This is an optimization exercise on Yosys and OpenROAD, whose aim is small area, a short achievable clock period and few clock cycles, not a production implementation. RTL that was checked went through simulation tests only; none was proved equivalent to the original. The series may have gaps, and a smaller design here may also do less where the tests do not look. For run 2, only the layout was checked, not whether the RTL still works.

Figure 1. Critical path on the layout (run 1).
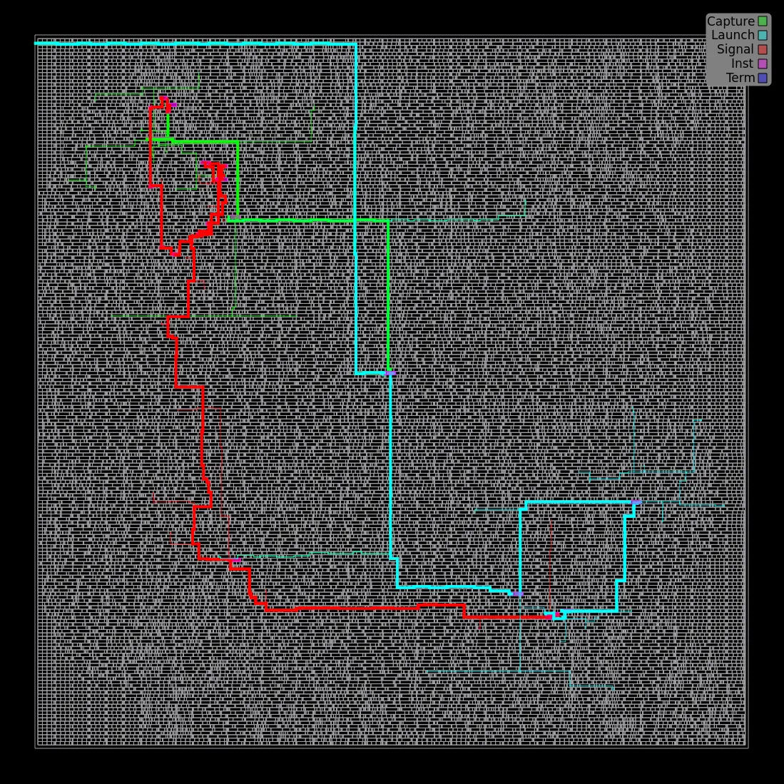
Figure 2. Pin placement (run 1).
Scale: 0.5 px per um. Pins as bars across the die edge, other pins in gray.
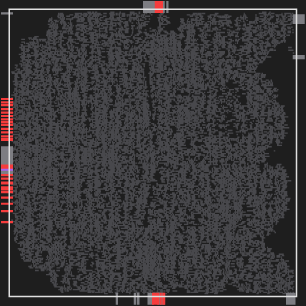
Figure 3. Cell density map (run 1).
Scale: 0.5 px per um. 29 x 29 tiles, from dark blue (low) to red (high), 0 to 100% covered.
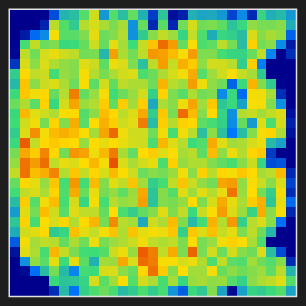
Figure 4. Port wiring (run 1).
Scale: 1 px per um.
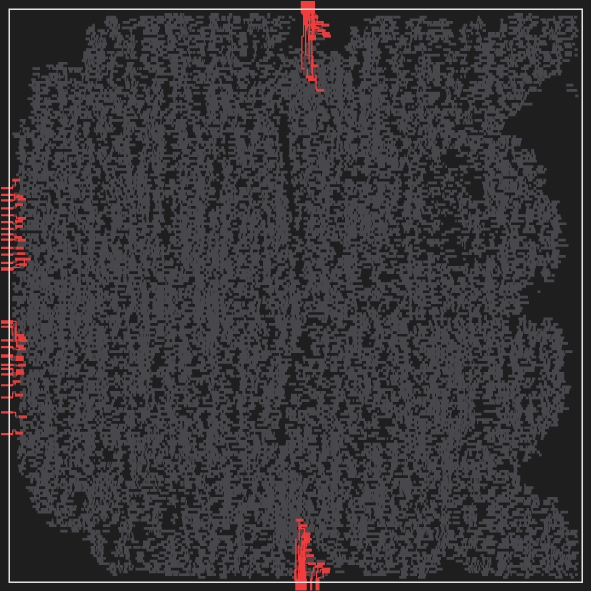
==> flow/design.v <==
module mod_mult_m_14 (
    input  wire        clk,
    input  wire        clr,
    input  wire [21:0] e,
    input  wire [13:0] b,
    output reg  [33:0] acc_s,
    output reg  [33:0] acc_c
);
wire [6:0] neg = e[6:0];
wire [6:0] one = e[13:7];
wire [6:0] two = e[20:14];
wire [14:0] b1 = {1'b0, b};         
wire [14:0] b2 = {b, 1'b0};         
wire [14:0] pp0 = (({15{one[0]}} & b1) | ({15{two[0]}} & b2)) ^ {15{neg[0]}};
wire [14:0] pp1 = (({15{one[1]}} & b1) | ({15{two[1]}} & b2)) ^ {15{neg[1]}};
wire [14:0] pp2 = (({15{one[2]}} & b1) | ({15{two[2]}} & b2)) ^ {15{neg[2]}};
wire [14:0] pp3 = (({15{one[3]}} & b1) | ({15{two[3]}} & b2)) ^ {15{neg[3]}};
wire [14:0] pp4 = (({15{one[4]}} & b1) | ({15{two[4]}} & b2)) ^ {15{neg[4]}};
wire [14:0] pp5 = (({15{one[5]}} & b1) | ({15{two[5]}} & b2)) ^ {15{neg[5]}};
wire [14:0] pp6 = (({15{one[6]}} & b1) | ({15{two[6]}} & b2)) ^ {15{neg[6]}};
wire [13:0] pp7 = {14{e[21]}} & b;
wire [33:0] gs = clr ? 34'd0 : acc_s;
wire [33:0] gc = clr ? 34'd0 : acc_c;
wire n1 = gs[12] ^ gc[12];
wire n2 = gs[12] & gc[12];
wire n3 = gs[13] ^ gc[13];
wire n4 = gs[13] & gc[13];
wire n5, n6;
fa_cell u_n5 (.a(gs[14]), .b(gc[14]), .c(pp7[0]), .s(n5), .co(n6));
wire n7 = ~(gs[15] ^ gc[15]);
wire n8 = gs[15] | gc[15];
wire n9 = ~neg[0] ^ pp7[1];
wire n10 = ~neg[0] & pp7[1];
wire n11 = ~(gs[16] ^ gc[16]);
wire n12 = gs[16] | gc[16];
wire n13 = pp7[2] ^ pp1[14];
wire n14 = pp7[2] & pp1[14];
wire n15, n16;
fa_cell u_n15 (.a(gs[17]), .b(gc[17]), .c(~neg[1]), .s(n15), .co(n16));
wire n17 = ~gs[18];
wire n18 = gs[6] ^ gc[6];
wire n19 = gs[6] & gc[6];
wire n20 = gs[7] ^ gc[7];
wire n21 = gs[7] & gc[7];
wire n22, n23;
fa_cell u_n22 (.a(gs[8]), .b(gc[8]), .c(neg[4]), .s(n22), .co(n23));
wire n24 = pp0[8] ^ pp1[6];
wire n25 = pp0[8] & pp1[6];
wire n26, n27;
fa_cell u_n26 (.a(gs[9]), .b(gc[9]), .c(pp0[9]), .s(n26), .co(n27));
wire n28 = pp1[7] ^ pp2[5];
wire n29 = pp1[7] & pp2[5];
wire n30, n31;
fa_cell u_n30 (.a(gs[10]), .b(gc[10]), .c(neg[5]), .s(n30), .co(n31));
wire n32, n33;
fa_cell u_n32 (.a(pp0[10]), .b(pp1[8]), .c(pp2[6]), .s(n32), .co(n33));
wire n34 = pp3[4] ^ pp4[2];
wire n35 = pp3[4] & pp4[2];
wire n36, n37;
fa_cell u_n36 (.a(gs[11]), .b(gc[11]), .c(pp0[11]), .s(n36), .co(n37));
wire n38, n39;
fa_cell u_n38 (.a(pp1[9]), .b(pp2[7]), .c(pp3[5]), .s(n38), .co(n39));
wire n40 = pp4[3] ^ pp5[1];
wire n41 = pp4[3] & pp5[1];
wire n42, n43;
fa_cell u_n42 (.a(neg[6]), .b(n1), .c(pp0[12]), .s(n42), .co(n43));
wire n44, n45;
fa_cell u_n44 (.a(pp1[10]), .b(pp2[8]), .c(pp3[6]), .s(n44), .co(n45));
wire n46, n47;
fa_cell u_n46 (.a(pp4[4]), .b(pp5[2]), .c(pp6[0]), .s(n46), .co(n47));
wire n48, n49;
fa_cell u_n48 (.a(n2), .b(n3), .c(pp0[13]), .s(n48), .co(n49));
wire n50, n51;
fa_cell u_n50 (.a(pp1[11]), .b(pp2[9]), .c(pp3[7]), .s(n50), .co(n51));
wire n52, n53;
fa_cell u_n52 (.a(pp4[5]), .b(pp5[3]), .c(pp6[1]), .s(n52), .co(n53));
wire n54, n55;
fa_cell u_n54 (.a(n4), .b(pp0[14]), .c(pp1[12]), .s(n54), .co(n55));
wire n56, n57;
fa_cell u_n56 (.a(pp2[10]), .b(pp3[8]), .c(pp4[6]), .s(n56), .co(n57));
wire n58, n59;
fa_cell u_n58 (.a(pp5[4]), .b(pp6[2]), .c(n5), .s(n58), .co(n59));
wire n60, n61;
fa_cell u_n60 (.a(n7), .b(pp1[13]), .c(pp2[11]), .s(n60), .co(n61));
wire n62, n63;
fa_cell u_n62 (.a(pp3[9]), .b(pp4[7]), .c(pp5[5]), .s(n62), .co(n63));
wire n64, n65;
fa_cell u_n64 (.a(pp6[3]), .b(n9), .c(n6), .s(n64), .co(n65));
wire n66, n67;
fa_cell u_n66 (.a(n11), .b(n8), .c(pp2[12]), .s(n66), .co(n67));
wire n68, n69;
fa_cell u_n68 (.a(pp3[10]), .b(pp4[8]), .c(pp5[6]), .s(n68), .co(n69));
wire n70, n71;
fa_cell u_n70 (.a(pp6[4]), .b(n10), .c(n13), .s(n70), .co(n71));
wire n72, n73;
fa_cell u_n72 (.a(n12), .b(pp7[3]), .c(pp2[13]), .s(n72), .co(n73));
wire n74, n75;
fa_cell u_n74 (.a(pp3[11]), .b(pp4[9]), .c(pp5[7]), .s(n74), .co(n75));
wire n76, n77;
fa_cell u_n76 (.a(pp6[5]), .b(n15), .c(n14), .s(n76), .co(n77));
wire n78, n79;
fa_cell u_n78 (.a(gc[18]), .b(n17), .c(pp7[4]), .s(n78), .co(n79));
wire n80, n81;
fa_cell u_n80 (.a(pp2[14]), .b(pp3[12]), .c(pp4[10]), .s(n80), .co(n81));
wire n82, n83;
fa_cell u_n82 (.a(pp5[8]), .b(pp6[6]), .c(n16), .s(n82), .co(n83));
wire n84, n85;
fa_cell u_n84 (.a(gs[19]), .b(gc[19]), .c(gs[18]), .s(n84), .co(n85));
wire n86, n87;
fa_cell u_n86 (.a(~neg[2]), .b(pp7[5]), .c(pp3[13]), .s(n86), .co(n87));
wire n88, n89;
fa_cell u_n88 (.a(pp4[11]), .b(pp5[9]), .c(pp6[7]), .s(n88), .co(n89));
wire n90 = ~(gs[20] ^ gc[20]);
wire n91 = gs[20] | gc[20];
wire n92, n93;
fa_cell u_n92 (.a(pp7[6]), .b(pp3[14]), .c(pp4[12]), .s(n92), .co(n93));
wire n94 = pp5[10] ^ pp6[8];
wire n95 = pp5[10] & pp6[8];
wire n96, n97;
fa_cell u_n96 (.a(gs[21]), .b(gc[21]), .c(~neg[3]), .s(n96), .co(n97));
wire n98, n99;
fa_cell u_n98 (.a(pp7[7]), .b(pp4[13]), .c(pp5[11]), .s(n98), .co(n99));
wire n100 = ~(gs[22] ^ gc[22]);
wire n101 = gs[22] | gc[22];
wire n102 = pp7[8] ^ pp4[14];
wire n103 = pp7[8] & pp4[14];
wire n104, n105;
fa_cell u_n104 (.a(gs[23]), .b(gc[23]), .c(~neg[4]), .s(n104), .co(n105));
wire n106 = ~gs[24];
wire n107 = gs[2] ^ gc[2];
wire n108 = gs[2] & gc[2];
wire n109 = gs[3] ^ gc[3];
wire n110 = gs[3] & gc[3];
wire n111, n112;
fa_cell u_n111 (.a(gs[4]), .b(gc[4]), .c(neg[2]), .s(n111), .co(n112));
wire n113 = pp0[4] ^ pp1[2];
wire n114 = pp0[4] & pp1[2];
wire n115, n116;
fa_cell u_n115 (.a(gs[5]), .b(gc[5]), .c(pp0[5]), .s(n115), .co(n116));
wire n117 = pp1[3] ^ pp2[1];
wire n118 = pp1[3] & pp2[1];
wire n119, n120;
fa_cell u_n119 (.a(neg[3]), .b(n18), .c(pp0[6]), .s(n119), .co(n120));
wire n121, n122;
fa_cell u_n121 (.a(pp1[4]), .b(pp2[2]), .c(pp3[0]), .s(n121), .co(n122));
wire n123, n124;
fa_cell u_n123 (.a(n19), .b(n20), .c(pp0[7]), .s(n123), .co(n124));
wire n125, n126;
fa_cell u_n125 (.a(pp1[5]), .b(pp2[3]), .c(pp3[1]), .s(n125), .co(n126));
wire n127, n128;
fa_cell u_n127 (.a(n21), .b(pp2[4]), .c(pp3[2]), .s(n127), .co(n128));
wire n129, n130;
fa_cell u_n129 (.a(pp4[0]), .b(n22), .c(n24), .s(n129), .co(n130));
wire n131, n132;
fa_cell u_n131 (.a(pp3[3]), .b(pp4[1]), .c(n23), .s(n131), .co(n132));
wire n133, n134;
fa_cell u_n133 (.a(n25), .b(n28), .c(n26), .s(n133), .co(n134));
wire n135, n136;
fa_cell u_n135 (.a(pp5[0]), .b(n30), .c(n29), .s(n135), .co(n136));
wire n137, n138;
fa_cell u_n137 (.a(n34), .b(n27), .c(n32), .s(n137), .co(n138));
wire n139, n140;
fa_cell u_n139 (.a(n31), .b(n35), .c(n40), .s(n139), .co(n140));
wire n141, n142;
fa_cell u_n141 (.a(n33), .b(n36), .c(n38), .s(n141), .co(n142));
wire n143, n144;
fa_cell u_n143 (.a(n41), .b(n37), .c(n39), .s(n143), .co(n144));
wire n145, n146;
fa_cell u_n145 (.a(n42), .b(n44), .c(n46), .s(n145), .co(n146));
wire n147, n148;
fa_cell u_n147 (.a(n43), .b(n45), .c(n47), .s(n147), .co(n148));
wire n149, n150;
fa_cell u_n149 (.a(n48), .b(n50), .c(n52), .s(n149), .co(n150));
wire n151, n152;
fa_cell u_n151 (.a(n49), .b(n51), .c(n53), .s(n151), .co(n152));
wire n153, n154;
fa_cell u_n153 (.a(n54), .b(n56), .c(n58), .s(n153), .co(n154));
wire n155, n156;
fa_cell u_n155 (.a(n55), .b(n57), .c(n60), .s(n155), .co(n156));
wire n157, n158;
fa_cell u_n157 (.a(n62), .b(n59), .c(n64), .s(n157), .co(n158));
wire n159, n160;
fa_cell u_n159 (.a(n61), .b(n63), .c(n66), .s(n159), .co(n160));
wire n161, n162;
fa_cell u_n161 (.a(n68), .b(n65), .c(n70), .s(n161), .co(n162));
wire n163, n164;
fa_cell u_n163 (.a(n67), .b(n69), .c(n72), .s(n163), .co(n164));
wire n165, n166;
fa_cell u_n165 (.a(n74), .b(n76), .c(n71), .s(n165), .co(n166));
wire n167, n168;
fa_cell u_n167 (.a(n78), .b(n73), .c(n75), .s(n167), .co(n168));
wire n169, n170;
fa_cell u_n169 (.a(n80), .b(n82), .c(n77), .s(n169), .co(n170));
wire n171, n172;
fa_cell u_n171 (.a(n84), .b(n79), .c(n81), .s(n171), .co(n172));
wire n173, n174;
fa_cell u_n173 (.a(n86), .b(n88), .c(n83), .s(n173), .co(n174));
wire n175, n176;
fa_cell u_n175 (.a(n90), .b(n85), .c(n94), .s(n175), .co(n176));
wire n177, n178;
fa_cell u_n177 (.a(n87), .b(n89), .c(n92), .s(n177), .co(n178));
wire n179, n180;
fa_cell u_n179 (.a(n91), .b(pp6[9]), .c(n96), .s(n179), .co(n180));
wire n181, n182;
fa_cell u_n181 (.a(n95), .b(n93), .c(n98), .s(n181), .co(n182));
wire n183, n184;
fa_cell u_n183 (.a(n100), .b(pp5[12]), .c(pp6[10]), .s(n183), .co(n184));
wire n185, n186;
fa_cell u_n185 (.a(n97), .b(n102), .c(n99), .s(n185), .co(n186));
wire n187, n188;
fa_cell u_n187 (.a(n101), .b(pp7[9]), .c(pp5[13]), .s(n187), .co(n188));
wire n189, n190;
fa_cell u_n189 (.a(pp6[11]), .b(n104), .c(n103), .s(n189), .co(n190));
wire n191, n192;
fa_cell u_n191 (.a(gc[24]), .b(n106), .c(pp7[10]), .s(n191), .co(n192));
wire n193, n194;
fa_cell u_n193 (.a(pp5[14]), .b(pp6[12]), .c(n105), .s(n193), .co(n194));
wire n195, n196;
fa_cell u_n195 (.a(gs[25]), .b(gc[25]), .c(gs[24]), .s(n195), .co(n196));
wire n197, n198;
fa_cell u_n197 (.a(~neg[5]), .b(pp7[11]), .c(pp6[13]), .s(n197), .co(n198));
wire n199 = ~(gs[26] ^ gc[26]);
wire n200 = gs[26] | gc[26];
wire n201 = pp7[12] ^ pp6[14];
wire n202 = pp7[12] & pp6[14];
wire n203, n204;
fa_cell u_n203 (.a(gs[27]), .b(gc[27]), .c(~neg[6]), .s(n203), .co(n204));
wire n205 = gs[0] ^ gc[0];
wire n206 = gs[0] & gc[0];
wire n207 = gs[1] ^ gc[1];
wire n208 = gs[1] & gc[1];
wire n209, n210;
fa_cell u_n209 (.a(neg[1]), .b(n107), .c(pp0[2]), .s(n209), .co(n210));
wire n211, n212;
fa_cell u_n211 (.a(n108), .b(n109), .c(pp0[3]), .s(n211), .co(n212));
wire n213, n214;
fa_cell u_n213 (.a(n110), .b(pp2[0]), .c(n111), .s(n213), .co(n214));
wire n215, n216;
fa_cell u_n215 (.a(n112), .b(n114), .c(n117), .s(n215), .co(n216));
wire n217, n218;
fa_cell u_n217 (.a(n118), .b(n116), .c(n119), .s(n217), .co(n218));
wire n219, n220;
fa_cell u_n219 (.a(n120), .b(n122), .c(n123), .s(n219), .co(n220));
wire n221, n222;
fa_cell u_n221 (.a(n124), .b(n126), .c(n127), .s(n221), .co(n222));
wire n223, n224;
fa_cell u_n223 (.a(n128), .b(n131), .c(n130), .s(n223), .co(n224));
wire n225, n226;
fa_cell u_n225 (.a(n132), .b(n135), .c(n134), .s(n225), .co(n226));
wire n227, n228;
fa_cell u_n227 (.a(n136), .b(n139), .c(n138), .s(n227), .co(n228));
wire n229, n230;
fa_cell u_n229 (.a(n140), .b(n143), .c(n142), .s(n229), .co(n230));
wire n231, n232;
fa_cell u_n231 (.a(n144), .b(n147), .c(n146), .s(n231), .co(n232));
wire n233, n234;
fa_cell u_n233 (.a(n148), .b(n151), .c(n150), .s(n233), .co(n234));
wire n235, n236;
fa_cell u_n235 (.a(n152), .b(n155), .c(n154), .s(n235), .co(n236));
wire n237, n238;
fa_cell u_n237 (.a(n156), .b(n159), .c(n158), .s(n237), .co(n238));
wire n239, n240;
fa_cell u_n239 (.a(n160), .b(n163), .c(n165), .s(n239), .co(n240));
wire n241, n242;
fa_cell u_n241 (.a(n167), .b(n164), .c(n169), .s(n241), .co(n242));
wire n243, n244;
fa_cell u_n243 (.a(n168), .b(n171), .c(n173), .s(n243), .co(n244));
wire n245, n246;
fa_cell u_n245 (.a(n175), .b(n172), .c(n174), .s(n245), .co(n246));
wire n247, n248;
fa_cell u_n247 (.a(n179), .b(n176), .c(n178), .s(n247), .co(n248));
wire n249, n250;
fa_cell u_n249 (.a(n183), .b(n180), .c(n185), .s(n249), .co(n250));
wire n251, n252;
fa_cell u_n251 (.a(n184), .b(n187), .c(n189), .s(n251), .co(n252));
wire n253, n254;
fa_cell u_n253 (.a(n191), .b(n188), .c(n193), .s(n253), .co(n254));
wire n255, n256;
fa_cell u_n255 (.a(n195), .b(n192), .c(n197), .s(n255), .co(n256));
wire n257, n258;
fa_cell u_n257 (.a(n199), .b(n196), .c(n201), .s(n257), .co(n258));
wire n259, n260;
fa_cell u_n259 (.a(n200), .b(pp7[13]), .c(n203), .s(n259), .co(n260));
wire n261 = ~(gs[28] ^ gc[28]);
wire n262 = gs[28] | gc[28];
wire n263 = ~gs[29];
wire n264 = ~gs[30];
wire n265 = ~gs[31];
wire n266 = ~gs[32];
wire n267 = ~gs[33];
wire n268 = neg[0] ^ n205;
wire n269 = neg[0] & n205;
wire n270, n271;
fa_cell u_n270 (.a(n206), .b(n207), .c(pp0[1]), .s(n270), .co(n271));
wire n272, n273;
fa_cell u_n272 (.a(n208), .b(pp1[0]), .c(n209), .s(n272), .co(n273));
wire n274, n275;
fa_cell u_n274 (.a(pp1[1]), .b(n210), .c(n211), .s(n274), .co(n275));
wire n276, n277;
fa_cell u_n276 (.a(n113), .b(n212), .c(n213), .s(n276), .co(n277));
wire n278, n279;
fa_cell u_n278 (.a(n115), .b(n214), .c(n215), .s(n278), .co(n279));
wire n280, n281;
fa_cell u_n280 (.a(n121), .b(n216), .c(n217), .s(n280), .co(n281));
wire n282, n283;
fa_cell u_n282 (.a(n125), .b(n218), .c(n219), .s(n282), .co(n283));
wire n284, n285;
fa_cell u_n284 (.a(n129), .b(n220), .c(n221), .s(n284), .co(n285));
wire n286, n287;
fa_cell u_n286 (.a(n222), .b(n133), .c(n223), .s(n286), .co(n287));
wire n288, n289;
fa_cell u_n288 (.a(n137), .b(n224), .c(n225), .s(n288), .co(n289));
wire n290, n291;
fa_cell u_n290 (.a(n141), .b(n226), .c(n227), .s(n290), .co(n291));
wire n292, n293;
fa_cell u_n292 (.a(n145), .b(n228), .c(n229), .s(n292), .co(n293));
wire n294, n295;
fa_cell u_n294 (.a(n149), .b(n230), .c(n231), .s(n294), .co(n295));
wire n296, n297;
fa_cell u_n296 (.a(n153), .b(n232), .c(n233), .s(n296), .co(n297));
wire n298, n299;
fa_cell u_n298 (.a(n157), .b(n234), .c(n235), .s(n298), .co(n299));
wire n300, n301;
fa_cell u_n300 (.a(n161), .b(n236), .c(n237), .s(n300), .co(n301));
wire n302, n303;
fa_cell u_n302 (.a(n162), .b(n238), .c(n239), .s(n302), .co(n303));
wire n304, n305;
fa_cell u_n304 (.a(n166), .b(n241), .c(n240), .s(n304), .co(n305));
wire n306, n307;
fa_cell u_n306 (.a(n170), .b(n243), .c(n242), .s(n306), .co(n307));
wire n308, n309;
fa_cell u_n308 (.a(n177), .b(n244), .c(n245), .s(n308), .co(n309));
wire n310, n311;
fa_cell u_n310 (.a(n181), .b(n246), .c(n247), .s(n310), .co(n311));
wire n312, n313;
fa_cell u_n312 (.a(n182), .b(n248), .c(n249), .s(n312), .co(n313));
wire n314, n315;
fa_cell u_n314 (.a(n186), .b(n251), .c(n250), .s(n314), .co(n315));
wire n316, n317;
fa_cell u_n316 (.a(n190), .b(n253), .c(n252), .s(n316), .co(n317));
wire n318, n319;
fa_cell u_n318 (.a(n194), .b(n255), .c(n254), .s(n318), .co(n319));
wire n320, n321;
fa_cell u_n320 (.a(n198), .b(n257), .c(n256), .s(n320), .co(n321));
wire n322, n323;
fa_cell u_n322 (.a(n202), .b(n259), .c(n258), .s(n322), .co(n323));
wire n324, n325;
fa_cell u_n324 (.a(n261), .b(n204), .c(n260), .s(n324), .co(n325));
wire n326, n327;
fa_cell u_n326 (.a(gc[29]), .b(n263), .c(n262), .s(n326), .co(n327));
wire n328, n329;
fa_cell u_n328 (.a(gc[30]), .b(gs[29]), .c(n264), .s(n328), .co(n329));
wire n330, n331;
fa_cell u_n330 (.a(gc[31]), .b(gs[30]), .c(n265), .s(n330), .co(n331));
wire n332, n333;
fa_cell u_n332 (.a(gc[32]), .b(gs[31]), .c(n266), .s(n332), .co(n333));
wire n334, n335;
fa_cell u_n334 (.a(gc[33]), .b(gs[32]), .c(n267), .s(n334), .co(n335));
always @(posedge clk) begin
    acc_s <= {n334, n332, n330, n328, n326, n324, n322, n320, n318, n316, n314, n312, n310, n308, n306, n304, n302, n300, n298, n296, n294, n292, n290, n288, n286, n284, n282, n280, n278, n276, n274, n272, n270, n268};
    acc_c <= {n333, n331, n329, n327, n325, n323, n321, n319, n317, n315, n313, n311, n309, n307, n305, n303, n301, n299, n297, n295, n293, n291, n289, n287, n285, n283, n281, n279, n277, n275, n273, n271, n269, pp0[0]};
end
endmodule
module fa_cell (
    input  wire a,
    input  wire b,
    input  wire c,
    output wire s,
    output wire co
);
    assign s  = a ^ b ^ c;
    assign co = (a & b) | (a & c) | (b & c);
endmodule
module systolic_mm (
    input clk,
    input rst_n,
    input in_valid,
    input in_last,
    input [55:0] a_col,
    input [55:0] b_row,
    output reg out_valid,
    output reg [55:0] out_data
);
function [21:0] booth_enc;
    input [13:0] a;
    reg [15:0] x;
    integer k;
    begin
        x = {1'b0, a, 1'b0};           
        for (k = 0; k < 7; k = k + 1) begin
            booth_enc[k]      = x[2*k+2];                                    
            booth_enc[7 + k]  = x[2*k+1] ^ x[2*k];                           
            booth_enc[14 + k] = (x[2*k+2] & ~x[2*k+1] & ~x[2*k]) |
                                (~x[2*k+2] & x[2*k+1] & x[2*k]);             
        end
        booth_enc[21] = a[13];
    end
endfunction
wire [55:0] a_in = in_valid ? a_col : 56'd0;
reg  [21:0] e0_d0, e1_d0, e2_d0, e3_d0;    
reg  [21:0] e1_d1, e2_d1, e2_d2, e3_d1, e3_d2, e3_d3;
reg  [55:0] b_d0, b_d1, b_d2, b_d3;            
reg         in_tile;        
reg  [3:0]  st_d;           
reg  [3:0]  ls_d;           
reg  [3:0]  fin;            
always @(posedge clk) begin
    e0_d0 <= booth_enc(a_in[13:0]);
    e1_d0 <= booth_enc(a_in[27:14]);
    e2_d0 <= booth_enc(a_in[41:28]);
    e3_d0 <= booth_enc(a_in[55:42]);
    e1_d1 <= e1_d0;
    e2_d1 <= e2_d0;
    e2_d2 <= e2_d1;
    e3_d1 <= e3_d0;
    e3_d2 <= e3_d1;
    e3_d3 <= e3_d2;
    b_d0  <= b_row;
    b_d1  <= b_d0;
    b_d2  <= b_d1;
    b_d3  <= b_d2;
end
always @(posedge clk or negedge rst_n) begin
    if (!rst_n) begin
        in_tile <= 1'b0;
        st_d    <= 4'd0;
        ls_d    <= 4'd0;
        fin     <= 4'd0;
    end else begin
        if (in_valid)
            in_tile <= !in_last;
        st_d <= {st_d[2:0], in_valid & !in_tile};
        ls_d <= {ls_d[2:0], in_valid & in_last};
        fin  <= ls_d;
    end
end
wire [21:0] e_row [0:3];
assign e_row[0] = e0_d0;
assign e_row[1] = e1_d1;
assign e_row[2] = e2_d2;
assign e_row[3] = e3_d3;
wire [55:0] b_row_d [0:3];
assign b_row_d[0] = b_d0;
assign b_row_d[1] = b_d1;
assign b_row_d[2] = b_d2;
assign b_row_d[3] = b_d3;
wire [33:0] acc_s [0:3][0:3];
wire [33:0] acc_c [0:3][0:3];
genvar gi, gj;
generate
    for (gi = 0; gi < 4; gi = gi + 1) begin : g_row
        for (gj = 0; gj < 4; gj = gj + 1) begin : g_col
            mod_mult_m_14 u_mac (
                .clk(clk),
                .clr(st_d[gi]),
                .e(e_row[gi]),
                .b(b_row_d[gi][gj*14 +: 14]),
                .acc_s(acc_s[gi][gj]),
                .acc_c(acc_c[gi][gj])
            );
        end
    end
endgenerate
function [13:0] lut0;       
    input [3:0] v;
    reg [223:0] tbl;
    begin
        tbl = {14'd12269, 14'd8174, 14'd4079, 14'd12273, 14'd8178, 14'd4083, 14'd12277, 14'd8182, 14'd4087, 14'd12281, 14'd8186, 14'd4091, 14'd12285, 14'd8190, 14'd4095, 14'd0};
        lut0 = tbl[v * 14 +: 14];
    end
endfunction
function [13:0] lut1;       
    input [3:0] v;
    reg [223:0] tbl;
    begin
        tbl = {14'd11969, 14'd7894, 14'd3819, 14'd12033, 14'd7958, 14'd3883, 14'd12097, 14'd8022, 14'd3947, 14'd12161, 14'd8086, 14'd4011, 14'd12225, 14'd8150, 14'd4075, 14'd0};
        lut1 = tbl[v * 14 +: 14];
    end
endfunction
function [13:0] lut2;       
    input [3:0] v;
    reg [223:0] tbl;
    begin
        tbl = {14'd7169, 14'd3414, 14'd11948, 14'd8193, 14'd4438, 14'd683, 14'd9217, 14'd5462, 14'd1707, 14'd10241, 14'd6486, 14'd2731, 14'd11265, 14'd7510, 14'd3755, 14'd0};
        lut2 = tbl[v * 14 +: 14];
    end
endfunction
function [13:0] lut3;       
    input [3:0] v;
    reg [223:0] tbl;
    begin
        tbl = {14'd4103, 14'd5468, 14'd6833, 14'd8198, 14'd9563, 14'd10928, 14'd4, 14'd1369, 14'd2734, 14'd4099, 14'd5464, 14'd6829, 14'd8194, 14'd9559, 14'd10924, 14'd0};
        lut3 = tbl[v * 14 +: 14];
    end
endfunction
function [13:0] lut4;       
    input [3:0] v;
    reg [223:0] tbl;
    begin
        tbl = {14'd4203, 14'd1465, 14'd11016, 14'd8278, 14'd5540, 14'd2802, 14'd64, 14'd9615, 14'd6877, 14'd4139, 14'd1401, 14'd10952, 14'd8214, 14'd5476, 14'd2738, 14'd0};
        lut4 = tbl[v * 14 +: 14];
    end
endfunction
function [13:0] luth;       
    input [2:0] v;
    reg [111:0] tbl;
    begin
        tbl = {14'd4087, 14'd12281, 14'd8186, 14'd4091, 14'd12285, 14'd8190, 14'd4095, 14'd0};
        luth = tbl[v * 14 +: 14];
    end
endfunction
function [13:0] fold3;           
    input [14:0] u;
    begin
        if (u >= 15'd24578)
            fold3 = u - 15'd24578;
        else if (u >= 15'd12289)
            fold3 = u - 15'd12289;
        else
            fold3 = u[13:0];
    end
endfunction
reg [3:0] rv;                    
always @(posedge clk or negedge rst_n) begin
    if (!rst_n) begin
        rv <= 4'd0;
        out_valid <= 1'b0;
    end else begin
        rv <= {rv[2:0], |fin};
        out_valid <= rv[3];
    end
end
genvar gc;
generate
    for (gc = 0; gc < 4; gc = gc + 1) begin : g_red
        wire [33:0] xs = ({34{fin[0]}} & acc_s[0][gc]) | ({34{fin[1]}} & acc_s[1][gc]) |
                         ({34{fin[2]}} & acc_s[2][gc]) | ({34{fin[3]}} & acc_s[3][gc]);
        wire [33:0] xc = ({34{fin[0]}} & acc_c[0][gc]) | ({34{fin[1]}} & acc_c[1][gc]) |
                         ({34{fin[2]}} & acc_c[2][gc]) | ({34{fin[3]}} & acc_c[3][gc]);
        reg  [33:0] x_r;
        wire [13:0] l0 = lut0(x_r[17:14]);
        wire [13:0] l1 = lut1(x_r[21:18]);
        wire [13:0] l2 = lut2(x_r[25:22]);
        wire [13:0] l3 = lut3(x_r[29:26]);
        wire [13:0] l4 = lut4(x_r[33:30]);
        wire f1, f2;
        fa_cell u_f1 (.a(x_r[0]), .b(l0[0]), .c(l1[0]), .s(f1), .co(f2));
        wire f3, f4;
        fa_cell u_f3 (.a(x_r[1]), .b(l0[1]), .c(l1[1]), .s(f3), .co(f4));
        wire f5 = l2[1] ^ l3[1];
        wire f6 = l2[1] & l3[1];
        wire f7, f8;
        fa_cell u_f7 (.a(x_r[2]), .b(l0[2]), .c(l1[2]), .s(f7), .co(f8));
        wire f9, f10;
        fa_cell u_f9 (.a(l2[2]), .b(l3[2]), .c(l4[2]), .s(f9), .co(f10));
        wire f11, f12;
        fa_cell u_f11 (.a(x_r[3]), .b(l0[3]), .c(l1[3]), .s(f11), .co(f12));
        wire f13, f14;
        fa_cell u_f13 (.a(l2[3]), .b(l3[3]), .c(l4[3]), .s(f13), .co(f14));
        wire f15, f16;
        fa_cell u_f15 (.a(x_r[4]), .b(l0[4]), .c(l1[4]), .s(f15), .co(f16));
        wire f17, f18;
        fa_cell u_f17 (.a(l2[4]), .b(l3[4]), .c(l4[4]), .s(f17), .co(f18));
        wire f19, f20;
        fa_cell u_f19 (.a(x_r[5]), .b(l0[5]), .c(l1[5]), .s(f19), .co(f20));
        wire f21, f22;
        fa_cell u_f21 (.a(l2[5]), .b(l3[5]), .c(l4[5]), .s(f21), .co(f22));
        wire f23, f24;
        fa_cell u_f23 (.a(x_r[6]), .b(l0[6]), .c(l1[6]), .s(f23), .co(f24));
        wire f25, f26;
        fa_cell u_f25 (.a(l2[6]), .b(l3[6]), .c(l4[6]), .s(f25), .co(f26));
        wire f27, f28;
        fa_cell u_f27 (.a(x_r[7]), .b(l0[7]), .c(l1[7]), .s(f27), .co(f28));
        wire f29, f30;
        fa_cell u_f29 (.a(l2[7]), .b(l3[7]), .c(l4[7]), .s(f29), .co(f30));
        wire f31, f32;
        fa_cell u_f31 (.a(x_r[8]), .b(l0[8]), .c(l1[8]), .s(f31), .co(f32));
        wire f33, f34;
        fa_cell u_f33 (.a(l2[8]), .b(l3[8]), .c(l4[8]), .s(f33), .co(f34));
        wire f35, f36;
        fa_cell u_f35 (.a(x_r[9]), .b(l0[9]), .c(l1[9]), .s(f35), .co(f36));
        wire f37, f38;
        fa_cell u_f37 (.a(l2[9]), .b(l3[9]), .c(l4[9]), .s(f37), .co(f38));
        wire f39, f40;
        fa_cell u_f39 (.a(x_r[10]), .b(l0[10]), .c(l1[10]), .s(f39), .co(f40));
        wire f41, f42;
        fa_cell u_f41 (.a(l2[10]), .b(l3[10]), .c(l4[10]), .s(f41), .co(f42));
        wire f43, f44;
        fa_cell u_f43 (.a(x_r[11]), .b(l0[11]), .c(l1[11]), .s(f43), .co(f44));
        wire f45, f46;
        fa_cell u_f45 (.a(l2[11]), .b(l3[11]), .c(l4[11]), .s(f45), .co(f46));
        wire f47, f48;
        fa_cell u_f47 (.a(x_r[12]), .b(l0[12]), .c(l1[12]), .s(f47), .co(f48));
        wire f49, f50;
        fa_cell u_f49 (.a(l2[12]), .b(l3[12]), .c(l4[12]), .s(f49), .co(f50));
        wire f51, f52;
        fa_cell u_f51 (.a(x_r[13]), .b(l0[13]), .c(l1[13]), .s(f51), .co(f52));
        wire f53, f54;
        fa_cell u_f53 (.a(l2[13]), .b(l3[13]), .c(l4[13]), .s(f53), .co(f54));
        wire f55 = l2[0] ^ l3[0];
        wire f56 = l2[0] & l3[0];
        wire f57, f58;
        fa_cell u_f57 (.a(l4[1]), .b(f5), .c(f2), .s(f57), .co(f58));
        wire f59, f60;
        fa_cell u_f59 (.a(f6), .b(f4), .c(f7), .s(f59), .co(f60));
        wire f61, f62;
        fa_cell u_f61 (.a(f8), .b(f10), .c(f11), .s(f61), .co(f62));
        wire f63, f64;
        fa_cell u_f63 (.a(f12), .b(f14), .c(f15), .s(f63), .co(f64));
        wire f65, f66;
        fa_cell u_f65 (.a(f16), .b(f18), .c(f19), .s(f65), .co(f66));
        wire f67, f68;
        fa_cell u_f67 (.a(f20), .b(f22), .c(f23), .s(f67), .co(f68));
        wire f69, f70;
        fa_cell u_f69 (.a(f24), .b(f26), .c(f27), .s(f69), .co(f70));
        wire f71, f72;
        fa_cell u_f71 (.a(f28), .b(f30), .c(f31), .s(f71), .co(f72));
        wire f73, f74;
        fa_cell u_f73 (.a(f32), .b(f34), .c(f35), .s(f73), .co(f74));
        wire f75, f76;
        fa_cell u_f75 (.a(f36), .b(f38), .c(f39), .s(f75), .co(f76));
        wire f77, f78;
        fa_cell u_f77 (.a(f40), .b(f42), .c(f43), .s(f77), .co(f78));
        wire f79, f80;
        fa_cell u_f79 (.a(f44), .b(f46), .c(f47), .s(f79), .co(f80));
        wire f81, f82;
        fa_cell u_f81 (.a(f48), .b(f50), .c(f51), .s(f81), .co(f82));
        wire f83 = l4[0] ^ f55;
        wire f84 = l4[0] & f55;
        wire f85, f86;
        fa_cell u_f85 (.a(f56), .b(f3), .c(f57), .s(f85), .co(f86));
        wire f87, f88;
        fa_cell u_f87 (.a(f9), .b(f58), .c(f59), .s(f87), .co(f88));
        wire f89, f90;
        fa_cell u_f89 (.a(f13), .b(f60), .c(f61), .s(f89), .co(f90));
        wire f91, f92;
        fa_cell u_f91 (.a(f17), .b(f62), .c(f63), .s(f91), .co(f92));
        wire f93, f94;
        fa_cell u_f93 (.a(f21), .b(f64), .c(f65), .s(f93), .co(f94));
        wire f95, f96;
        fa_cell u_f95 (.a(f25), .b(f66), .c(f67), .s(f95), .co(f96));
        wire f97, f98;
        fa_cell u_f97 (.a(f29), .b(f68), .c(f69), .s(f97), .co(f98));
        wire f99, f100;
        fa_cell u_f99 (.a(f33), .b(f70), .c(f71), .s(f99), .co(f100));
        wire f101, f102;
        fa_cell u_f101 (.a(f37), .b(f72), .c(f73), .s(f101), .co(f102));
        wire f103, f104;
        fa_cell u_f103 (.a(f41), .b(f74), .c(f75), .s(f103), .co(f104));
        wire f105, f106;
        fa_cell u_f105 (.a(f45), .b(f76), .c(f77), .s(f105), .co(f106));
        wire f107, f108;
        fa_cell u_f107 (.a(f49), .b(f78), .c(f79), .s(f107), .co(f108));
        wire f109, f110;
        fa_cell u_f109 (.a(f53), .b(f80), .c(f81), .s(f109), .co(f110));
        wire f111, f112;
        fa_cell u_f111 (.a(f52), .b(f54), .c(f82), .s(f111), .co(f112));
        reg  [16:0] f0_r, f1_r;
        reg  [16:0] t_r;
        reg  [14:0] u_r;
        always @(posedge clk) begin
            x_r  <= xs + xc;
            f0_r <= {1'b0, f112, f111, f109, f107, f105, f103, f101, f99, f97, f95, f93, f91, f89, f87, f85, f83};
            f1_r <= {1'b0, 1'b0, f110, f108, f106, f104, f102, f100, f98, f96, f94, f92, f90, f88, f86, f84, f1};
            t_r  <= f0_r + f1_r;
            u_r  <= {1'b0, t_r[13:0]} + {1'b0, luth(t_r[16:14])};
            out_data[gc*14 +: 14] <= fold3(u_r);
        end
    end
endgenerate
endmodule
==> flow/run.sh <==
#!/bin/bash
# synth_recipe.tcl (not shown) runs the flow's synth.tcl, then flattens the netlist and writes it again
# the make line also repeats each setting of config.mk as NAME=value (left out here)
make -C /OpenROAD-flow-scripts/flow DESIGN_CONFIG=/design/flow/config.mk WORK_HOME=/design/flow/orfs CLKGATE_MAP_FILE= SYNTH_SCRIPT=/design/flow/synth_recipe.tcl finish
==> flow/config.mk <==
export PLATFORM = sky130hd
export DESIGN_NAME = systolic_mm
export DESIGN_NICKNAME = systolic_mm
export VERILOG_FILES = /design/flow/design.v
export SDC_FILE = /design/flow/constraint.sdc
export NUM_CORES = 4
export LEC_CHECK = 0
export ABC_CLOCK_PERIOD_IN_PS = 3000
export CAP_MARGIN = 20
export CORE_MARGIN = 2
export CORE_UTILIZATION = 50
export SETUP_SLACK_MARGIN = 4.2
export SLEW_MARGIN = 20
export SYNTH_HIERARCHICAL = 1
export SYNTH_MINIMUM_KEEP_SIZE = 0
==> flow/constraint.sdc <==
create_clock -name core_clock -period 7.5 [get_ports {clk}]
set_input_delay 1.5000 -clock core_clock [delete_from_list [all_inputs] [get_ports {clk}]]
set_output_delay 1.5000 -clock core_clock [all_outputs]
set_load 0.01 [all_outputs]
==> metrics.cfg, run 1 <==
[run_status]
status=no timing/DRC/antenna violations

[cells_and_area]
mostFrequentLayoutCells=xnor2_1 (1846), fa_1 (1806), a22oi_1 (1756)
multi_input_area_share_pct=63.3
inverters=579
dominant_cells=multi-input gates
multi_input_area_um2=122000

[placed_design]
placed_area_um2=164000
io_buffers=172
place_ws_ns=2.70
dp_cells=18200

[synth]
syn-num-nets=18000
seq_area_frac_synth_pct=24.7
synth_adder_area_share_pct=36.9
yosys.area_share.simple_pct=9.36
syn_inst=14600
ys_types=83
async_flop_share_pct=0.757
synth_xor_area_share_pct=10.7
synthDominantCellAreaShare_pct=30.2

[timing]
fmax_ghz=0.271
finalHoldViolations=0
slew_headroom_pct=31.6
fin_skew_ns=0.0567

[route]
drt_iter0_drc=12700
drc_errors=0
wire_per_inst_um=30.9

[critical_path]
r2r_setup_slack_ns=3.81
rr_worst_depth=14
cp_slowest_cell=dfrtp_4
r2r-end=g_red[2].x_r[33]
endpoint_kind=register
slowest_delay_ns=0.53
path_delay_family=compound AO/OA/AOI/OAI gates

[global_routing]
grt_use_met2_pct=55.5
grt_max_degree=84
antenna_found_initial=45

[clock_network]
cts_sinks=1981
postCtsHoldBufs=0
ctsResizeCount=1864

[die]
io_pins=173
rows=208
core_um2=321000

Testbench counts for the RTL of run 1, summed over its fixed seeds: cycles 6,224.
Notes on Figure 1 above:
Final Util: 60.2%
Layout Cells excl Fill: 19.3k
fin crit period: 3.69 ns
final worst slack: 3.81 ns

Notes on Figure 2 above:
legend:
  red:
    port: `b_row`
    pins: 56
    direction: input
    edge: 28 left, 14 top, 14 bottom
  purple:
    port: `in_valid`
    pins: 1
    direction: input
    edge: left
all pins by edge: 67 left, 54 bottom, 38 top, 14 right

Notes on Figure 3 above:
emptiest ninth of the die: top right
fullest tile: 91%
mean over tiles: 57%

Notes on Figure 4 above:
legend:
  red:
    port: `b_row`
    direction: input
    end_cells: 56
    buffers: 56
    wire: 1310 um

--- run 2 (changed files replaced; the others as in run 1) ---
==> flow/design.v <==
module mod_mult_m_14 (
  input  wire        clk,
  input  wire        rst,
  input  wire [13:0] input_data0,
  input  wire [13:0] input_data1,
  output reg  [13:0] output_data
);
  localparam [15:0] modulus = 16'd12289;
  reg [27:0] product;                
  reg [13:0] q_est;                 
  reg [29:0] r_partial0, r_partial1, r_partial2, r_partial3, r_partial4, r_partial5, r_est;  
  reg [24:0] y_partial0, y_partial1, y_term;  
  reg [15:0] diff;                 
  reg [13:0] q_d1, q_d2, q_d3, q_d4, q_d5, q_d6;
  reg [14:0] h_d1, h_d2;
  reg [15:0] p_low [0:10];
  integer k;
  always @(posedge clk or negedge rst) begin
    if (!rst)
      product <= 0;
    else
      product <= input_data0 * input_data1;
  end
  always @(posedge clk or negedge rst) begin
    if (!rst)
      q_est <= 0;
    else
      q_est <= product[27:14];
  end
  always @(posedge clk or negedge rst) begin
    if (!rst) begin
      for (k = 0; k < 11; k = k + 1)
        p_low[k] <= 0;
    end else begin
      p_low[0] <= product[15:0];
      for (k = 1; k < 11; k = k + 1)
        p_low[k] <= p_low[k-1];
    end
  end
  always @(posedge clk or negedge rst) begin
    if (!rst) begin
      r_partial0 <= 0;
      r_partial1 <= 0;
      r_partial2 <= 0;
      r_partial3 <= 0;
      r_partial4 <= 0;
      r_partial5 <= 0;
      r_est      <= 0;
      q_d1 <= 0;
      q_d2 <= 0;
      q_d3 <= 0;
      q_d4 <= 0;
      q_d5 <= 0;
      q_d6 <= 0;
    end else begin
      r_partial0 <= (q_est << 14);                
      r_partial1 <= r_partial0 + (q_d1 << 12);    
      r_partial2 <= r_partial1 + (q_d2 << 10);    
      r_partial3 <= r_partial2 + (q_d3 << 8);     
      r_partial4 <= r_partial3 + (q_d4 << 6);     
      r_partial5 <= r_partial4 + (q_d5 << 4);     
      r_est      <= r_partial5 + (q_d6 << 1) + q_d6;  
      q_d1 <= q_est;
      q_d2 <= q_d1;
      q_d3 <= q_d2;
      q_d4 <= q_d3;
      q_d5 <= q_d4;
      q_d6 <= q_d5;
    end
  end
  always @(posedge clk or negedge rst) begin
    if (!rst) begin
      y_partial0 <= 0;
      y_partial1 <= 0;
      y_term     <= 0;
      h_d1 <= 0;
      h_d2 <= 0;
    end else begin
      y_partial0 <= (r_est[28:14] << 13);
      y_partial1 <= y_partial0 + (h_d1 << 12);
      y_term     <= y_partial1 + h_d2;
      h_d1 <= r_est[28:14];
      h_d2 <= h_d1;
    end
  end
  always @(posedge clk or negedge rst) begin
    if (!rst)
      diff <= 0;
    else
      diff <= p_low[10] - y_term[15:0];
  end
  always @(posedge clk or negedge rst) begin
    if (!rst)
      output_data <= 0;
    else if (diff >= (modulus << 1))
      output_data <= diff - (modulus << 1);
    else if (diff >= modulus)
      output_data <= diff - modulus;
    else
      output_data <= diff;
  end
endmodule
module systolic_mm #(
    parameter ARRAY_ROWS = 4,
    parameter ARRAY_COLUMNS = 4,
    parameter DATA_WIDTH = 14,
    parameter MUL_DELAY = 14
)(
    input clk,
    input rst_n,
    input in_valid,
    input in_last,
    input [ARRAY_ROWS*DATA_WIDTH-1:0] a_col,
    input [ARRAY_COLUMNS*DATA_WIDTH-1:0] b_row,
    output reg out_valid,
    output reg [ARRAY_COLUMNS*DATA_WIDTH-1:0] out_data
);
localparam [DATA_WIDTH-1:0] MODULUS = 14'd12289;
reg [DATA_WIDTH-1:0] A_shift [0:ARRAY_ROWS-1][0:ARRAY_ROWS-1];
reg [1:0]            C_shift [0:ARRAY_ROWS-1][0:ARRAY_ROWS-1];    
reg [DATA_WIDTH-1:0] B_shift [0:ARRAY_COLUMNS-1][0:ARRAY_COLUMNS-1];
reg [DATA_WIDTH-1:0] a_pipe [0:ARRAY_ROWS-1][0:ARRAY_COLUMNS-1];
reg [1:0]            c_pipe [0:ARRAY_ROWS-1][0:ARRAY_COLUMNS-1];
reg [DATA_WIDTH-1:0] b_pipe [0:ARRAY_ROWS-1][0:ARRAY_COLUMNS-1];
reg [1:0]            mode_pipeline [0:MUL_DELAY-1][0:ARRAY_ROWS-1][0:ARRAY_COLUMNS-1];
wire [DATA_WIDTH-1:0] pe_result [0:ARRAY_ROWS-1][0:ARRAY_COLUMNS-1];
reg [DATA_WIDTH-1:0] mac [0:ARRAY_ROWS-1][0:ARRAY_COLUMNS-1];
reg                  mac_clear [0:ARRAY_ROWS-1][0:ARRAY_COLUMNS-1];
reg [DATA_WIDTH-1:0] out_buffer [0:ARRAY_ROWS-1][0:ARRAY_COLUMNS-1];
reg                  row_done [0:ARRAY_ROWS-1];
integer ii, jj, l;
genvar gr, gc;
generate
    for (gr = 0; gr < ARRAY_ROWS; gr = gr + 1) begin : gen_row
        for (gc = 0; gc < ARRAY_COLUMNS; gc = gc + 1) begin : gen_col
            mod_mult_m_14 u_mod_mult_m_14 (
                .clk(clk),
                .rst(rst_n),
                .input_data0(a_pipe[gr][gc]),
                .input_data1(b_pipe[gr][gc]),
                .output_data(pe_result[gr][gc])
            );
        end
    end
endgenerate
function [DATA_WIDTH-1:0] mod_add;
    input [DATA_WIDTH-1:0] x;
    input [DATA_WIDTH-1:0] y;
    reg [DATA_WIDTH:0] s;
    begin
        s = x + y;
        if (s >= MODULUS)
            mod_add = s - MODULUS;
        else
            mod_add = s[DATA_WIDTH-1:0];
    end
endfunction
reg [DATA_WIDTH-1:0] sum_tmp;
always @(posedge clk or negedge rst_n) begin
    if (!rst_n) begin
        for (ii = 0; ii < ARRAY_ROWS; ii = ii + 1)
            for (jj = 0; jj < ARRAY_ROWS; jj = jj + 1) begin
                A_shift[ii][jj] <= 0;
                C_shift[ii][jj] <= 0;
            end
        for (ii = 0; ii < ARRAY_COLUMNS; ii = ii + 1)
            for (jj = 0; jj < ARRAY_COLUMNS; jj = jj + 1)
                B_shift[ii][jj] <= 0;
        for (ii = 0; ii < ARRAY_ROWS; ii = ii + 1) begin
            row_done[ii] <= 0;
            for (jj = 0; jj < ARRAY_COLUMNS; jj = jj + 1) begin
                a_pipe[ii][jj] <= 0;
                b_pipe[ii][jj] <= 0;
                c_pipe[ii][jj] <= 0;
                mac[ii][jj] <= 0;
                mac_clear[ii][jj] <= 1;
                out_buffer[ii][jj] <= 0;
                for (l = 0; l < MUL_DELAY; l = l + 1)
                    mode_pipeline[l][ii][jj] <= 0;
            end
        end
        out_valid <= 0;
        out_data <= 0;
    end else begin
        for (ii = 0; ii < ARRAY_ROWS; ii = ii + 1) begin
            A_shift[ii][0] <= a_col[ii*DATA_WIDTH +: DATA_WIDTH];
            C_shift[ii][0] <= {in_last & in_valid, in_valid};
            for (jj = 1; jj < ARRAY_ROWS; jj = jj + 1) begin
                A_shift[ii][jj] <= A_shift[ii][jj-1];
                C_shift[ii][jj] <= C_shift[ii][jj-1];
            end
        end
        for (ii = 0; ii < ARRAY_COLUMNS; ii = ii + 1) begin
            B_shift[ii][0] <= b_row[ii*DATA_WIDTH +: DATA_WIDTH];
            for (jj = 1; jj < ARRAY_COLUMNS; jj = jj + 1)
                B_shift[ii][jj] <= B_shift[ii][jj-1];
        end
        for (ii = 0; ii < ARRAY_ROWS; ii = ii + 1) begin
            a_pipe[ii][0] <= A_shift[ii][ii];
            c_pipe[ii][0] <= C_shift[ii][ii];
            for (jj = 1; jj < ARRAY_COLUMNS; jj = jj + 1) begin
                a_pipe[ii][jj] <= a_pipe[ii][jj-1];
                c_pipe[ii][jj] <= c_pipe[ii][jj-1];
            end
        end
        for (jj = 0; jj < ARRAY_COLUMNS; jj = jj + 1) begin
            b_pipe[0][jj] <= B_shift[jj][jj];
            for (ii = 1; ii < ARRAY_ROWS; ii = ii + 1)
                b_pipe[ii][jj] <= b_pipe[ii-1][jj];
        end
        for (ii = 0; ii < ARRAY_ROWS; ii = ii + 1)
            for (jj = 0; jj < ARRAY_COLUMNS; jj = jj + 1) begin
                mode_pipeline[0][ii][jj] <= c_pipe[ii][jj];
                for (l = 1; l < MUL_DELAY; l = l + 1)
                    mode_pipeline[l][ii][jj] <= mode_pipeline[l-1][ii][jj];
                if (mode_pipeline[MUL_DELAY-1][ii][jj][0]) begin
                    sum_tmp = mod_add(mac_clear[ii][jj] ? {DATA_WIDTH{1'b0}} : mac[ii][jj],
                                      pe_result[ii][jj]);
                    mac[ii][jj] <= sum_tmp;
                    mac_clear[ii][jj] <= mode_pipeline[MUL_DELAY-1][ii][jj][1];
                    if (mode_pipeline[MUL_DELAY-1][ii][jj][1])
                        out_buffer[ii][jj] <= sum_tmp;
                end
            end
        for (ii = 0; ii < ARRAY_ROWS; ii = ii + 1)
            row_done[ii] <= mode_pipeline[MUL_DELAY-1][ii][ARRAY_COLUMNS-1] == 2'b11;
        out_valid <= 0;
        for (ii = 0; ii < ARRAY_ROWS; ii = ii + 1)
            if (row_done[ii]) begin
                out_valid <= 1;
                for (jj = 0; jj < ARRAY_COLUMNS; jj = jj + 1)
                    out_data[jj*DATA_WIDTH +: DATA_WIDTH] <= out_buffer[ii][jj];
            end
    end
end
endmodule
==> flow/config.mk <==
export PLATFORM = sky130hd
export DESIGN_NAME = systolic_mm
export DESIGN_NICKNAME = systolic_mm
export VERILOG_FILES = /design/flow/design.v
export SDC_FILE = /design/flow/constraint.sdc
export NUM_CORES = 4
export LEC_CHECK = 0
export CAP_MARGIN = 20
export CORE_MARGIN = 2
export CORE_UTILIZATION = 40
export SLEW_MARGIN = 20
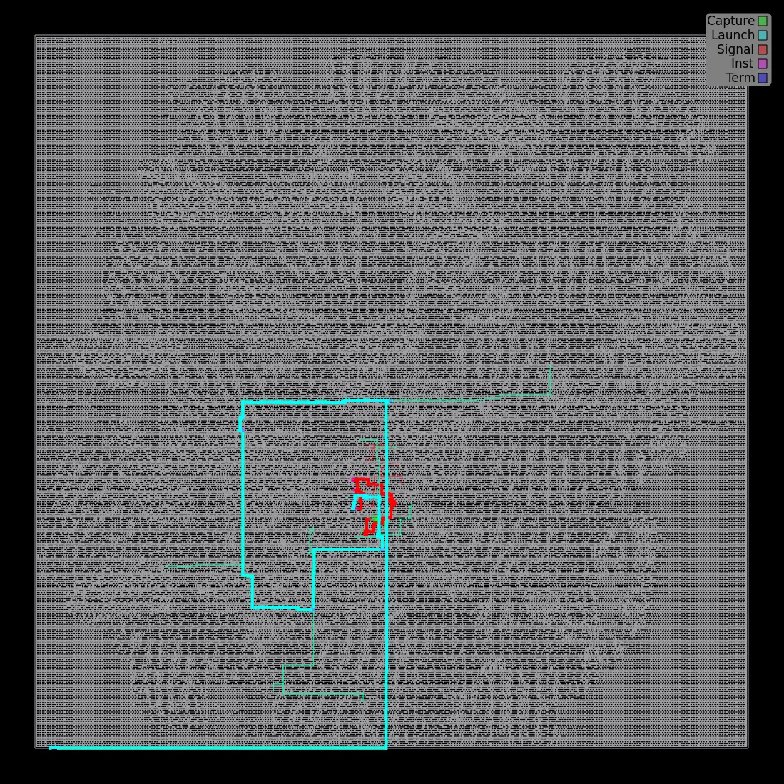
Figure 5: run 2, critical path on the layout.
Layout Cells excl Fill: 51.4k
setup tns final: 0 ns
fin crit period: 7.07 ns
Final Util: 45.1%
final worst slack: 0.432 ns

==> metrics.cfg, run 2 <==
[run_status]
status=no timing/DRC/antenna violations

[route]
wire_per_inst_um=17.8  ; -42%
drc_errors=0  ; unchanged
dr.max_layer_used=met5

[cells_and_area]
nMultiInputCombCells=22000
multi_input_area_share_pct=39.2  ; -24 points
multi_input_area_um2=189000  ; +54%
inverters=3978  ; +590%
dominant_cells=registers
mostFrequentLayoutCells=dfrtp_1 (8907), inv_1 (3975), ha_1 (3328)

[critical_path]
cp_slowest_cell=dfrtp_1
critPathArrivalTime_ns=8.12
r2r_setup_slack_ns=0.43  ; -3.37 ns
slowest_delay_ns=0.62  ; +0.09 ns
rr_worst_depth=22  ; +8
path_delay_family=adder cells
endpoint_kind=register
r2r-end=gen_row[1].gen_col[2].u_mod_mult_m_14.product[24]

[die]
io_pins=173  ; unchanged
rows=380  ; +83%
die_y_um=1040
n_tap_cell=14300
core_um2=1070000  ; +230%

[synth]
seq_area_frac_synth_pct=52.0  ; +27 points
syn-num-nets=41600  ; +130%
synth_xor_area_share_pct=5.03  ; -5.7 points
syn_inst=35600  ; +140%
synth_adder_area_share_pct=21.6  ; -15 points
synthDominantCellAreaShare_pct=51.9  ; +22 points
async_flop_share_pct=100  ; +99 points
ys_types=99  ; +19%
yosys.area_share.simple_pct=10.1  ; +0.76 points

[timing]
fin_skew_ns=0.150  ; +0.0929 ns
fmax_ghz=0.141  ; -48%
slew_headroom_pct=16.9  ; -15 points
finalHoldViolations=0  ; unchanged

[global_routing]
antenna_found_initial=96  ; +110%
grt_use_met2_pct=27.9  ; -28 points
grt_max_degree=201  ; +140%
met1_usage_pct=24.2

[placed_design]
dp_cells=49700  ; +170%
placed_area_um2=449000  ; +170%
place_ws_ns=0.423  ; -2.27 ns
io_buffers=172  ; unchanged

[clock_network]
clockBufferDepth=5
ctsResizeCount=0  ; -100%
postCtsHoldBufs=0  ; unchanged

[worst_hold_path]
min_to=gen_row[0].gen_col[0].u_mod_mult_m_14.h_d2[6]

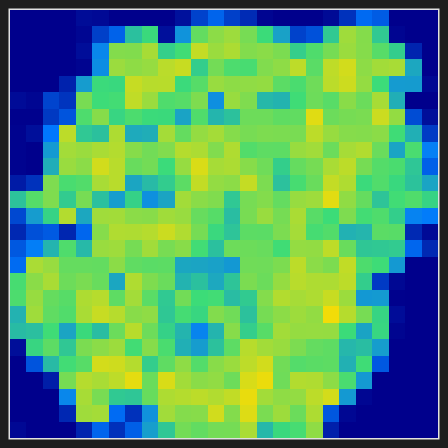
Figure 6: run 2, cell density map.
26 x 26 tiles, from dark blue (low) to red (high), 0 to 100% covered.
nearly empty tiles: 15%
mean over tiles: 43%
fullest tile: 73%

--- run 3 (changed files replaced; the others as in run 2) ---
==> flow/design.v <==
module mod_mult_m_14 (
    input  wire        clk,
    input  wire        clr,
    input  wire [13:0] e,
    input  wire [13:0] b,
    output reg  [33:0] acc_s,
    output reg  [33:0] acc_c
);
wire [13:0] pp0 = {14{e[0]}} & b;
wire [13:0] pp1 = {14{e[1]}} & b;
wire [13:0] pp2 = {14{e[2]}} & b;
wire [13:0] pp3 = {14{e[3]}} & b;
wire [13:0] pp4 = {14{e[4]}} & b;
wire [13:0] pp5 = {14{e[5]}} & b;
wire [13:0] pp6 = {14{e[6]}} & b;
wire [13:0] pp7 = {14{e[7]}} & b;
wire [13:0] pp8 = {14{e[8]}} & b;
wire [13:0] pp9 = {14{e[9]}} & b;
wire [13:0] pp10 = {14{e[10]}} & b;
wire [13:0] pp11 = {14{e[11]}} & b;
wire [13:0] pp12 = {14{e[12]}} & b;
wire [13:0] pp13 = {14{e[13]}} & b;
wire [33:0] gs = clr ? 34'd0 : acc_s;
wire [33:0] gc = clr ? 34'd0 : acc_c;
wire n1 = gs[11] ^ gc[11];
wire n2 = gs[11] & gc[11];
wire n3, n4;
fa_cell u_n3 (.a(gs[12]), .b(gc[12]), .c(pp0[12]), .s(n3), .co(n4));
wire n5 = pp1[11] ^ pp2[10];
wire n6 = pp1[11] & pp2[10];
wire n7, n8;
fa_cell u_n7 (.a(gs[13]), .b(gc[13]), .c(pp0[13]), .s(n7), .co(n8));
wire n9, n10;
fa_cell u_n9 (.a(pp1[12]), .b(pp2[11]), .c(pp3[10]), .s(n9), .co(n10));
wire n11 = pp4[9] ^ pp5[8];
wire n12 = pp4[9] & pp5[8];
wire n13, n14;
fa_cell u_n13 (.a(gs[14]), .b(gc[14]), .c(pp1[13]), .s(n13), .co(n14));
wire n15, n16;
fa_cell u_n15 (.a(pp2[12]), .b(pp3[11]), .c(pp4[10]), .s(n15), .co(n16));
wire n17 = pp5[9] ^ pp6[8];
wire n18 = pp5[9] & pp6[8];
wire n19, n20;
fa_cell u_n19 (.a(gs[15]), .b(gc[15]), .c(pp2[13]), .s(n19), .co(n20));
wire n21, n22;
fa_cell u_n21 (.a(pp3[12]), .b(pp4[11]), .c(pp5[10]), .s(n21), .co(n22));
wire n23, n24;
fa_cell u_n23 (.a(gs[16]), .b(gc[16]), .c(pp3[13]), .s(n23), .co(n24));
wire n25 = gs[7] ^ gc[7];
wire n26 = gs[7] & gc[7];
wire n27, n28;
fa_cell u_n27 (.a(gs[8]), .b(gc[8]), .c(pp0[8]), .s(n27), .co(n28));
wire n29 = pp1[7] ^ pp2[6];
wire n30 = pp1[7] & pp2[6];
wire n31, n32;
fa_cell u_n31 (.a(gs[9]), .b(gc[9]), .c(pp0[9]), .s(n31), .co(n32));
wire n33, n34;
fa_cell u_n33 (.a(pp1[8]), .b(pp2[7]), .c(pp3[6]), .s(n33), .co(n34));
wire n35 = pp4[5] ^ pp5[4];
wire n36 = pp4[5] & pp5[4];
wire n37, n38;
fa_cell u_n37 (.a(gs[10]), .b(gc[10]), .c(pp0[10]), .s(n37), .co(n38));
wire n39, n40;
fa_cell u_n39 (.a(pp1[9]), .b(pp2[8]), .c(pp3[7]), .s(n39), .co(n40));
wire n41, n42;
fa_cell u_n41 (.a(pp4[6]), .b(pp5[5]), .c(pp6[4]), .s(n41), .co(n42));
wire n43 = pp7[3] ^ pp8[2];
wire n44 = pp7[3] & pp8[2];
wire n45, n46;
fa_cell u_n45 (.a(n1), .b(pp0[11]), .c(pp1[10]), .s(n45), .co(n46));
wire n47, n48;
fa_cell u_n47 (.a(pp2[9]), .b(pp3[8]), .c(pp4[7]), .s(n47), .co(n48));
wire n49, n50;
fa_cell u_n49 (.a(pp5[6]), .b(pp6[5]), .c(pp7[4]), .s(n49), .co(n50));
wire n51, n52;
fa_cell u_n51 (.a(pp8[3]), .b(pp9[2]), .c(pp10[1]), .s(n51), .co(n52));
wire n53, n54;
fa_cell u_n53 (.a(n2), .b(pp3[9]), .c(pp4[8]), .s(n53), .co(n54));
wire n55, n56;
fa_cell u_n55 (.a(pp5[7]), .b(pp6[6]), .c(pp7[5]), .s(n55), .co(n56));
wire n57, n58;
fa_cell u_n57 (.a(pp8[4]), .b(pp9[3]), .c(pp10[2]), .s(n57), .co(n58));
wire n59, n60;
fa_cell u_n59 (.a(pp11[1]), .b(pp12[0]), .c(n5), .s(n59), .co(n60));
wire n61, n62;
fa_cell u_n61 (.a(pp6[7]), .b(pp7[6]), .c(pp8[5]), .s(n61), .co(n62));
wire n63, n64;
fa_cell u_n63 (.a(pp9[4]), .b(pp10[3]), .c(pp11[2]), .s(n63), .co(n64));
wire n65, n66;
fa_cell u_n65 (.a(pp12[1]), .b(pp13[0]), .c(n6), .s(n65), .co(n66));
wire n67, n68;
fa_cell u_n67 (.a(n11), .b(n4), .c(n7), .s(n67), .co(n68));
wire n69, n70;
fa_cell u_n69 (.a(pp7[7]), .b(pp8[6]), .c(pp9[5]), .s(n69), .co(n70));
wire n71, n72;
fa_cell u_n71 (.a(pp10[4]), .b(pp11[3]), .c(pp12[2]), .s(n71), .co(n72));
wire n73, n74;
fa_cell u_n73 (.a(pp13[1]), .b(n12), .c(n17), .s(n73), .co(n74));
wire n75, n76;
fa_cell u_n75 (.a(n8), .b(n10), .c(n13), .s(n75), .co(n76));
wire n77, n78;
fa_cell u_n77 (.a(pp6[9]), .b(pp7[8]), .c(pp8[7]), .s(n77), .co(n78));
wire n79, n80;
fa_cell u_n79 (.a(pp9[6]), .b(pp10[5]), .c(pp11[4]), .s(n79), .co(n80));
wire n81, n82;
fa_cell u_n81 (.a(pp12[3]), .b(pp13[2]), .c(n18), .s(n81), .co(n82));
wire n83, n84;
fa_cell u_n83 (.a(n14), .b(n16), .c(n19), .s(n83), .co(n84));
wire n85, n86;
fa_cell u_n85 (.a(pp4[12]), .b(pp5[11]), .c(pp6[10]), .s(n85), .co(n86));
wire n87, n88;
fa_cell u_n87 (.a(pp7[9]), .b(pp8[8]), .c(pp9[7]), .s(n87), .co(n88));
wire n89, n90;
fa_cell u_n89 (.a(pp10[6]), .b(pp11[5]), .c(pp12[4]), .s(n89), .co(n90));
wire n91, n92;
fa_cell u_n91 (.a(pp13[3]), .b(n20), .c(n22), .s(n91), .co(n92));
wire n93, n94;
fa_cell u_n93 (.a(gs[17]), .b(gc[17]), .c(pp4[13]), .s(n93), .co(n94));
wire n95, n96;
fa_cell u_n95 (.a(pp5[12]), .b(pp6[11]), .c(pp7[10]), .s(n95), .co(n96));
wire n97, n98;
fa_cell u_n97 (.a(pp8[9]), .b(pp9[8]), .c(pp10[7]), .s(n97), .co(n98));
wire n99, n100;
fa_cell u_n99 (.a(pp11[6]), .b(pp12[5]), .c(pp13[4]), .s(n99), .co(n100));
wire n101, n102;
fa_cell u_n101 (.a(gs[18]), .b(gc[18]), .c(pp5[13]), .s(n101), .co(n102));
wire n103, n104;
fa_cell u_n103 (.a(pp6[12]), .b(pp7[11]), .c(pp8[10]), .s(n103), .co(n104));
wire n105, n106;
fa_cell u_n105 (.a(pp9[9]), .b(pp10[8]), .c(pp11[7]), .s(n105), .co(n106));
wire n107, n108;
fa_cell u_n107 (.a(gs[19]), .b(gc[19]), .c(pp6[13]), .s(n107), .co(n108));
wire n109, n110;
fa_cell u_n109 (.a(pp7[12]), .b(pp8[11]), .c(pp9[10]), .s(n109), .co(n110));
wire n111, n112;
fa_cell u_n111 (.a(gs[20]), .b(gc[20]), .c(pp7[13]), .s(n111), .co(n112));
wire n113 = gs[4] ^ gc[4];
wire n114 = gs[4] & gc[4];
wire n115, n116;
fa_cell u_n115 (.a(gs[5]), .b(gc[5]), .c(pp0[5]), .s(n115), .co(n116));
wire n117 = pp1[4] ^ pp2[3];
wire n118 = pp1[4] & pp2[3];
wire n119, n120;
fa_cell u_n119 (.a(gs[6]), .b(gc[6]), .c(pp0[6]), .s(n119), .co(n120));
wire n121, n122;
fa_cell u_n121 (.a(pp1[5]), .b(pp2[4]), .c(pp3[3]), .s(n121), .co(n122));
wire n123 = pp4[2] ^ pp5[1];
wire n124 = pp4[2] & pp5[1];
wire n125, n126;
fa_cell u_n125 (.a(n25), .b(pp0[7]), .c(pp1[6]), .s(n125), .co(n126));
wire n127, n128;
fa_cell u_n127 (.a(pp2[5]), .b(pp3[4]), .c(pp4[3]), .s(n127), .co(n128));
wire n129, n130;
fa_cell u_n129 (.a(pp5[2]), .b(pp6[1]), .c(pp7[0]), .s(n129), .co(n130));
wire n131, n132;
fa_cell u_n131 (.a(n26), .b(pp3[5]), .c(pp4[4]), .s(n131), .co(n132));
wire n133, n134;
fa_cell u_n133 (.a(pp5[3]), .b(pp6[2]), .c(pp7[1]), .s(n133), .co(n134));
wire n135, n136;
fa_cell u_n135 (.a(pp8[0]), .b(n29), .c(n27), .s(n135), .co(n136));
wire n137, n138;
fa_cell u_n137 (.a(pp6[3]), .b(pp7[2]), .c(pp8[1]), .s(n137), .co(n138));
wire n139, n140;
fa_cell u_n139 (.a(pp9[0]), .b(n30), .c(n35), .s(n139), .co(n140));
wire n141, n142;
fa_cell u_n141 (.a(n28), .b(n31), .c(n33), .s(n141), .co(n142));
wire n143, n144;
fa_cell u_n143 (.a(pp9[1]), .b(pp10[0]), .c(n36), .s(n143), .co(n144));
wire n145, n146;
fa_cell u_n145 (.a(n43), .b(n32), .c(n34), .s(n145), .co(n146));
wire n147, n148;
fa_cell u_n147 (.a(n37), .b(n39), .c(n41), .s(n147), .co(n148));
wire n149, n150;
fa_cell u_n149 (.a(pp11[0]), .b(n44), .c(n38), .s(n149), .co(n150));
wire n151, n152;
fa_cell u_n151 (.a(n40), .b(n42), .c(n45), .s(n151), .co(n152));
wire n153, n154;
fa_cell u_n153 (.a(n47), .b(n49), .c(n51), .s(n153), .co(n154));
wire n155, n156;
fa_cell u_n155 (.a(n46), .b(n48), .c(n50), .s(n155), .co(n156));
wire n157, n158;
fa_cell u_n157 (.a(n52), .b(n53), .c(n55), .s(n157), .co(n158));
wire n159, n160;
fa_cell u_n159 (.a(n57), .b(n3), .c(n59), .s(n159), .co(n160));
wire n161, n162;
fa_cell u_n161 (.a(n54), .b(n56), .c(n58), .s(n161), .co(n162));
wire n163, n164;
fa_cell u_n163 (.a(n61), .b(n63), .c(n9), .s(n163), .co(n164));
wire n165, n166;
fa_cell u_n165 (.a(n65), .b(n60), .c(n67), .s(n165), .co(n166));
wire n167, n168;
fa_cell u_n167 (.a(n62), .b(n64), .c(n69), .s(n167), .co(n168));
wire n169, n170;
fa_cell u_n169 (.a(n71), .b(n15), .c(n66), .s(n169), .co(n170));
wire n171, n172;
fa_cell u_n171 (.a(n73), .b(n68), .c(n75), .s(n171), .co(n172));
wire n173, n174;
fa_cell u_n173 (.a(n70), .b(n72), .c(n77), .s(n173), .co(n174));
wire n175, n176;
fa_cell u_n175 (.a(n79), .b(n21), .c(n81), .s(n175), .co(n176));
wire n177, n178;
fa_cell u_n177 (.a(n74), .b(n76), .c(n83), .s(n177), .co(n178));
wire n179, n180;
fa_cell u_n179 (.a(n78), .b(n80), .c(n85), .s(n179), .co(n180));
wire n181, n182;
fa_cell u_n181 (.a(n87), .b(n89), .c(n23), .s(n181), .co(n182));
wire n183, n184;
fa_cell u_n183 (.a(n82), .b(n84), .c(n91), .s(n183), .co(n184));
wire n185, n186;
fa_cell u_n185 (.a(n24), .b(n86), .c(n88), .s(n185), .co(n186));
wire n187, n188;
fa_cell u_n187 (.a(n90), .b(n93), .c(n95), .s(n187), .co(n188));
wire n189, n190;
fa_cell u_n189 (.a(n97), .b(n99), .c(n92), .s(n189), .co(n190));
wire n191, n192;
fa_cell u_n191 (.a(pp12[6]), .b(pp13[5]), .c(n94), .s(n191), .co(n192));
wire n193, n194;
fa_cell u_n193 (.a(n96), .b(n98), .c(n100), .s(n193), .co(n194));
wire n195, n196;
fa_cell u_n195 (.a(n101), .b(n103), .c(n105), .s(n195), .co(n196));
wire n197, n198;
fa_cell u_n197 (.a(pp10[9]), .b(pp11[8]), .c(pp12[7]), .s(n197), .co(n198));
wire n199, n200;
fa_cell u_n199 (.a(pp13[6]), .b(n102), .c(n104), .s(n199), .co(n200));
wire n201, n202;
fa_cell u_n201 (.a(n106), .b(n107), .c(n109), .s(n201), .co(n202));
wire n203, n204;
fa_cell u_n203 (.a(pp8[12]), .b(pp9[11]), .c(pp10[10]), .s(n203), .co(n204));
wire n205, n206;
fa_cell u_n205 (.a(pp11[9]), .b(pp12[8]), .c(pp13[7]), .s(n205), .co(n206));
wire n207, n208;
fa_cell u_n207 (.a(n108), .b(n110), .c(n111), .s(n207), .co(n208));
wire n209, n210;
fa_cell u_n209 (.a(gs[21]), .b(gc[21]), .c(pp8[13]), .s(n209), .co(n210));
wire n211, n212;
fa_cell u_n211 (.a(pp9[12]), .b(pp10[11]), .c(pp11[10]), .s(n211), .co(n212));
wire n213, n214;
fa_cell u_n213 (.a(pp12[9]), .b(pp13[8]), .c(n112), .s(n213), .co(n214));
wire n215, n216;
fa_cell u_n215 (.a(gs[22]), .b(gc[22]), .c(pp9[13]), .s(n215), .co(n216));
wire n217, n218;
fa_cell u_n217 (.a(pp10[12]), .b(pp11[11]), .c(pp12[10]), .s(n217), .co(n218));
wire n219, n220;
fa_cell u_n219 (.a(gs[23]), .b(gc[23]), .c(pp10[13]), .s(n219), .co(n220));
wire n221 = gs[2] ^ gc[2];
wire n222 = gs[2] & gc[2];
wire n223, n224;
fa_cell u_n223 (.a(gs[3]), .b(gc[3]), .c(pp0[3]), .s(n223), .co(n224));
wire n225 = pp1[2] ^ pp2[1];
wire n226 = pp1[2] & pp2[1];
wire n227, n228;
fa_cell u_n227 (.a(n113), .b(pp0[4]), .c(pp1[3]), .s(n227), .co(n228));
wire n229, n230;
fa_cell u_n229 (.a(pp2[2]), .b(pp3[1]), .c(pp4[0]), .s(n229), .co(n230));
wire n231, n232;
fa_cell u_n231 (.a(n114), .b(pp3[2]), .c(pp4[1]), .s(n231), .co(n232));
wire n233, n234;
fa_cell u_n233 (.a(pp5[0]), .b(n117), .c(n115), .s(n233), .co(n234));
wire n235, n236;
fa_cell u_n235 (.a(pp6[0]), .b(n118), .c(n123), .s(n235), .co(n236));
wire n237, n238;
fa_cell u_n237 (.a(n116), .b(n119), .c(n121), .s(n237), .co(n238));
wire n239, n240;
fa_cell u_n239 (.a(n124), .b(n120), .c(n122), .s(n239), .co(n240));
wire n241, n242;
fa_cell u_n241 (.a(n125), .b(n127), .c(n129), .s(n241), .co(n242));
wire n243, n244;
fa_cell u_n243 (.a(n126), .b(n128), .c(n130), .s(n243), .co(n244));
wire n245, n246;
fa_cell u_n245 (.a(n131), .b(n133), .c(n135), .s(n245), .co(n246));
wire n247, n248;
fa_cell u_n247 (.a(n132), .b(n134), .c(n137), .s(n247), .co(n248));
wire n249, n250;
fa_cell u_n249 (.a(n139), .b(n136), .c(n141), .s(n249), .co(n250));
wire n251, n252;
fa_cell u_n251 (.a(n138), .b(n143), .c(n140), .s(n251), .co(n252));
wire n253, n254;
fa_cell u_n253 (.a(n142), .b(n145), .c(n147), .s(n253), .co(n254));
wire n255, n256;
fa_cell u_n255 (.a(n144), .b(n146), .c(n148), .s(n255), .co(n256));
wire n257, n258;
fa_cell u_n257 (.a(n149), .b(n151), .c(n153), .s(n257), .co(n258));
wire n259, n260;
fa_cell u_n259 (.a(n150), .b(n152), .c(n154), .s(n259), .co(n260));
wire n261, n262;
fa_cell u_n261 (.a(n155), .b(n157), .c(n159), .s(n261), .co(n262));
wire n263, n264;
fa_cell u_n263 (.a(n156), .b(n158), .c(n161), .s(n263), .co(n264));
wire n265, n266;
fa_cell u_n265 (.a(n163), .b(n160), .c(n165), .s(n265), .co(n266));
wire n267, n268;
fa_cell u_n267 (.a(n162), .b(n164), .c(n167), .s(n267), .co(n268));
wire n269, n270;
fa_cell u_n269 (.a(n169), .b(n166), .c(n171), .s(n269), .co(n270));
wire n271, n272;
fa_cell u_n271 (.a(n168), .b(n173), .c(n170), .s(n271), .co(n272));
wire n273, n274;
fa_cell u_n273 (.a(n175), .b(n172), .c(n177), .s(n273), .co(n274));
wire n275, n276;
fa_cell u_n275 (.a(n174), .b(n179), .c(n181), .s(n275), .co(n276));
wire n277, n278;
fa_cell u_n277 (.a(n176), .b(n178), .c(n183), .s(n277), .co(n278));
wire n279, n280;
fa_cell u_n279 (.a(n180), .b(n182), .c(n185), .s(n279), .co(n280));
wire n281, n282;
fa_cell u_n281 (.a(n187), .b(n189), .c(n184), .s(n281), .co(n282));
wire n283, n284;
fa_cell u_n283 (.a(n186), .b(n188), .c(n191), .s(n283), .co(n284));
wire n285, n286;
fa_cell u_n285 (.a(n193), .b(n195), .c(n190), .s(n285), .co(n286));
wire n287, n288;
fa_cell u_n287 (.a(n197), .b(n192), .c(n194), .s(n287), .co(n288));
wire n289, n290;
fa_cell u_n289 (.a(n196), .b(n199), .c(n201), .s(n289), .co(n290));
wire n291, n292;
fa_cell u_n291 (.a(n198), .b(n203), .c(n205), .s(n291), .co(n292));
wire n293, n294;
fa_cell u_n293 (.a(n200), .b(n202), .c(n207), .s(n293), .co(n294));
wire n295, n296;
fa_cell u_n295 (.a(n204), .b(n206), .c(n209), .s(n295), .co(n296));
wire n297, n298;
fa_cell u_n297 (.a(n211), .b(n208), .c(n213), .s(n297), .co(n298));
wire n299, n300;
fa_cell u_n299 (.a(pp13[9]), .b(n210), .c(n212), .s(n299), .co(n300));
wire n301, n302;
fa_cell u_n301 (.a(n215), .b(n217), .c(n214), .s(n301), .co(n302));
wire n303, n304;
fa_cell u_n303 (.a(pp11[12]), .b(pp12[11]), .c(pp13[10]), .s(n303), .co(n304));
wire n305, n306;
fa_cell u_n305 (.a(n216), .b(n218), .c(n219), .s(n305), .co(n306));
wire n307, n308;
fa_cell u_n307 (.a(gs[24]), .b(gc[24]), .c(pp11[13]), .s(n307), .co(n308));
wire n309, n310;
fa_cell u_n309 (.a(pp12[12]), .b(pp13[11]), .c(n220), .s(n309), .co(n310));
wire n311, n312;
fa_cell u_n311 (.a(gs[25]), .b(gc[25]), .c(pp12[13]), .s(n311), .co(n312));
wire n313 = gs[1] ^ gc[1];
wire n314 = gs[1] & gc[1];
wire n315, n316;
fa_cell u_n315 (.a(n221), .b(pp0[2]), .c(pp1[1]), .s(n315), .co(n316));
wire n317, n318;
fa_cell u_n317 (.a(n222), .b(pp3[0]), .c(n225), .s(n317), .co(n318));
wire n319, n320;
fa_cell u_n319 (.a(n226), .b(n224), .c(n227), .s(n319), .co(n320));
wire n321, n322;
fa_cell u_n321 (.a(n228), .b(n230), .c(n231), .s(n321), .co(n322));
wire n323, n324;
fa_cell u_n323 (.a(n232), .b(n235), .c(n234), .s(n323), .co(n324));
wire n325, n326;
fa_cell u_n325 (.a(n236), .b(n238), .c(n239), .s(n325), .co(n326));
wire n327, n328;
fa_cell u_n327 (.a(n240), .b(n242), .c(n243), .s(n327), .co(n328));
wire n329, n330;
fa_cell u_n329 (.a(n244), .b(n247), .c(n246), .s(n329), .co(n330));
wire n331, n332;
fa_cell u_n331 (.a(n248), .b(n251), .c(n250), .s(n331), .co(n332));
wire n333, n334;
fa_cell u_n333 (.a(n252), .b(n255), .c(n254), .s(n333), .co(n334));
wire n335, n336;
fa_cell u_n335 (.a(n256), .b(n259), .c(n258), .s(n335), .co(n336));
wire n337, n338;
fa_cell u_n337 (.a(n260), .b(n263), .c(n262), .s(n337), .co(n338));
wire n339, n340;
fa_cell u_n339 (.a(n264), .b(n267), .c(n266), .s(n339), .co(n340));
wire n341, n342;
fa_cell u_n341 (.a(n268), .b(n271), .c(n270), .s(n341), .co(n342));
wire n343, n344;
fa_cell u_n343 (.a(n272), .b(n275), .c(n274), .s(n343), .co(n344));
wire n345, n346;
fa_cell u_n345 (.a(n276), .b(n279), .c(n281), .s(n345), .co(n346));
wire n347, n348;
fa_cell u_n347 (.a(n280), .b(n283), .c(n285), .s(n347), .co(n348));
wire n349, n350;
fa_cell u_n349 (.a(n287), .b(n284), .c(n289), .s(n349), .co(n350));
wire n351, n352;
fa_cell u_n351 (.a(n291), .b(n288), .c(n290), .s(n351), .co(n352));
wire n353, n354;
fa_cell u_n353 (.a(n292), .b(n295), .c(n294), .s(n353), .co(n354));
wire n355, n356;
fa_cell u_n355 (.a(n296), .b(n299), .c(n301), .s(n355), .co(n356));
wire n357, n358;
fa_cell u_n357 (.a(n303), .b(n300), .c(n305), .s(n357), .co(n358));
wire n359, n360;
fa_cell u_n359 (.a(n304), .b(n307), .c(n306), .s(n359), .co(n360));
wire n361, n362;
fa_cell u_n361 (.a(pp13[12]), .b(n308), .c(n311), .s(n361), .co(n362));
wire n363, n364;
fa_cell u_n363 (.a(gs[26]), .b(gc[26]), .c(pp13[13]), .s(n363), .co(n364));
wire n365 = gs[0] ^ gc[0];
wire n366 = gs[0] & gc[0];
wire n367, n368;
fa_cell u_n367 (.a(n313), .b(pp0[1]), .c(pp1[0]), .s(n367), .co(n368));
wire n369, n370;
fa_cell u_n369 (.a(n314), .b(pp2[0]), .c(n315), .s(n369), .co(n370));
wire n371, n372;
fa_cell u_n371 (.a(n316), .b(n223), .c(n317), .s(n371), .co(n372));
wire n373, n374;
fa_cell u_n373 (.a(n229), .b(n318), .c(n319), .s(n373), .co(n374));
wire n375, n376;
fa_cell u_n375 (.a(n320), .b(n321), .c(n233), .s(n375), .co(n376));
wire n377, n378;
fa_cell u_n377 (.a(n322), .b(n237), .c(n323), .s(n377), .co(n378));
wire n379, n380;
fa_cell u_n379 (.a(n241), .b(n324), .c(n325), .s(n379), .co(n380));
wire n381, n382;
fa_cell u_n381 (.a(n326), .b(n327), .c(n245), .s(n381), .co(n382));
wire n383, n384;
fa_cell u_n383 (.a(n328), .b(n249), .c(n329), .s(n383), .co(n384));
wire n385, n386;
fa_cell u_n385 (.a(n253), .b(n330), .c(n331), .s(n385), .co(n386));
wire n387, n388;
fa_cell u_n387 (.a(n257), .b(n332), .c(n333), .s(n387), .co(n388));
wire n389, n390;
fa_cell u_n389 (.a(n261), .b(n334), .c(n335), .s(n389), .co(n390));
wire n391, n392;
fa_cell u_n391 (.a(n336), .b(n265), .c(n337), .s(n391), .co(n392));
wire n393, n394;
fa_cell u_n393 (.a(n269), .b(n338), .c(n339), .s(n393), .co(n394));
wire n395, n396;
fa_cell u_n395 (.a(n273), .b(n340), .c(n341), .s(n395), .co(n396));
wire n397, n398;
fa_cell u_n397 (.a(n277), .b(n342), .c(n343), .s(n397), .co(n398));
wire n399, n400;
fa_cell u_n399 (.a(n278), .b(n344), .c(n345), .s(n399), .co(n400));
wire n401, n402;
fa_cell u_n401 (.a(n282), .b(n347), .c(n346), .s(n401), .co(n402));
wire n403, n404;
fa_cell u_n403 (.a(n286), .b(n349), .c(n348), .s(n403), .co(n404));
wire n405, n406;
fa_cell u_n405 (.a(n293), .b(n351), .c(n350), .s(n405), .co(n406));
wire n407, n408;
fa_cell u_n407 (.a(n297), .b(n352), .c(n353), .s(n407), .co(n408));
wire n409, n410;
fa_cell u_n409 (.a(n298), .b(n354), .c(n355), .s(n409), .co(n410));
wire n411, n412;
fa_cell u_n411 (.a(n302), .b(n357), .c(n356), .s(n411), .co(n412));
wire n413, n414;
fa_cell u_n413 (.a(n309), .b(n359), .c(n358), .s(n413), .co(n414));
wire n415, n416;
fa_cell u_n415 (.a(n310), .b(n361), .c(n360), .s(n415), .co(n416));
wire n417, n418;
fa_cell u_n417 (.a(n312), .b(n363), .c(n362), .s(n417), .co(n418));
wire n419, n420;
fa_cell u_n419 (.a(gs[27]), .b(gc[27]), .c(n364), .s(n419), .co(n420));
wire n421 = gs[28] ^ gc[28];
wire n422 = gs[28] & gc[28];
wire n423 = gs[29] ^ gc[29];
wire n424 = gs[29] & gc[29];
wire n425 = gs[30] ^ gc[30];
wire n426 = gs[30] & gc[30];
wire n427 = gs[31] ^ gc[31];
wire n428 = gs[31] & gc[31];
wire n429 = gs[32] ^ gc[32];
wire n430 = gs[32] & gc[32];
wire n431 = gs[33] ^ gc[33];
wire n432 = gs[33] & gc[33];
always @(posedge clk) begin
    acc_s <= {n431, n429, n427, n425, n423, n421, n419, n417, n415, n413, n411, n409, n407, n405, n403, n401, n399, n397, n395, n393, n391, n389, n387, n385, n383, n381, n379, n377, n375, n373, n371, n369, n367, n365};
    acc_c <= {n430, n428, n426, n424, n422, n420, n418, n416, n414, n412, n410, n408, n406, n404, n402, n400, n398, n396, n394, n392, n390, n388, n386, n384, n382, n380, n378, n376, n374, n372, n370, n368, n366, pp0[0]};
end
endmodule
module fa_cell (
    input  wire a,
    input  wire b,
    input  wire c,
    output wire s,
    output wire co
);
    assign s  = a ^ b ^ c;
    assign co = (a & b) | (a & c) | (b & c);
endmodule
module systolic_mm (
    input clk,
    input rst_n,
    input in_valid,
    input in_last,
    input [55:0] a_col,
    input [55:0] b_row,
    output reg out_valid,
    output reg [55:0] out_data
);
wire [55:0] a_in = in_valid ? a_col : 56'd0;
reg  [13:0] e0_d0, e1_d0, e2_d0, e3_d0;    
reg  [13:0] e1_d1, e2_d1, e2_d2, e3_d1, e3_d2, e3_d3;
reg  [55:0] b_d0, b_d1, b_d2, b_d3;            
reg         in_tile;        
reg  [3:0]  st_d;           
reg  [3:0]  ls_d;           
reg  [3:0]  fin;            
always @(posedge clk) begin
    e0_d0 <= (a_in[13:0]);
    e1_d0 <= (a_in[27:14]);
    e2_d0 <= (a_in[41:28]);
    e3_d0 <= (a_in[55:42]);
    e1_d1 <= e1_d0;
    e2_d1 <= e2_d0;
    e2_d2 <= e2_d1;
    e3_d1 <= e3_d0;
    e3_d2 <= e3_d1;
    e3_d3 <= e3_d2;
    b_d0  <= b_row;
    b_d1  <= b_d0;
    b_d2  <= b_d1;
    b_d3  <= b_d2;
end
always @(posedge clk or negedge rst_n) begin
    if (!rst_n) begin
        in_tile <= 1'b0;
        st_d    <= 4'd0;
        ls_d    <= 4'd0;
        fin     <= 4'd0;
    end else begin
        if (in_valid)
            in_tile <= !in_last;
        st_d <= {st_d[2:0], in_valid & !in_tile};
        ls_d <= {ls_d[2:0], in_valid & in_last};
        fin  <= ls_d;
    end
end
wire [13:0] e_row [0:3];
assign e_row[0] = e0_d0;
assign e_row[1] = e1_d1;
assign e_row[2] = e2_d2;
assign e_row[3] = e3_d3;
wire [55:0] b_row_d [0:3];
assign b_row_d[0] = b_d0;
assign b_row_d[1] = b_d1;
assign b_row_d[2] = b_d2;
assign b_row_d[3] = b_d3;
wire [33:0] acc_s [0:3][0:3];
wire [33:0] acc_c [0:3][0:3];
genvar gi, gj;
generate
    for (gi = 0; gi < 4; gi = gi + 1) begin : g_row
        for (gj = 0; gj < 4; gj = gj + 1) begin : g_col
            mod_mult_m_14 u_mac (
                .clk(clk),
                .clr(st_d[gi]),
                .e(e_row[gi]),
                .b(b_row_d[gi][gj*14 +: 14]),
                .acc_s(acc_s[gi][gj]),
                .acc_c(acc_c[gi][gj])
            );
        end
    end
endgenerate
function [13:0] lut0;       
    input [3:0] v;
    reg [223:0] tbl;
    begin
        tbl = {14'd12269, 14'd8174, 14'd4079, 14'd12273, 14'd8178, 14'd4083, 14'd12277, 14'd8182, 14'd4087, 14'd12281, 14'd8186, 14'd4091, 14'd12285, 14'd8190, 14'd4095, 14'd0};
        lut0 = tbl[v * 14 +: 14];
    end
endfunction
function [13:0] lut1;       
    input [3:0] v;
    reg [223:0] tbl;
    begin
        tbl = {14'd11969, 14'd7894, 14'd3819, 14'd12033, 14'd7958, 14'd3883, 14'd12097, 14'd8022, 14'd3947, 14'd12161, 14'd8086, 14'd4011, 14'd12225, 14'd8150, 14'd4075, 14'd0};
        lut1 = tbl[v * 14 +: 14];
    end
endfunction
function [13:0] lut2;       
    input [3:0] v;
    reg [223:0] tbl;
    begin
        tbl = {14'd7169, 14'd3414, 14'd11948, 14'd8193, 14'd4438, 14'd683, 14'd9217, 14'd5462, 14'd1707, 14'd10241, 14'd6486, 14'd2731, 14'd11265, 14'd7510, 14'd3755, 14'd0};
        lut2 = tbl[v * 14 +: 14];
    end
endfunction
function [13:0] lut3;       
    input [3:0] v;
    reg [223:0] tbl;
    begin
        tbl = {14'd4103, 14'd5468, 14'd6833, 14'd8198, 14'd9563, 14'd10928, 14'd4, 14'd1369, 14'd2734, 14'd4099, 14'd5464, 14'd6829, 14'd8194, 14'd9559, 14'd10924, 14'd0};
        lut3 = tbl[v * 14 +: 14];
    end
endfunction
function [13:0] lut4;       
    input [3:0] v;
    reg [223:0] tbl;
    begin
        tbl = {14'd4203, 14'd1465, 14'd11016, 14'd8278, 14'd5540, 14'd2802, 14'd64, 14'd9615, 14'd6877, 14'd4139, 14'd1401, 14'd10952, 14'd8214, 14'd5476, 14'd2738, 14'd0};
        lut4 = tbl[v * 14 +: 14];
    end
endfunction
function [13:0] luth;       
    input [2:0] v;
    reg [111:0] tbl;
    begin
        tbl = {14'd4087, 14'd12281, 14'd8186, 14'd4091, 14'd12285, 14'd8190, 14'd4095, 14'd0};
        luth = tbl[v * 14 +: 14];
    end
endfunction
function [13:0] fold3;           
    input [14:0] u;
    begin
        if (u >= 15'd24578)
            fold3 = u - 15'd24578;
        else if (u >= 15'd12289)
            fold3 = u - 15'd12289;
        else
            fold3 = u[13:0];
    end
endfunction
reg [3:0] rv;                    
always @(posedge clk or negedge rst_n) begin
    if (!rst_n) begin
        rv <= 4'd0;
        out_valid <= 1'b0;
    end else begin
        rv <= {rv[2:0], |fin};
        out_valid <= rv[3];
    end
end
genvar gc;
generate
    for (gc = 0; gc < 4; gc = gc + 1) begin : g_red
        wire [33:0] xs = ({34{fin[0]}} & acc_s[0][gc]) | ({34{fin[1]}} & acc_s[1][gc]) |
                         ({34{fin[2]}} & acc_s[2][gc]) | ({34{fin[3]}} & acc_s[3][gc]);
        wire [33:0] xc = ({34{fin[0]}} & acc_c[0][gc]) | ({34{fin[1]}} & acc_c[1][gc]) |
                         ({34{fin[2]}} & acc_c[2][gc]) | ({34{fin[3]}} & acc_c[3][gc]);
        reg  [33:0] x_r;
        wire [13:0] l0 = lut0(x_r[17:14]);
        wire [13:0] l1 = lut1(x_r[21:18]);
        wire [13:0] l2 = lut2(x_r[25:22]);
        wire [13:0] l3 = lut3(x_r[29:26]);
        wire [13:0] l4 = lut4(x_r[33:30]);
        wire f1, f2;
        fa_cell u_f1 (.a(x_r[0]), .b(l0[0]), .c(l1[0]), .s(f1), .co(f2));
        wire f3, f4;
        fa_cell u_f3 (.a(x_r[1]), .b(l0[1]), .c(l1[1]), .s(f3), .co(f4));
        wire f5 = l2[1] ^ l3[1];
        wire f6 = l2[1] & l3[1];
        wire f7, f8;
        fa_cell u_f7 (.a(x_r[2]), .b(l0[2]), .c(l1[2]), .s(f7), .co(f8));
        wire f9, f10;
        fa_cell u_f9 (.a(l2[2]), .b(l3[2]), .c(l4[2]), .s(f9), .co(f10));
        wire f11, f12;
        fa_cell u_f11 (.a(x_r[3]), .b(l0[3]), .c(l1[3]), .s(f11), .co(f12));
        wire f13, f14;
        fa_cell u_f13 (.a(l2[3]), .b(l3[3]), .c(l4[3]), .s(f13), .co(f14));
        wire f15, f16;
        fa_cell u_f15 (.a(x_r[4]), .b(l0[4]), .c(l1[4]), .s(f15), .co(f16));
        wire f17, f18;
        fa_cell u_f17 (.a(l2[4]), .b(l3[4]), .c(l4[4]), .s(f17), .co(f18));
        wire f19, f20;
        fa_cell u_f19 (.a(x_r[5]), .b(l0[5]), .c(l1[5]), .s(f19), .co(f20));
        wire f21, f22;
        fa_cell u_f21 (.a(l2[5]), .b(l3[5]), .c(l4[5]), .s(f21), .co(f22));
        wire f23, f24;
        fa_cell u_f23 (.a(x_r[6]), .b(l0[6]), .c(l1[6]), .s(f23), .co(f24));
        wire f25, f26;
        fa_cell u_f25 (.a(l2[6]), .b(l3[6]), .c(l4[6]), .s(f25), .co(f26));
        wire f27, f28;
        fa_cell u_f27 (.a(x_r[7]), .b(l0[7]), .c(l1[7]), .s(f27), .co(f28));
        wire f29, f30;
        fa_cell u_f29 (.a(l2[7]), .b(l3[7]), .c(l4[7]), .s(f29), .co(f30));
        wire f31, f32;
        fa_cell u_f31 (.a(x_r[8]), .b(l0[8]), .c(l1[8]), .s(f31), .co(f32));
        wire f33, f34;
        fa_cell u_f33 (.a(l2[8]), .b(l3[8]), .c(l4[8]), .s(f33), .co(f34));
        wire f35, f36;
        fa_cell u_f35 (.a(x_r[9]), .b(l0[9]), .c(l1[9]), .s(f35), .co(f36));
        wire f37, f38;
        fa_cell u_f37 (.a(l2[9]), .b(l3[9]), .c(l4[9]), .s(f37), .co(f38));
        wire f39, f40;
        fa_cell u_f39 (.a(x_r[10]), .b(l0[10]), .c(l1[10]), .s(f39), .co(f40));
        wire f41, f42;
        fa_cell u_f41 (.a(l2[10]), .b(l3[10]), .c(l4[10]), .s(f41), .co(f42));
        wire f43, f44;
        fa_cell u_f43 (.a(x_r[11]), .b(l0[11]), .c(l1[11]), .s(f43), .co(f44));
        wire f45, f46;
        fa_cell u_f45 (.a(l2[11]), .b(l3[11]), .c(l4[11]), .s(f45), .co(f46));
        wire f47, f48;
        fa_cell u_f47 (.a(x_r[12]), .b(l0[12]), .c(l1[12]), .s(f47), .co(f48));
        wire f49, f50;
        fa_cell u_f49 (.a(l2[12]), .b(l3[12]), .c(l4[12]), .s(f49), .co(f50));
        wire f51, f52;
        fa_cell u_f51 (.a(x_r[13]), .b(l0[13]), .c(l1[13]), .s(f51), .co(f52));
        wire f53, f54;
        fa_cell u_f53 (.a(l2[13]), .b(l3[13]), .c(l4[13]), .s(f53), .co(f54));
        wire f55 = l2[0] ^ l3[0];
        wire f56 = l2[0] & l3[0];
        wire f57, f58;
        fa_cell u_f57 (.a(l4[1]), .b(f5), .c(f2), .s(f57), .co(f58));
        wire f59, f60;
        fa_cell u_f59 (.a(f6), .b(f4), .c(f7), .s(f59), .co(f60));
        wire f61, f62;
        fa_cell u_f61 (.a(f8), .b(f10), .c(f11), .s(f61), .co(f62));
        wire f63, f64;
        fa_cell u_f63 (.a(f12), .b(f14), .c(f15), .s(f63), .co(f64));
        wire f65, f66;
        fa_cell u_f65 (.a(f16), .b(f18), .c(f19), .s(f65), .co(f66));
        wire f67, f68;
        fa_cell u_f67 (.a(f20), .b(f22), .c(f23), .s(f67), .co(f68));
        wire f69, f70;
        fa_cell u_f69 (.a(f24), .b(f26), .c(f27), .s(f69), .co(f70));
        wire f71, f72;
        fa_cell u_f71 (.a(f28), .b(f30), .c(f31), .s(f71), .co(f72));
        wire f73, f74;
        fa_cell u_f73 (.a(f32), .b(f34), .c(f35), .s(f73), .co(f74));
        wire f75, f76;
        fa_cell u_f75 (.a(f36), .b(f38), .c(f39), .s(f75), .co(f76));
        wire f77, f78;
        fa_cell u_f77 (.a(f40), .b(f42), .c(f43), .s(f77), .co(f78));
        wire f79, f80;
        fa_cell u_f79 (.a(f44), .b(f46), .c(f47), .s(f79), .co(f80));
        wire f81, f82;
        fa_cell u_f81 (.a(f48), .b(f50), .c(f51), .s(f81), .co(f82));
        wire f83 = l4[0] ^ f55;
        wire f84 = l4[0] & f55;
        wire f85, f86;
        fa_cell u_f85 (.a(f56), .b(f3), .c(f57), .s(f85), .co(f86));
        wire f87, f88;
        fa_cell u_f87 (.a(f9), .b(f58), .c(f59), .s(f87), .co(f88));
        wire f89, f90;
        fa_cell u_f89 (.a(f13), .b(f60), .c(f61), .s(f89), .co(f90));
        wire f91, f92;
        fa_cell u_f91 (.a(f17), .b(f62), .c(f63), .s(f91), .co(f92));
        wire f93, f94;
        fa_cell u_f93 (.a(f21), .b(f64), .c(f65), .s(f93), .co(f94));
        wire f95, f96;
        fa_cell u_f95 (.a(f25), .b(f66), .c(f67), .s(f95), .co(f96));
        wire f97, f98;
        fa_cell u_f97 (.a(f29), .b(f68), .c(f69), .s(f97), .co(f98));
        wire f99, f100;
        fa_cell u_f99 (.a(f33), .b(f70), .c(f71), .s(f99), .co(f100));
        wire f101, f102;
        fa_cell u_f101 (.a(f37), .b(f72), .c(f73), .s(f101), .co(f102));
        wire f103, f104;
        fa_cell u_f103 (.a(f41), .b(f74), .c(f75), .s(f103), .co(f104));
        wire f105, f106;
        fa_cell u_f105 (.a(f45), .b(f76), .c(f77), .s(f105), .co(f106));
        wire f107, f108;
        fa_cell u_f107 (.a(f49), .b(f78), .c(f79), .s(f107), .co(f108));
        wire f109, f110;
        fa_cell u_f109 (.a(f53), .b(f80), .c(f81), .s(f109), .co(f110));
        wire f111, f112;
        fa_cell u_f111 (.a(f52), .b(f54), .c(f82), .s(f111), .co(f112));
        reg  [16:0] f0_r, f1_r;
        reg  [16:0] t_r;
        reg  [14:0] u_r;
        always @(posedge clk) begin
            x_r  <= xs + xc;
            f0_r <= {1'b0, f112, f111, f109, f107, f105, f103, f101, f99, f97, f95, f93, f91, f89, f87, f85, f83};
            f1_r <= {1'b0, 1'b0, f110, f108, f106, f104, f102, f100, f98, f96, f94, f92, f90, f88, f86, f84, f1};
            t_r  <= f0_r + f1_r;
            u_r  <= {1'b0, t_r[13:0]} + {1'b0, luth(t_r[16:14])};
            out_data[gc*14 +: 14] <= fold3(u_r);
        end
    end
endgenerate
endmodule
==> flow/config.mk <==
export PLATFORM = sky130hd
export DESIGN_NAME = systolic_mm
export DESIGN_NICKNAME = systolic_mm
export VERILOG_FILES = /design/flow/design.v
export SDC_FILE = /design/flow/constraint.sdc
export NUM_CORES = 4
export LEC_CHECK = 0
export ABC_CLOCK_PERIOD_IN_PS = 3000
export CAP_MARGIN = 20
export CORE_MARGIN = 2
export CORE_UTILIZATION = 50
export SETUP_SLACK_MARGIN = 4.2
export SLEW_MARGIN = 20
export SYNTH_HIERARCHICAL = 1
export SYNTH_MINIMUM_KEEP_SIZE = 0
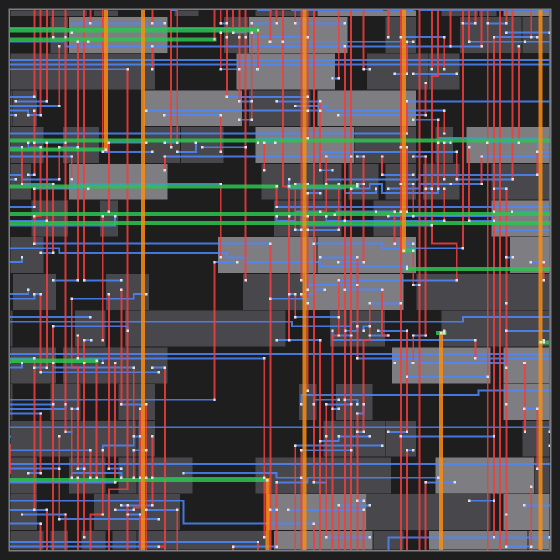
Figure 7: run 3, a small window of the routed layout.
Window x 124 to 164, y 412 to 452 um. Cells in gray, sequential cells in the stronger gray; small squares are vias.
legend:
  orange:
    layer: metal 4
  green:
    layer: metal 3
  red:
    layer: metal 2
  blue:
    layer: metal 1
cells with their middle in the window: 77
most frequent: dfxtp_1 (17), nor2b_1 (11)
netlist names of flops here include: `g_row.g_col.u_mac.acc_s` (7), `g_row.g_col.u_mac.acc_c` (6), `g_red.x_r` (4)
sequential cells in the window: 17

==> metrics.cfg, run 3 <==
[die]
io_pins=173  ; unchanged
die_y_um=576  ; -45%
n_tap_cell=4346  ; -70%
core_um2=327000  ; -69%
rows=210  ; -45%

[cells_and_area]
multi_input_area_um2=132000  ; -30%
nets=18800
nMultiInputCombCells=11300  ; -49%
multi_input_area_share_pct=66.1  ; +27 points
fin_util_pct=61.1  ; +16 points
inverters=182  ; -95%
mostFrequentLayoutCells=and2_1 (3205), fa_1 (2246), dfxtp_1 (1742)
final_cells=19200  ; -63%
dominant_cells=multi-input gates
final_common_cell=and2_1

[timing]
fin_skew_ns=0.0544  ; -0.0952 ns
hold_slack_ns=0.283
finalHoldViolations=0  ; unchanged
fin_crit_ns=3.98  ; -3.09 ns
fmax_ghz=0.251  ; +78%
layout_setup_ws_ns=3.52  ; +3.09 ns

[synth]
synth_xor_area_share_pct=1.52  ; -3.5 points
synth_adder_area_share_pct=46.7  ; +25 points
yosys.area_share.simple_pct=19.3  ; +9.2 points
ys_types=82  ; -17%
async_flop_share_pct=0.785  ; -99 points
synthDominantCellAreaShare_pct=40.9  ; -11 points
syn-num-nets=18300  ; -56%
syn_inst=14100  ; -60%

[clock_network]
clockBufferDepth=4  ; -1
ctsResizeCount=2585  ; +2585
clock_latency_ns=0.99
postCtsHoldBufs=0  ; unchanged

[critical_path]
critPathArrivalTime_ns=4.82  ; -3.30 ns
rr_startpoint=st_d[0]
path_delay_family=adder cells
r2r-end=g_row[0].g_col[3].u_mac.acc_s[15]
rr_worst_depth=10  ; -55%
critical_path_buf_inv_count=3
cp_slowest_cell=fa_2
r2r_setup_slack_ns=3.52  ; +3.09 ns
slowest_delay_ns=0.56  ; -0.06 ns

[run_status]
status=no timing/DRC/antenna violations

[route]
wire_per_inst_um=29.3  ; +64%
dr.max_layer_used=met5
drt_iter0_drc=9032
drc_errors=0  ; unchanged

[global_routing]
met1_usage_pct=42.3  ; +18 points
grt_max_degree=69  ; -66%
antenna_found_initial=49  ; -49%

[placed_design]
placed_area_um2=170000  ; -62%
io_buffers=172  ; unchanged
dp_cells=18000  ; -64%

[job]
maxCapViolations=0

[worst_hold_path]
min_to=e1_d1[12]

Testbench counts for the RTL of run 3, summed over its fixed seeds: cycles 6,224.
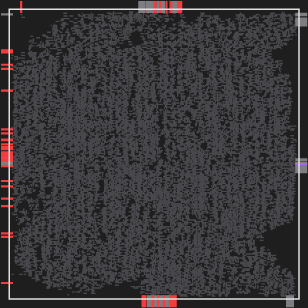
Figure 8: run 3, pin placement.
Scale: 0.5 px per um. Pins as bars across the die edge, other pins in gray.
legend:
  purple:
    port: `in_valid`
    pins: 1
    direction: input
    edge: right
  red:
    port: `b_row`
    pins: 56
    direction: input
    edge: 27 left, 16 bottom, 13 top
all pins by edge: 55 bottom, 55 top, 38 left, 25 right

==> run 4: a larger rewrite; changed files in full <==
==> flow/design.v <==
module mod_mult_m_14 (
    input  wire        clk,
    input  wire        rst_n,
    input  wire        st,           
    input  wire [20:0] e,
    input  wire [13:0] b,
    output reg  [33:0] acc_s,
    output reg  [33:0] acc_c
);
reg clr;
always @(posedge clk or negedge rst_n) begin
    if (!rst_n)
        clr <= 1'b0;
    else
        clr <= st;
end
wire [6:0] neg = e[6:0];
wire [6:0] one = e[13:7];
wire [6:0] two = e[20:14];
wire [14:0] b1 = {1'b0, b};         
wire [14:0] b2 = {b, 1'b0};         
wire [14:0] pp0 = (({15{one[0]}} & b1) | ({15{two[0]}} & b2)) ^ {15{neg[0]}};
wire [14:0] pp1 = (({15{one[1]}} & b1) | ({15{two[1]}} & b2)) ^ {15{neg[1]}};
wire [14:0] pp2 = (({15{one[2]}} & b1) | ({15{two[2]}} & b2)) ^ {15{neg[2]}};
wire [14:0] pp3 = (({15{one[3]}} & b1) | ({15{two[3]}} & b2)) ^ {15{neg[3]}};
wire [14:0] pp4 = (({15{one[4]}} & b1) | ({15{two[4]}} & b2)) ^ {15{neg[4]}};
wire [14:0] pp5 = (({15{one[5]}} & b1) | ({15{two[5]}} & b2)) ^ {15{neg[5]}};
wire [14:0] pp6 = (({15{one[6]}} & b1) | ({15{two[6]}} & b2)) ^ {15{neg[6]}};
wire [33:0] gs = clr ? 34'd0 : acc_s;
wire [33:0] gc = clr ? 34'd0 : acc_c;
wire n1 = neg[6] ^ gs[12];
wire n2 = neg[6] & gs[12];
wire n3 = gs[13] ^ gc[13];
wire n4 = gs[13] & gc[13];
wire n5 = gs[14] ^ gc[14];
wire n6 = gs[14] & gc[14];
wire n7 = ~(~neg[0] ^ gs[15]);
wire n8 = ~neg[0] | gs[15];
wire n9 = ~gs[16];
wire n10 = neg[3] ^ gs[6];
wire n11 = neg[3] & gs[6];
wire n12 = gs[7] ^ gc[7];
wire n13 = gs[7] & gc[7];
wire n14, n15;
fa_cell u_n14 (.a(neg[4]), .b(gs[8]), .c(gc[8]), .s(n14), .co(n15));
wire n16 = pp0[8] ^ pp1[6];
wire n17 = pp0[8] & pp1[6];
wire n18, n19;
fa_cell u_n18 (.a(gs[9]), .b(gc[9]), .c(pp0[9]), .s(n18), .co(n19));
wire n20 = pp1[7] ^ pp2[5];
wire n21 = pp1[7] & pp2[5];
wire n22, n23;
fa_cell u_n22 (.a(neg[5]), .b(gs[10]), .c(gc[10]), .s(n22), .co(n23));
wire n24, n25;
fa_cell u_n24 (.a(pp0[10]), .b(pp1[8]), .c(pp2[6]), .s(n24), .co(n25));
wire n26 = pp3[4] ^ pp4[2];
wire n27 = pp3[4] & pp4[2];
wire n28, n29;
fa_cell u_n28 (.a(gs[11]), .b(gc[11]), .c(pp0[11]), .s(n28), .co(n29));
wire n30, n31;
fa_cell u_n30 (.a(pp1[9]), .b(pp2[7]), .c(pp3[5]), .s(n30), .co(n31));
wire n32 = pp4[3] ^ pp5[1];
wire n33 = pp4[3] & pp5[1];
wire n34, n35;
fa_cell u_n34 (.a(gc[12]), .b(pp0[12]), .c(pp1[10]), .s(n34), .co(n35));
wire n36, n37;
fa_cell u_n36 (.a(pp2[8]), .b(pp3[6]), .c(pp4[4]), .s(n36), .co(n37));
wire n38, n39;
fa_cell u_n38 (.a(pp5[2]), .b(pp6[0]), .c(n1), .s(n38), .co(n39));
wire n40, n41;
fa_cell u_n40 (.a(pp0[13]), .b(pp1[11]), .c(pp2[9]), .s(n40), .co(n41));
wire n42, n43;
fa_cell u_n42 (.a(pp3[7]), .b(pp4[5]), .c(pp5[3]), .s(n42), .co(n43));
wire n44, n45;
fa_cell u_n44 (.a(pp6[1]), .b(n2), .c(n3), .s(n44), .co(n45));
wire n46, n47;
fa_cell u_n46 (.a(pp0[14]), .b(pp1[12]), .c(pp2[10]), .s(n46), .co(n47));
wire n48, n49;
fa_cell u_n48 (.a(pp3[8]), .b(pp4[6]), .c(pp5[4]), .s(n48), .co(n49));
wire n50, n51;
fa_cell u_n50 (.a(pp6[2]), .b(n4), .c(n5), .s(n50), .co(n51));
wire n52, n53;
fa_cell u_n52 (.a(gc[15]), .b(pp1[13]), .c(pp2[11]), .s(n52), .co(n53));
wire n54, n55;
fa_cell u_n54 (.a(pp3[9]), .b(pp4[7]), .c(pp5[5]), .s(n54), .co(n55));
wire n56, n57;
fa_cell u_n56 (.a(pp6[3]), .b(n6), .c(n7), .s(n56), .co(n57));
wire n58, n59;
fa_cell u_n58 (.a(gc[16]), .b(n9), .c(pp1[14]), .s(n58), .co(n59));
wire n60, n61;
fa_cell u_n60 (.a(pp2[12]), .b(pp3[10]), .c(pp4[8]), .s(n60), .co(n61));
wire n62, n63;
fa_cell u_n62 (.a(pp5[6]), .b(pp6[4]), .c(n8), .s(n62), .co(n63));
wire n64, n65;
fa_cell u_n64 (.a(~neg[1]), .b(gs[17]), .c(gc[17]), .s(n64), .co(n65));
wire n66, n67;
fa_cell u_n66 (.a(gs[16]), .b(pp2[13]), .c(pp3[11]), .s(n66), .co(n67));
wire n68, n69;
fa_cell u_n68 (.a(pp4[9]), .b(pp5[7]), .c(pp6[5]), .s(n68), .co(n69));
wire n70 = ~(gs[18] ^ gc[18]);
wire n71 = gs[18] | gc[18];
wire n72, n73;
fa_cell u_n72 (.a(pp2[14]), .b(pp3[12]), .c(pp4[10]), .s(n72), .co(n73));
wire n74 = pp5[8] ^ pp6[6];
wire n75 = pp5[8] & pp6[6];
wire n76, n77;
fa_cell u_n76 (.a(~neg[2]), .b(gs[19]), .c(gc[19]), .s(n76), .co(n77));
wire n78, n79;
fa_cell u_n78 (.a(pp3[13]), .b(pp4[11]), .c(pp5[9]), .s(n78), .co(n79));
wire n80 = ~(gs[20] ^ gc[20]);
wire n81 = gs[20] | gc[20];
wire n82 = pp3[14] ^ pp4[12];
wire n83 = pp3[14] & pp4[12];
wire n84, n85;
fa_cell u_n84 (.a(~neg[3]), .b(gs[21]), .c(gc[21]), .s(n84), .co(n85));
wire n86 = ~gs[22];
wire n87 = neg[1] ^ gs[2];
wire n88 = neg[1] & gs[2];
wire n89 = gs[3] ^ gc[3];
wire n90 = gs[3] & gc[3];
wire n91, n92;
fa_cell u_n91 (.a(neg[2]), .b(gs[4]), .c(gc[4]), .s(n91), .co(n92));
wire n93 = pp0[4] ^ pp1[2];
wire n94 = pp0[4] & pp1[2];
wire n95, n96;
fa_cell u_n95 (.a(gs[5]), .b(gc[5]), .c(pp0[5]), .s(n95), .co(n96));
wire n97 = pp1[3] ^ pp2[1];
wire n98 = pp1[3] & pp2[1];
wire n99, n100;
fa_cell u_n99 (.a(gc[6]), .b(pp0[6]), .c(pp1[4]), .s(n99), .co(n100));
wire n101, n102;
fa_cell u_n101 (.a(pp2[2]), .b(pp3[0]), .c(n10), .s(n101), .co(n102));
wire n103, n104;
fa_cell u_n103 (.a(pp0[7]), .b(pp1[5]), .c(pp2[3]), .s(n103), .co(n104));
wire n105, n106;
fa_cell u_n105 (.a(pp3[1]), .b(n11), .c(n12), .s(n105), .co(n106));
wire n107, n108;
fa_cell u_n107 (.a(pp2[4]), .b(pp3[2]), .c(pp4[0]), .s(n107), .co(n108));
wire n109, n110;
fa_cell u_n109 (.a(n13), .b(n14), .c(n16), .s(n109), .co(n110));
wire n111, n112;
fa_cell u_n111 (.a(pp3[3]), .b(pp4[1]), .c(n17), .s(n111), .co(n112));
wire n113, n114;
fa_cell u_n113 (.a(n15), .b(n20), .c(n18), .s(n113), .co(n114));
wire n115, n116;
fa_cell u_n115 (.a(pp5[0]), .b(n21), .c(n22), .s(n115), .co(n116));
wire n117, n118;
fa_cell u_n117 (.a(n26), .b(n19), .c(n24), .s(n117), .co(n118));
wire n119, n120;
fa_cell u_n119 (.a(n27), .b(n23), .c(n32), .s(n119), .co(n120));
wire n121, n122;
fa_cell u_n121 (.a(n25), .b(n28), .c(n30), .s(n121), .co(n122));
wire n123, n124;
fa_cell u_n123 (.a(n33), .b(n29), .c(n31), .s(n123), .co(n124));
wire n125, n126;
fa_cell u_n125 (.a(n34), .b(n36), .c(n38), .s(n125), .co(n126));
wire n127, n128;
fa_cell u_n127 (.a(n35), .b(n37), .c(n40), .s(n127), .co(n128));
wire n129, n130;
fa_cell u_n129 (.a(n42), .b(n39), .c(n44), .s(n129), .co(n130));
wire n131, n132;
fa_cell u_n131 (.a(n41), .b(n43), .c(n46), .s(n131), .co(n132));
wire n133, n134;
fa_cell u_n133 (.a(n48), .b(n45), .c(n50), .s(n133), .co(n134));
wire n135, n136;
fa_cell u_n135 (.a(n47), .b(n49), .c(n52), .s(n135), .co(n136));
wire n137, n138;
fa_cell u_n137 (.a(n54), .b(n51), .c(n56), .s(n137), .co(n138));
wire n139, n140;
fa_cell u_n139 (.a(n53), .b(n55), .c(n57), .s(n139), .co(n140));
wire n141, n142;
fa_cell u_n141 (.a(n58), .b(n60), .c(n62), .s(n141), .co(n142));
wire n143, n144;
fa_cell u_n143 (.a(n64), .b(n59), .c(n61), .s(n143), .co(n144));
wire n145, n146;
fa_cell u_n145 (.a(n63), .b(n66), .c(n68), .s(n145), .co(n146));
wire n147, n148;
fa_cell u_n147 (.a(n70), .b(n65), .c(n74), .s(n147), .co(n148));
wire n149, n150;
fa_cell u_n149 (.a(n67), .b(n69), .c(n72), .s(n149), .co(n150));
wire n151, n152;
fa_cell u_n151 (.a(pp6[7]), .b(n71), .c(n75), .s(n151), .co(n152));
wire n153, n154;
fa_cell u_n153 (.a(n76), .b(n73), .c(n78), .s(n153), .co(n154));
wire n155, n156;
fa_cell u_n155 (.a(pp5[10]), .b(pp6[8]), .c(n80), .s(n155), .co(n156));
wire n157, n158;
fa_cell u_n157 (.a(n77), .b(n82), .c(n79), .s(n157), .co(n158));
wire n159, n160;
fa_cell u_n159 (.a(pp4[13]), .b(pp5[11]), .c(pp6[9]), .s(n159), .co(n160));
wire n161, n162;
fa_cell u_n161 (.a(n81), .b(n83), .c(n84), .s(n161), .co(n162));
wire n163, n164;
fa_cell u_n163 (.a(gc[22]), .b(n86), .c(pp4[14]), .s(n163), .co(n164));
wire n165, n166;
fa_cell u_n165 (.a(pp5[12]), .b(pp6[10]), .c(n85), .s(n165), .co(n166));
wire n167, n168;
fa_cell u_n167 (.a(~neg[4]), .b(gs[23]), .c(gc[23]), .s(n167), .co(n168));
wire n169, n170;
fa_cell u_n169 (.a(gs[22]), .b(pp5[13]), .c(pp6[11]), .s(n169), .co(n170));
wire n171 = ~(gs[24] ^ gc[24]);
wire n172 = gs[24] | gc[24];
wire n173 = pp5[14] ^ pp6[12];
wire n174 = pp5[14] & pp6[12];
wire n175, n176;
fa_cell u_n175 (.a(~neg[5]), .b(gs[25]), .c(gc[25]), .s(n175), .co(n176));
wire n177 = ~gs[26];
wire n178 = neg[0] ^ gs[0];
wire n179 = neg[0] & gs[0];
wire n180 = gs[1] ^ gc[1];
wire n181 = gs[1] & gc[1];
wire n182, n183;
fa_cell u_n182 (.a(gc[2]), .b(pp0[2]), .c(pp1[0]), .s(n182), .co(n183));
wire n184, n185;
fa_cell u_n184 (.a(pp0[3]), .b(pp1[1]), .c(n88), .s(n184), .co(n185));
wire n186, n187;
fa_cell u_n186 (.a(pp2[0]), .b(n90), .c(n91), .s(n186), .co(n187));
wire n188, n189;
fa_cell u_n188 (.a(n94), .b(n92), .c(n97), .s(n188), .co(n189));
wire n190, n191;
fa_cell u_n190 (.a(n98), .b(n96), .c(n99), .s(n190), .co(n191));
wire n192, n193;
fa_cell u_n192 (.a(n100), .b(n103), .c(n102), .s(n192), .co(n193));
wire n194, n195;
fa_cell u_n194 (.a(n104), .b(n107), .c(n106), .s(n194), .co(n195));
wire n196, n197;
fa_cell u_n196 (.a(n108), .b(n111), .c(n110), .s(n196), .co(n197));
wire n198, n199;
fa_cell u_n198 (.a(n112), .b(n115), .c(n114), .s(n198), .co(n199));
wire n200, n201;
fa_cell u_n200 (.a(n116), .b(n119), .c(n118), .s(n200), .co(n201));
wire n202, n203;
fa_cell u_n202 (.a(n120), .b(n123), .c(n122), .s(n202), .co(n203));
wire n204, n205;
fa_cell u_n204 (.a(n124), .b(n127), .c(n126), .s(n204), .co(n205));
wire n206, n207;
fa_cell u_n206 (.a(n128), .b(n131), .c(n130), .s(n206), .co(n207));
wire n208, n209;
fa_cell u_n208 (.a(n132), .b(n135), .c(n134), .s(n208), .co(n209));
wire n210, n211;
fa_cell u_n210 (.a(n136), .b(n139), .c(n138), .s(n210), .co(n211));
wire n212, n213;
fa_cell u_n212 (.a(n140), .b(n143), .c(n142), .s(n212), .co(n213));
wire n214, n215;
fa_cell u_n214 (.a(n147), .b(n144), .c(n146), .s(n214), .co(n215));
wire n216, n217;
fa_cell u_n216 (.a(n151), .b(n148), .c(n150), .s(n216), .co(n217));
wire n218, n219;
fa_cell u_n218 (.a(n155), .b(n152), .c(n157), .s(n218), .co(n219));
wire n220, n221;
fa_cell u_n220 (.a(n156), .b(n159), .c(n161), .s(n220), .co(n221));
wire n222, n223;
fa_cell u_n222 (.a(n160), .b(n163), .c(n162), .s(n222), .co(n223));
wire n224, n225;
fa_cell u_n224 (.a(n167), .b(n164), .c(n169), .s(n224), .co(n225));
wire n226, n227;
fa_cell u_n226 (.a(n171), .b(n168), .c(n173), .s(n226), .co(n227));
wire n228, n229;
fa_cell u_n228 (.a(pp6[13]), .b(n172), .c(n174), .s(n228), .co(n229));
wire n230, n231;
fa_cell u_n230 (.a(gc[26]), .b(n177), .c(pp6[14]), .s(n230), .co(n231));
wire n232, n233;
fa_cell u_n232 (.a(~neg[6]), .b(gs[27]), .c(gc[27]), .s(n232), .co(n233));
wire n234 = ~gs[28];
wire n235 = ~gs[29];
wire n236 = ~gs[30];
wire n237 = ~gs[31];
wire n238 = ~gs[32];
wire n239 = ~gs[33];
wire n240 = gc[0] ^ pp0[0];
wire n241 = gc[0] & pp0[0];
wire n242, n243;
fa_cell u_n242 (.a(pp0[1]), .b(n179), .c(n180), .s(n242), .co(n243));
wire n244, n245;
fa_cell u_n244 (.a(n181), .b(n87), .c(n182), .s(n244), .co(n245));
wire n246, n247;
fa_cell u_n246 (.a(n89), .b(n183), .c(n184), .s(n246), .co(n247));
wire n248, n249;
fa_cell u_n248 (.a(n93), .b(n185), .c(n186), .s(n248), .co(n249));
wire n250, n251;
fa_cell u_n250 (.a(n95), .b(n187), .c(n188), .s(n250), .co(n251));
wire n252, n253;
fa_cell u_n252 (.a(n101), .b(n189), .c(n190), .s(n252), .co(n253));
wire n254, n255;
fa_cell u_n254 (.a(n105), .b(n191), .c(n192), .s(n254), .co(n255));
wire n256, n257;
fa_cell u_n256 (.a(n109), .b(n193), .c(n194), .s(n256), .co(n257));
wire n258, n259;
fa_cell u_n258 (.a(n195), .b(n113), .c(n196), .s(n258), .co(n259));
wire n260, n261;
fa_cell u_n260 (.a(n117), .b(n197), .c(n198), .s(n260), .co(n261));
wire n262, n263;
fa_cell u_n262 (.a(n121), .b(n199), .c(n200), .s(n262), .co(n263));
wire n264, n265;
fa_cell u_n264 (.a(n125), .b(n201), .c(n202), .s(n264), .co(n265));
wire n266, n267;
fa_cell u_n266 (.a(n129), .b(n203), .c(n204), .s(n266), .co(n267));
wire n268, n269;
fa_cell u_n268 (.a(n133), .b(n205), .c(n206), .s(n268), .co(n269));
wire n270, n271;
fa_cell u_n270 (.a(n137), .b(n207), .c(n208), .s(n270), .co(n271));
wire n272, n273;
fa_cell u_n272 (.a(n141), .b(n209), .c(n210), .s(n272), .co(n273));
wire n274, n275;
fa_cell u_n274 (.a(n145), .b(n211), .c(n212), .s(n274), .co(n275));
wire n276, n277;
fa_cell u_n276 (.a(n149), .b(n213), .c(n214), .s(n276), .co(n277));
wire n278, n279;
fa_cell u_n278 (.a(n153), .b(n215), .c(n216), .s(n278), .co(n279));
wire n280, n281;
fa_cell u_n280 (.a(n154), .b(n217), .c(n218), .s(n280), .co(n281));
wire n282, n283;
fa_cell u_n282 (.a(n158), .b(n220), .c(n219), .s(n282), .co(n283));
wire n284, n285;
fa_cell u_n284 (.a(n165), .b(n222), .c(n221), .s(n284), .co(n285));
wire n286, n287;
fa_cell u_n286 (.a(n166), .b(n224), .c(n223), .s(n286), .co(n287));
wire n288, n289;
fa_cell u_n288 (.a(n170), .b(n226), .c(n225), .s(n288), .co(n289));
wire n290, n291;
fa_cell u_n290 (.a(n175), .b(n228), .c(n227), .s(n290), .co(n291));
wire n292, n293;
fa_cell u_n292 (.a(n176), .b(n230), .c(n229), .s(n292), .co(n293));
wire n294, n295;
fa_cell u_n294 (.a(gs[26]), .b(n232), .c(n231), .s(n294), .co(n295));
wire n296, n297;
fa_cell u_n296 (.a(gc[28]), .b(n234), .c(n233), .s(n296), .co(n297));
wire n298, n299;
fa_cell u_n298 (.a(gc[29]), .b(gs[28]), .c(n235), .s(n298), .co(n299));
wire n300, n301;
fa_cell u_n300 (.a(gc[30]), .b(gs[29]), .c(n236), .s(n300), .co(n301));
wire n302, n303;
fa_cell u_n302 (.a(gc[31]), .b(gs[30]), .c(n237), .s(n302), .co(n303));
wire n304, n305;
fa_cell u_n304 (.a(gc[32]), .b(gs[31]), .c(n238), .s(n304), .co(n305));
wire n306, n307;
fa_cell u_n306 (.a(gc[33]), .b(gs[32]), .c(n239), .s(n306), .co(n307));
always @(posedge clk) begin
    acc_s <= {n306, n304, n302, n300, n298, n296, n294, n292, n290, n288, n286, n284, n282, n280, n278, n276, n274, n272, n270, n268, n266, n264, n262, n260, n258, n256, n254, n252, n250, n248, n246, n244, n242, n240};
    acc_c <= {n305, n303, n301, n299, n297, n295, n293, n291, n289, n287, n285, n283, n281, n279, n277, n275, n273, n271, n269, n267, n265, n263, n261, n259, n257, n255, n253, n251, n249, n247, n245, n243, n241, n178};
end
endmodule
module fa_cell (
    input  wire a,
    input  wire b,
    input  wire c,
    output wire s,
    output wire co
);
    assign s  = a ^ b ^ c;
    assign co = (a & b) | (a & c) | (b & c);
endmodule
module pfx34 (
    input  wire [33:0] g,
    input  wire [33:0] p,
    output wire [33:0] c
);
wire G0_1 = g[1] | (p[1] & g[0]);
wire P0_1 = p[1] & p[0];
wire G0_3 = g[3] | (p[3] & g[2]);
wire P0_3 = p[3] & p[2];
wire G0_5 = g[5] | (p[5] & g[4]);
wire P0_5 = p[5] & p[4];
wire G0_7 = g[7] | (p[7] & g[6]);
wire P0_7 = p[7] & p[6];
wire G0_9 = g[9] | (p[9] & g[8]);
wire P0_9 = p[9] & p[8];
wire G0_11 = g[11] | (p[11] & g[10]);
wire P0_11 = p[11] & p[10];
wire G0_13 = g[13] | (p[13] & g[12]);
wire P0_13 = p[13] & p[12];
wire G0_15 = g[15] | (p[15] & g[14]);
wire P0_15 = p[15] & p[14];
wire G0_17 = g[17] | (p[17] & g[16]);
wire P0_17 = p[17] & p[16];
wire G0_19 = g[19] | (p[19] & g[18]);
wire P0_19 = p[19] & p[18];
wire G0_21 = g[21] | (p[21] & g[20]);
wire P0_21 = p[21] & p[20];
wire G0_23 = g[23] | (p[23] & g[22]);
wire P0_23 = p[23] & p[22];
wire G0_25 = g[25] | (p[25] & g[24]);
wire P0_25 = p[25] & p[24];
wire G0_27 = g[27] | (p[27] & g[26]);
wire P0_27 = p[27] & p[26];
wire G0_29 = g[29] | (p[29] & g[28]);
wire P0_29 = p[29] & p[28];
wire G0_31 = g[31] | (p[31] & g[30]);
wire P0_31 = p[31] & p[30];
wire G0_33 = g[33] | (p[33] & g[32]);
wire P0_33 = p[33] & p[32];
wire G1_2 = g[2] | (p[2] & G0_1);
wire P1_2 = p[2] & P0_1;
wire G1_3 = G0_3 | (P0_3 & G0_1);
wire P1_3 = P0_3 & P0_1;
wire G1_6 = g[6] | (p[6] & G0_5);
wire P1_6 = p[6] & P0_5;
wire G1_7 = G0_7 | (P0_7 & G0_5);
wire P1_7 = P0_7 & P0_5;
wire G1_10 = g[10] | (p[10] & G0_9);
wire P1_10 = p[10] & P0_9;
wire G1_11 = G0_11 | (P0_11 & G0_9);
wire P1_11 = P0_11 & P0_9;
wire G1_14 = g[14] | (p[14] & G0_13);
wire P1_14 = p[14] & P0_13;
wire G1_15 = G0_15 | (P0_15 & G0_13);
wire P1_15 = P0_15 & P0_13;
wire G1_18 = g[18] | (p[18] & G0_17);
wire P1_18 = p[18] & P0_17;
wire G1_19 = G0_19 | (P0_19 & G0_17);
wire P1_19 = P0_19 & P0_17;
wire G1_22 = g[22] | (p[22] & G0_21);
wire P1_22 = p[22] & P0_21;
wire G1_23 = G0_23 | (P0_23 & G0_21);
wire P1_23 = P0_23 & P0_21;
wire G1_26 = g[26] | (p[26] & G0_25);
wire P1_26 = p[26] & P0_25;
wire G1_27 = G0_27 | (P0_27 & G0_25);
wire P1_27 = P0_27 & P0_25;
wire G1_30 = g[30] | (p[30] & G0_29);
wire P1_30 = p[30] & P0_29;
wire G1_31 = G0_31 | (P0_31 & G0_29);
wire P1_31 = P0_31 & P0_29;
wire G2_4 = g[4] | (p[4] & G1_3);
wire P2_4 = p[4] & P1_3;
wire G2_5 = G0_5 | (P0_5 & G1_3);
wire P2_5 = P0_5 & P1_3;
wire G2_6 = G1_6 | (P1_6 & G1_3);
wire P2_6 = P1_6 & P1_3;
wire G2_7 = G1_7 | (P1_7 & G1_3);
wire P2_7 = P1_7 & P1_3;
wire G2_12 = g[12] | (p[12] & G1_11);
wire P2_12 = p[12] & P1_11;
wire G2_13 = G0_13 | (P0_13 & G1_11);
wire P2_13 = P0_13 & P1_11;
wire G2_14 = G1_14 | (P1_14 & G1_11);
wire P2_14 = P1_14 & P1_11;
wire G2_15 = G1_15 | (P1_15 & G1_11);
wire P2_15 = P1_15 & P1_11;
wire G2_20 = g[20] | (p[20] & G1_19);
wire P2_20 = p[20] & P1_19;
wire G2_21 = G0_21 | (P0_21 & G1_19);
wire P2_21 = P0_21 & P1_19;
wire G2_22 = G1_22 | (P1_22 & G1_19);
wire P2_22 = P1_22 & P1_19;
wire G2_23 = G1_23 | (P1_23 & G1_19);
wire P2_23 = P1_23 & P1_19;
wire G2_28 = g[28] | (p[28] & G1_27);
wire P2_28 = p[28] & P1_27;
wire G2_29 = G0_29 | (P0_29 & G1_27);
wire P2_29 = P0_29 & P1_27;
wire G2_30 = G1_30 | (P1_30 & G1_27);
wire P2_30 = P1_30 & P1_27;
wire G2_31 = G1_31 | (P1_31 & G1_27);
wire P2_31 = P1_31 & P1_27;
wire G3_8 = g[8] | (p[8] & G2_7);
wire P3_8 = p[8] & P2_7;
wire G3_9 = G0_9 | (P0_9 & G2_7);
wire P3_9 = P0_9 & P2_7;
wire G3_10 = G1_10 | (P1_10 & G2_7);
wire P3_10 = P1_10 & P2_7;
wire G3_11 = G1_11 | (P1_11 & G2_7);
wire P3_11 = P1_11 & P2_7;
wire G3_12 = G2_12 | (P2_12 & G2_7);
wire P3_12 = P2_12 & P2_7;
wire G3_13 = G2_13 | (P2_13 & G2_7);
wire P3_13 = P2_13 & P2_7;
wire G3_14 = G2_14 | (P2_14 & G2_7);
wire P3_14 = P2_14 & P2_7;
wire G3_15 = G2_15 | (P2_15 & G2_7);
wire P3_15 = P2_15 & P2_7;
wire G3_24 = g[24] | (p[24] & G2_23);
wire P3_24 = p[24] & P2_23;
wire G3_25 = G0_25 | (P0_25 & G2_23);
wire P3_25 = P0_25 & P2_23;
wire G3_26 = G1_26 | (P1_26 & G2_23);
wire P3_26 = P1_26 & P2_23;
wire G3_27 = G1_27 | (P1_27 & G2_23);
wire P3_27 = P1_27 & P2_23;
wire G3_28 = G2_28 | (P2_28 & G2_23);
wire P3_28 = P2_28 & P2_23;
wire G3_29 = G2_29 | (P2_29 & G2_23);
wire P3_29 = P2_29 & P2_23;
wire G3_30 = G2_30 | (P2_30 & G2_23);
wire P3_30 = P2_30 & P2_23;
wire G3_31 = G2_31 | (P2_31 & G2_23);
wire P3_31 = P2_31 & P2_23;
wire G4_16 = g[16] | (p[16] & G3_15);
wire P4_16 = p[16] & P3_15;
wire G4_17 = G0_17 | (P0_17 & G3_15);
wire P4_17 = P0_17 & P3_15;
wire G4_18 = G1_18 | (P1_18 & G3_15);
wire P4_18 = P1_18 & P3_15;
wire G4_19 = G1_19 | (P1_19 & G3_15);
wire P4_19 = P1_19 & P3_15;
wire G4_20 = G2_20 | (P2_20 & G3_15);
wire P4_20 = P2_20 & P3_15;
wire G4_21 = G2_21 | (P2_21 & G3_15);
wire P4_21 = P2_21 & P3_15;
wire G4_22 = G2_22 | (P2_22 & G3_15);
wire P4_22 = P2_22 & P3_15;
wire G4_23 = G2_23 | (P2_23 & G3_15);
wire P4_23 = P2_23 & P3_15;
wire G4_24 = G3_24 | (P3_24 & G3_15);
wire P4_24 = P3_24 & P3_15;
wire G4_25 = G3_25 | (P3_25 & G3_15);
wire P4_25 = P3_25 & P3_15;
wire G4_26 = G3_26 | (P3_26 & G3_15);
wire P4_26 = P3_26 & P3_15;
wire G4_27 = G3_27 | (P3_27 & G3_15);
wire P4_27 = P3_27 & P3_15;
wire G4_28 = G3_28 | (P3_28 & G3_15);
wire P4_28 = P3_28 & P3_15;
wire G4_29 = G3_29 | (P3_29 & G3_15);
wire P4_29 = P3_29 & P3_15;
wire G4_30 = G3_30 | (P3_30 & G3_15);
wire P4_30 = P3_30 & P3_15;
wire G4_31 = G3_31 | (P3_31 & G3_15);
wire P4_31 = P3_31 & P3_15;
wire G5_32 = g[32] | (p[32] & G4_31);
wire P5_32 = p[32] & P4_31;
wire G5_33 = G0_33 | (P0_33 & G4_31);
wire P5_33 = P0_33 & P4_31;
assign c = {G5_33, G5_32, G4_31, G4_30, G4_29, G4_28, G4_27, G4_26, G4_25, G4_24, G4_23, G4_22, G4_21, G4_20, G4_19, G4_18, G4_17, G4_16, G3_15, G3_14, G3_13, G3_12, G3_11, G3_10, G3_9, G3_8, G2_7, G2_6, G2_5, G2_4, G1_3, G1_2, G0_1, g[0]};
endmodule
module pfx17 (
    input  wire [16:0] g,
    input  wire [16:0] p,
    output wire [16:0] c
);
wire G0_1 = g[1] | (p[1] & g[0]);
wire P0_1 = p[1] & p[0];
wire G0_3 = g[3] | (p[3] & g[2]);
wire P0_3 = p[3] & p[2];
wire G0_5 = g[5] | (p[5] & g[4]);
wire P0_5 = p[5] & p[4];
wire G0_7 = g[7] | (p[7] & g[6]);
wire P0_7 = p[7] & p[6];
wire G0_9 = g[9] | (p[9] & g[8]);
wire P0_9 = p[9] & p[8];
wire G0_11 = g[11] | (p[11] & g[10]);
wire P0_11 = p[11] & p[10];
wire G0_13 = g[13] | (p[13] & g[12]);
wire P0_13 = p[13] & p[12];
wire G0_15 = g[15] | (p[15] & g[14]);
wire P0_15 = p[15] & p[14];
wire G1_2 = g[2] | (p[2] & G0_1);
wire P1_2 = p[2] & P0_1;
wire G1_3 = G0_3 | (P0_3 & G0_1);
wire P1_3 = P0_3 & P0_1;
wire G1_6 = g[6] | (p[6] & G0_5);
wire P1_6 = p[6] & P0_5;
wire G1_7 = G0_7 | (P0_7 & G0_5);
wire P1_7 = P0_7 & P0_5;
wire G1_10 = g[10] | (p[10] & G0_9);
wire P1_10 = p[10] & P0_9;
wire G1_11 = G0_11 | (P0_11 & G0_9);
wire P1_11 = P0_11 & P0_9;
wire G1_14 = g[14] | (p[14] & G0_13);
wire P1_14 = p[14] & P0_13;
wire G1_15 = G0_15 | (P0_15 & G0_13);
wire P1_15 = P0_15 & P0_13;
wire G2_4 = g[4] | (p[4] & G1_3);
wire P2_4 = p[4] & P1_3;
wire G2_5 = G0_5 | (P0_5 & G1_3);
wire P2_5 = P0_5 & P1_3;
wire G2_6 = G1_6 | (P1_6 & G1_3);
wire P2_6 = P1_6 & P1_3;
wire G2_7 = G1_7 | (P1_7 & G1_3);
wire P2_7 = P1_7 & P1_3;
wire G2_12 = g[12] | (p[12] & G1_11);
wire P2_12 = p[12] & P1_11;
wire G2_13 = G0_13 | (P0_13 & G1_11);
wire P2_13 = P0_13 & P1_11;
wire G2_14 = G1_14 | (P1_14 & G1_11);
wire P2_14 = P1_14 & P1_11;
wire G2_15 = G1_15 | (P1_15 & G1_11);
wire P2_15 = P1_15 & P1_11;
wire G3_8 = g[8] | (p[8] & G2_7);
wire P3_8 = p[8] & P2_7;
wire G3_9 = G0_9 | (P0_9 & G2_7);
wire P3_9 = P0_9 & P2_7;
wire G3_10 = G1_10 | (P1_10 & G2_7);
wire P3_10 = P1_10 & P2_7;
wire G3_11 = G1_11 | (P1_11 & G2_7);
wire P3_11 = P1_11 & P2_7;
wire G3_12 = G2_12 | (P2_12 & G2_7);
wire P3_12 = P2_12 & P2_7;
wire G3_13 = G2_13 | (P2_13 & G2_7);
wire P3_13 = P2_13 & P2_7;
wire G3_14 = G2_14 | (P2_14 & G2_7);
wire P3_14 = P2_14 & P2_7;
wire G3_15 = G2_15 | (P2_15 & G2_7);
wire P3_15 = P2_15 & P2_7;
wire G4_16 = g[16] | (p[16] & G3_15);
wire P4_16 = p[16] & P3_15;
assign c = {G4_16, G3_15, G3_14, G3_13, G3_12, G3_11, G3_10, G3_9, G3_8, G2_7, G2_6, G2_5, G2_4, G1_3, G1_2, G0_1, g[0]};
endmodule
module systolic_mm (
    input clk,
    input rst_n,
    input in_valid,
    input in_last,
    input [55:0] a_col,
    input [55:0] b_row,
    output reg out_valid,
    output reg [55:0] out_data
);
function [20:0] booth_enc;
    input [13:0] a;
    reg [13:0] s;
    reg [14:0] x;
    integer k;
    begin
        s = a[13] ? a + 14'd4095 : a;     
        x = {s, 1'b0};
        for (k = 0; k < 7; k = k + 1) begin
            booth_enc[k]      = x[2*k+2];                                    
            booth_enc[7 + k]  = x[2*k+1] ^ x[2*k];                           
            booth_enc[14 + k] = (x[2*k+2] & ~x[2*k+1] & ~x[2*k]) |
                                (~x[2*k+2] & x[2*k+1] & x[2*k]);             
        end
    end
endfunction
wire [55:0] a_in = in_valid ? a_col : 56'd0;
reg  [20:0] e0_d0, e1_d1, e2_d2, e3_d3;    
reg  [13:0] a1_d0, a2_d0, a2_d1, a3_d0, a3_d1, a3_d2;    
reg  [55:0] b_d0, b_d1, b_d2, b_d3;        
reg         in_tile;        
reg  [3:0]  st_d;           
reg  [3:0]  ls_d;           
reg  [3:0]  rv;             
always @(posedge clk) begin
    e0_d0 <= booth_enc(a_in[13:0]);
    a1_d0 <= a_in[27:14];
    a2_d0 <= a_in[41:28];
    a3_d0 <= a_in[55:42];
    e1_d1 <= booth_enc(a1_d0);
    a2_d1 <= a2_d0;
    e2_d2 <= booth_enc(a2_d1);
    a3_d1 <= a3_d0;
    a3_d2 <= a3_d1;
    e3_d3 <= booth_enc(a3_d2);
    b_d0  <= b_row;
    b_d1  <= b_d0;
    b_d2  <= b_d1;
    b_d3  <= b_d2;
end
wire st_in = in_valid & !in_tile;
always @(posedge clk or negedge rst_n) begin
    if (!rst_n) begin
        in_tile   <= 1'b0;
        st_d      <= 4'd0;
        ls_d      <= 4'd0;
        rv        <= 4'd0;
        out_valid <= 1'b0;
    end else begin
        if (in_valid)
            in_tile <= !in_last;
        st_d      <= {st_d[2:0], st_in};
        ls_d      <= {ls_d[2:0], in_valid & in_last};
        rv        <= {rv[2:0], |ls_d};
        out_valid <= rv[3];
    end
end
wire [20:0] e_row [0:3];
assign e_row[0] = e0_d0;
assign e_row[1] = e1_d1;
assign e_row[2] = e2_d2;
assign e_row[3] = e3_d3;
wire [55:0] b_row_d [0:3];
assign b_row_d[0] = b_d0;
assign b_row_d[1] = b_d1;
assign b_row_d[2] = b_d2;
assign b_row_d[3] = b_d3;
wire [3:0] st_pe = {st_d[2:0], st_in};
wire [33:0] acc_s [0:3][0:3];
wire [33:0] acc_c [0:3][0:3];
genvar gi, gj;
generate
    for (gi = 0; gi < 4; gi = gi + 1) begin : g_row
        for (gj = 0; gj < 4; gj = gj + 1) begin : g_col
            mod_mult_m_14 u_mac (
                .clk(clk),
                .rst_n(rst_n),
                .st(st_pe[gi]),
                .e(e_row[gi]),
                .b(b_row_d[gi][gj*14 +: 14]),
                .acc_s(acc_s[gi][gj]),
                .acc_c(acc_c[gi][gj])
            );
        end
    end
endgenerate
wire [13:0] res [0:3];
generate
    for (gj = 0; gj < 4; gj = gj + 1) begin : g_red
        mod_red u_red (
            .clk(clk),
            .rst_n(rst_n),
            .ls(ls_d),
            .acc_s({acc_s[3][gj], acc_s[2][gj], acc_s[1][gj], acc_s[0][gj]}),
            .acc_c({acc_c[3][gj], acc_c[2][gj], acc_c[1][gj], acc_c[0][gj]}),
            .res(res[gj])
        );
    end
endgenerate
always @(*) out_data = {res[3], res[2], res[1], res[0]};
endmodule
module mod_red (
    input  wire         clk,
    input  wire         rst_n,
    input  wire [3:0]   ls,           
    input  wire [135:0] acc_s,        
    input  wire [135:0] acc_c,
    output reg  [13:0]  res
);
reg [3:0] fin;
always @(posedge clk or negedge rst_n) begin
    if (!rst_n)
        fin <= 4'd0;
    else
        fin <= ls;
end
function [13:0] lut0;       
    input [3:0] v;
    reg [223:0] tbl;
    begin
        tbl = {14'd12269, 14'd8174, 14'd4079, 14'd12273, 14'd8178, 14'd4083, 14'd12277, 14'd8182, 14'd4087, 14'd12281, 14'd8186, 14'd4091, 14'd12285, 14'd8190, 14'd4095, 14'd0};
        lut0 = tbl[v * 14 +: 14];
    end
endfunction
function [13:0] lut1;       
    input [3:0] v;
    reg [223:0] tbl;
    begin
        tbl = {14'd11969, 14'd7894, 14'd3819, 14'd12033, 14'd7958, 14'd3883, 14'd12097, 14'd8022, 14'd3947, 14'd12161, 14'd8086, 14'd4011, 14'd12225, 14'd8150, 14'd4075, 14'd0};
        lut1 = tbl[v * 14 +: 14];
    end
endfunction
function [13:0] lut2;       
    input [3:0] v;
    reg [223:0] tbl;
    begin
        tbl = {14'd7169, 14'd3414, 14'd11948, 14'd8193, 14'd4438, 14'd683, 14'd9217, 14'd5462, 14'd1707, 14'd10241, 14'd6486, 14'd2731, 14'd11265, 14'd7510, 14'd3755, 14'd0};
        lut2 = tbl[v * 14 +: 14];
    end
endfunction
function [13:0] lut3;       
    input [3:0] v;
    reg [223:0] tbl;
    begin
        tbl = {14'd4103, 14'd5468, 14'd6833, 14'd8198, 14'd9563, 14'd10928, 14'd4, 14'd1369, 14'd2734, 14'd4099, 14'd5464, 14'd6829, 14'd8194, 14'd9559, 14'd10924, 14'd0};
        lut3 = tbl[v * 14 +: 14];
    end
endfunction
function [13:0] lut4;       
    input [3:0] v;
    reg [223:0] tbl;
    begin
        tbl = {14'd9551, 14'd6813, 14'd4075, 14'd1337, 14'd10888, 14'd8150, 14'd5412, 14'd2674, 14'd6877, 14'd4139, 14'd1401, 14'd10952, 14'd8214, 14'd5476, 14'd2738, 14'd0};
        lut4 = tbl[v * 14 +: 14];
    end
endfunction
function [15:0] cconst;          
    input [2:0] h;
    input [1:0] k;
    reg [127:0] tbl0, tbl1, tbl2;
    begin
        tbl0 = {16'd4087, 16'd12281, 16'd8186, 16'd4091, 16'd12285, 16'd8190, 16'd4095, 16'd0};
        tbl1 = {16'd57334, 16'd65528, 16'd61433, 16'd57338, 16'd65532, 16'd61437, 16'd57342, 16'd53247};
        tbl2 = {16'd45045, 16'd53239, 16'd49144, 16'd45049, 16'd53243, 16'd49148, 16'd45053, 16'd40958};
        case (k)
            2'd0: cconst = tbl0[h * 16 +: 16];
            2'd1: cconst = tbl1[h * 16 +: 16];
            default: cconst = tbl2[h * 16 +: 16];
        endcase
    end
endfunction
function [13:0] final_red;
    input [16:0] t;
    reg [15:0] c0, c1, c2;
    begin
        c0 = {2'b00, t[13:0]} + cconst(t[16:14], 2'd0);
        c1 = {2'b00, t[13:0]} + cconst(t[16:14], 2'd1);
        c2 = {2'b00, t[13:0]} + cconst(t[16:14], 2'd2);
        if (!c2[15])
            final_red = c2[13:0];
        else if (!c1[15])
            final_red = c1[13:0];
        else
            final_red = c0[13:0];
    end
endfunction
wire [33:0] xs = ({34{fin[0]}} & acc_s[33:0])   | ({34{fin[1]}} & acc_s[67:34]) |
                 ({34{fin[2]}} & acc_s[101:68]) | ({34{fin[3]}} & acc_s[135:102]);
wire [33:0] xc = ({34{fin[0]}} & acc_c[33:0])   | ({34{fin[1]}} & acc_c[67:34]) |
                 ({34{fin[2]}} & acc_c[101:68]) | ({34{fin[3]}} & acc_c[135:102]);
wire [33:0] xa_p = xs ^ xc;
wire [33:0] xa_g = xs & xc;
wire [33:0] xa_c;
pfx34 u_xa (.g(xa_g), .p(xa_p), .c(xa_c));
wire [33:0] xa = xa_p ^ {xa_c[32:0], 1'b0};
reg [33:0] x_r;
wire [13:0] l0 = lut0(x_r[17:14]);
wire [13:0] l1 = lut1(x_r[21:18]);
wire [13:0] l2 = lut2(x_r[25:22]);
wire [13:0] l3 = lut3(x_r[29:26]);
wire [13:0] l4 = lut4(x_r[33:30]);
wire f1, f2;
fa_cell u_f1 (.a(x_r[0]), .b(l0[0]), .c(l1[0]), .s(f1), .co(f2));
wire f3, f4;
fa_cell u_f3 (.a(x_r[1]), .b(l0[1]), .c(l1[1]), .s(f3), .co(f4));
wire f5 = l2[1] ^ l3[1];
wire f6 = l2[1] & l3[1];
wire f7, f8;
fa_cell u_f7 (.a(x_r[2]), .b(l0[2]), .c(l1[2]), .s(f7), .co(f8));
wire f9, f10;
fa_cell u_f9 (.a(l2[2]), .b(l3[2]), .c(l4[2]), .s(f9), .co(f10));
wire f11, f12;
fa_cell u_f11 (.a(x_r[3]), .b(l0[3]), .c(l1[3]), .s(f11), .co(f12));
wire f13, f14;
fa_cell u_f13 (.a(l2[3]), .b(l3[3]), .c(l4[3]), .s(f13), .co(f14));
wire f15, f16;
fa_cell u_f15 (.a(x_r[4]), .b(l0[4]), .c(l1[4]), .s(f15), .co(f16));
wire f17, f18;
fa_cell u_f17 (.a(l2[4]), .b(l3[4]), .c(l4[4]), .s(f17), .co(f18));
wire f19, f20;
fa_cell u_f19 (.a(x_r[5]), .b(l0[5]), .c(l1[5]), .s(f19), .co(f20));
wire f21, f22;
fa_cell u_f21 (.a(l2[5]), .b(l3[5]), .c(l4[5]), .s(f21), .co(f22));
wire f23, f24;
fa_cell u_f23 (.a(x_r[6]), .b(l0[6]), .c(l1[6]), .s(f23), .co(f24));
wire f25, f26;
fa_cell u_f25 (.a(l2[6]), .b(l3[6]), .c(l4[6]), .s(f25), .co(f26));
wire f27, f28;
fa_cell u_f27 (.a(x_r[7]), .b(l0[7]), .c(l1[7]), .s(f27), .co(f28));
wire f29, f30;
fa_cell u_f29 (.a(l2[7]), .b(l3[7]), .c(l4[7]), .s(f29), .co(f30));
wire f31, f32;
fa_cell u_f31 (.a(x_r[8]), .b(l0[8]), .c(l1[8]), .s(f31), .co(f32));
wire f33, f34;
fa_cell u_f33 (.a(l2[8]), .b(l3[8]), .c(l4[8]), .s(f33), .co(f34));
wire f35, f36;
fa_cell u_f35 (.a(x_r[9]), .b(l0[9]), .c(l1[9]), .s(f35), .co(f36));
wire f37, f38;
fa_cell u_f37 (.a(l2[9]), .b(l3[9]), .c(l4[9]), .s(f37), .co(f38));
wire f39, f40;
fa_cell u_f39 (.a(x_r[10]), .b(l0[10]), .c(l1[10]), .s(f39), .co(f40));
wire f41, f42;
fa_cell u_f41 (.a(l2[10]), .b(l3[10]), .c(l4[10]), .s(f41), .co(f42));
wire f43, f44;
fa_cell u_f43 (.a(x_r[11]), .b(l0[11]), .c(l1[11]), .s(f43), .co(f44));
wire f45, f46;
fa_cell u_f45 (.a(l2[11]), .b(l3[11]), .c(l4[11]), .s(f45), .co(f46));
wire f47, f48;
fa_cell u_f47 (.a(x_r[12]), .b(l0[12]), .c(l1[12]), .s(f47), .co(f48));
wire f49, f50;
fa_cell u_f49 (.a(l2[12]), .b(l3[12]), .c(l4[12]), .s(f49), .co(f50));
wire f51, f52;
fa_cell u_f51 (.a(x_r[13]), .b(l0[13]), .c(l1[13]), .s(f51), .co(f52));
wire f53, f54;
fa_cell u_f53 (.a(l2[13]), .b(l3[13]), .c(l4[13]), .s(f53), .co(f54));
wire f55 = l2[0] ^ l3[0];
wire f56 = l2[0] & l3[0];
wire f57, f58;
fa_cell u_f57 (.a(l4[1]), .b(f5), .c(f2), .s(f57), .co(f58));
wire f59, f60;
fa_cell u_f59 (.a(f6), .b(f4), .c(f7), .s(f59), .co(f60));
wire f61, f62;
fa_cell u_f61 (.a(f8), .b(f10), .c(f11), .s(f61), .co(f62));
wire f63, f64;
fa_cell u_f63 (.a(f12), .b(f14), .c(f15), .s(f63), .co(f64));
wire f65, f66;
fa_cell u_f65 (.a(f16), .b(f18), .c(f19), .s(f65), .co(f66));
wire f67, f68;
fa_cell u_f67 (.a(f20), .b(f22), .c(f23), .s(f67), .co(f68));
wire f69, f70;
fa_cell u_f69 (.a(f24), .b(f26), .c(f27), .s(f69), .co(f70));
wire f71, f72;
fa_cell u_f71 (.a(f28), .b(f30), .c(f31), .s(f71), .co(f72));
wire f73, f74;
fa_cell u_f73 (.a(f32), .b(f34), .c(f35), .s(f73), .co(f74));
wire f75, f76;
fa_cell u_f75 (.a(f36), .b(f38), .c(f39), .s(f75), .co(f76));
wire f77, f78;
fa_cell u_f77 (.a(f40), .b(f42), .c(f43), .s(f77), .co(f78));
wire f79, f80;
fa_cell u_f79 (.a(f44), .b(f46), .c(f47), .s(f79), .co(f80));
wire f81, f82;
fa_cell u_f81 (.a(f48), .b(f50), .c(f51), .s(f81), .co(f82));
wire f83 = l4[0] ^ f55;
wire f84 = l4[0] & f55;
wire f85, f86;
fa_cell u_f85 (.a(f56), .b(f3), .c(f57), .s(f85), .co(f86));
wire f87, f88;
fa_cell u_f87 (.a(f9), .b(f58), .c(f59), .s(f87), .co(f88));
wire f89, f90;
fa_cell u_f89 (.a(f13), .b(f60), .c(f61), .s(f89), .co(f90));
wire f91, f92;
fa_cell u_f91 (.a(f17), .b(f62), .c(f63), .s(f91), .co(f92));
wire f93, f94;
fa_cell u_f93 (.a(f21), .b(f64), .c(f65), .s(f93), .co(f94));
wire f95, f96;
fa_cell u_f95 (.a(f25), .b(f66), .c(f67), .s(f95), .co(f96));
wire f97, f98;
fa_cell u_f97 (.a(f29), .b(f68), .c(f69), .s(f97), .co(f98));
wire f99, f100;
fa_cell u_f99 (.a(f33), .b(f70), .c(f71), .s(f99), .co(f100));
wire f101, f102;
fa_cell u_f101 (.a(f37), .b(f72), .c(f73), .s(f101), .co(f102));
wire f103, f104;
fa_cell u_f103 (.a(f41), .b(f74), .c(f75), .s(f103), .co(f104));
wire f105, f106;
fa_cell u_f105 (.a(f45), .b(f76), .c(f77), .s(f105), .co(f106));
wire f107, f108;
fa_cell u_f107 (.a(f49), .b(f78), .c(f79), .s(f107), .co(f108));
wire f109, f110;
fa_cell u_f109 (.a(f53), .b(f80), .c(f81), .s(f109), .co(f110));
wire f111, f112;
fa_cell u_f111 (.a(f52), .b(f54), .c(f82), .s(f111), .co(f112));
reg [16:0] f0_r, f1_r;
wire [16:0] ta_p = f0_r ^ f1_r;
wire [16:0] ta_g = f0_r & f1_r;
wire [16:0] ta_c;
pfx17 u_ta (.g(ta_g), .p(ta_p), .c(ta_c));
wire [16:0] ta = ta_p ^ {ta_c[15:0], 1'b0};
reg [16:0] t_r;
always @(posedge clk) begin
    x_r  <= xa;
    f0_r <= {1'b0, f112, f111, f109, f107, f105, f103, f101, f99, f97, f95, f93, f91, f89, f87, f85, f83};
    f1_r <= {1'b0, 1'b0, f110, f108, f106, f104, f102, f100, f98, f96, f94, f92, f90, f88, f86, f84, f1};
    t_r  <= ta;
    res  <= final_red(t_r);
end
endmodule
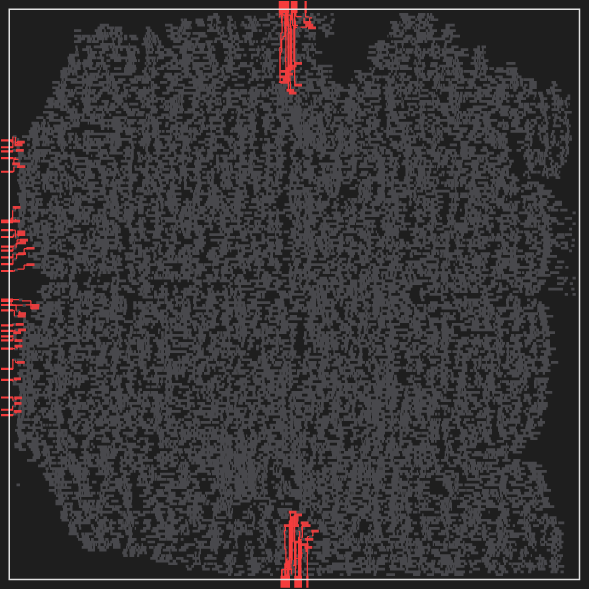
Figure 9: run 4, port wiring.
Scale: 1 px per um.
legend:
  red:
    port: `b_row`
    direction: input
    end_cells: 56
    buffers: 56
    wire: 1960 um

==> metrics.cfg, run 4 <==
[run_status]
status=no timing/DRC/antenna violations

[critical_path]
r2r_setup_slack_ns=4.13  ; +0.61 ns
path_delay_family=compound AO/OA/AOI/OAI gates
start_kind=register
cp.required_ns=8.29
cp_slowest_cell=dfrtp_4
cp_max_fo=24
rr_startpoint=g_red[3].u_red.fin[0]
worstSetupStartpoint=g_red[3].u_red.fin[0]
endpoint=g_red[3].u_red.x_r[33]
critPathArrivalTime_ns=4.16  ; -0.66 ns
rr_worst_depth=11  ; +1
r2r-end=g_red[3].u_red.x_r[33]
critical_path_buf_inv_count=2  ; -1
slowest_delay_ns=0.57  ; about the same

[cells_and_area]
nets=17500  ; -7.1%
regArea_um2=39100
clkCellAreaFrac_pct=4.66
multi_input_area_um2=113000  ; -14%
final_common_cell=fa_1
multi_input_area_share_pct=64.2  ; -1.9 points
clock_buffers=292
mostFrequentLayoutCells=fa_1 (2240), a22oi_1 (1849), xnor2_1 (1774)
fin_util_pct=55.5  ; -5.6 points
area_delta_synth_final_pct=10.5
inverters=526  ; +190%
drive_gt1_share_pct=11.9
dominant_cells=multi-input gates
final_cells=18600  ; -2.7%
diodes=10
nMultiInputCombCells=11000  ; -2.7%
seq-cell-share_pct=22.2

[timing]
layout_setup_ws_ns=4.13  ; +0.607 ns
tns_ns=0
slew_headroom_pct=33.0
finalCritPeriodShare_pct=44.9
hold_slack_ns=0.324  ; +0.0415 ns
finalHoldViolations=0  ; unchanged
fmax_ghz=0.297  ; +18%
setup_viol=0
report.final.slew_viol_count=0
fin_crit_ns=3.37  ; -0.607 ns
fin_skew_ns=0.0558  ; +0.00135 ns

[route]
drt_iter0_drc=11900  ; +31%
drt-pass1-iter-count=7
vias=116000
wire_per_inst_um=29.8  ; +1.6%
routed-wl-met2_um=250000
wl_met1_um=206000
drc_errors=0  ; unchanged
dr.max_layer_used=met5
route.met3.wl_um=53500

[worst_hold_path]
hold_depth=0
min_path_type=register to register
min_to=a3_d2[5]
hold_path_startpoint=a3_d1[5]

[clock_network]
clockBufferDepth=4  ; unchanged
postCtsHoldBufs=0  ; unchanged
cts_sinks=1909
clock_latency_ns=0.95  ; -0.04 ns
cts_tree=done
clk_pin_slew_ns=0.06
cts_setup_buffers=247
cts-buffers-inserted=229
ctsResizeCount=602  ; -77%

[die]
core_um2=318000  ; -2.8%
io_pins=173  ; unchanged
rows=207  ; -1.4%
die_y_um=569  ; -1.3%
n_tap_cell=4180  ; -3.8%
die-width_um=569
initial_core_util_pct=50.2

[global_routing]
antenna_found_initial=26  ; -47%
grt_max_degree=69  ; unchanged
grt_pass1_wl_um=816000
gr-total-overflow=0
grt_use_met2_pct=53.4
met1_usage_pct=41.7  ; -0.53 points
gr-usage-met3_pct=7.40

[job]
maxCapViolations=0  ; unchanged

[placed_design]
gp_congestion=0.938
io_buffers=172  ; unchanged
dp_cells=17900  ; -0.69%
placed_area_um2=160000  ; -5.8%

[synth]
syn-num-nets=17800  ; -2.9%
syn_inst=14600  ; +3.5%

Testbench counts for the RTL of run 4, summed over its fixed seeds: cycles 6,216.
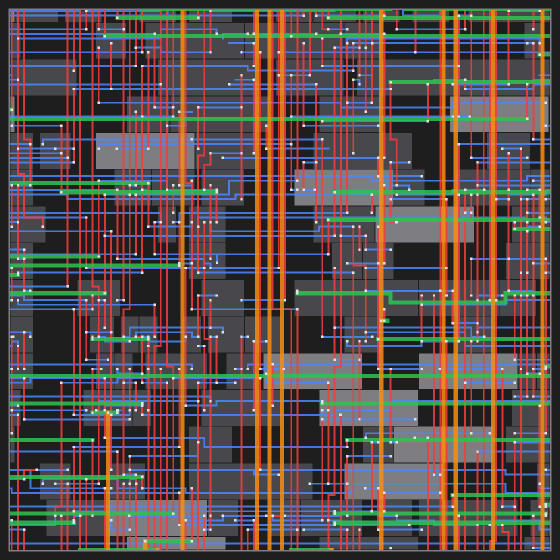
Figure 10: run 4, a small window of the routed layout.
Window x 122 to 162, y 407 to 447 um. Cells in gray, sequential cells in the stronger gray; small squares are vias.
legend:
  blue:
    layer: metal 1
  green:
    layer: metal 3
  red:
    layer: metal 2
  orange:
    layer: metal 4
cells with their middle in the window: 84
netlist names of flops here include: `g_row.g_col.u_mac.acc_c` (5), `g_row.g_col.u_mac.acc_s` (5)
sequential cells in the window: 10
most frequent: nor2b_1 (11), dfxtp_1 (10)

==> inputs of run 5 (changes only) <==
--- a/flow/design.v
+++ b/flow/design.v
@@ -8,12 +8,8 @@
     output reg  [33:0] acc_c
 );
 reg clr;
-always @(posedge clk or negedge rst_n) begin
-    if (!rst_n)
-        clr <= 1'b0;
-    else
-        clr <= st;
-end
+always @(posedge clk)
+    clr <= st;
 wire [6:0] neg = e[6:0];
 wire [6:0] one = e[13:7];
 wire [6:0] two = e[20:14];
@@ -716,12 +712,8 @@
     output reg  [13:0]  res
 );
 reg [3:0] fin;
-always @(posedge clk or negedge rst_n) begin
-    if (!rst_n)
-        fin <= 4'd0;
-    else
-        fin <= ls;
-end
+always @(posedge clk)
+    fin <= ls;
 function [13:0] lut0;       
     input [3:0] v;
     reg [223:0] tbl;
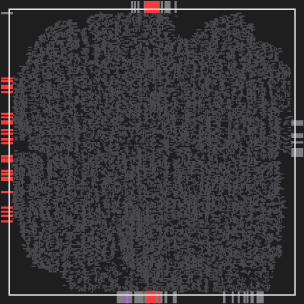
Figure 11: run 5, pin placement.
Scale: 0.5 px per um. Pins as bars across the die edge, other pins in gray.
legend:
  purple:
    port: `in_valid`
    pins: 1
    direction: input
    edge: bottom
  red:
    port: `b_row`
    pins: 56
    direction: input
    edge: 28 left, 14 bottom, 14 top
all pins by edge: 83 bottom, 45 top, 29 left, 16 right

==> metrics.cfg, run 5 <==
[placed_design]
dp_cells=17900  ; -0.050%
io_buffers=172  ; unchanged
placed_area_um2=160000  ; -0.13%
gp_congestion=0.959  ; +2.3%

[timing]
finalCritPeriodShare_pct=44.4  ; -0.53 points
fmax_ghz=0.300  ; +1.2%
report.final.slew_viol_count=0  ; unchanged
hold_slack_ns=0.303  ; -0.0210 ns
slew_headroom_pct=12.6  ; -20 points
setup_viol=0  ; unchanged
layout_setup_ws_ns=4.17  ; +0.0401 ns
fin_crit_ns=3.33  ; -0.0401 ns
tns_ns=0  ; unchanged
fin_skew_ns=0.0666  ; +0.0109 ns

[clock_network]
postCtsHoldBufs=0  ; unchanged
clockBufferDepth=4  ; unchanged
cts-buffers-inserted=229  ; unchanged
clock_latency_ns=0.99  ; +0.04 ns
cts_setup_buffers=191  ; -23%
ctsResizeCount=527  ; -12%
clk_pin_slew_ns=0.06  ; about the same

[global_routing]
gr-total-overflow=0  ; unchanged
grt_use_met2_pct=51.0  ; -2.4 points
gr-usage-met3_pct=7.95  ; +0.55 points
grt_pass1_wl_um=802000  ; -1.7%
grt_max_degree=69  ; unchanged
met1_usage_pct=42.1  ; +0.35 points
antenna_found_initial=21  ; -19%

[route]
dr.max_layer_used=met5
wire_per_inst_um=29.3  ; -1.7%
drt-pass1-iter-count=7  ; unchanged
vias=115000  ; -1.3%
routed-wl-met2_um=241000  ; -3.5%
wl_met1_um=207000  ; +0.45%
drt_iter0_drc=12000  ; +1.1%
route.met3.wl_um=53800  ; +0.45%

[run_status]
status=no timing/DRC/antenna violations

[die]
die_y_um=568  ; about the same
initial_core_util_pct=50.2  ; -0.050 points
io_pins=173  ; unchanged
rows=207  ; unchanged
n_tap_cell=4180  ; unchanged

[critical_path]
critPathArrivalTime_ns=4.15  ; about the same
cp_slowest_cell=a22oi_1
rr_worst_depth=11  ; unchanged
r2r-end=g_red[1].u_red.x_r[33]
r2r_setup_slack_ns=4.17  ; +0.04 ns
critical_path_buf_inv_count=2  ; unchanged
rr_startpoint=g_red[1].u_red.fin[0]
worstSetupStartpoint=g_red[1].u_red.fin[0]
start_kind=register
path_delay_family=compound AO/OA/AOI/OAI gates
cp.required_ns=8.32  ; +0.03 ns
endpoint=g_red[1].u_red.x_r[33]

[cells_and_area]
area_delta_synth_final_pct=9.04
multi_input_area_um2=112000  ; -0.62%
drive_gt1_share_pct=10.5  ; -1.4 points
regArea_um2=38900  ; -0.49%
nMultiInputCombCells=11000  ; unchanged
clkCellAreaFrac_pct=4.53  ; -0.13 points
final_common_cell=fa_1
clock_buffers=308  ; +5.5%
fin_util_pct=54.7  ; -0.76 points
diodes=40  ; +30
seq-cell-share_pct=22.4  ; +0.20 points
nets=17400  ; -0.44%
final_cells=18600  ; -0.28%
mostFrequentLayoutCells=fa_1 (2238), a22oi_1 (1909), xnor2_1 (1773)

[synth]
syn_inst=14600  ; unchanged
syn-num-nets=17800  ; unchanged

[worst_hold_path]
hold_path_startpoint=a2_d0[4]
min_to=a2_d1[4]

[job]
maxCapViolations=0  ; unchanged

Testbench counts for the RTL of run 5, summed over its fixed seeds: cycles 6,216.
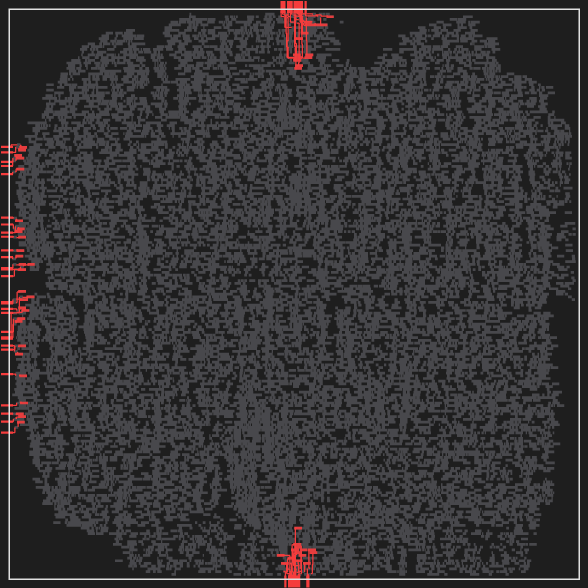
Figure 12: run 5, port wiring.
Scale: 1 px per um.
legend:
  red:
    port: `b_row`
    direction: input
    end_cells: 56
    buffers: 56
    wire: 1360 um

==> inputs of run 6 (changes only) <==
--- a/flow/design.v
+++ b/flow/design.v
@@ -1,15 +1,14 @@
 module mod_mult_m_14 (
     input  wire        clk,
-    input  wire        rst_n,
     input  wire        st,           
     input  wire [20:0] e,
     input  wire [13:0] b,
     output reg  [33:0] acc_s,
     output reg  [33:0] acc_c
 );
-reg clr;
-always @(posedge clk)
-    clr <= st;
+wire clr_s, clr_c;
+flag_reg #(.W(1)) u_clr_s (.clk(clk), .d(st), .q(clr_s));
+flag_reg #(.W(1)) u_clr_c (.clk(clk), .d(st), .q(clr_c));
 wire [6:0] neg = e[6:0];
 wire [6:0] one = e[13:7];
 wire [6:0] two = e[20:14];
@@ -22,8 +21,8 @@
 wire [14:0] pp4 = (({15{one[4]}} & b1) | ({15{two[4]}} & b2)) ^ {15{neg[4]}};
 wire [14:0] pp5 = (({15{one[5]}} & b1) | ({15{two[5]}} & b2)) ^ {15{neg[5]}};
 wire [14:0] pp6 = (({15{one[6]}} & b1) | ({15{two[6]}} & b2)) ^ {15{neg[6]}};
-wire [33:0] gs = clr ? 34'd0 : acc_s;
-wire [33:0] gc = clr ? 34'd0 : acc_c;
+wire [33:0] gs = clr_s ? 34'd0 : acc_s;
+wire [33:0] gc = clr_c ? 34'd0 : acc_c;
 wire n1 = neg[6] ^ gs[12];
 wire n2 = neg[6] & gs[12];
 wire n3 = gs[13] ^ gc[13];
@@ -336,6 +335,14 @@
     acc_c <= {n305, n303, n301, n299, n297, n295, n293, n291, n289, n287, n285, n283, n281, n279, n277, n275, n273, n271, n269, n267, n265, n263, n261, n259, n257, n255, n253, n251, n249, n247, n245, n243, n241, n178};
 end
 endmodule
+module flag_reg #(parameter W = 1) (
+    input  wire         clk,
+    input  wire [W-1:0] d,
+    output reg  [W-1:0] q
+);
+    always @(posedge clk)
+        q <= d;
+endmodule
 module fa_cell (
     input  wire a,
     input  wire b,
@@ -678,7 +685,6 @@
         for (gj = 0; gj < 4; gj = gj + 1) begin : g_col
             mod_mult_m_14 u_mac (
                 .clk(clk),
-                .rst_n(rst_n),
                 .st(st_pe[gi]),
                 .e(e_row[gi]),
                 .b(b_row_d[gi][gj*14 +: 14]),
@@ -693,7 +699,6 @@
     for (gj = 0; gj < 4; gj = gj + 1) begin : g_red
         mod_red u_red (
             .clk(clk),
-            .rst_n(rst_n),
             .ls(ls_d),
             .acc_s({acc_s[3][gj], acc_s[2][gj], acc_s[1][gj], acc_s[0][gj]}),
             .acc_c({acc_c[3][gj], acc_c[2][gj], acc_c[1][gj], acc_c[0][gj]}),
@@ -705,15 +710,14 @@
 endmodule
 module mod_red (
     input  wire         clk,
-    input  wire         rst_n,
     input  wire [3:0]   ls,           
     input  wire [135:0] acc_s,        
     input  wire [135:0] acc_c,
     output reg  [13:0]  res
 );
-reg [3:0] fin;
-always @(posedge clk)
-    fin <= ls;
+wire [3:0] fin_s, fin_c;
+flag_reg #(.W(4)) u_fin_s (.clk(clk), .d(ls), .q(fin_s));
+flag_reg #(.W(4)) u_fin_c (.clk(clk), .d(ls), .q(fin_c));
 function [13:0] lut0;       
     input [3:0] v;
     reg [223:0] tbl;
@@ -784,10 +788,10 @@
             final_red = c0[13:0];
     end
 endfunction
-wire [33:0] xs = ({34{fin[0]}} & acc_s[33:0])   | ({34{fin[1]}} & acc_s[67:34]) |
-                 ({34{fin[2]}} & acc_s[101:68]) | ({34{fin[3]}} & acc_s[135:102]);
-wire [33:0] xc = ({34{fin[0]}} & acc_c[33:0])   | ({34{fin[1]}} & acc_c[67:34]) |
-                 ({34{fin[2]}} & acc_c[101:68]) | ({34{fin[3]}} & acc_c[135:102]);
+wire [33:0] xs = ({34{fin_s[0]}} & acc_s[33:0])   | ({34{fin_s[1]}} & acc_s[67:34]) |
+                 ({34{fin_s[2]}} & acc_s[101:68]) | ({34{fin_s[3]}} & acc_s[135:102]);
+wire [33:0] xc = ({34{fin_c[0]}} & acc_c[33:0])   | ({34{fin_c[1]}} & acc_c[67:34]) |
+                 ({34{fin_c[2]}} & acc_c[101:68]) | ({34{fin_c[3]}} & acc_c[135:102]);
 wire [33:0] xa_p = xs ^ xc;
 wire [33:0] xa_g = xs & xc;
 wire [33:0] xa_c;
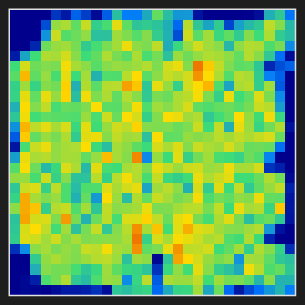
Figure 13: run 6, cell density map.
Scale: 0.5 px per um. 28 x 28 tiles, from dark blue (low) to red (high), 0 to 100% covered.
fullest tile: 87%
tiles over 75% full: 4.1%
mean over tiles: 52%
nearly empty tiles: 5.4%

==> metrics.cfg, run 6 <==
[critical_path]
rr_worst_depth=11  ; unchanged
endpoint=g_red[1].u_red.x_r[19]
cp_slowest_cell=a22oi_2
r2r_setup_slack_ns=4.19  ; +0.02 ns
slowest_delay_ns=0.40
cp.required_ns=8.32  ; about the same
r2r-end=g_red[1].u_red.x_r[19]
critical_path_buf_inv_count=1  ; -1
path_delay_family=compound AO/OA/AOI/OAI gates
worstSetupStartpoint=g_red[1].u_red.u_fin_s.q[1]
start_kind=register
critPathArrivalTime_ns=4.13  ; -0.02 ns
rr_startpoint=g_red[1].u_red.u_fin_s.q[1]

[job]
maxCapViolations=0  ; unchanged

[clock_network]
cts_tree=done
htree_levels=4
ctsResizeCount=467  ; -11%
clk_pin_slew_ns=0.06  ; about the same
postCtsHoldBufs=0  ; unchanged
clockBufferDepth=4  ; unchanged
clock_latency_ns=0.98  ; about the same
cts_setup_buffers=168  ; -12%
cts-buffers-inserted=238  ; +3.9%

[placed_design]
io_buffers=172  ; unchanged
placed_area_um2=161000  ; +0.65%
dp_cells=17900  ; +0.27%
gp_congestion=0.983  ; +2.4%

[cells_and_area]
mostFrequentLayoutCells=fa_1 (2240), a22oi_1 (1928), xnor2_1 (1791)
nets=17400  ; +0.28%
seq-cell-share_pct=22.6  ; +0.17 points
final_common_cell=fa_1
diodes=35  ; -13%
multi_input_area_um2=112000  ; -0.13%
regArea_um2=39500  ; +1.6%
drive_gt1_share_pct=10.6  ; +0.087 points
inverters=526
nFlopsAndLatches=1941
clock_buffers=310  ; +0.65%
fin_util_pct=55.0  ; +0.33 points
final_cells=18700  ; +0.30%
clkCellAreaFrac_pct=4.94  ; +0.41 points
nMultiInputCombCells=10900  ; -0.11%
area_delta_synth_final_pct=9.47

[global_routing]
grt_use_met2_pct=53.9  ; +2.9 points
met1_usage_pct=40.7  ; -1.4 points
gr-total-overflow=0  ; unchanged
grt_pass1_wl_um=814000  ; +1.5%
gr-usage-met3_pct=7.78  ; -0.17 points
grt_max_degree=65  ; -5.8%
antenna_found_initial=39  ; +86%

[die]
rows=207  ; unchanged
n_tap_cell=4180  ; unchanged
initial_core_util_pct=50.3  ; +0.10 points
core_um2=318000
io_pins=173  ; unchanged
die_y_um=570  ; +0.22%

[timing]
fin_crit_ns=3.31  ; -0.0159 ns
fmax_ghz=0.302  ; +0.48%
finalCritPeriodShare_pct=44.2  ; -0.21 points
fin_skew_ns=0.0675  ; +0.000893 ns
layout_setup_ws_ns=4.19  ; +0.0159 ns
hold_slack_ns=0.316  ; +0.0126 ns
slew_headroom_pct=28.0  ; +15 points
report.final.slew_viol_count=0  ; unchanged
tns_ns=0  ; unchanged
setup_viol=0  ; unchanged

[route]
wire_per_inst_um=29.9  ; +2.0%
routed_wl_um=557000
vias=116000  ; +1.1%
drt-pass1-iter-count=8  ; +1
route.met3.wl_um=54200  ; +0.78%
wl_met1_um=204000  ; -1.5%
routed-wl-met2_um=254000  ; +5.5%
dr.max_layer_used=met5
drt_iter0_drc=11600  ; -3.2%

[run_status]
status=no timing/DRC/antenna violations

[worst_hold_path]
min_to=a3_d2[7]
hold_path_startpoint=a3_d1[7]

[synth]
syn_inst=14600  ; +0.055%
syn-num-nets=17800  ; +0.045%
yosys_warnings=11

Testbench counts for the RTL of run 6, summed over its fixed seeds: cycles 6,216.
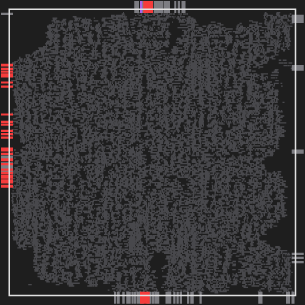
Figure 14: run 6, pin placement.
Scale: 0.5 px per um. Pins as bars across the die edge, other pins in gray.
legend:
  red:
    port: `b_row`
    pins: 56
    direction: input
    edge: 28 left, 14 bottom, 14 top
  purple:
    port: `in_valid`
    pins: 1
    direction: input
    edge: top

==> inputs of run 7 (changes only) <==
--- a/flow/design.v
+++ b/flow/design.v
@@ -758,34 +758,25 @@
         lut4 = tbl[v * 14 +: 14];
     end
 endfunction
-function [15:0] cconst;          
-    input [2:0] h;
-    input [1:0] k;
-    reg [127:0] tbl0, tbl1, tbl2;
-    begin
-        tbl0 = {16'd4087, 16'd12281, 16'd8186, 16'd4091, 16'd12285, 16'd8190, 16'd4095, 16'd0};
-        tbl1 = {16'd57334, 16'd65528, 16'd61433, 16'd57338, 16'd65532, 16'd61437, 16'd57342, 16'd53247};
-        tbl2 = {16'd45045, 16'd53239, 16'd49144, 16'd45049, 16'd53243, 16'd49148, 16'd45053, 16'd40958};
-        case (k)
-            2'd0: cconst = tbl0[h * 16 +: 16];
-            2'd1: cconst = tbl1[h * 16 +: 16];
-            default: cconst = tbl2[h * 16 +: 16];
-        endcase
-    end
-endfunction
 function [13:0] final_red;
     input [16:0] t;
-    reg [15:0] c0, c1, c2;
+    reg [159:0] rk_tbl;
+    reg [111:0] neg_tbl;
+    reg [4:0] rk;               
+    reg [3:0] lo;               
+    reg [8:0] mid;              
+    reg [1:0] hi;               
     begin
-        c0 = {2'b00, t[13:0]} + cconst(t[16:14], 2'd0);
-        c1 = {2'b00, t[13:0]} + cconst(t[16:14], 2'd1);
-        c2 = {2'b00, t[13:0]} + cconst(t[16:14], 2'd2);
-        if (!c2[15])
-            final_red = c2[13:0];
-        else if (!c1[15])
-            final_red = c1[13:0];
+        rk_tbl = {5'd10, 5'd10, 5'd25, 5'd9, 5'd9, 5'd24, 5'd8, 5'd8, 5'd23, 5'd15, 5'd7, 5'd22, 5'd14, 5'd6, 5'd21, 5'd13, 5'd5, 5'd20, 5'd12, 5'd4, 5'd19, 5'd11, 5'd3, 5'd18, 5'd10, 5'd2, 5'd17, 5'd9, 5'd1, 5'd16, 5'd8, 5'd0};
+        neg_tbl = {14'd12288, 14'd12287, 14'd12286, 14'd12285, 14'd12284, 14'd12283, 14'd0, 14'd0};
+        rk = rk_tbl[t[16:12] * 5 +: 5];
+        lo = {1'b0, t[2:0]} - {1'b0, rk[2:0]};
+        mid = lo[3] ? t[11:3] - 9'd1 : t[11:3];
+        hi = (lo[3] && t[11:3] == 9'd0) ? rk[4:3] - 2'd1 : rk[4:3];
+        if (lo[3] && t[11:3] == 9'd0 && rk[4:3] == 2'd0)
+            final_red = neg_tbl[lo[2:0] * 14 +: 14];     
         else
-            final_red = c0[13:0];
+            final_red = {hi, mid, lo[2:0]};
     end
 endfunction
 wire [33:0] xs = ({34{fin_s[0]}} & acc_s[33:0])   | ({34{fin_s[1]}} & acc_s[67:34]) |
--- a/flow/config.mk
+++ b/flow/config.mk
@@ -8,7 +8,8 @@
 export ABC_CLOCK_PERIOD_IN_PS = 3000
 export CAP_MARGIN = 20
 export CORE_MARGIN = 2
-export CORE_UTILIZATION = 50
+export CORE_UTILIZATION = 65
+export PLACE_DENSITY = 0.72
 export SETUP_SLACK_MARGIN = 4.2
 export SLEW_MARGIN = 20
 export SYNTH_HIERARCHICAL = 1
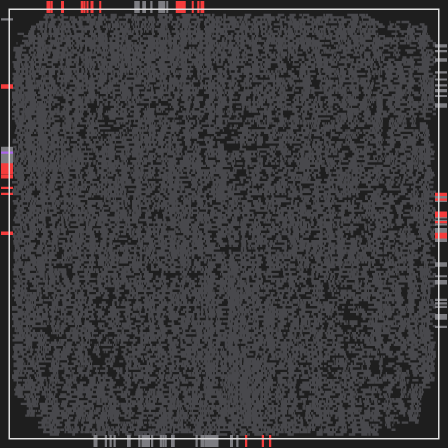
Figure 15: run 7, pin placement.
Pins as bars across the die edge, other pins in gray.
legend:
  purple:
    port: `in_valid`
    pins: 1
    direction: input
    edge: left
  red:
    port: `b_row`
    pins: 56
    direction: input
    edge: 25 top, 17 left, 11 right, 3 bottom

==> metrics.cfg, run 7 <==
[global_routing]
met1_usage_pct=52.7  ; +12 points
gr-usage-met3_pct=16.5  ; +8.7 points
grt_max_degree=63  ; -3.1%
gr-total-overflow=0  ; unchanged
antenna_found_initial=22  ; -44%
grt_use_met2_pct=62.6  ; +8.7 points
grt_pass1_wl_um=774000  ; -4.9%

[critical_path]
cp.required_ns=8.19  ; -0.13 ns
rr_startpoint=g_red[2].u_red.u_fin_s.q[1]
endpoint=g_red[2].u_red.x_r[21]
slowest_delay_ns=0.59  ; +0.19 ns
critPathArrivalTime_ns=4.05  ; -0.08 ns
r2r-end=g_red[2].u_red.x_r[21]
worstSetupStartpoint=g_red[2].u_red.u_fin_s.q[1]
critical_path_buf_inv_count=1  ; unchanged
rr_worst_depth=10  ; -1
start_kind=register
cp_slowest_cell=xor2_1
crit_type=register to register
r2r_setup_slack_ns=4.14  ; -0.04 ns

[cells_and_area]
drive_gt1_share_pct=10.3  ; -0.29 points
nets=16800  ; -3.7%
multi_input_area_um2=108000  ; -3.6%
area_delta_synth_final_pct=8.05
final_cells=17100  ; -8.5%
mostFrequentLayoutCells=fa_1 (2232), a22oi_1 (1915), xnor2_1 (1734)
inverters=518  ; -1.5%
top_regs=g_row.g_col.u_mac.acc_c (544), g_row.g_col.u_mac.acc_s (544), g_red.u_red.x_r (136)
final_common_cell=fa_1
clkCellAreaFrac_pct=4.54  ; -0.40 points
seq-cell-share_pct=23.4  ; +0.88 points
nFlopsAndLatches=1941  ; unchanged
diodes=35  ; unchanged
multi_input_area_share_pct=64.2
clock_buffers=286  ; -7.7%
design_area_um2=169000
regArea_um2=39500  ; about the same
nMultiInputCombCells=10400  ; -4.6%

[clock_network]
clk_pin_slew_ns=0.06  ; about the same
postCtsHoldBufs=0  ; unchanged
cts-buffers-inserted=215  ; -9.7%
cts_tree=done
clockBufferDepth=3  ; -1
clock_latency_ns=0.91  ; -0.07 ns
htree_levels=4  ; unchanged
ctsResizeCount=383  ; -18%

[die]
initial_core_util_pct=65.5  ; +15 points
n_tap_cell=3167  ; -24%
rows=179  ; -14%
io_pins=173  ; unchanged
core_um2=238000  ; -25%
die_y_um=494  ; -13%

[timing]
report.final.slew_viol_count=0  ; unchanged
tns_ns=0  ; unchanged
finalCritPeriodShare_pct=44.8  ; +0.60 points
slew_headroom_pct=19.5  ; -8.5 points
hold_slack_ns=0.303  ; -0.0133 ns
fin_skew_ns=0.0608  ; -0.00671 ns
setup_viol=0  ; unchanged

[placed_design]
dp_cells=16400  ; -8.5%
placed_area_um2=155000  ; -3.3%
gp_congestion=1.03  ; +4.6%
io_buffers=172  ; unchanged

[route]
vias=114000  ; -1.5%
route.met3.wl_um=79500  ; +47%
routed_wl_um=543000  ; -2.6%
dr.max_layer_used=met5
drt_iter0_drc=13500  ; +17%
drt-pass1-iter-count=9  ; +1
routed-wl-met2_um=227000  ; -11%
wire_per_inst_um=31.8  ; +6.5%

[worst_hold_path]
min_to=a3_d2[5]
hold_path_startpoint=a3_d1[5]

[job]
maxCapViolations=0  ; unchanged

[run_status]
status=no timing/DRC/antenna violations

[synth]
yosys_warnings=11  ; unchanged
syn-num-nets=17200  ; -3.3%
syn_inst=14100  ; -3.5%

Testbench counts for the RTL of run 7, summed over its fixed seeds: cycles 6,216.
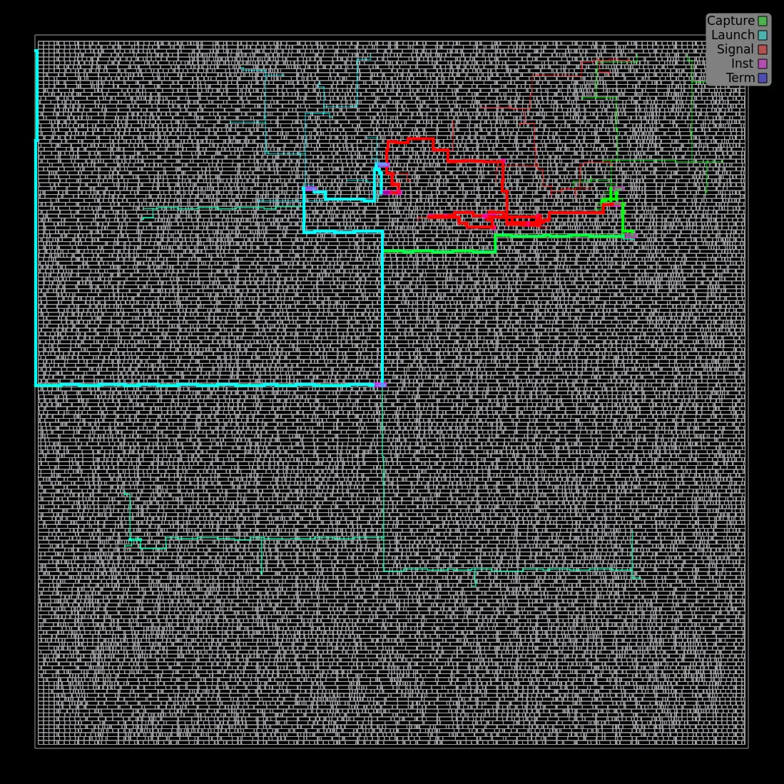
Figure 16: run 7, critical path on the layout.
Final Util: 70.8%
final worst slack: 4.14 ns
fin crit period: 3.36 ns

==> inputs of run 8 (changes only) <==
--- a/flow/config.mk
+++ b/flow/config.mk
@@ -8,9 +8,10 @@
 export ABC_CLOCK_PERIOD_IN_PS = 3000
 export CAP_MARGIN = 20
 export CORE_MARGIN = 2
-export CORE_UTILIZATION = 65
-export PLACE_DENSITY = 0.72
-export SETUP_SLACK_MARGIN = 4.2
+export CORE_UTILIZATION = 50
+export CTS_CLUSTER_DIAMETER = 80
+export CTS_CLUSTER_SIZE = 30
+export SETUP_SLACK_MARGIN = 4.3
 export SLEW_MARGIN = 20
 export SYNTH_HIERARCHICAL = 1
 export SYNTH_MINIMUM_KEEP_SIZE = 0
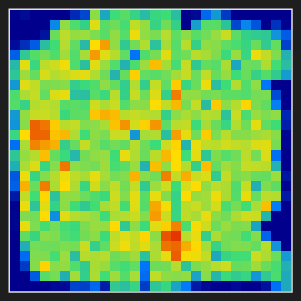
Figure 17: run 8, cell density map.
Scale: 0.5 px per um. 28 x 28 tiles, from dark blue (low) to red (high), 0 to 100% covered.
mean over tiles: 52%
tiles over 75% full: 7.4%
nearly empty tiles: 7.9%
fullest tile: 94%

==> metrics.cfg, run 8 <==
[clock_network]
clock_latency_ns=0.92  ; about the same
cts-buffers-inserted=143  ; -33%
ctsResizeCount=636  ; +66%
clk_pin_slew_ns=0.10  ; +0.04 ns
cts_tree=done
clockBufferDepth=4  ; +1
postCtsHoldBufs=0  ; unchanged

[global_routing]
grt_use_met2_pct=51.6  ; -11 points
met1_usage_pct=43.2  ; -9.5 points

[route]
routed-wl-met2_um=244000  ; +7.3%
wire_per_inst_um=31.2  ; -1.8%
drt_iter0_drc=13100  ; -3.0%

[worst_hold_path]
min_to=a2_d1[4]

[cells_and_area]
regArea_um2=39600  ; +0.22%
design_area_um2=171000  ; +1.4%
multi_input_area_um2=109000  ; +1.1%
nets=16900  ; +0.44%
seq-cell-share_pct=23.2  ; -0.28 points
top_regs=g_row.g_col.u_mac.acc_c (544), g_row.g_col.u_mac.acc_s (544), g_red.u_red.x_r (136)
multi_input_area_share_pct=64.0  ; -0.23 points
clkCellAreaFrac_pct=2.98  ; -1.6 points
drive_gt1_share_pct=12.4  ; +2.1 points

[critical_path]
start_kind=register
endpoint=g_red[0].u_red.x_r[23]
rr_worst_depth=11  ; +1
rr_startpoint=g_red[0].u_red.u_fin_c.q[2]
r2r-end=g_red[0].u_red.x_r[23]
r2r_setup_slack_ns=4.26  ; +0.11 ns

[placed_design]
gp_congestion=0.959  ; -6.7%
io_buffers=172  ; unchanged

[die]
rows=205  ; +15%
initial_core_util_pct=50.2  ; -15 points
n_tap_cell=4140  ; +31%

[timing]
fin_skew_ns=0.0573  ; -0.00353 ns
slew_headroom_pct=32.1  ; +13 points
hold_slack_ns=0.322  ; +0.0190 ns
setup_viol=0  ; unchanged
report.final.slew_viol_count=0  ; unchanged

[synth]
syn-num-nets=17200  ; unchanged

[run_status]
status=no timing/DRC/antenna violations

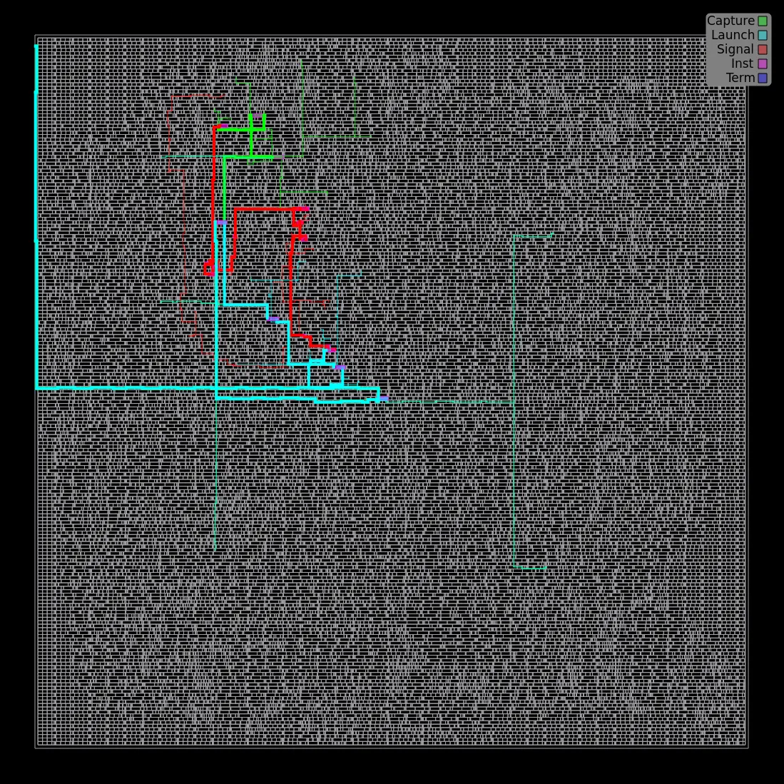
Figure 18: run 8, critical path on the layout.
fin crit period: 3.24 ns
Final Util: 55.0%
Layout Cells excl Fill: 18.0k
final worst slack: 4.26 ns

==> inputs of run 9 (changes only) <==
--- a/flow/design.v
+++ b/flow/design.v
@@ -599,6 +599,150 @@
 wire P4_16 = p[16] & P3_15;
 assign c = {G4_16, G3_15, G3_14, G3_13, G3_12, G3_11, G3_10, G3_9, G3_8, G2_7, G2_6, G2_5, G2_4, G1_3, G1_2, G0_1, g[0]};
 endmodule
+module pfx14 (
+    input  wire [13:0] g,
+    input  wire [13:0] p,
+    output wire [13:0] c
+);
+wire G0_1 = g[1] | (p[1] & g[0]);
+wire P0_1 = p[1] & p[0];
+wire G0_3 = g[3] | (p[3] & g[2]);
+wire P0_3 = p[3] & p[2];
+wire G0_5 = g[5] | (p[5] & g[4]);
+wire P0_5 = p[5] & p[4];
+wire G0_7 = g[7] | (p[7] & g[6]);
+wire P0_7 = p[7] & p[6];
+wire G0_9 = g[9] | (p[9] & g[8]);
+wire P0_9 = p[9] & p[8];
+wire G0_11 = g[11] | (p[11] & g[10]);
+wire P0_11 = p[11] & p[10];
+wire G0_13 = g[13] | (p[13] & g[12]);
+wire P0_13 = p[13] & p[12];
+wire G1_2 = g[2] | (p[2] & G0_1);
+wire P1_2 = p[2] & P0_1;
+wire G1_3 = G0_3 | (P0_3 & G0_1);
+wire P1_3 = P0_3 & P0_1;
+wire G1_6 = g[6] | (p[6] & G0_5);
+wire P1_6 = p[6] & P0_5;
+wire G1_7 = G0_7 | (P0_7 & G0_5);
+wire P1_7 = P0_7 & P0_5;
+wire G1_10 = g[10] | (p[10] & G0_9);
+wire P1_10 = p[10] & P0_9;
+wire G1_11 = G0_11 | (P0_11 & G0_9);
+wire P1_11 = P0_11 & P0_9;
+wire G2_4 = g[4] | (p[4] & G1_3);
+wire P2_4 = p[4] & P1_3;
+wire G2_5 = G0_5 | (P0_5 & G1_3);
+wire P2_5 = P0_5 & P1_3;
+wire G2_6 = G1_6 | (P1_6 & G1_3);
+wire P2_6 = P1_6 & P1_3;
+wire G2_7 = G1_7 | (P1_7 & G1_3);
+wire P2_7 = P1_7 & P1_3;
+wire G2_12 = g[12] | (p[12] & G1_11);
+wire P2_12 = p[12] & P1_11;
+wire G2_13 = G0_13 | (P0_13 & G1_11);
+wire P2_13 = P0_13 & P1_11;
+wire G3_8 = g[8] | (p[8] & G2_7);
+wire P3_8 = p[8] & P2_7;
+wire G3_9 = G0_9 | (P0_9 & G2_7);
+wire P3_9 = P0_9 & P2_7;
+wire G3_10 = G1_10 | (P1_10 & G2_7);
+wire P3_10 = P1_10 & P2_7;
+wire G3_11 = G1_11 | (P1_11 & G2_7);
+wire P3_11 = P1_11 & P2_7;
+wire G3_12 = G2_12 | (P2_12 & G2_7);
+wire P3_12 = P2_12 & P2_7;
+wire G3_13 = G2_13 | (P2_13 & G2_7);
+wire P3_13 = P2_13 & P2_7;
+assign c = {G3_13, G3_12, G3_11, G3_10, G3_9, G3_8, G2_7, G2_6, G2_5, G2_4, G1_3, G1_2, G0_1, g[0]};
+endmodule
+module pfx20 (
+    input  wire [19:0] g,
+    input  wire [19:0] p,
+    output wire [19:0] c
+);
+wire G0_1 = g[1] | (p[1] & g[0]);
+wire P0_1 = p[1] & p[0];
+wire G0_3 = g[3] | (p[3] & g[2]);
+wire P0_3 = p[3] & p[2];
+wire G0_5 = g[5] | (p[5] & g[4]);
+wire P0_5 = p[5] & p[4];
+wire G0_7 = g[7] | (p[7] & g[6]);
+wire P0_7 = p[7] & p[6];
+wire G0_9 = g[9] | (p[9] & g[8]);
+wire P0_9 = p[9] & p[8];
+wire G0_11 = g[11] | (p[11] & g[10]);
+wire P0_11 = p[11] & p[10];
+wire G0_13 = g[13] | (p[13] & g[12]);
+wire P0_13 = p[13] & p[12];
+wire G0_15 = g[15] | (p[15] & g[14]);
+wire P0_15 = p[15] & p[14];
+wire G0_17 = g[17] | (p[17] & g[16]);
+wire P0_17 = p[17] & p[16];
+wire G0_19 = g[19] | (p[19] & g[18]);
+wire P0_19 = p[19] & p[18];
+wire G1_2 = g[2] | (p[2] & G0_1);
+wire P1_2 = p[2] & P0_1;
+wire G1_3 = G0_3 | (P0_3 & G0_1);
+wire P1_3 = P0_3 & P0_1;
+wire G1_6 = g[6] | (p[6] & G0_5);
+wire P1_6 = p[6] & P0_5;
+wire G1_7 = G0_7 | (P0_7 & G0_5);
+wire P1_7 = P0_7 & P0_5;
+wire G1_10 = g[10] | (p[10] & G0_9);
+wire P1_10 = p[10] & P0_9;
+wire G1_11 = G0_11 | (P0_11 & G0_9);
+wire P1_11 = P0_11 & P0_9;
+wire G1_14 = g[14] | (p[14] & G0_13);
+wire P1_14 = p[14] & P0_13;
+wire G1_15 = G0_15 | (P0_15 & G0_13);
+wire P1_15 = P0_15 & P0_13;
+wire G1_18 = g[18] | (p[18] & G0_17);
+wire P1_18 = p[18] & P0_17;
+wire G1_19 = G0_19 | (P0_19 & G0_17);
+wire P1_19 = P0_19 & P0_17;
+wire G2_4 = g[4] | (p[4] & G1_3);
+wire P2_4 = p[4] & P1_3;
+wire G2_5 = G0_5 | (P0_5 & G1_3);
+wire P2_5 = P0_5 & P1_3;
+wire G2_6 = G1_6 | (P1_6 & G1_3);
+wire P2_6 = P1_6 & P1_3;
+wire G2_7 = G1_7 | (P1_7 & G1_3);
+wire P2_7 = P1_7 & P1_3;
+wire G2_12 = g[12] | (p[12] & G1_11);
+wire P2_12 = p[12] & P1_11;
+wire G2_13 = G0_13 | (P0_13 & G1_11);
+wire P2_13 = P0_13 & P1_11;
+wire G2_14 = G1_14 | (P1_14 & G1_11);
+wire P2_14 = P1_14 & P1_11;
+wire G2_15 = G1_15 | (P1_15 & G1_11);
+wire P2_15 = P1_15 & P1_11;
+wire G3_8 = g[8] | (p[8] & G2_7);
+wire P3_8 = p[8] & P2_7;
+wire G3_9 = G0_9 | (P0_9 & G2_7);
+wire P3_9 = P0_9 & P2_7;
+wire G3_10 = G1_10 | (P1_10 & G2_7);
+wire P3_10 = P1_10 & P2_7;
+wire G3_11 = G1_11 | (P1_11 & G2_7);
+wire P3_11 = P1_11 & P2_7;
+wire G3_12 = G2_12 | (P2_12 & G2_7);
+wire P3_12 = P2_12 & P2_7;
+wire G3_13 = G2_13 | (P2_13 & G2_7);
+wire P3_13 = P2_13 & P2_7;
+wire G3_14 = G2_14 | (P2_14 & G2_7);
+wire P3_14 = P2_14 & P2_7;
+wire G3_15 = G2_15 | (P2_15 & G2_7);
+wire P3_15 = P2_15 & P2_7;
+wire G4_16 = g[16] | (p[16] & G3_15);
+wire P4_16 = p[16] & P3_15;
+wire G4_17 = G0_17 | (P0_17 & G3_15);
+wire P4_17 = P0_17 & P3_15;
+wire G4_18 = G1_18 | (P1_18 & G3_15);
+wire P4_18 = P1_18 & P3_15;
+wire G4_19 = G1_19 | (P1_19 & G3_15);
+wire P4_19 = P1_19 & P3_15;
+assign c = {G4_19, G4_18, G4_17, G4_16, G3_15, G3_14, G3_13, G3_12, G3_11, G3_10, G3_9, G3_8, G2_7, G2_6, G2_5, G2_4, G1_3, G1_2, G0_1, g[0]};
+endmodule
 module systolic_mm (
     input clk,
     input rst_n,
@@ -626,7 +770,19 @@
     end
 endfunction
 wire [55:0] a_in = in_valid ? a_col : 56'd0;
-reg  [20:0] e0_d0, e1_d1, e2_d2, e3_d3;    
+wire [20:0] e0_d0a, e1_d1a, e2_d2a, e3_d3a, e0_d0b, e1_d1b, e2_d2b, e3_d3b;
+wire [20:0] enc0 = booth_enc(a_in[13:0]);
+wire [20:0] enc1 = booth_enc(a1_d0);
+wire [20:0] enc2 = booth_enc(a2_d1);
+wire [20:0] enc3 = booth_enc(a3_d2);
+flag_reg #(.W(21)) u_e0_d0a (.clk(clk), .d(enc0), .q(e0_d0a));
+flag_reg #(.W(21)) u_e0_d0b (.clk(clk), .d(enc0), .q(e0_d0b));
+flag_reg #(.W(21)) u_e1_d1a (.clk(clk), .d(enc1), .q(e1_d1a));
+flag_reg #(.W(21)) u_e1_d1b (.clk(clk), .d(enc1), .q(e1_d1b));
+flag_reg #(.W(21)) u_e2_d2a (.clk(clk), .d(enc2), .q(e2_d2a));
+flag_reg #(.W(21)) u_e2_d2b (.clk(clk), .d(enc2), .q(e2_d2b));
+flag_reg #(.W(21)) u_e3_d3a (.clk(clk), .d(enc3), .q(e3_d3a));
+flag_reg #(.W(21)) u_e3_d3b (.clk(clk), .d(enc3), .q(e3_d3b));
 reg  [13:0] a1_d0, a2_d0, a2_d1, a3_d0, a3_d1, a3_d2;    
 reg  [55:0] b_d0, b_d1, b_d2, b_d3;        
 reg         in_tile;        
@@ -634,16 +790,12 @@
 reg  [3:0]  ls_d;           
 reg  [3:0]  rv;             
 always @(posedge clk) begin
-    e0_d0 <= booth_enc(a_in[13:0]);
     a1_d0 <= a_in[27:14];
     a2_d0 <= a_in[41:28];
     a3_d0 <= a_in[55:42];
-    e1_d1 <= booth_enc(a1_d0);
     a2_d1 <= a2_d0;
-    e2_d2 <= booth_enc(a2_d1);
     a3_d1 <= a3_d0;
     a3_d2 <= a3_d1;
-    e3_d3 <= booth_enc(a3_d2);
     b_d0  <= b_row;
     b_d1  <= b_d0;
     b_d2  <= b_d1;
@@ -666,11 +818,16 @@
         out_valid <= rv[3];
     end
 end
-wire [20:0] e_row [0:3];
-assign e_row[0] = e0_d0;
-assign e_row[1] = e1_d1;
-assign e_row[2] = e2_d2;
-assign e_row[3] = e3_d3;
+wire [20:0] e_row_a [0:3];
+wire [20:0] e_row_b [0:3];
+assign e_row_a[0] = e0_d0a;
+assign e_row_a[1] = e1_d1a;
+assign e_row_a[2] = e2_d2a;
+assign e_row_a[3] = e3_d3a;
+assign e_row_b[0] = e0_d0b;
+assign e_row_b[1] = e1_d1b;
+assign e_row_b[2] = e2_d2b;
+assign e_row_b[3] = e3_d3b;
 wire [55:0] b_row_d [0:3];
 assign b_row_d[0] = b_d0;
 assign b_row_d[1] = b_d1;
@@ -686,7 +843,7 @@
             mod_mult_m_14 u_mac (
                 .clk(clk),
                 .st(st_pe[gi]),
-                .e(e_row[gi]),
+                .e(gj < 2 ? e_row_a[gi] : e_row_b[gi]),
                 .b(b_row_d[gi][gj*14 +: 14]),
                 .acc_s(acc_s[gi][gj]),
                 .acc_c(acc_c[gi][gj])
@@ -715,9 +872,18 @@
     input  wire [135:0] acc_c,
     output reg  [13:0]  res
 );
-wire [3:0] fin_s, fin_c;
-flag_reg #(.W(4)) u_fin_s (.clk(clk), .d(ls), .q(fin_s));
-flag_reg #(.W(4)) u_fin_c (.clk(clk), .d(ls), .q(fin_c));
+wire [3:0] fin_sl, fin_sh, fin_cl, fin_ch;
+flag_reg #(.W(4)) u_fin_sl (.clk(clk), .d(ls), .q(fin_sl));
+flag_reg #(.W(4)) u_fin_sh (.clk(clk), .d(ls), .q(fin_sh));
+flag_reg #(.W(4)) u_fin_cl (.clk(clk), .d(ls), .q(fin_cl));
+flag_reg #(.W(4)) u_fin_ch (.clk(clk), .d(ls), .q(fin_ch));
+function [16:0] sel4;            
+    input [3:0] f;
+    input [16:0] r0, r1, r2, r3;
+    begin
+        sel4 = ({17{f[0]}} & r0) | ({17{f[1]}} & r1) | ({17{f[2]}} & r2) | ({17{f[3]}} & r3);
+    end
+endfunction
 function [13:0] lut0;       
     input [3:0] v;
     reg [223:0] tbl;
@@ -768,7 +934,7 @@
     reg [1:0] hi;               
     begin
         rk_tbl = {5'd10, 5'd10, 5'd25, 5'd9, 5'd9, 5'd24, 5'd8, 5'd8, 5'd23, 5'd15, 5'd7, 5'd22, 5'd14, 5'd6, 5'd21, 5'd13, 5'd5, 5'd20, 5'd12, 5'd4, 5'd19, 5'd11, 5'd3, 5'd18, 5'd10, 5'd2, 5'd17, 5'd9, 5'd1, 5'd16, 5'd8, 5'd0};
-        neg_tbl = {14'd12288, 14'd12287, 14'd12286, 14'd12285, 14'd12284, 14'd12283, 14'd0, 14'd0};
+        neg_tbl = {14'd12288, 14'd12287, 14'd12286, 14'd12285, 14'd12284, 14'd12283, 14'd12282, 14'd0};
         rk = rk_tbl[t[16:12] * 5 +: 5];
         lo = {1'b0, t[2:0]} - {1'b0, rk[2:0]};
         mid = lo[3] ? t[11:3] - 9'd1 : t[11:3];
@@ -779,15 +945,23 @@
             final_red = {hi, mid, lo[2:0]};
     end
 endfunction
-wire [33:0] xs = ({34{fin_s[0]}} & acc_s[33:0])   | ({34{fin_s[1]}} & acc_s[67:34]) |
-                 ({34{fin_s[2]}} & acc_s[101:68]) | ({34{fin_s[3]}} & acc_s[135:102]);
-wire [33:0] xc = ({34{fin_c[0]}} & acc_c[33:0])   | ({34{fin_c[1]}} & acc_c[67:34]) |
-                 ({34{fin_c[2]}} & acc_c[101:68]) | ({34{fin_c[3]}} & acc_c[135:102]);
-wire [33:0] xa_p = xs ^ xc;
-wire [33:0] xa_g = xs & xc;
-wire [33:0] xa_c;
-pfx34 u_xa (.g(xa_g), .p(xa_p), .c(xa_c));
-wire [33:0] xa = xa_p ^ {xa_c[32:0], 1'b0};
+wire [33:0] xs = {sel4(fin_sh, acc_s[33:17], acc_s[67:51], acc_s[101:85], acc_s[135:119]),
+                  sel4(fin_sl, acc_s[16:0], acc_s[50:34], acc_s[84:68], acc_s[118:102])};
+wire [33:0] xc = {sel4(fin_ch, acc_c[33:17], acc_c[67:51], acc_c[101:85], acc_c[135:119]),
+                  sel4(fin_cl, acc_c[16:0], acc_c[50:34], acc_c[84:68], acc_c[118:102])};
+wire [13:0] xa0_p = xs[13:0] ^ xc[13:0];
+wire [13:0] xa0_g = xs[13:0] & xc[13:0];
+wire [13:0] xa0_c;
+pfx14 u_xa0 (.g(xa0_g), .p(xa0_p), .c(xa0_c));
+wire [13:0] xa0 = xa0_p ^ {xa0_c[12:0], 1'b0};
+wire [19:0] xa14_p = xs[33:14] ^ xc[33:14];
+wire [19:0] xa14_g = xs[33:14] & xc[33:14];
+wire [19:0] xa14_c;
+pfx20 u_xa14 (.g(xa14_g), .p(xa14_p), .c(xa14_c));
+wire [19:0] xa14 = xa14_p ^ {xa14_c[18:0], 1'b0};
+wire [33:0] xa = {xa14, xa0};
+wire [0:0] xcy = xa0_c[13];      
+reg [0:0] cy_r;
 reg [33:0] x_r;
 wire [13:0] l0 = lut0(x_r[17:14]);
 wire [13:0] l1 = lut1(x_r[21:18]);
@@ -876,36 +1050,38 @@
 fa_cell u_f79 (.a(f44), .b(f46), .c(f47), .s(f79), .co(f80));
 wire f81, f82;
 fa_cell u_f81 (.a(f48), .b(f50), .c(f51), .s(f81), .co(f82));
-wire f83 = l4[0] ^ f55;
-wire f84 = l4[0] & f55;
-wire f85, f86;
-fa_cell u_f85 (.a(f56), .b(f3), .c(f57), .s(f85), .co(f86));
+wire f83 = cy_r[0] ^ f52;
+wire f84 = cy_r[0] & f52;
+wire f85 = l4[0] ^ f55;
+wire f86 = l4[0] & f55;
 wire f87, f88;
-fa_cell u_f87 (.a(f9), .b(f58), .c(f59), .s(f87), .co(f88));
+fa_cell u_f87 (.a(f56), .b(f3), .c(f57), .s(f87), .co(f88));
 wire f89, f90;
-fa_cell u_f89 (.a(f13), .b(f60), .c(f61), .s(f89), .co(f90));
+fa_cell u_f89 (.a(f9), .b(f58), .c(f59), .s(f89), .co(f90));
 wire f91, f92;
-fa_cell u_f91 (.a(f17), .b(f62), .c(f63), .s(f91), .co(f92));
+fa_cell u_f91 (.a(f13), .b(f60), .c(f61), .s(f91), .co(f92));
 wire f93, f94;
-fa_cell u_f93 (.a(f21), .b(f64), .c(f65), .s(f93), .co(f94));
+fa_cell u_f93 (.a(f17), .b(f62), .c(f63), .s(f93), .co(f94));
 wire f95, f96;
-fa_cell u_f95 (.a(f25), .b(f66), .c(f67), .s(f95), .co(f96));
+fa_cell u_f95 (.a(f21), .b(f64), .c(f65), .s(f95), .co(f96));
 wire f97, f98;
-fa_cell u_f97 (.a(f29), .b(f68), .c(f69), .s(f97), .co(f98));
+fa_cell u_f97 (.a(f25), .b(f66), .c(f67), .s(f97), .co(f98));
 wire f99, f100;
-fa_cell u_f99 (.a(f33), .b(f70), .c(f71), .s(f99), .co(f100));
+fa_cell u_f99 (.a(f29), .b(f68), .c(f69), .s(f99), .co(f100));
 wire f101, f102;
-fa_cell u_f101 (.a(f37), .b(f72), .c(f73), .s(f101), .co(f102));
+fa_cell u_f101 (.a(f33), .b(f70), .c(f71), .s(f101), .co(f102));
 wire f103, f104;
-fa_cell u_f103 (.a(f41), .b(f74), .c(f75), .s(f103), .co(f104));
+fa_cell u_f103 (.a(f37), .b(f72), .c(f73), .s(f103), .co(f104));
 wire f105, f106;
-fa_cell u_f105 (.a(f45), .b(f76), .c(f77), .s(f105), .co(f106));
+fa_cell u_f105 (.a(f41), .b(f74), .c(f75), .s(f105), .co(f106));
 wire f107, f108;
-fa_cell u_f107 (.a(f49), .b(f78), .c(f79), .s(f107), .co(f108));
+fa_cell u_f107 (.a(f45), .b(f76), .c(f77), .s(f107), .co(f108));
 wire f109, f110;
-fa_cell u_f109 (.a(f53), .b(f80), .c(f81), .s(f109), .co(f110));
+fa_cell u_f109 (.a(f49), .b(f78), .c(f79), .s(f109), .co(f110));
 wire f111, f112;
-fa_cell u_f111 (.a(f52), .b(f54), .c(f82), .s(f111), .co(f112));
+fa_cell u_f111 (.a(f53), .b(f80), .c(f81), .s(f111), .co(f112));
+wire f113, f114;
+fa_cell u_f113 (.a(f54), .b(f83), .c(f82), .s(f113), .co(f114));
 reg [16:0] f0_r, f1_r;
 wire [16:0] ta_p = f0_r ^ f1_r;
 wire [16:0] ta_g = f0_r & f1_r;
@@ -915,8 +1091,9 @@
 reg [16:0] t_r;
 always @(posedge clk) begin
     x_r  <= xa;
-    f0_r <= {1'b0, f112, f111, f109, f107, f105, f103, f101, f99, f97, f95, f93, f91, f89, f87, f85, f83};
-    f1_r <= {1'b0, 1'b0, f110, f108, f106, f104, f102, f100, f98, f96, f94, f92, f90, f88, f86, f84, f1};
+    cy_r <= xcy;
+    f0_r <= {1'b0, f84, f113, f111, f109, f107, f105, f103, f101, f99, f97, f95, f93, f91, f89, f87, f85};
+    f1_r <= {1'b0, f114, f112, f110, f108, f106, f104, f102, f100, f98, f96, f94, f92, f90, f88, f86, f1};
     t_r  <= ta;
     res  <= final_red(t_r);
 end
--- a/flow/config.mk
+++ b/flow/config.mk
@@ -9,9 +9,7 @@
 export CAP_MARGIN = 20
 export CORE_MARGIN = 2
 export CORE_UTILIZATION = 50
-export CTS_CLUSTER_DIAMETER = 80
-export CTS_CLUSTER_SIZE = 30
-export SETUP_SLACK_MARGIN = 4.3
+export SETUP_SLACK_MARGIN = 4.25
 export SLEW_MARGIN = 20
 export SYNTH_HIERARCHICAL = 1
 export SYNTH_MINIMUM_KEEP_SIZE = 0
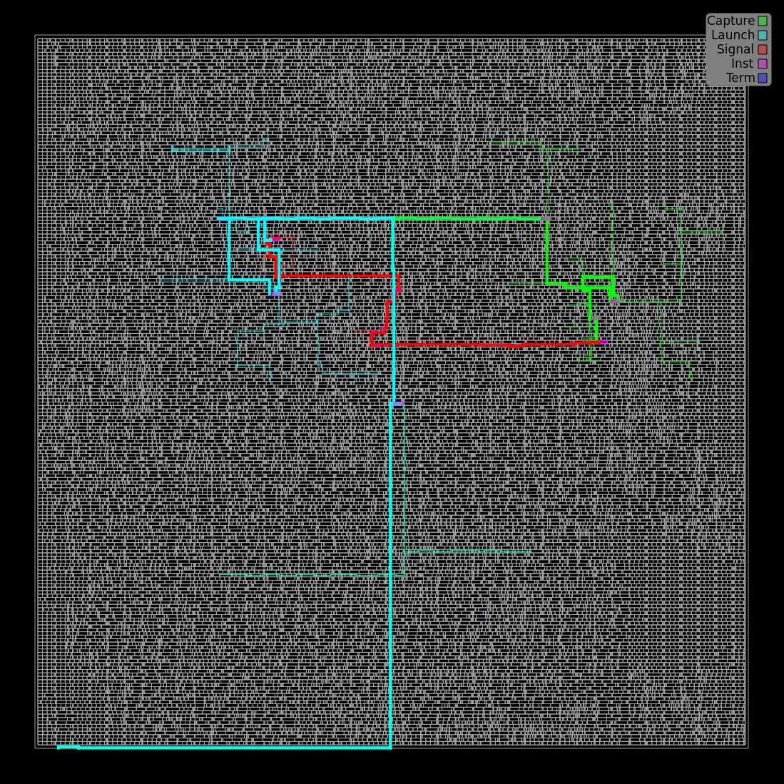
Figure 19: run 9, critical path on the layout.
Layout Cells excl Fill: 17.9k
final worst slack: 4.19 ns

==> metrics.cfg, run 9 <==
[route]
wire_per_inst_um=28.0  ; -10%
dr.max_layer_used=met5
route.met3.wl_um=65900
routed-wl-met2_um=201000  ; -18%
drt_iter0_drc=11600  ; -12%
drt-pass1-iter-count=7
post_drt_via_cell_ratio=6.02
wl_met1_um=220000

[die]
n_tap_cell=4160  ; +0.48%
die_y_um=566
io_pins=173
core_um2=314000
rows=206  ; +0.49%
initial_core_util_pct=50.2  ; +0.051 points

[placed_design]
place_ws_ns=3.47
io_buffers=172  ; unchanged
gp_congestion=0.965  ; +0.63%

[timing]
fin_crit_ns=3.31  ; +0.0659 ns
worst_pin_slew_ns=1.17
setup_viol=0  ; unchanged
hold_slack_ns=0.278  ; -0.0436 ns
fin_skew_ns=0.0713  ; +0.0140 ns
finalCritPeriodShare_pct=44.1
finalHoldViolations=0
report.final.slew_viol_count=0  ; unchanged
slew_headroom_pct=21.7  ; -10 points

[critical_path]
endpoint_kind=register
start_kind=register
worstSetupStartpoint=g_red[0].u_red.u_fin_cl.q[0]
cp_max_fo=17
endpoint=g_red[0].u_red.x_r[26]
critical_path_buf_inv_count=0
cp.required_ns=8.26
crit_type=register to register
slowest_delay_ns=0.61
r2r_setup_slack_ns=4.19  ; -0.07 ns
r2r-end=g_red[0].u_red.x_r[26]
rr_startpoint=g_red[0].u_red.u_fin_cl.q[0]
rr_worst_depth=8  ; -3
cp_slowest_cell=a22oi_1

[clock_network]
clock_latency_ns=0.96  ; +0.04 ns
cts_tree=done
clk_pin_slew_ns=0.07  ; -0.03 ns
cts-buffers-inserted=239  ; +67%
ctsResizeCount=288  ; -55%
clockBufferDepth=4  ; unchanged
postCtsHoldBufs=0  ; unchanged

[cells_and_area]
final_common_cell=fa_1
seq-cell-share_pct=24.8  ; +1.7 points
nMultiInputCombCells=10300
fin_util_pct=53.7  ; -1.3 points
dominant_cells=multi-input gates
nets=16600  ; -1.5%
num-fill-cells=27100
mostFrequentLayoutCells=fa_1 (2231), a22oi_1 (1937), xnor2_1 (1754)
clock_buffers=308
drive_gt1_share_pct=9.83  ; -2.5 points
diodes=14
nFlopsAndLatches=2065
top_regs=g_row.g_col.u_mac.acc_c (544), g_row.g_col.u_mac.acc_s (544), g_red.u_red.x_r (136)
clkCellAreaFrac_pct=5.13  ; +2.1 points
multi_input_area_um2=107000  ; -1.8%
regArea_um2=41900  ; +5.9%
multi_input_area_share_pct=63.6  ; -0.34 points
design_area_um2=169000  ; -1.3%

[worst_hold_path]
min_to=a2_d1[13]
hold_depth=0
min_path_type=register to register

[global_routing]
busiest_layer=met1
grt_use_met2_pct=42.1  ; -9.5 points
grt_pass1_wl_um=747000
met1_usage_pct=44.7  ; +1.5 points

[synth]
netlist_area_um2=158000
avgSynthCellArea_um2=11.2
syn-num-nets=17200  ; -0.19%

[job]
maxCapViolations=0

[run_status]
status=no timing/DRC/antenna violations

Testbench counts for the RTL of run 9, summed over its fixed seeds: cycles 6,216.
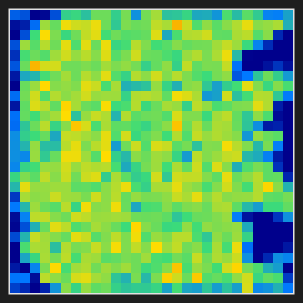
Figure 20: run 9, cell density map.
Scale: 0.5 px per um. 28 x 28 tiles, from dark blue (low) to red (high), 0 to 100% covered.
tiles over 75% full: 1.8%
mean over tiles: 51%
fullest tile: 80%

==> inputs of run 10 (changes only) <==
==> flow/flow/run.sh (new file) <==
#!/bin/bash
set -euo pipefail
export BUFFER_PORTS_ARGS="-buffer_cell sky130_fd_sc_hd__buf_4"
bash standard.sh finish > standard_flow.log 2>&1
==> flow/standard.sh (new file) <==
#!/bin/bash
# synth_recipe.tcl (not shown) runs the flow's synth.tcl, then flattens the netlist and writes it again
# the make line also repeats each setting of config.mk as NAME=value (left out here)
make -C /OpenROAD-flow-scripts/flow DESIGN_CONFIG=/design/flow/config.mk WORK_HOME=/design/flow/orfs CLKGATE_MAP_FILE= SYNTH_SCRIPT=/design/flow/synth_recipe.tcl "${@:-finish}"
removed: flow/run.sh
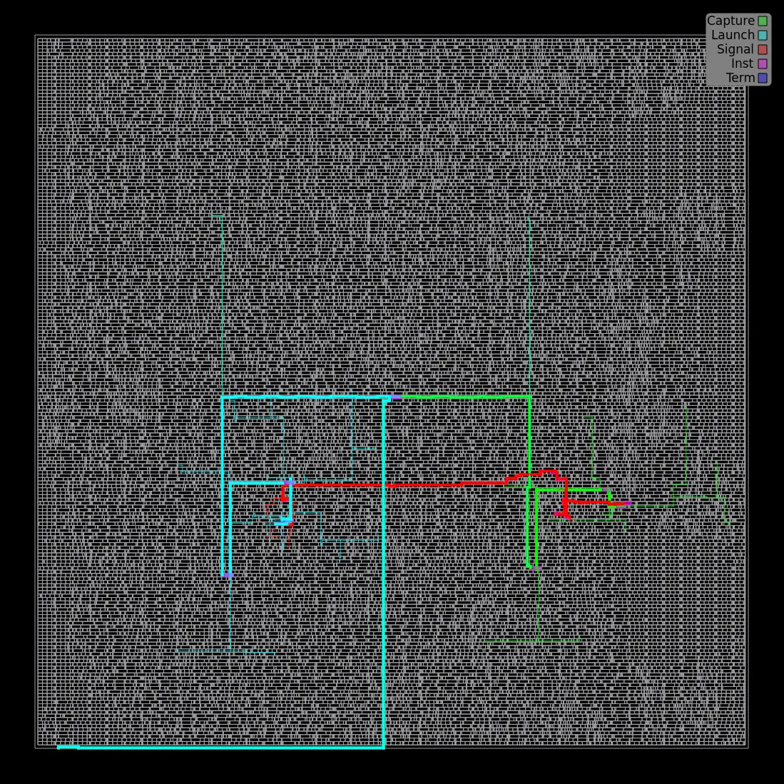
Figure 21: run 10, critical path on the layout.
Final Util: 53.5%
final worst slack: 4.20 ns
Layout Cells excl Fill: 17.9k

==> metrics.cfg, run 10 <==
[timing]
fmax_ghz=0.303
worst_pin_slew_ns=1.15  ; -0.0207 ns
finalHoldViolations=0  ; unchanged
fin_skew_ns=0.0843  ; +0.0130 ns
setup_viol=0  ; unchanged
hold_slack_ns=0.319  ; +0.0412 ns
report.final.slew_viol_count=0  ; unchanged
fin_crit_ns=3.30  ; -0.0118 ns
grt_setup_unrepaired=yes
finalCritPeriodShare_pct=44.0  ; -0.16 points
tns_ns=0
slew_headroom_pct=23.1  ; +1.4 points

[die]
core_um2=314000  ; unchanged
n_tap_cell=4160  ; unchanged
rows=206  ; unchanged
die_y_um=566  ; unchanged
initial_core_util_pct=50.2  ; unchanged
io_pins=173  ; unchanged

[cells_and_area]
num-fill-cells=27100  ; -0.17%
design_area_um2=168000  ; -0.31%
final_common_cell=fa_1
clock_buffers=297  ; -3.6%
area_delta_synth_final_pct=6.56
multi_input_area_um2=107000  ; about the same
mostFrequentLayoutCells=fa_1 (2228), a22oi_1 (1951), xnor2_1 (1755)
clkCellAreaFrac_pct=5.04  ; -0.093 points
nMultiInputCombCells=10300  ; unchanged
regArea_um2=41900  ; -0.11%
diodes=20  ; +6
nFlopsAndLatches=2065  ; unchanged
drive_gt1_share_pct=10.9  ; +1.1 points
layout.nonclk_buf_share_pct=2.05
top_regs=g_row.g_col.u_mac.acc_c (544), g_row.g_col.u_mac.acc_s (544), g_red.u_red.x_r (136)
inverters=510
seq-cell-share_pct=24.9  ; +0.048 points
multi_input_area_share_pct=63.8  ; +0.14 points
nets=16600  ; +0.042%
dominant_cells=multi-input gates

[synth]
netlist_area_um2=158000  ; unchanged
syn-num-nets=17200  ; unchanged
avgSynthCellArea_um2=11.2  ; unchanged
syn_inst=14100

[route]
routed_wl_um=499000
route.met3.wl_um=68400  ; +3.8%
drt-pass1-iter-count=9  ; +2
wire_per_inst_um=27.9  ; -0.27%
drt_iter0_drc=12100  ; +4.9%
dr.max_layer_used=met5
route.antenna.remaining_nets=0
wl_met1_um=218000  ; -0.83%
post_drt_via_cell_ratio=6.06  ; +0.59%
routed-wl-met2_um=199000  ; -0.65%

[global_routing]
grt_pass1_vias=115000
gr-usage-met3_pct=12.6
grt_use_met2_pct=41.8  ; -0.30 points
met1_usage_pct=44.9  ; +0.20 points
busiest_layer=met1
grt_pass1_wl_um=749000  ; +0.32%
grt_max_degree=65

[job]
maxCapViolations=0  ; unchanged

[critical_path]
critPathArrivalTime_ns=4.07
slowest_delay_ns=0.92  ; +0.31 ns
path_delay_family=compound AO/OA/AOI/OAI gates
rr_startpoint=g_red[3].u_red.u_fin_cl.q[0]
start_kind=register
endpoint_kind=register
r2r_setup_slack_ns=4.20  ; about the same
cp_slowest_cell=a22oi_1
worstSetupStartpoint=g_red[3].u_red.u_fin_cl.q[0]
cp.depth=8
rr_worst_depth=8  ; unchanged
critical_path_buf_inv_count=0  ; unchanged
endpoint=g_red[3].u_red.x_r[11]
cp_max_fo=17  ; unchanged
crit_path_cell_trace=a22oi_1 > nand2_1 > ha_1 > a21oi_2 > o22ai_2 > a41o_1 > a31o_1 > xor2_1
cp.required_ns=8.27  ; about the same
r2r-end=g_red[3].u_red.x_r[11]
crit_type=register to register

[clock_network]
ctsResizeCount=216  ; -25%
cts-buffers-inserted=239  ; unchanged
cts_tree=done
clk_pin_slew_ns=0.07  ; about the same
root_buffer=clkbuf_16
cts_setup_buffers=15
postCtsHoldBufs=0  ; unchanged
clockBufferDepth=4  ; unchanged
htree_levels=4
cts_sinks=2065
clock_latency_ns=0.96  ; about the same

[placed_design]
dp_cells=17400
gp_congestion=0.977  ; +1.2%
io_buffers=172  ; unchanged
dpl.hpwl_um=363000
place_ws_ns=3.92  ; +0.444 ns

[worst_hold_path]
hold_path_startpoint=a2_d0[6]
min_to=a2_d1[6]
hold_depth=0  ; unchanged
min_path_type=register to register

[run_status]
status=no timing/DRC/antenna violations

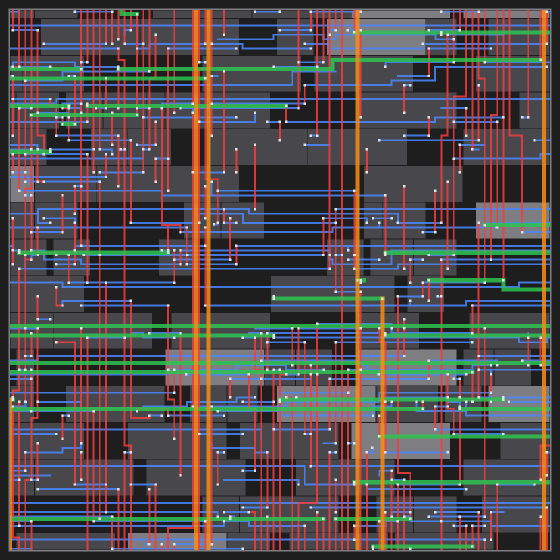
Figure 22: run 10, a small window of the routed layout.
Window x 121 to 161, y 404 to 444 um. Cells in gray, sequential cells in the stronger gray; small squares are vias.
legend:
  blue:
    layer: metal 1
  orange:
    layer: metal 4
  red:
    layer: metal 2
  green:
    layer: metal 3
most frequent: fa_1 (26), a22oi_1 (14), xnor2_1 (13)
cells with their middle in the window: 76
netlist names of flops here include: `g_row.g_col.u_mac.acc_s` (4), `g_row.g_col.u_mac.acc_c` (3)
sequential cells in the window: 7

==> inputs of run 11 (changes only) <==
--- a/flow/config.mk
+++ b/flow/config.mk
@@ -9,7 +9,9 @@
 export CAP_MARGIN = 20
 export CORE_MARGIN = 2
 export CORE_UTILIZATION = 50
-export SETUP_SLACK_MARGIN = 4.25
+export CTS_CLUSTER_DIAMETER = 80
+export CTS_CLUSTER_SIZE = 30
+export SETUP_SLACK_MARGIN = 4.45
 export SLEW_MARGIN = 20
 export SYNTH_HIERARCHICAL = 1
 export SYNTH_MINIMUM_KEEP_SIZE = 0
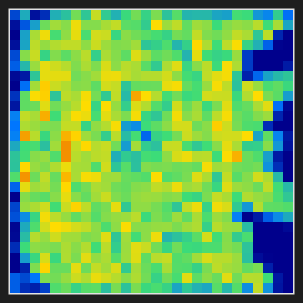
Figure 23: run 11, cell density map.
Scale: 0.5 px per um. 28 x 28 tiles, from dark blue (low) to red (high), 0 to 100% covered.
fullest tile: 84%
mean over tiles: 52%
nearly empty tiles: 5.6%
tiles over 75% full: 2.4%
emptiest ninth of the die: bottom right

==> metrics.cfg, run 11 <==
[run_status]
status=no timing/DRC/antenna violations

[cells_and_area]
inverters=510  ; unchanged
drive_gt1_share_pct=14.0  ; +3.1 points
multi_input_area_share_pct=63.0  ; -0.76 points
seq-cell-share_pct=24.8  ; -0.063 points
nets=16700  ; +0.49%
final_common_cell=fa_1
area_delta_synth_final_pct=9.06
multi_input_area_um2=108000  ; +1.1%
clkCellAreaFrac_pct=3.18  ; -1.9 points
clock_buffers=154  ; -48%
layout.nonclk_buf_share_pct=4.84  ; +2.8 points

[die]
n_tap_cell=4160  ; unchanged
initial_core_util_pct=50.2  ; unchanged

[job]
maxCapViolations=0  ; unchanged

[route]
wire_per_inst_um=29.7  ; +6.4%
routed_wl_um=531000  ; +6.3%
drt-pass1-iter-count=6  ; -3
dr.max_layer_used=met5

[timing]
worst_pin_slew_ns=0.991  ; -0.162 ns
report.final.slew_viol_count=0  ; unchanged
finalCritPeriodShare_pct=41.7  ; -2.2 points
slew_headroom_pct=33.7  ; +11 points
hold_slack_ns=0.322  ; +0.00251 ns
fin_skew_ns=0.0534  ; -0.0309 ns

[critical_path]
endpoint_kind=register
cp.depth=9  ; +1
rr_worst_depth=9  ; +1
cp.required_ns=8.24  ; -0.03 ns
crit_type=register to register
cp_max_fo=17  ; unchanged
cp_slowest_cell=a22oi_1
rr_startpoint=g_red[0].u_red.u_fin_sl.q[0]

[synth]
netlist_area_um2=158000  ; unchanged
avgSynthCellArea_um2=11.2  ; unchanged
syn-num-nets=17200  ; unchanged

[clock_network]
ctsResizeCount=656  ; +200%
clock_latency_ns=0.90  ; -0.06 ns
htree_levels=4  ; unchanged
cts_tree=done

[worst_hold_path]
hold_path_startpoint=a3_d1[7]
min_to=a3_d2[7]

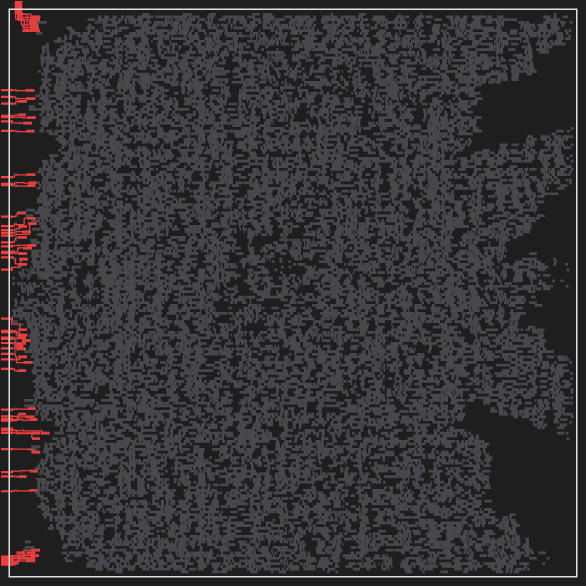
Figure 24: run 11, port wiring.
Scale: 1 px per um.
legend:
  red:
    port: `b_row`
    direction: input
    end_cells: 56
    buffers: 56
    wire: 1010 um

==> inputs of run 12 (changes only) <==
--- a/flow/config.mk
+++ b/flow/config.mk
@@ -8,9 +8,10 @@
 export ABC_CLOCK_PERIOD_IN_PS = 3000
 export CAP_MARGIN = 20
 export CORE_MARGIN = 2
-export CORE_UTILIZATION = 50
+export CORE_UTILIZATION = 60
 export CTS_CLUSTER_DIAMETER = 80
 export CTS_CLUSTER_SIZE = 30
+export PLACE_DENSITY = 0.68
 export SETUP_SLACK_MARGIN = 4.45
 export SLEW_MARGIN = 20
 export SYNTH_HIERARCHICAL = 1
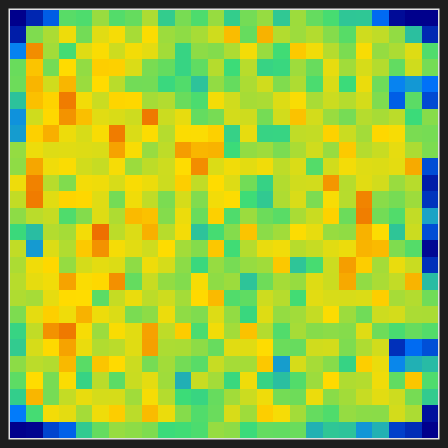
Figure 25: run 12, cell density map.
26 x 26 tiles, from dark blue (low) to red (high), 0 to 100% covered.
nearly empty tiles: 1.0%
fullest tile: 87%
tiles over 75% full: 14%
mean over tiles: 62%

==> metrics.cfg, run 12 <==
[clock_network]
cts_tree=done
htree_levels=4  ; unchanged
clock_latency_ns=0.85  ; -0.05 ns
ctsResizeCount=628  ; -4.3%

[run_status]
status=no timing/DRC/antenna violations

[worst_hold_path]
hold_path_startpoint=a2_d0[11]

[timing]
worst_pin_slew_ns=1.10  ; +0.105 ns
finalHoldViolations=0
fin_skew_ns=0.0398  ; -0.0135 ns
slew_headroom_pct=26.9  ; -6.8 points

[cells_and_area]
multi_input_area_um2=108000  ; about the same
layout.nonclk_buf_share_pct=4.81  ; -0.024 points
multi_input_area_share_pct=63.6  ; +0.56 points
regArea_um2=42700
nets=16700  ; -0.072%
final_common_cell=fa_1
seq-cell-share_pct=25.0  ; +0.20 points
clock_buffers=155  ; +0.65%
clkCellAreaFrac_pct=2.87  ; -0.31 points
area_delta_synth_final_pct=8.13

[synth]
netlist_area_um2=158000  ; unchanged
syn-num-nets=17200  ; unchanged
avgSynthCellArea_um2=11.2  ; unchanged

[critical_path]
crit_type=register to register
cp_slowest_cell=xor2_1
cp.required_ns=8.15  ; -0.09 ns
slowest_delay_ns=0.57
rr_worst_depth=8  ; -1
cp_max_fo=17  ; unchanged
endpoint_kind=register
start_kind=register
rr_startpoint=g_red[1].u_red.u_fin_sh.q[2]

[route]
wire_per_inst_um=30.8  ; +3.6%
drt-pass1-iter-count=10  ; +4
drc_errors=0
dr.max_layer_used=met5
routed_wl_um=530000  ; -0.14%

[global_routing]
grt.total_usage_pct=37.7

[job]
maxCapViolations=0  ; unchanged

[die]
initial_core_util_pct=60.3  ; +10 points

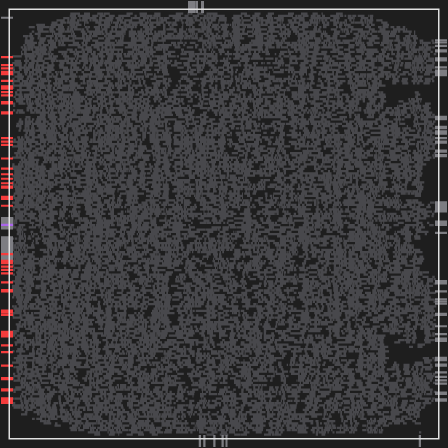
Figure 26: run 12, pin placement.
Pins as bars across the die edge, other pins in gray.
legend:
  purple:
    port: `in_valid`
    pins: 1
    direction: input
    edge: left
  red:
    port: `b_row`
    pins: 56
    direction: input
    edge: left

==> inputs of run 13 (changes only) <==
--- a/flow/config.mk
+++ b/flow/config.mk
@@ -8,11 +8,10 @@
 export ABC_CLOCK_PERIOD_IN_PS = 3000
 export CAP_MARGIN = 20
 export CORE_MARGIN = 2
-export CORE_UTILIZATION = 60
+export CORE_UTILIZATION = 50
 export CTS_CLUSTER_DIAMETER = 80
 export CTS_CLUSTER_SIZE = 30
-export PLACE_DENSITY = 0.68
-export SETUP_SLACK_MARGIN = 4.45
+export SETUP_SLACK_MARGIN = 4.5
 export SLEW_MARGIN = 20
 export SYNTH_HIERARCHICAL = 1
 export SYNTH_MINIMUM_KEEP_SIZE = 0
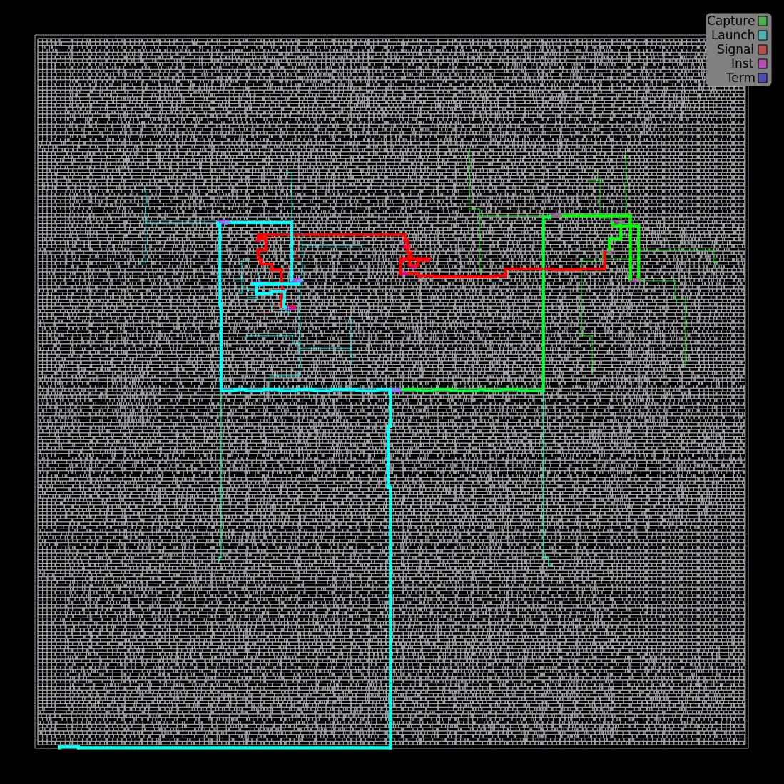
Figure 27: run 13, critical path on the layout.
Final Util: 57.1%
fin crit period: 3.11 ns

==> metrics.cfg, run 13 <==
[timing]
grt_setup_unrepaired=yes
finalHoldViolations=0  ; unchanged
layout_setup_ws_ns=4.39
slew_headroom_pct=26.3  ; -0.63 points
tns_ns=0
report.final.slew_viol_count=0
worst_pin_slew_ns=1.10  ; +0.00565 ns
setup_viol=0
finalCritPeriodShare_pct=41.5
fin_skew_ns=0.0763  ; +0.0365 ns

[placed_design]
gp_congestion=0.990
dp_cells=17400
io_buffers=172
place_ws_ns=3.83

[critical_path]
critPathArrivalTime_ns=3.84
endpoint_kind=register
endpoint=g_red[0].u_red.x_r[13]
rr_worst_depth=8  ; unchanged
cp.required_ns=8.23  ; +0.08 ns
start_kind=register
worstSetupStartpoint=g_red[0].u_red.u_fin_cl.q[0]
cp_max_fo=17  ; unchanged
rr_startpoint=g_red[0].u_red.u_fin_cl.q[0]
r2r_setup_slack_ns=4.39
crit_type=register to register
cp_slowest_cell=a22oi_1
worst_path_most_repeated_cell=and4_1
slowest_delay_ns=0.61  ; +0.04 ns
cp.depth=8

[route]
route.antenna.remaining_nets=0
wire_per_inst_um=31.1  ; +1.1%
vias=113000
post_drt_via_cell_ratio=6.23
route.met3.wl_um=81700
drt-pass1-iter-count=7  ; -3
dr.max_layer_used=met5
drt_iter0_drc=14700
routed_wl_um=565000  ; +6.7%
drc_errors=0  ; unchanged

[worst_hold_path]
min_path_type=register to register
hold_depth=0
hold_path_startpoint=a3_d1[4]
min_to=a3_d2[4]

[cells_and_area]
seq-cell-share_pct=24.0  ; -1.0 points
num-fill-cells=25800
multi_input_area_um2=112000  ; +2.8%
layout.nonclk_buf_share_pct=6.80  ; +2.0 points
regArea_um2=43100  ; +0.74%
final_common_cell=fa_1
final_cells=18200
nets=17000  ; +1.7%
inverters=510
design_area_um2=179000
clock_buffers=157  ; +1.3%
clkCellAreaFrac_pct=3.03  ; +0.16 points
nMultiInputCombCells=10300
dominant_cells=multi-input gates
top_regs=g_row.g_col.u_mac.acc_c (544), g_row.g_col.u_mac.acc_s (544), g_red.u_red.x_r (136)
area_delta_synth_final_pct=13.7
multi_input_area_share_pct=62.1  ; -1.4 points

[clock_network]
root_buffer=clkbuf_16
cts_setup_buffers=56
clk_pin_slew_ns=0.10
ctsResizeCount=1148  ; +83%
clock_latency_ns=0.91  ; +0.06 ns
htree_levels=4  ; unchanged
cts_sinks=2065
cts_tree=done

[global_routing]
antenna_found_initial=54
grt_pass1_wl_um=782000
busiest_layer=met1
met1_usage_pct=47.5
grt.total_usage_pct=32.7  ; -5.0 points
grt_max_degree=65
grt_use_met2_pct=44.4

[synth]
avgSynthCellArea_um2=11.2  ; unchanged
yosys_warnings=12
netlist_area_um2=158000  ; unchanged
syn-num-nets=17200  ; unchanged
syn_inst=14100

[die]
rows=206
n_tap_cell=4160
io_pins=173
die_area_um2=320000
initial_core_util_pct=50.2  ; -10 points
die-width_um=566

[run_status]
status=no timing/DRC/antenna violations

[job]
maxCapViolations=0  ; unchanged

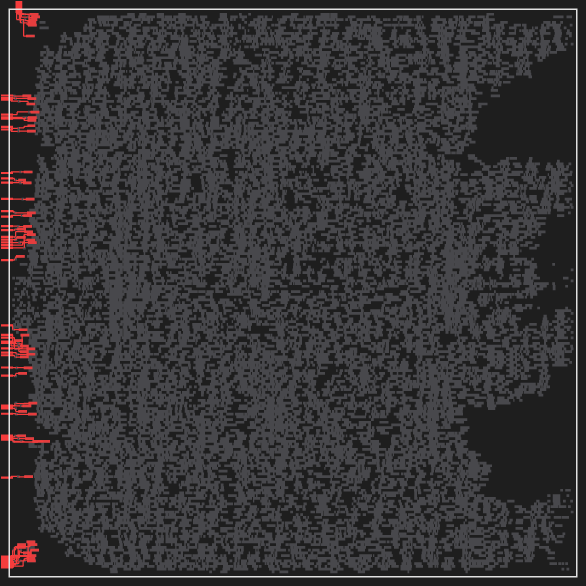
Figure 28: run 13, port wiring.
Scale: 1 px per um.
legend:
  red:
    port: `b_row`
    direction: input
    end_cells: 56
    buffers: 56
    wire: 1080 um

==> inputs of run 14 (changes only) <==
--- a/flow/config.mk
+++ b/flow/config.mk
@@ -8,10 +8,11 @@
 export ABC_CLOCK_PERIOD_IN_PS = 3000
 export CAP_MARGIN = 20
 export CORE_MARGIN = 2
-export CORE_UTILIZATION = 50
+export CORE_UTILIZATION = 70
 export CTS_CLUSTER_DIAMETER = 80
 export CTS_CLUSTER_SIZE = 30
-export SETUP_SLACK_MARGIN = 4.5
+export PLACE_DENSITY = 0.78
+export SETUP_SLACK_MARGIN = 4.45
 export SLEW_MARGIN = 20
 export SYNTH_HIERARCHICAL = 1
 export SYNTH_MINIMUM_KEEP_SIZE = 0
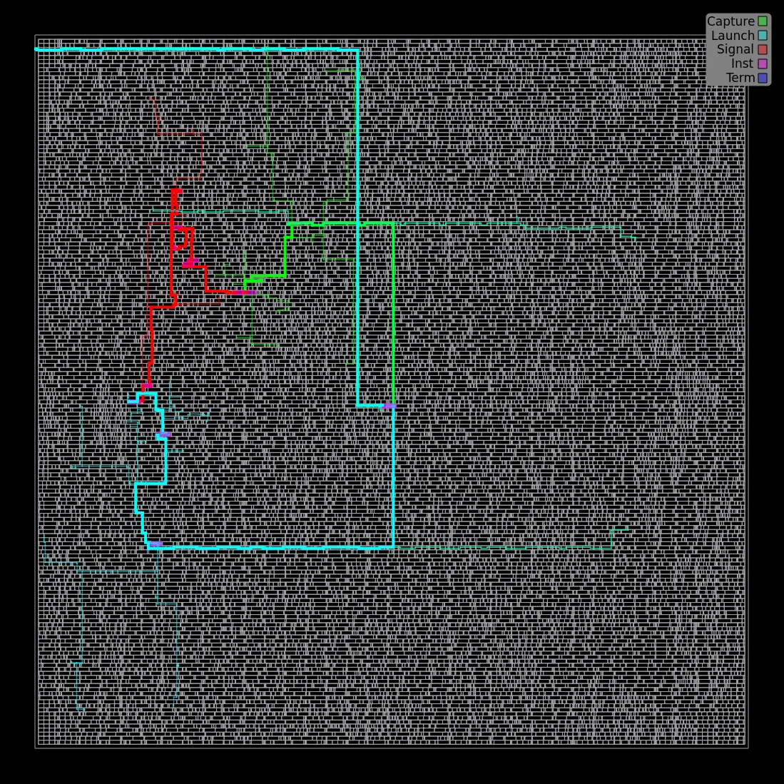
Figure 29: run 14, critical path on the layout.
fin crit period: 3.15 ns
final worst slack: 4.35 ns
Final Util: 75.8%
Layout Cells excl Fill: 16.7k

==> metrics.cfg, run 14 <==
[synth]
yosys_warnings=12  ; unchanged
syn-num-nets=17200  ; unchanged
netlist_area_um2=158000  ; unchanged
syn_inst=14100  ; unchanged
avgSynthCellArea_um2=11.2  ; unchanged

[placed_design]
dpl.hpwl_um=350000
place_ws_ns=3.85  ; +0.0243 ns
io_buffers=172  ; unchanged
dp_cells=16200  ; -6.7%
gp_congestion=1.05  ; +6.5%

[cells_and_area]
dominant_cells=multi-input gates
area_delta_synth_final_pct=7.72
design_area_um2=170000  ; -5.2%
layout.nonclk_buf_share_pct=4.97  ; -1.8 points
inverters=510  ; unchanged
top_regs=g_row.g_col.u_mac.acc_c (544), g_row.g_col.u_mac.acc_s (544), g_red.u_red.x_r (136)
multi_input_area_um2=109000  ; -2.6%
nets=16700  ; -1.7%
multi_input_area_share_pct=63.9  ; +1.8 points
clock_buffers=130  ; -17%
seq-cell-share_pct=25.1  ; +1.1 points
nMultiInputCombCells=10300  ; unchanged
nNonClkBuffers=563
num-fill-cells=14400  ; -44%
clkCellAreaFrac_pct=2.63  ; -0.41 points

[die]
io_pins=173  ; unchanged
initial_core_util_pct=70.3  ; +20 points
die_area_um2=229000  ; -28%
die-width_um=479  ; -15%
rows=174  ; -16%

[critical_path]
cp.required_ns=8.24  ; about the same
endpoint=g_row[1].g_col[1].u_mac.acc_s[16]
slowest_delay_ns=0.52  ; -0.09 ns
crit_path_cell_trace=buf_12 > a22oi_1 > xnor2_1 > fa_1 > fa_1 > fa_1 > fa_1
endpoint_kind=register
crit_type=register to register
cp_slowest_cell=fa_1
critPathArrivalTime_ns=3.90  ; +0.06 ns
worstSetupStartpoint=u_e1_d1a.q[12]
r2r_setup_slack_ns=4.35  ; -0.04 ns
cp.depth=7  ; -1
r2r-end=g_row[1].g_col[1].u_mac.acc_s[16]
rr_worst_depth=7  ; -1
cp_max_fo=14  ; -3
start_kind=register
rr_startpoint=u_e1_d1a.q[12]

[clock_network]
cts_setup_buffers=20  ; -64%
cts_tree=done
clock_latency_ns=0.86  ; -0.05 ns
clk_pin_slew_ns=0.11  ; about the same
root_buffer=clkbuf_16
cts-buffers-inserted=117
cts_sinks=2065  ; unchanged
htree_levels=3  ; -1
ctsResizeCount=649  ; -43%

[job]
maxCapViolations=0  ; unchanged

[timing]
worst_pin_slew_ns=1.15  ; +0.0453 ns
finalHoldViolations=0  ; unchanged
grt_setup_unrepaired=yes
finalCritPeriodShare_pct=42.0  ; +0.51 points
report.final.slew_viol_count=0  ; unchanged
fin_skew_ns=0.0529  ; -0.0234 ns

[global_routing]
antenna_found_initial=41  ; -24%
met1_usage_pct=57.6  ; +10 points
grt_use_met2_pct=59.0  ; +15 points
busiest_layer=met2
grt_pass1_wl_um=732000  ; -6.3%
grt_max_degree=65  ; unchanged
grt.total_usage_pct=42.4  ; +9.7 points

[route]
route.met3.wl_um=90100  ; +10%
drc_errors=0  ; unchanged
drt_iter0_drc=16400  ; +12%
route.antenna.remaining_nets=0  ; unchanged
wire_per_inst_um=31.2  ; +0.24%
post_drt_via_cell_ratio=6.83  ; +9.5%
drt-pass1-iter-count=9  ; +2
vias=114000  ; +0.50%
routed_wl_um=520000  ; -8.0%
dr.max_layer_used=met5

[run_status]
status=no timing/DRC/antenna violations

[worst_hold_path]
min_to=a3_d2[12]
hold_depth=0  ; unchanged
min_path_type=register to register

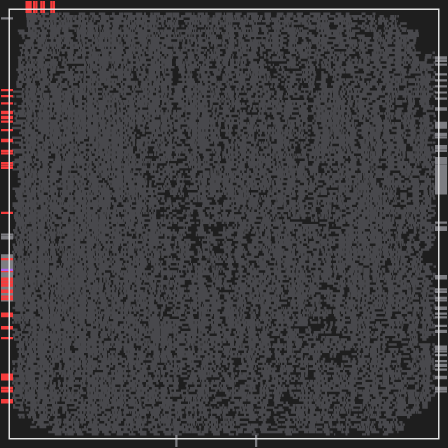
Figure 30: run 14, pin placement.
Pins as bars across the die edge, other pins in gray.
legend:
  red:
    port: `b_row`
    pins: 56
    direction: input
    edge: 45 left, 11 top
  purple:
    port: `in_valid`
    pins: 1
    direction: input
    edge: left
all pins by edge: 84 right, 76 left, 11 top, 2 bottom

==> inputs of run 15 (changes only) <==
--- a/flow/config.mk
+++ b/flow/config.mk
@@ -8,11 +8,11 @@
 export ABC_CLOCK_PERIOD_IN_PS = 3000
 export CAP_MARGIN = 20
 export CORE_MARGIN = 2
-export CORE_UTILIZATION = 70
+export CORE_UTILIZATION = 65
 export CTS_CLUSTER_DIAMETER = 80
 export CTS_CLUSTER_SIZE = 30
-export PLACE_DENSITY = 0.78
-export SETUP_SLACK_MARGIN = 4.45
+export PLACE_DENSITY = 0.72
+export SETUP_SLACK_MARGIN = 4.4
 export SLEW_MARGIN = 20
 export SYNTH_HIERARCHICAL = 1
 export SYNTH_MINIMUM_KEEP_SIZE = 0
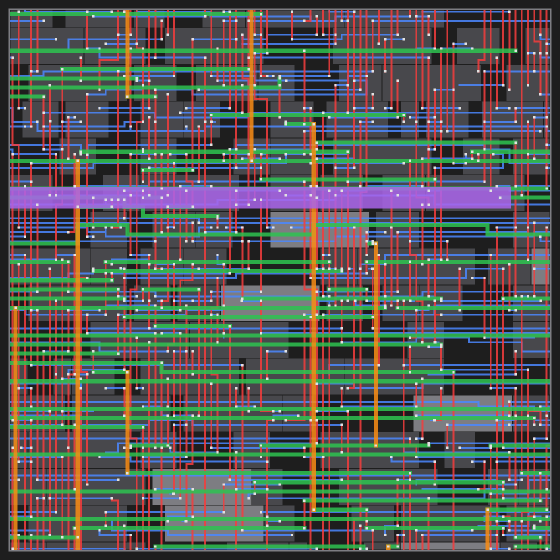
Figure 31: run 15, a small window of the routed layout.
Window x 104 to 144, y 353 to 393 um. Cells in gray, sequential cells in the stronger gray; small squares are vias.
legend:
  purple:
    layer: metal 5
  orange:
    layer: metal 4
  green:
    layer: metal 3
  red:
    layer: metal 2
  blue:
    layer: metal 1
most frequent: fa_1 (24), xnor2_1 (22), a22oi_1 (19)
sequential cells in the window: 5
netlist names of flops here include: `g_row.g_col.u_mac.acc_s` (3), `g_row.g_col.u_mac.acc_c` (2)
cells with their middle in the window: 87

==> metrics.cfg, run 15 <==
[critical_path]
endpoint=g_red[1].u_red.x_r[11]
rr_worst_depth=8  ; +1
endpoint_kind=register
r2r_setup_slack_ns=4.25  ; -0.10 ns
start_kind=register
cp_slowest_cell=a22oi_1
crit_path_cell_trace=a22oi_1 > nand2_1 > ha_1 > nand3_1 > o22ai_2 > a41o_1 > a31o_1 > xor2_1
worstSetupStartpoint=g_red[1].u_red.u_fin_cl.q[1]
crit_type=register to register
slowest_delay_ns=0.94  ; +0.42 ns
cp.depth=8  ; +1
r2r-end=g_red[1].u_red.x_r[11]

[run_status]
status=no timing/DRC/antenna violations

[cells_and_area]
clkCellAreaFrac_pct=3.15  ; +0.52 points
nets=16600  ; -0.65%
top_regs=g_row.g_col.u_mac.acc_c (544), g_row.g_col.u_mac.acc_s (544), g_red.u_red.x_r (136)
seq-cell-share_pct=25.3  ; +0.20 points
fin_util_pct=69.4  ; -6.4 points
inverters=510  ; unchanged
area_delta_synth_final_pct=5.89
design_area_um2=167000  ; -1.7%
layout.nonclk_buf_share_pct=3.42  ; -1.5 points
clock_buffers=151  ; +16%
nMultiInputCombCells=10300  ; unchanged
multi_input_area_share_pct=64.5  ; +0.63 points
num-fill-cells=17600  ; +23%
nNonClkBuffers=434  ; -23%
multi_input_area_um2=108000  ; -0.74%

[timing]
finalHoldViolations=0  ; unchanged
grt_setup_unrepaired=yes
layout_setup_ws_ns=4.25  ; -0.0966 ns
fin_crit_ns=3.25  ; +0.0966 ns
finalCritPeriodShare_pct=43.3  ; +1.3 points
fin_skew_ns=0.0469  ; -0.00601 ns
report.final.slew_viol_count=0  ; unchanged

[route]
routed_wl_um=509000  ; -2.1%
drt_iter0_drc=14100  ; -14%
route.antenna.remaining_nets=0  ; unchanged
drt-pass1-iter-count=10  ; +1
route.met3.wl_um=91300  ; +1.3%
wire_per_inst_um=30.4  ; -2.6%
dr.max_layer_used=met5

[clock_network]
root_buffer=clkbuf_16
clk_pin_slew_ns=0.12  ; about the same
htree_levels=4  ; +1
ctsResizeCount=526  ; -19%
cts_tree=done
cts-buffers-inserted=137  ; +17%
cts_setup_buffers=14  ; -30%
clock_latency_ns=0.87  ; about the same

[global_routing]
grt_use_met2_pct=53.5  ; -5.6 points
grt_pass1_wl_um=742000  ; +1.3%
met1_usage_pct=55.8  ; -1.8 points
grt_max_degree=65  ; unchanged
grt.total_usage_pct=40.2  ; -2.2 points
busiest_layer=met1

[die]
initial_core_util_pct=65.5  ; -4.8 points
die_area_um2=247000  ; +7.6%
io_pins=173  ; unchanged
rows=180  ; +3.4%

[placed_design]
gp_congestion=1.06  ; +0.64%
io_buffers=172  ; unchanged
dpl.hpwl_um=367000  ; +4.8%
dp_cells=16400  ; +1.2%
place_ws_ns=3.90  ; +0.0434 ns

[worst_hold_path]
min_path_type=register to register
hold_depth=0  ; unchanged

[synth]
syn-num-nets=17200  ; unchanged
syn_inst=14100  ; unchanged
netlist_area_um2=158000  ; unchanged
avgSynthCellArea_um2=11.2  ; unchanged

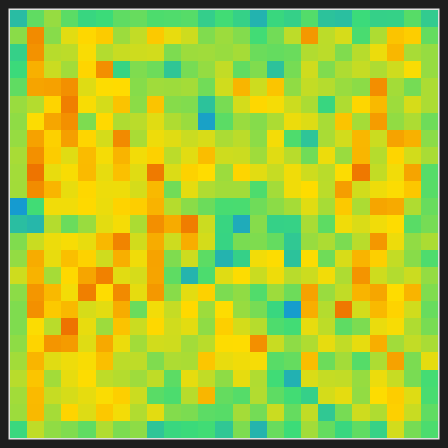
Figure 32: run 15, cell density map.
25 x 25 tiles, from dark blue (low) to red (high), 0 to 100% covered.
mean over tiles: 66%
fullest tile: 87%
tiles over 75% full: 21%

==> inputs of run 16 (changes only) <==
--- a/flow/config.mk
+++ b/flow/config.mk
@@ -8,10 +8,10 @@
 export ABC_CLOCK_PERIOD_IN_PS = 3000
 export CAP_MARGIN = 20
 export CORE_MARGIN = 2
-export CORE_UTILIZATION = 65
+export CORE_UTILIZATION = 60
 export CTS_CLUSTER_DIAMETER = 80
 export CTS_CLUSTER_SIZE = 30
-export PLACE_DENSITY = 0.72
+export PLACE_DENSITY = 0.68
 export SETUP_SLACK_MARGIN = 4.4
 export SLEW_MARGIN = 20
 export SYNTH_HIERARCHICAL = 1
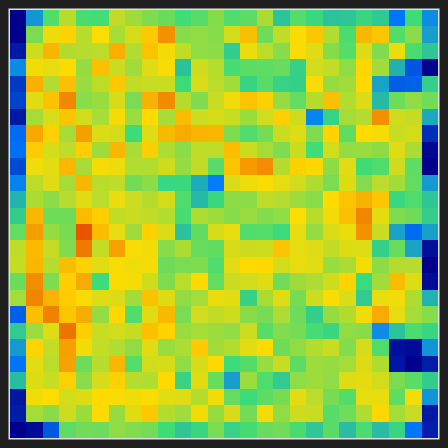
Figure 33: run 16, cell density map.
26 x 26 tiles, from dark blue (low) to red (high), 0 to 100% covered.
nearly empty tiles: 1.2%
tiles over 75% full: 16%
fullest tile: 91%
mean over tiles: 61%

==> metrics.cfg, run 16 <==
[cells_and_area]
num-fill-cells=20400  ; +16%
design_area_um2=168000  ; +0.55%
clkCellAreaFrac_pct=3.01  ; -0.14 points
fin_util_pct=64.1  ; -5.2 points
top_regs=g_row.g_col.u_mac.acc_c (544), g_row.g_col.u_mac.acc_s (544), g_red.u_red.x_r (136)
multi_input_area_um2=108000  ; about the same
nMultiInputCombCells=10300  ; unchanged
inverters=510  ; unchanged
clock_buffers=152  ; +0.66%
area_delta_synth_final_pct=6.47
multi_input_area_share_pct=64.2  ; -0.34 points
nNonClkBuffers=479  ; +10%

[critical_path]
worstSetupStartpoint=g_red[3].u_red.u_fin_sl.q[2]
cp_slowest_cell=xor2_1
cp.depth=7  ; -1
rr_worst_depth=7  ; -1
slowest_delay_ns=0.77  ; -0.17 ns
endpoint=g_red[3].u_red.x_r[22]
crit_type=register to register
start_kind=register
r2r_setup_slack_ns=4.38  ; +0.13 ns
endpoint_kind=register

[route]
route.antenna.remaining_nets=0  ; unchanged
wire_per_inst_um=29.8  ; -2.0%
dr.max_layer_used=met5
route.met3.wl_um=78900  ; -14%
routed_wl_um=510000  ; +0.21%
drt_iter0_drc=14100  ; +0.16%

[timing]
layout_setup_ws_ns=4.38  ; +0.131 ns
report.final.slew_viol_count=0  ; unchanged
fin_skew_ns=0.0537  ; +0.00679 ns
finalHoldViolations=0  ; unchanged
grt_setup_unrepaired=yes

[global_routing]
grt_max_degree=65  ; unchanged
met1_usage_pct=52.5  ; -3.3 points
grt.total_usage_pct=37.1  ; -3.1 points
grt_use_met2_pct=50.8  ; -2.6 points
busiest_layer=met1

[placed_design]
gp_congestion=1.02  ; -3.9%
dp_cells=16800  ; +2.1%
io_buffers=172  ; unchanged
dpl.hpwl_um=361000  ; -1.5%

[clock_network]
clk_pin_slew_ns=0.10  ; -0.02 ns
cts_tree=done
htree_levels=4  ; unchanged
cts-buffers-inserted=136  ; -0.73%
clock_latency_ns=0.88  ; about the same

[synth]
avgSynthCellArea_um2=11.2  ; unchanged
netlist_area_um2=158000  ; unchanged
syn_inst=14100  ; unchanged
syn-num-nets=17200  ; unchanged

[die]
initial_core_util_pct=60.3  ; -5.3 points
io_pins=173  ; unchanged
rows=188  ; +4.4%

[run_status]
status=no timing/DRC/antenna violations

[worst_hold_path]
min_path_type=register to register

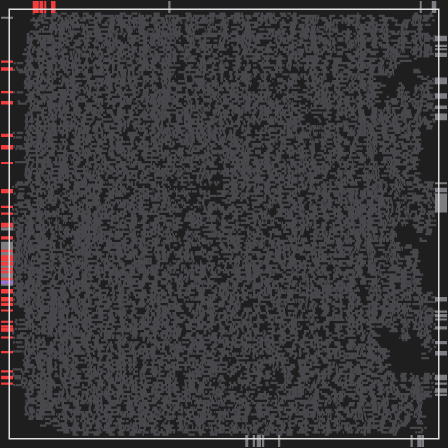
Figure 34: run 16, pin placement.
Pins as bars across the die edge, other pins in gray.
legend:
  purple:
    port: `in_valid`
    pins: 1
    direction: input
    edge: left
  red:
    port: `b_row`
    pins: 56
    direction: input
    edge: 48 left, 8 top

==> inputs of run 17 (changes only) <==
--- a/flow/config.mk
+++ b/flow/config.mk
@@ -12,7 +12,7 @@
 export CTS_CLUSTER_DIAMETER = 80
 export CTS_CLUSTER_SIZE = 30
 export PLACE_DENSITY = 0.68
-export SETUP_SLACK_MARGIN = 4.4
+export SETUP_SLACK_MARGIN = 4.35
 export SLEW_MARGIN = 20
 export SYNTH_HIERARCHICAL = 1
 export SYNTH_MINIMUM_KEEP_SIZE = 0
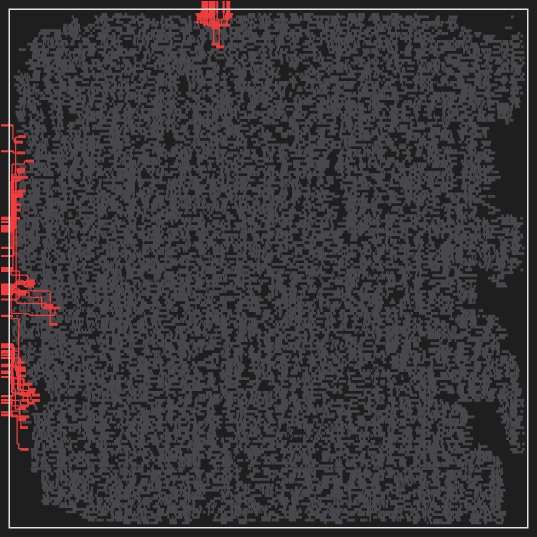
Figure 35: run 17, port wiring.
Scale: 1 px per um.
legend:
  red:
    port: `b_row`
    direction: input
    end_cells: 56
    buffers: 56
    wire: 2190 um

==> metrics.cfg, run 17 <==
[global_routing]
busiest_layer=met2
met1_usage_pct=50.1  ; -2.4 points
grt.total_usage_pct=36.6  ; -0.46 points
grt_use_met2_pct=51.9  ; +1.0 points
gr-total-overflow=0
grt_max_degree=65  ; unchanged

[cells_and_area]
regArea_um2=42100
inverters=510  ; unchanged
area_delta_synth_final_pct=5.23
layout.nonclk_buf_share_pct=3.16
num-fill-cells=20600  ; +0.97%
design_area_um2=166000  ; -1.2%
multi_input_area_um2=107000  ; -0.54%
nMultiInputCombCells=10300  ; unchanged
diodes=16
clkCellAreaFrac_pct=3.10  ; +0.092 points
nNonClkBuffers=433  ; -9.6%
nets=16600
multi_input_area_share_pct=64.6  ; +0.40 points
final_common_cell=fa_1
top_regs=g_row.g_col.u_mac.acc_c (544), g_row.g_col.u_mac.acc_s (544), g_red.u_red.x_r (136)
clock_buffers=156  ; +2.6%

[timing]
tns_ns=0
finalCritPeriodShare_pct=41.8
report.final.slew_viol_count=0  ; unchanged
grt_setup_unrepaired=yes
fin_skew_ns=0.0410  ; -0.0127 ns
worst_pin_slew_ns=1.05
hold_slack_ns=0.312
finalHoldViolations=0  ; unchanged

[die]
io_pins=173  ; unchanged
rows=188  ; unchanged
initial_core_util_pct=60.3  ; unchanged

[clock_network]
ctsResizeCount=443
clk_pin_slew_ns=0.10  ; about the same
cts_tree=done
htree_levels=4  ; unchanged
cts-buffers-inserted=139  ; +2.2%
clock_latency_ns=0.89  ; about the same

[placed_design]
dpl.hpwl_um=355000  ; -1.8%
io_buffers=172  ; unchanged
dp_cells=16800  ; -0.060%
gp_congestion=1.00  ; -1.6%

[worst_hold_path]
min_path_type=register to register
hold_depth=0
hold_path_startpoint=a3_d0[5]
min_to=a3_d1[5]

[critical_path]
cp.depth=9  ; +2
worstSetupStartpoint=g_red[3].u_red.u_fin_sh.q[0]
start_kind=register
rr_worst_depth=9  ; +2
r2r_setup_slack_ns=4.36  ; -0.02 ns
endpoint=g_red[3].u_red.x_r[33]
slowest_delay_ns=0.66  ; -0.11 ns
endpoint_kind=register
cp_slowest_cell=a22oi_1
crit_type=register to register

[synth]
avgSynthCellArea_um2=11.2  ; unchanged
yosys_warnings=12
syn_inst=14100  ; unchanged
netlist_area_um2=158000  ; unchanged
syn-num-nets=17200  ; unchanged

[job]
maxCapViolations=0

[route]
drt_iter0_drc=12700  ; -10%
route.antenna.remaining_nets=0  ; unchanged
dr.max_layer_used=met5
wire_per_inst_um=29.2  ; -1.9%
routed-wl-met2_um=209000
route.met3.wl_um=73500  ; -6.8%
routed_wl_um=500000  ; -2.1%

[run_status]
status=no timing/DRC/antenna violations

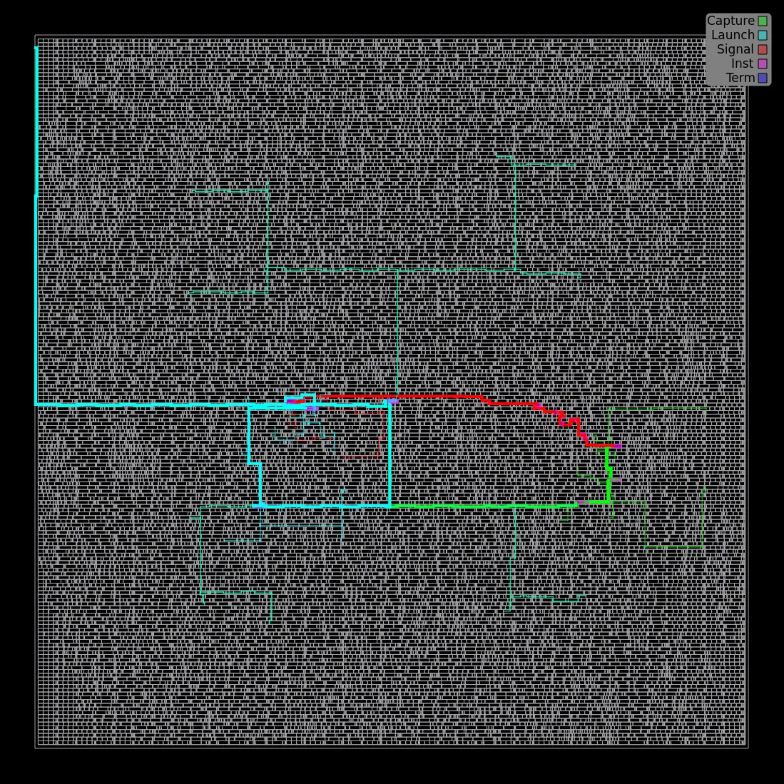
Figure 36: run 17, critical path on the layout.
Final Util: 63.4%
Layout Cells excl Fill: 17.1k
fin crit period: 3.14 ns
final worst slack: 4.36 ns

==> inputs of run 18 (changes only) <==
--- a/flow/config.mk
+++ b/flow/config.mk
@@ -8,11 +8,11 @@
 export ABC_CLOCK_PERIOD_IN_PS = 3000
 export CAP_MARGIN = 20
 export CORE_MARGIN = 2
-export CORE_UTILIZATION = 60
+export CORE_UTILIZATION = 55
 export CTS_CLUSTER_DIAMETER = 80
 export CTS_CLUSTER_SIZE = 30
-export PLACE_DENSITY = 0.68
-export SETUP_SLACK_MARGIN = 4.35
+export PLACE_DENSITY = 0.64
+export SETUP_SLACK_MARGIN = 4.45
 export SLEW_MARGIN = 20
 export SYNTH_HIERARCHICAL = 1
 export SYNTH_MINIMUM_KEEP_SIZE = 0
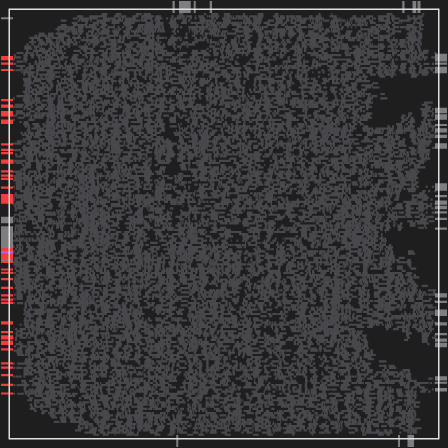
Figure 37: run 18, pin placement.
Pins as bars across the die edge, other pins in gray.
legend:
  purple:
    port: `in_valid`
    pins: 1
    direction: input
    edge: left
  red:
    port: `b_row`
    pins: 56
    direction: input
    edge: left

==> metrics.cfg, run 18 <==
[timing]
finalHoldViolations=0  ; unchanged
layout_setup_ws_ns=4.39  ; +0.0206 ns
fin_skew_ns=0.0756  ; +0.0346 ns
tns_ns=0  ; unchanged
hold_slack_ns=0.325  ; +0.0126 ns
report.final.slew_viol_count=0  ; unchanged
grt_setup_unrepaired=yes
finalCritPeriodShare_pct=41.5  ; -0.28 points
worst_pin_slew_ns=1.25  ; +0.205 ns

[cells_and_area]
regArea_um2=42800  ; +1.6%
diodes=20  ; +4
nets=16700  ; +0.91%
design_area_um2=172000  ; +3.6%
drive_gt1_share_pct=14.6
final_common_cell=fa_1
final_cells=17500  ; +2.3%
clkCellAreaFrac_pct=3.15  ; +0.055 points
multi_input_area_um2=109000  ; +1.4%
clock_buffers=160  ; +2.6%
fin_util_pct=60.3  ; -3.1 points
nMultiInputCombCells=10300  ; unchanged
area_delta_synth_final_pct=9.00
top_regs=g_row.g_col.u_mac.acc_c (544), g_row.g_col.u_mac.acc_s (544), g_red.u_red.x_r (136)
inverters=510  ; unchanged
num-fill-cells=22900  ; +11%
layout.nonclk_buf_share_pct=4.91  ; +1.8 points
multi_input_area_share_pct=63.2  ; -1.4 points

[clock_network]
clk_pin_slew_ns=0.10  ; about the same
ctsResizeCount=737  ; +66%
htree_levels=4  ; unchanged
cts_tree=done
clock_latency_ns=0.93  ; +0.04 ns
cts-buffers-inserted=146  ; +5.0%

[die]
n_tap_cell=3762
initial_core_util_pct=55.3  ; -4.9 points
io_pins=173  ; unchanged
rows=196  ; +4.3%

[route]
drc_errors=0
route.met3.wl_um=80800  ; +9.9%
routed_wl_um=528000  ; +5.7%
wire_per_inst_um=30.2  ; +3.2%
routed-wl-met2_um=214000  ; +2.3%
dr.max_layer_used=met5
vias=110000
drt-pass1-iter-count=8
drt_iter0_drc=13000  ; +2.8%
route.antenna.remaining_nets=0  ; unchanged

[global_routing]
met1_usage_pct=48.6  ; -1.5 points
gr-total-overflow=0  ; unchanged
grt_max_degree=65  ; unchanged
grt_use_met2_pct=46.3  ; -5.6 points
busiest_layer=met1
grt.total_usage_pct=34.2  ; -2.5 points

[critical_path]
cp_slowest_cell=a22oi_1
crit_type=register to register
start_kind=register
endpoint_kind=register
critPathArrivalTime_ns=3.88
r2r_setup_slack_ns=4.39  ; +0.02 ns
slowest_delay_ns=0.79  ; +0.13 ns
cp.depth=8  ; -1
worstSetupStartpoint=g_red[0].u_red.u_fin_cl.q[0]
rr_worst_depth=8  ; -1
endpoint=g_red[0].u_red.x_r[9]

[synth]
yosys_warnings=12  ; unchanged
syn_inst=14100  ; unchanged
avgSynthCellArea_um2=11.2  ; unchanged
netlist_area_um2=158000  ; unchanged
syn-num-nets=17200  ; unchanged

[worst_hold_path]
hold_depth=0  ; unchanged
min_to=a3_d2[0]
min_path_type=register to register
hold_path_startpoint=a3_d1[0]

[placed_design]
gp_congestion=1.03  ; +2.2%
dpl.hpwl_um=365000  ; +2.8%
dp_cells=17000  ; +1.5%
io_buffers=172  ; unchanged
placed_area_um2=158000

[job]
maxCapViolations=0  ; unchanged

[run_status]
status=no timing/DRC/antenna violations

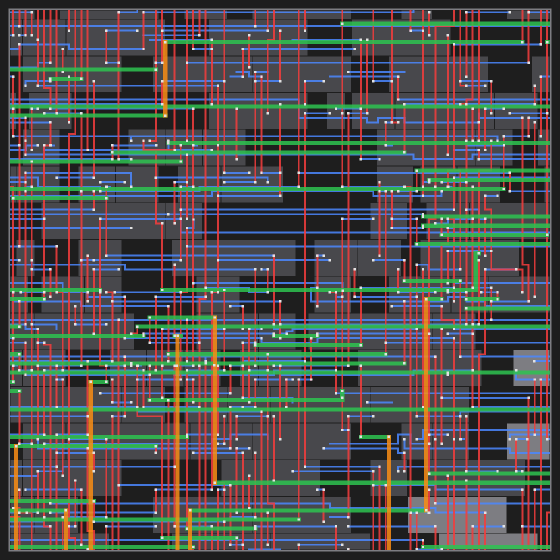
Figure 38: run 18, a small window of the routed layout.
Window x 115 to 155, y 385 to 425 um. Cells in gray, sequential cells in the stronger gray; small squares are vias.
legend:
  green:
    layer: metal 3
  red:
    layer: metal 2
  blue:
    layer: metal 1
  orange:
    layer: metal 4
cells with their middle in the window: 81
sequential cells in the window: 1
netlist names of flops here include: `g_row.g_col.u_mac.acc_c` (1)
most frequent: xnor2_1 (24), fa_1 (21), a22oi_1 (18)

==> inputs of run 19 (changes only) <==
--- a/flow/config.mk
+++ b/flow/config.mk
@@ -8,11 +8,11 @@
 export ABC_CLOCK_PERIOD_IN_PS = 3000
 export CAP_MARGIN = 20
 export CORE_MARGIN = 2
-export CORE_UTILIZATION = 55
+export CORE_UTILIZATION = 62
 export CTS_CLUSTER_DIAMETER = 80
 export CTS_CLUSTER_SIZE = 30
-export PLACE_DENSITY = 0.64
-export SETUP_SLACK_MARGIN = 4.45
+export PLACE_DENSITY = 0.7
+export SETUP_SLACK_MARGIN = 4.42
 export SLEW_MARGIN = 20
 export SYNTH_HIERARCHICAL = 1
 export SYNTH_MINIMUM_KEEP_SIZE = 0
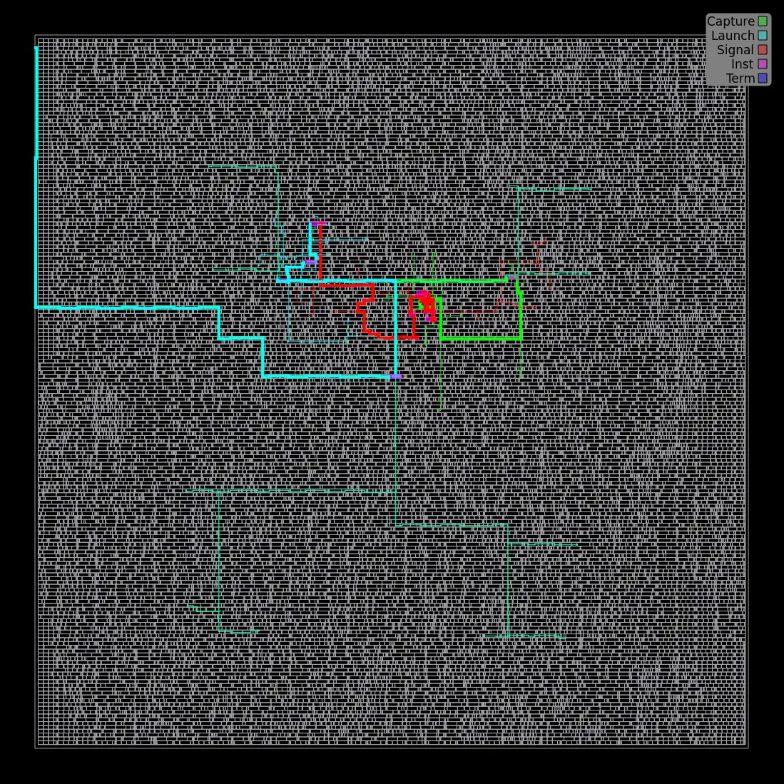
Figure 39: run 19, critical path on the layout.
Layout Cells excl Fill: 17.0k
Final Util: 66.8%
fin crit period: 3.10 ns
final worst slack: 4.40 ns

==> metrics.cfg, run 19 <==
[run_status]
status=no timing/DRC/antenna violations

[synth]
netlist_area_um2=158000  ; unchanged
syn_inst=14100  ; unchanged
yosys_warnings=12  ; unchanged
avgSynthCellArea_um2=11.2  ; unchanged
syn-num-nets=17200  ; unchanged

[clock_network]
cts_tree=done
cts-buffers-inserted=138  ; -5.5%
ctsResizeCount=583  ; -21%
clock_latency_ns=0.87  ; -0.06 ns
htree_levels=4  ; unchanged
clk_pin_slew_ns=0.10  ; about the same

[worst_hold_path]
min_path_type=register to register
hold_path_startpoint=a2_d0[0]
hold_depth=0  ; unchanged
min_to=a2_d1[0]

[critical_path]
start_kind=register
r2r-end=g_row[2].g_col[1].u_mac.acc_s[15]
slowest_delay_ns=0.53  ; -0.26 ns
worstSetupStartpoint=g_row[2].g_col[1].u_mac.u_clr_s.q
rr_worst_depth=7  ; -1
crit_type=register to register
r2r_setup_slack_ns=4.40  ; +0.02 ns
endpoint=g_row[2].g_col[1].u_mac.acc_s[15]
cp_slowest_cell=fa_1
cp.depth=7  ; -1
critPathArrivalTime_ns=3.82  ; -0.06 ns

[global_routing]
met1_usage_pct=53.8  ; +5.2 points
grt_max_degree=65  ; unchanged
gr-total-overflow=0  ; unchanged
busiest_layer=met1
grt.total_usage_pct=38.1  ; +4.0 points
grt_use_met2_pct=51.5  ; +5.2 points
grt_pass1_wl_um=735000

[placed_design]
gp_congestion=1.03  ; +0.12%
dp_cells=16600  ; -2.3%
dpl.hpwl_um=362000  ; -0.69%

[cells_and_area]
nets=16700  ; -0.39%
diodes=10  ; -50%
final_common_cell=fa_1
layout.nonclk_buf_share_pct=4.32  ; -0.59 points
clkCellAreaFrac_pct=3.12  ; -0.033 points
inverters=510  ; unchanged
regArea_um2=42600  ; -0.38%
area_delta_synth_final_pct=7.36
design_area_um2=170000  ; -1.5%
top_regs=g_row.g_col.u_mac.acc_c (544), g_row.g_col.u_mac.acc_s (544), g_red.u_red.x_r (136)
clock_buffers=149  ; -6.9%
drive_gt1_share_pct=13.0  ; -1.6 points

[route]
route.met3.wl_um=82600  ; +2.3%
drc_errors=0  ; unchanged
routed-wl-met2_um=210000  ; -1.9%
wire_per_inst_um=30.3  ; +0.35%
dr.max_layer_used=met5
routed_wl_um=516000  ; -2.3%
route.antenna.remaining_nets=0  ; unchanged
vias=111000  ; +0.53%
drt_iter0_drc=14100  ; +8.3%
drt-pass1-iter-count=7  ; -1

[timing]
finalHoldViolations=0  ; unchanged
tns_ns=0  ; unchanged
fin_skew_ns=0.0540  ; -0.0217 ns
worst_pin_slew_ns=1.22  ; -0.0285 ns
hold_slack_ns=0.334  ; +0.00898 ns
report.final.slew_viol_count=0  ; unchanged
grt_setup_unrepaired=yes
finalCritPeriodShare_pct=41.3  ; -0.20 points

[die]
n_tap_cell=3366  ; -11%
rows=185  ; -5.6%
initial_core_util_pct=62.2  ; +6.9 points

[job]
maxCapViolations=0  ; unchanged

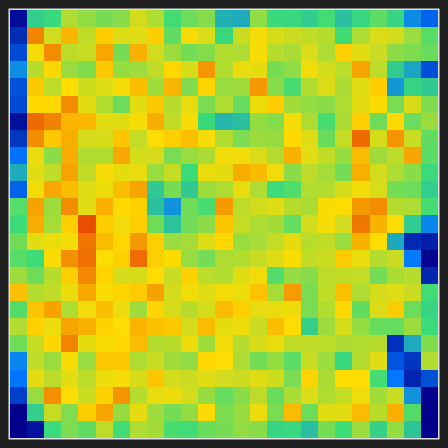
Figure 40: run 19, cell density map.
25 x 25 tiles, from dark blue (low) to red (high), 0 to 100% covered.
mean over tiles: 64%
tiles over 75% full: 21%
nearly empty tiles: 1.0%
fullest tile: 91%

-- what the ideal ports hide --
No port has a modelled driver above. Below, the same layouts with a new extraction and two added sets of constraints.
Step 1: set_driving_cell puts a clkbuf_16 on clk and a buf_2 on each other input, an assumption about the parent block.
Step 2 moves the port delays by t, midway between the first and last clock arrival at a register: inputs arrive t later, outputs are due t later. That takes back most of the time a late clock gives input paths.
Slacks: no drivers / after step 1 / after step 2; pairs: no drivers / after step 1.
run | shift t [ns] | setup slack, ns | hold slack, ns | worst setup path after step 2 | worst slew at a driven data input, ns
run 1 | 1.076 | 3.806 / 3.806 / 3.806 | 0.307 / 0.307 / 0.307 | register to register | 0.10
run 2 | 1.282 | 0.432 / 0.432 / 0.432 | 0.270 / 0.270 / 0.270 | register to register | 0.08
run 3 | 1.076 | 3.522 / 3.522 / 3.522 | 0.283 / 0.283 / 0.283 | register to register | 0.07
run 4 | 1.038 | 4.129 / 4.129 / 3.385 | 0.324 / 0.324 / 0.324 | input to register | 0.33
run 5 | 1.067 | 4.169 / 4.168 / 3.246 | 0.303 / 0.303 / 0.303 | input to register | 0.09
run 6 | 1.059 | 4.185 / 4.048 / 2.988 | 0.316 / 0.316 / 0.316 | input to register | 0.48
run 7 | 0.984 | 4.141 / 4.141 / 3.451 | 0.303 / 0.303 / 0.303 | input to register | 0.06
run 8 | 0.996 | 4.255 / 4.255 / 3.576 | 0.322 / 0.322 / 0.322 | input to register | 0.21
run 9 | 1.014 | 4.189 / 4.189 / 3.436 | 0.278 / 0.278 / 0.278 | input to register | 0.08
run 10 | 1.014 | 4.201 / 4.201 / 3.876 | 0.319 / 0.319 / 0.319 | input to register | 0.08
run 11 | 0.985 | 4.369 / 4.369 / 4.108 | 0.322 / 0.322 / 0.322 | input to register | 0.06
run 12 | 0.921 | 4.430 / 4.430 / 3.969 | 0.323 / 0.323 / 0.323 | input to register | 0.07
run 13 | 0.974 | 4.386 / 4.386 / 4.106 | 0.334 / 0.334 / 0.334 | input to register | 0.07
run 14 | 0.945 | 4.348 / 4.348 / 3.961 | 0.337 / 0.337 / 0.337 | input to register | 0.05
run 15 | 0.949 | 4.251 / 4.251 / 3.989 | 0.328 / 0.328 / 0.328 | input to register | 0.08
run 16 | 0.946 | 4.383 / 4.383 / 4.028 | 0.330 / 0.330 / 0.330 | input to register | 0.06
run 17 | 0.964 | 4.365 / 4.365 / 3.820 | 0.312 / 0.312 / 0.312 | input to register | 0.07
run 18 | 0.982 | 4.385 / 4.350 / 4.010 | 0.325 / 0.325 / 0.325 | input to register | 0.07
run 19 | 0.949 | 4.400 / 4.400 / 3.970 | 0.334 / 0.334 / 0.334 | input to register | 0.10
After both steps every run listed still meets setup and hold. The setup slack of run 6, which loses most, moves by -0.137 ns with the drivers and by -1.197 ns with both steps.
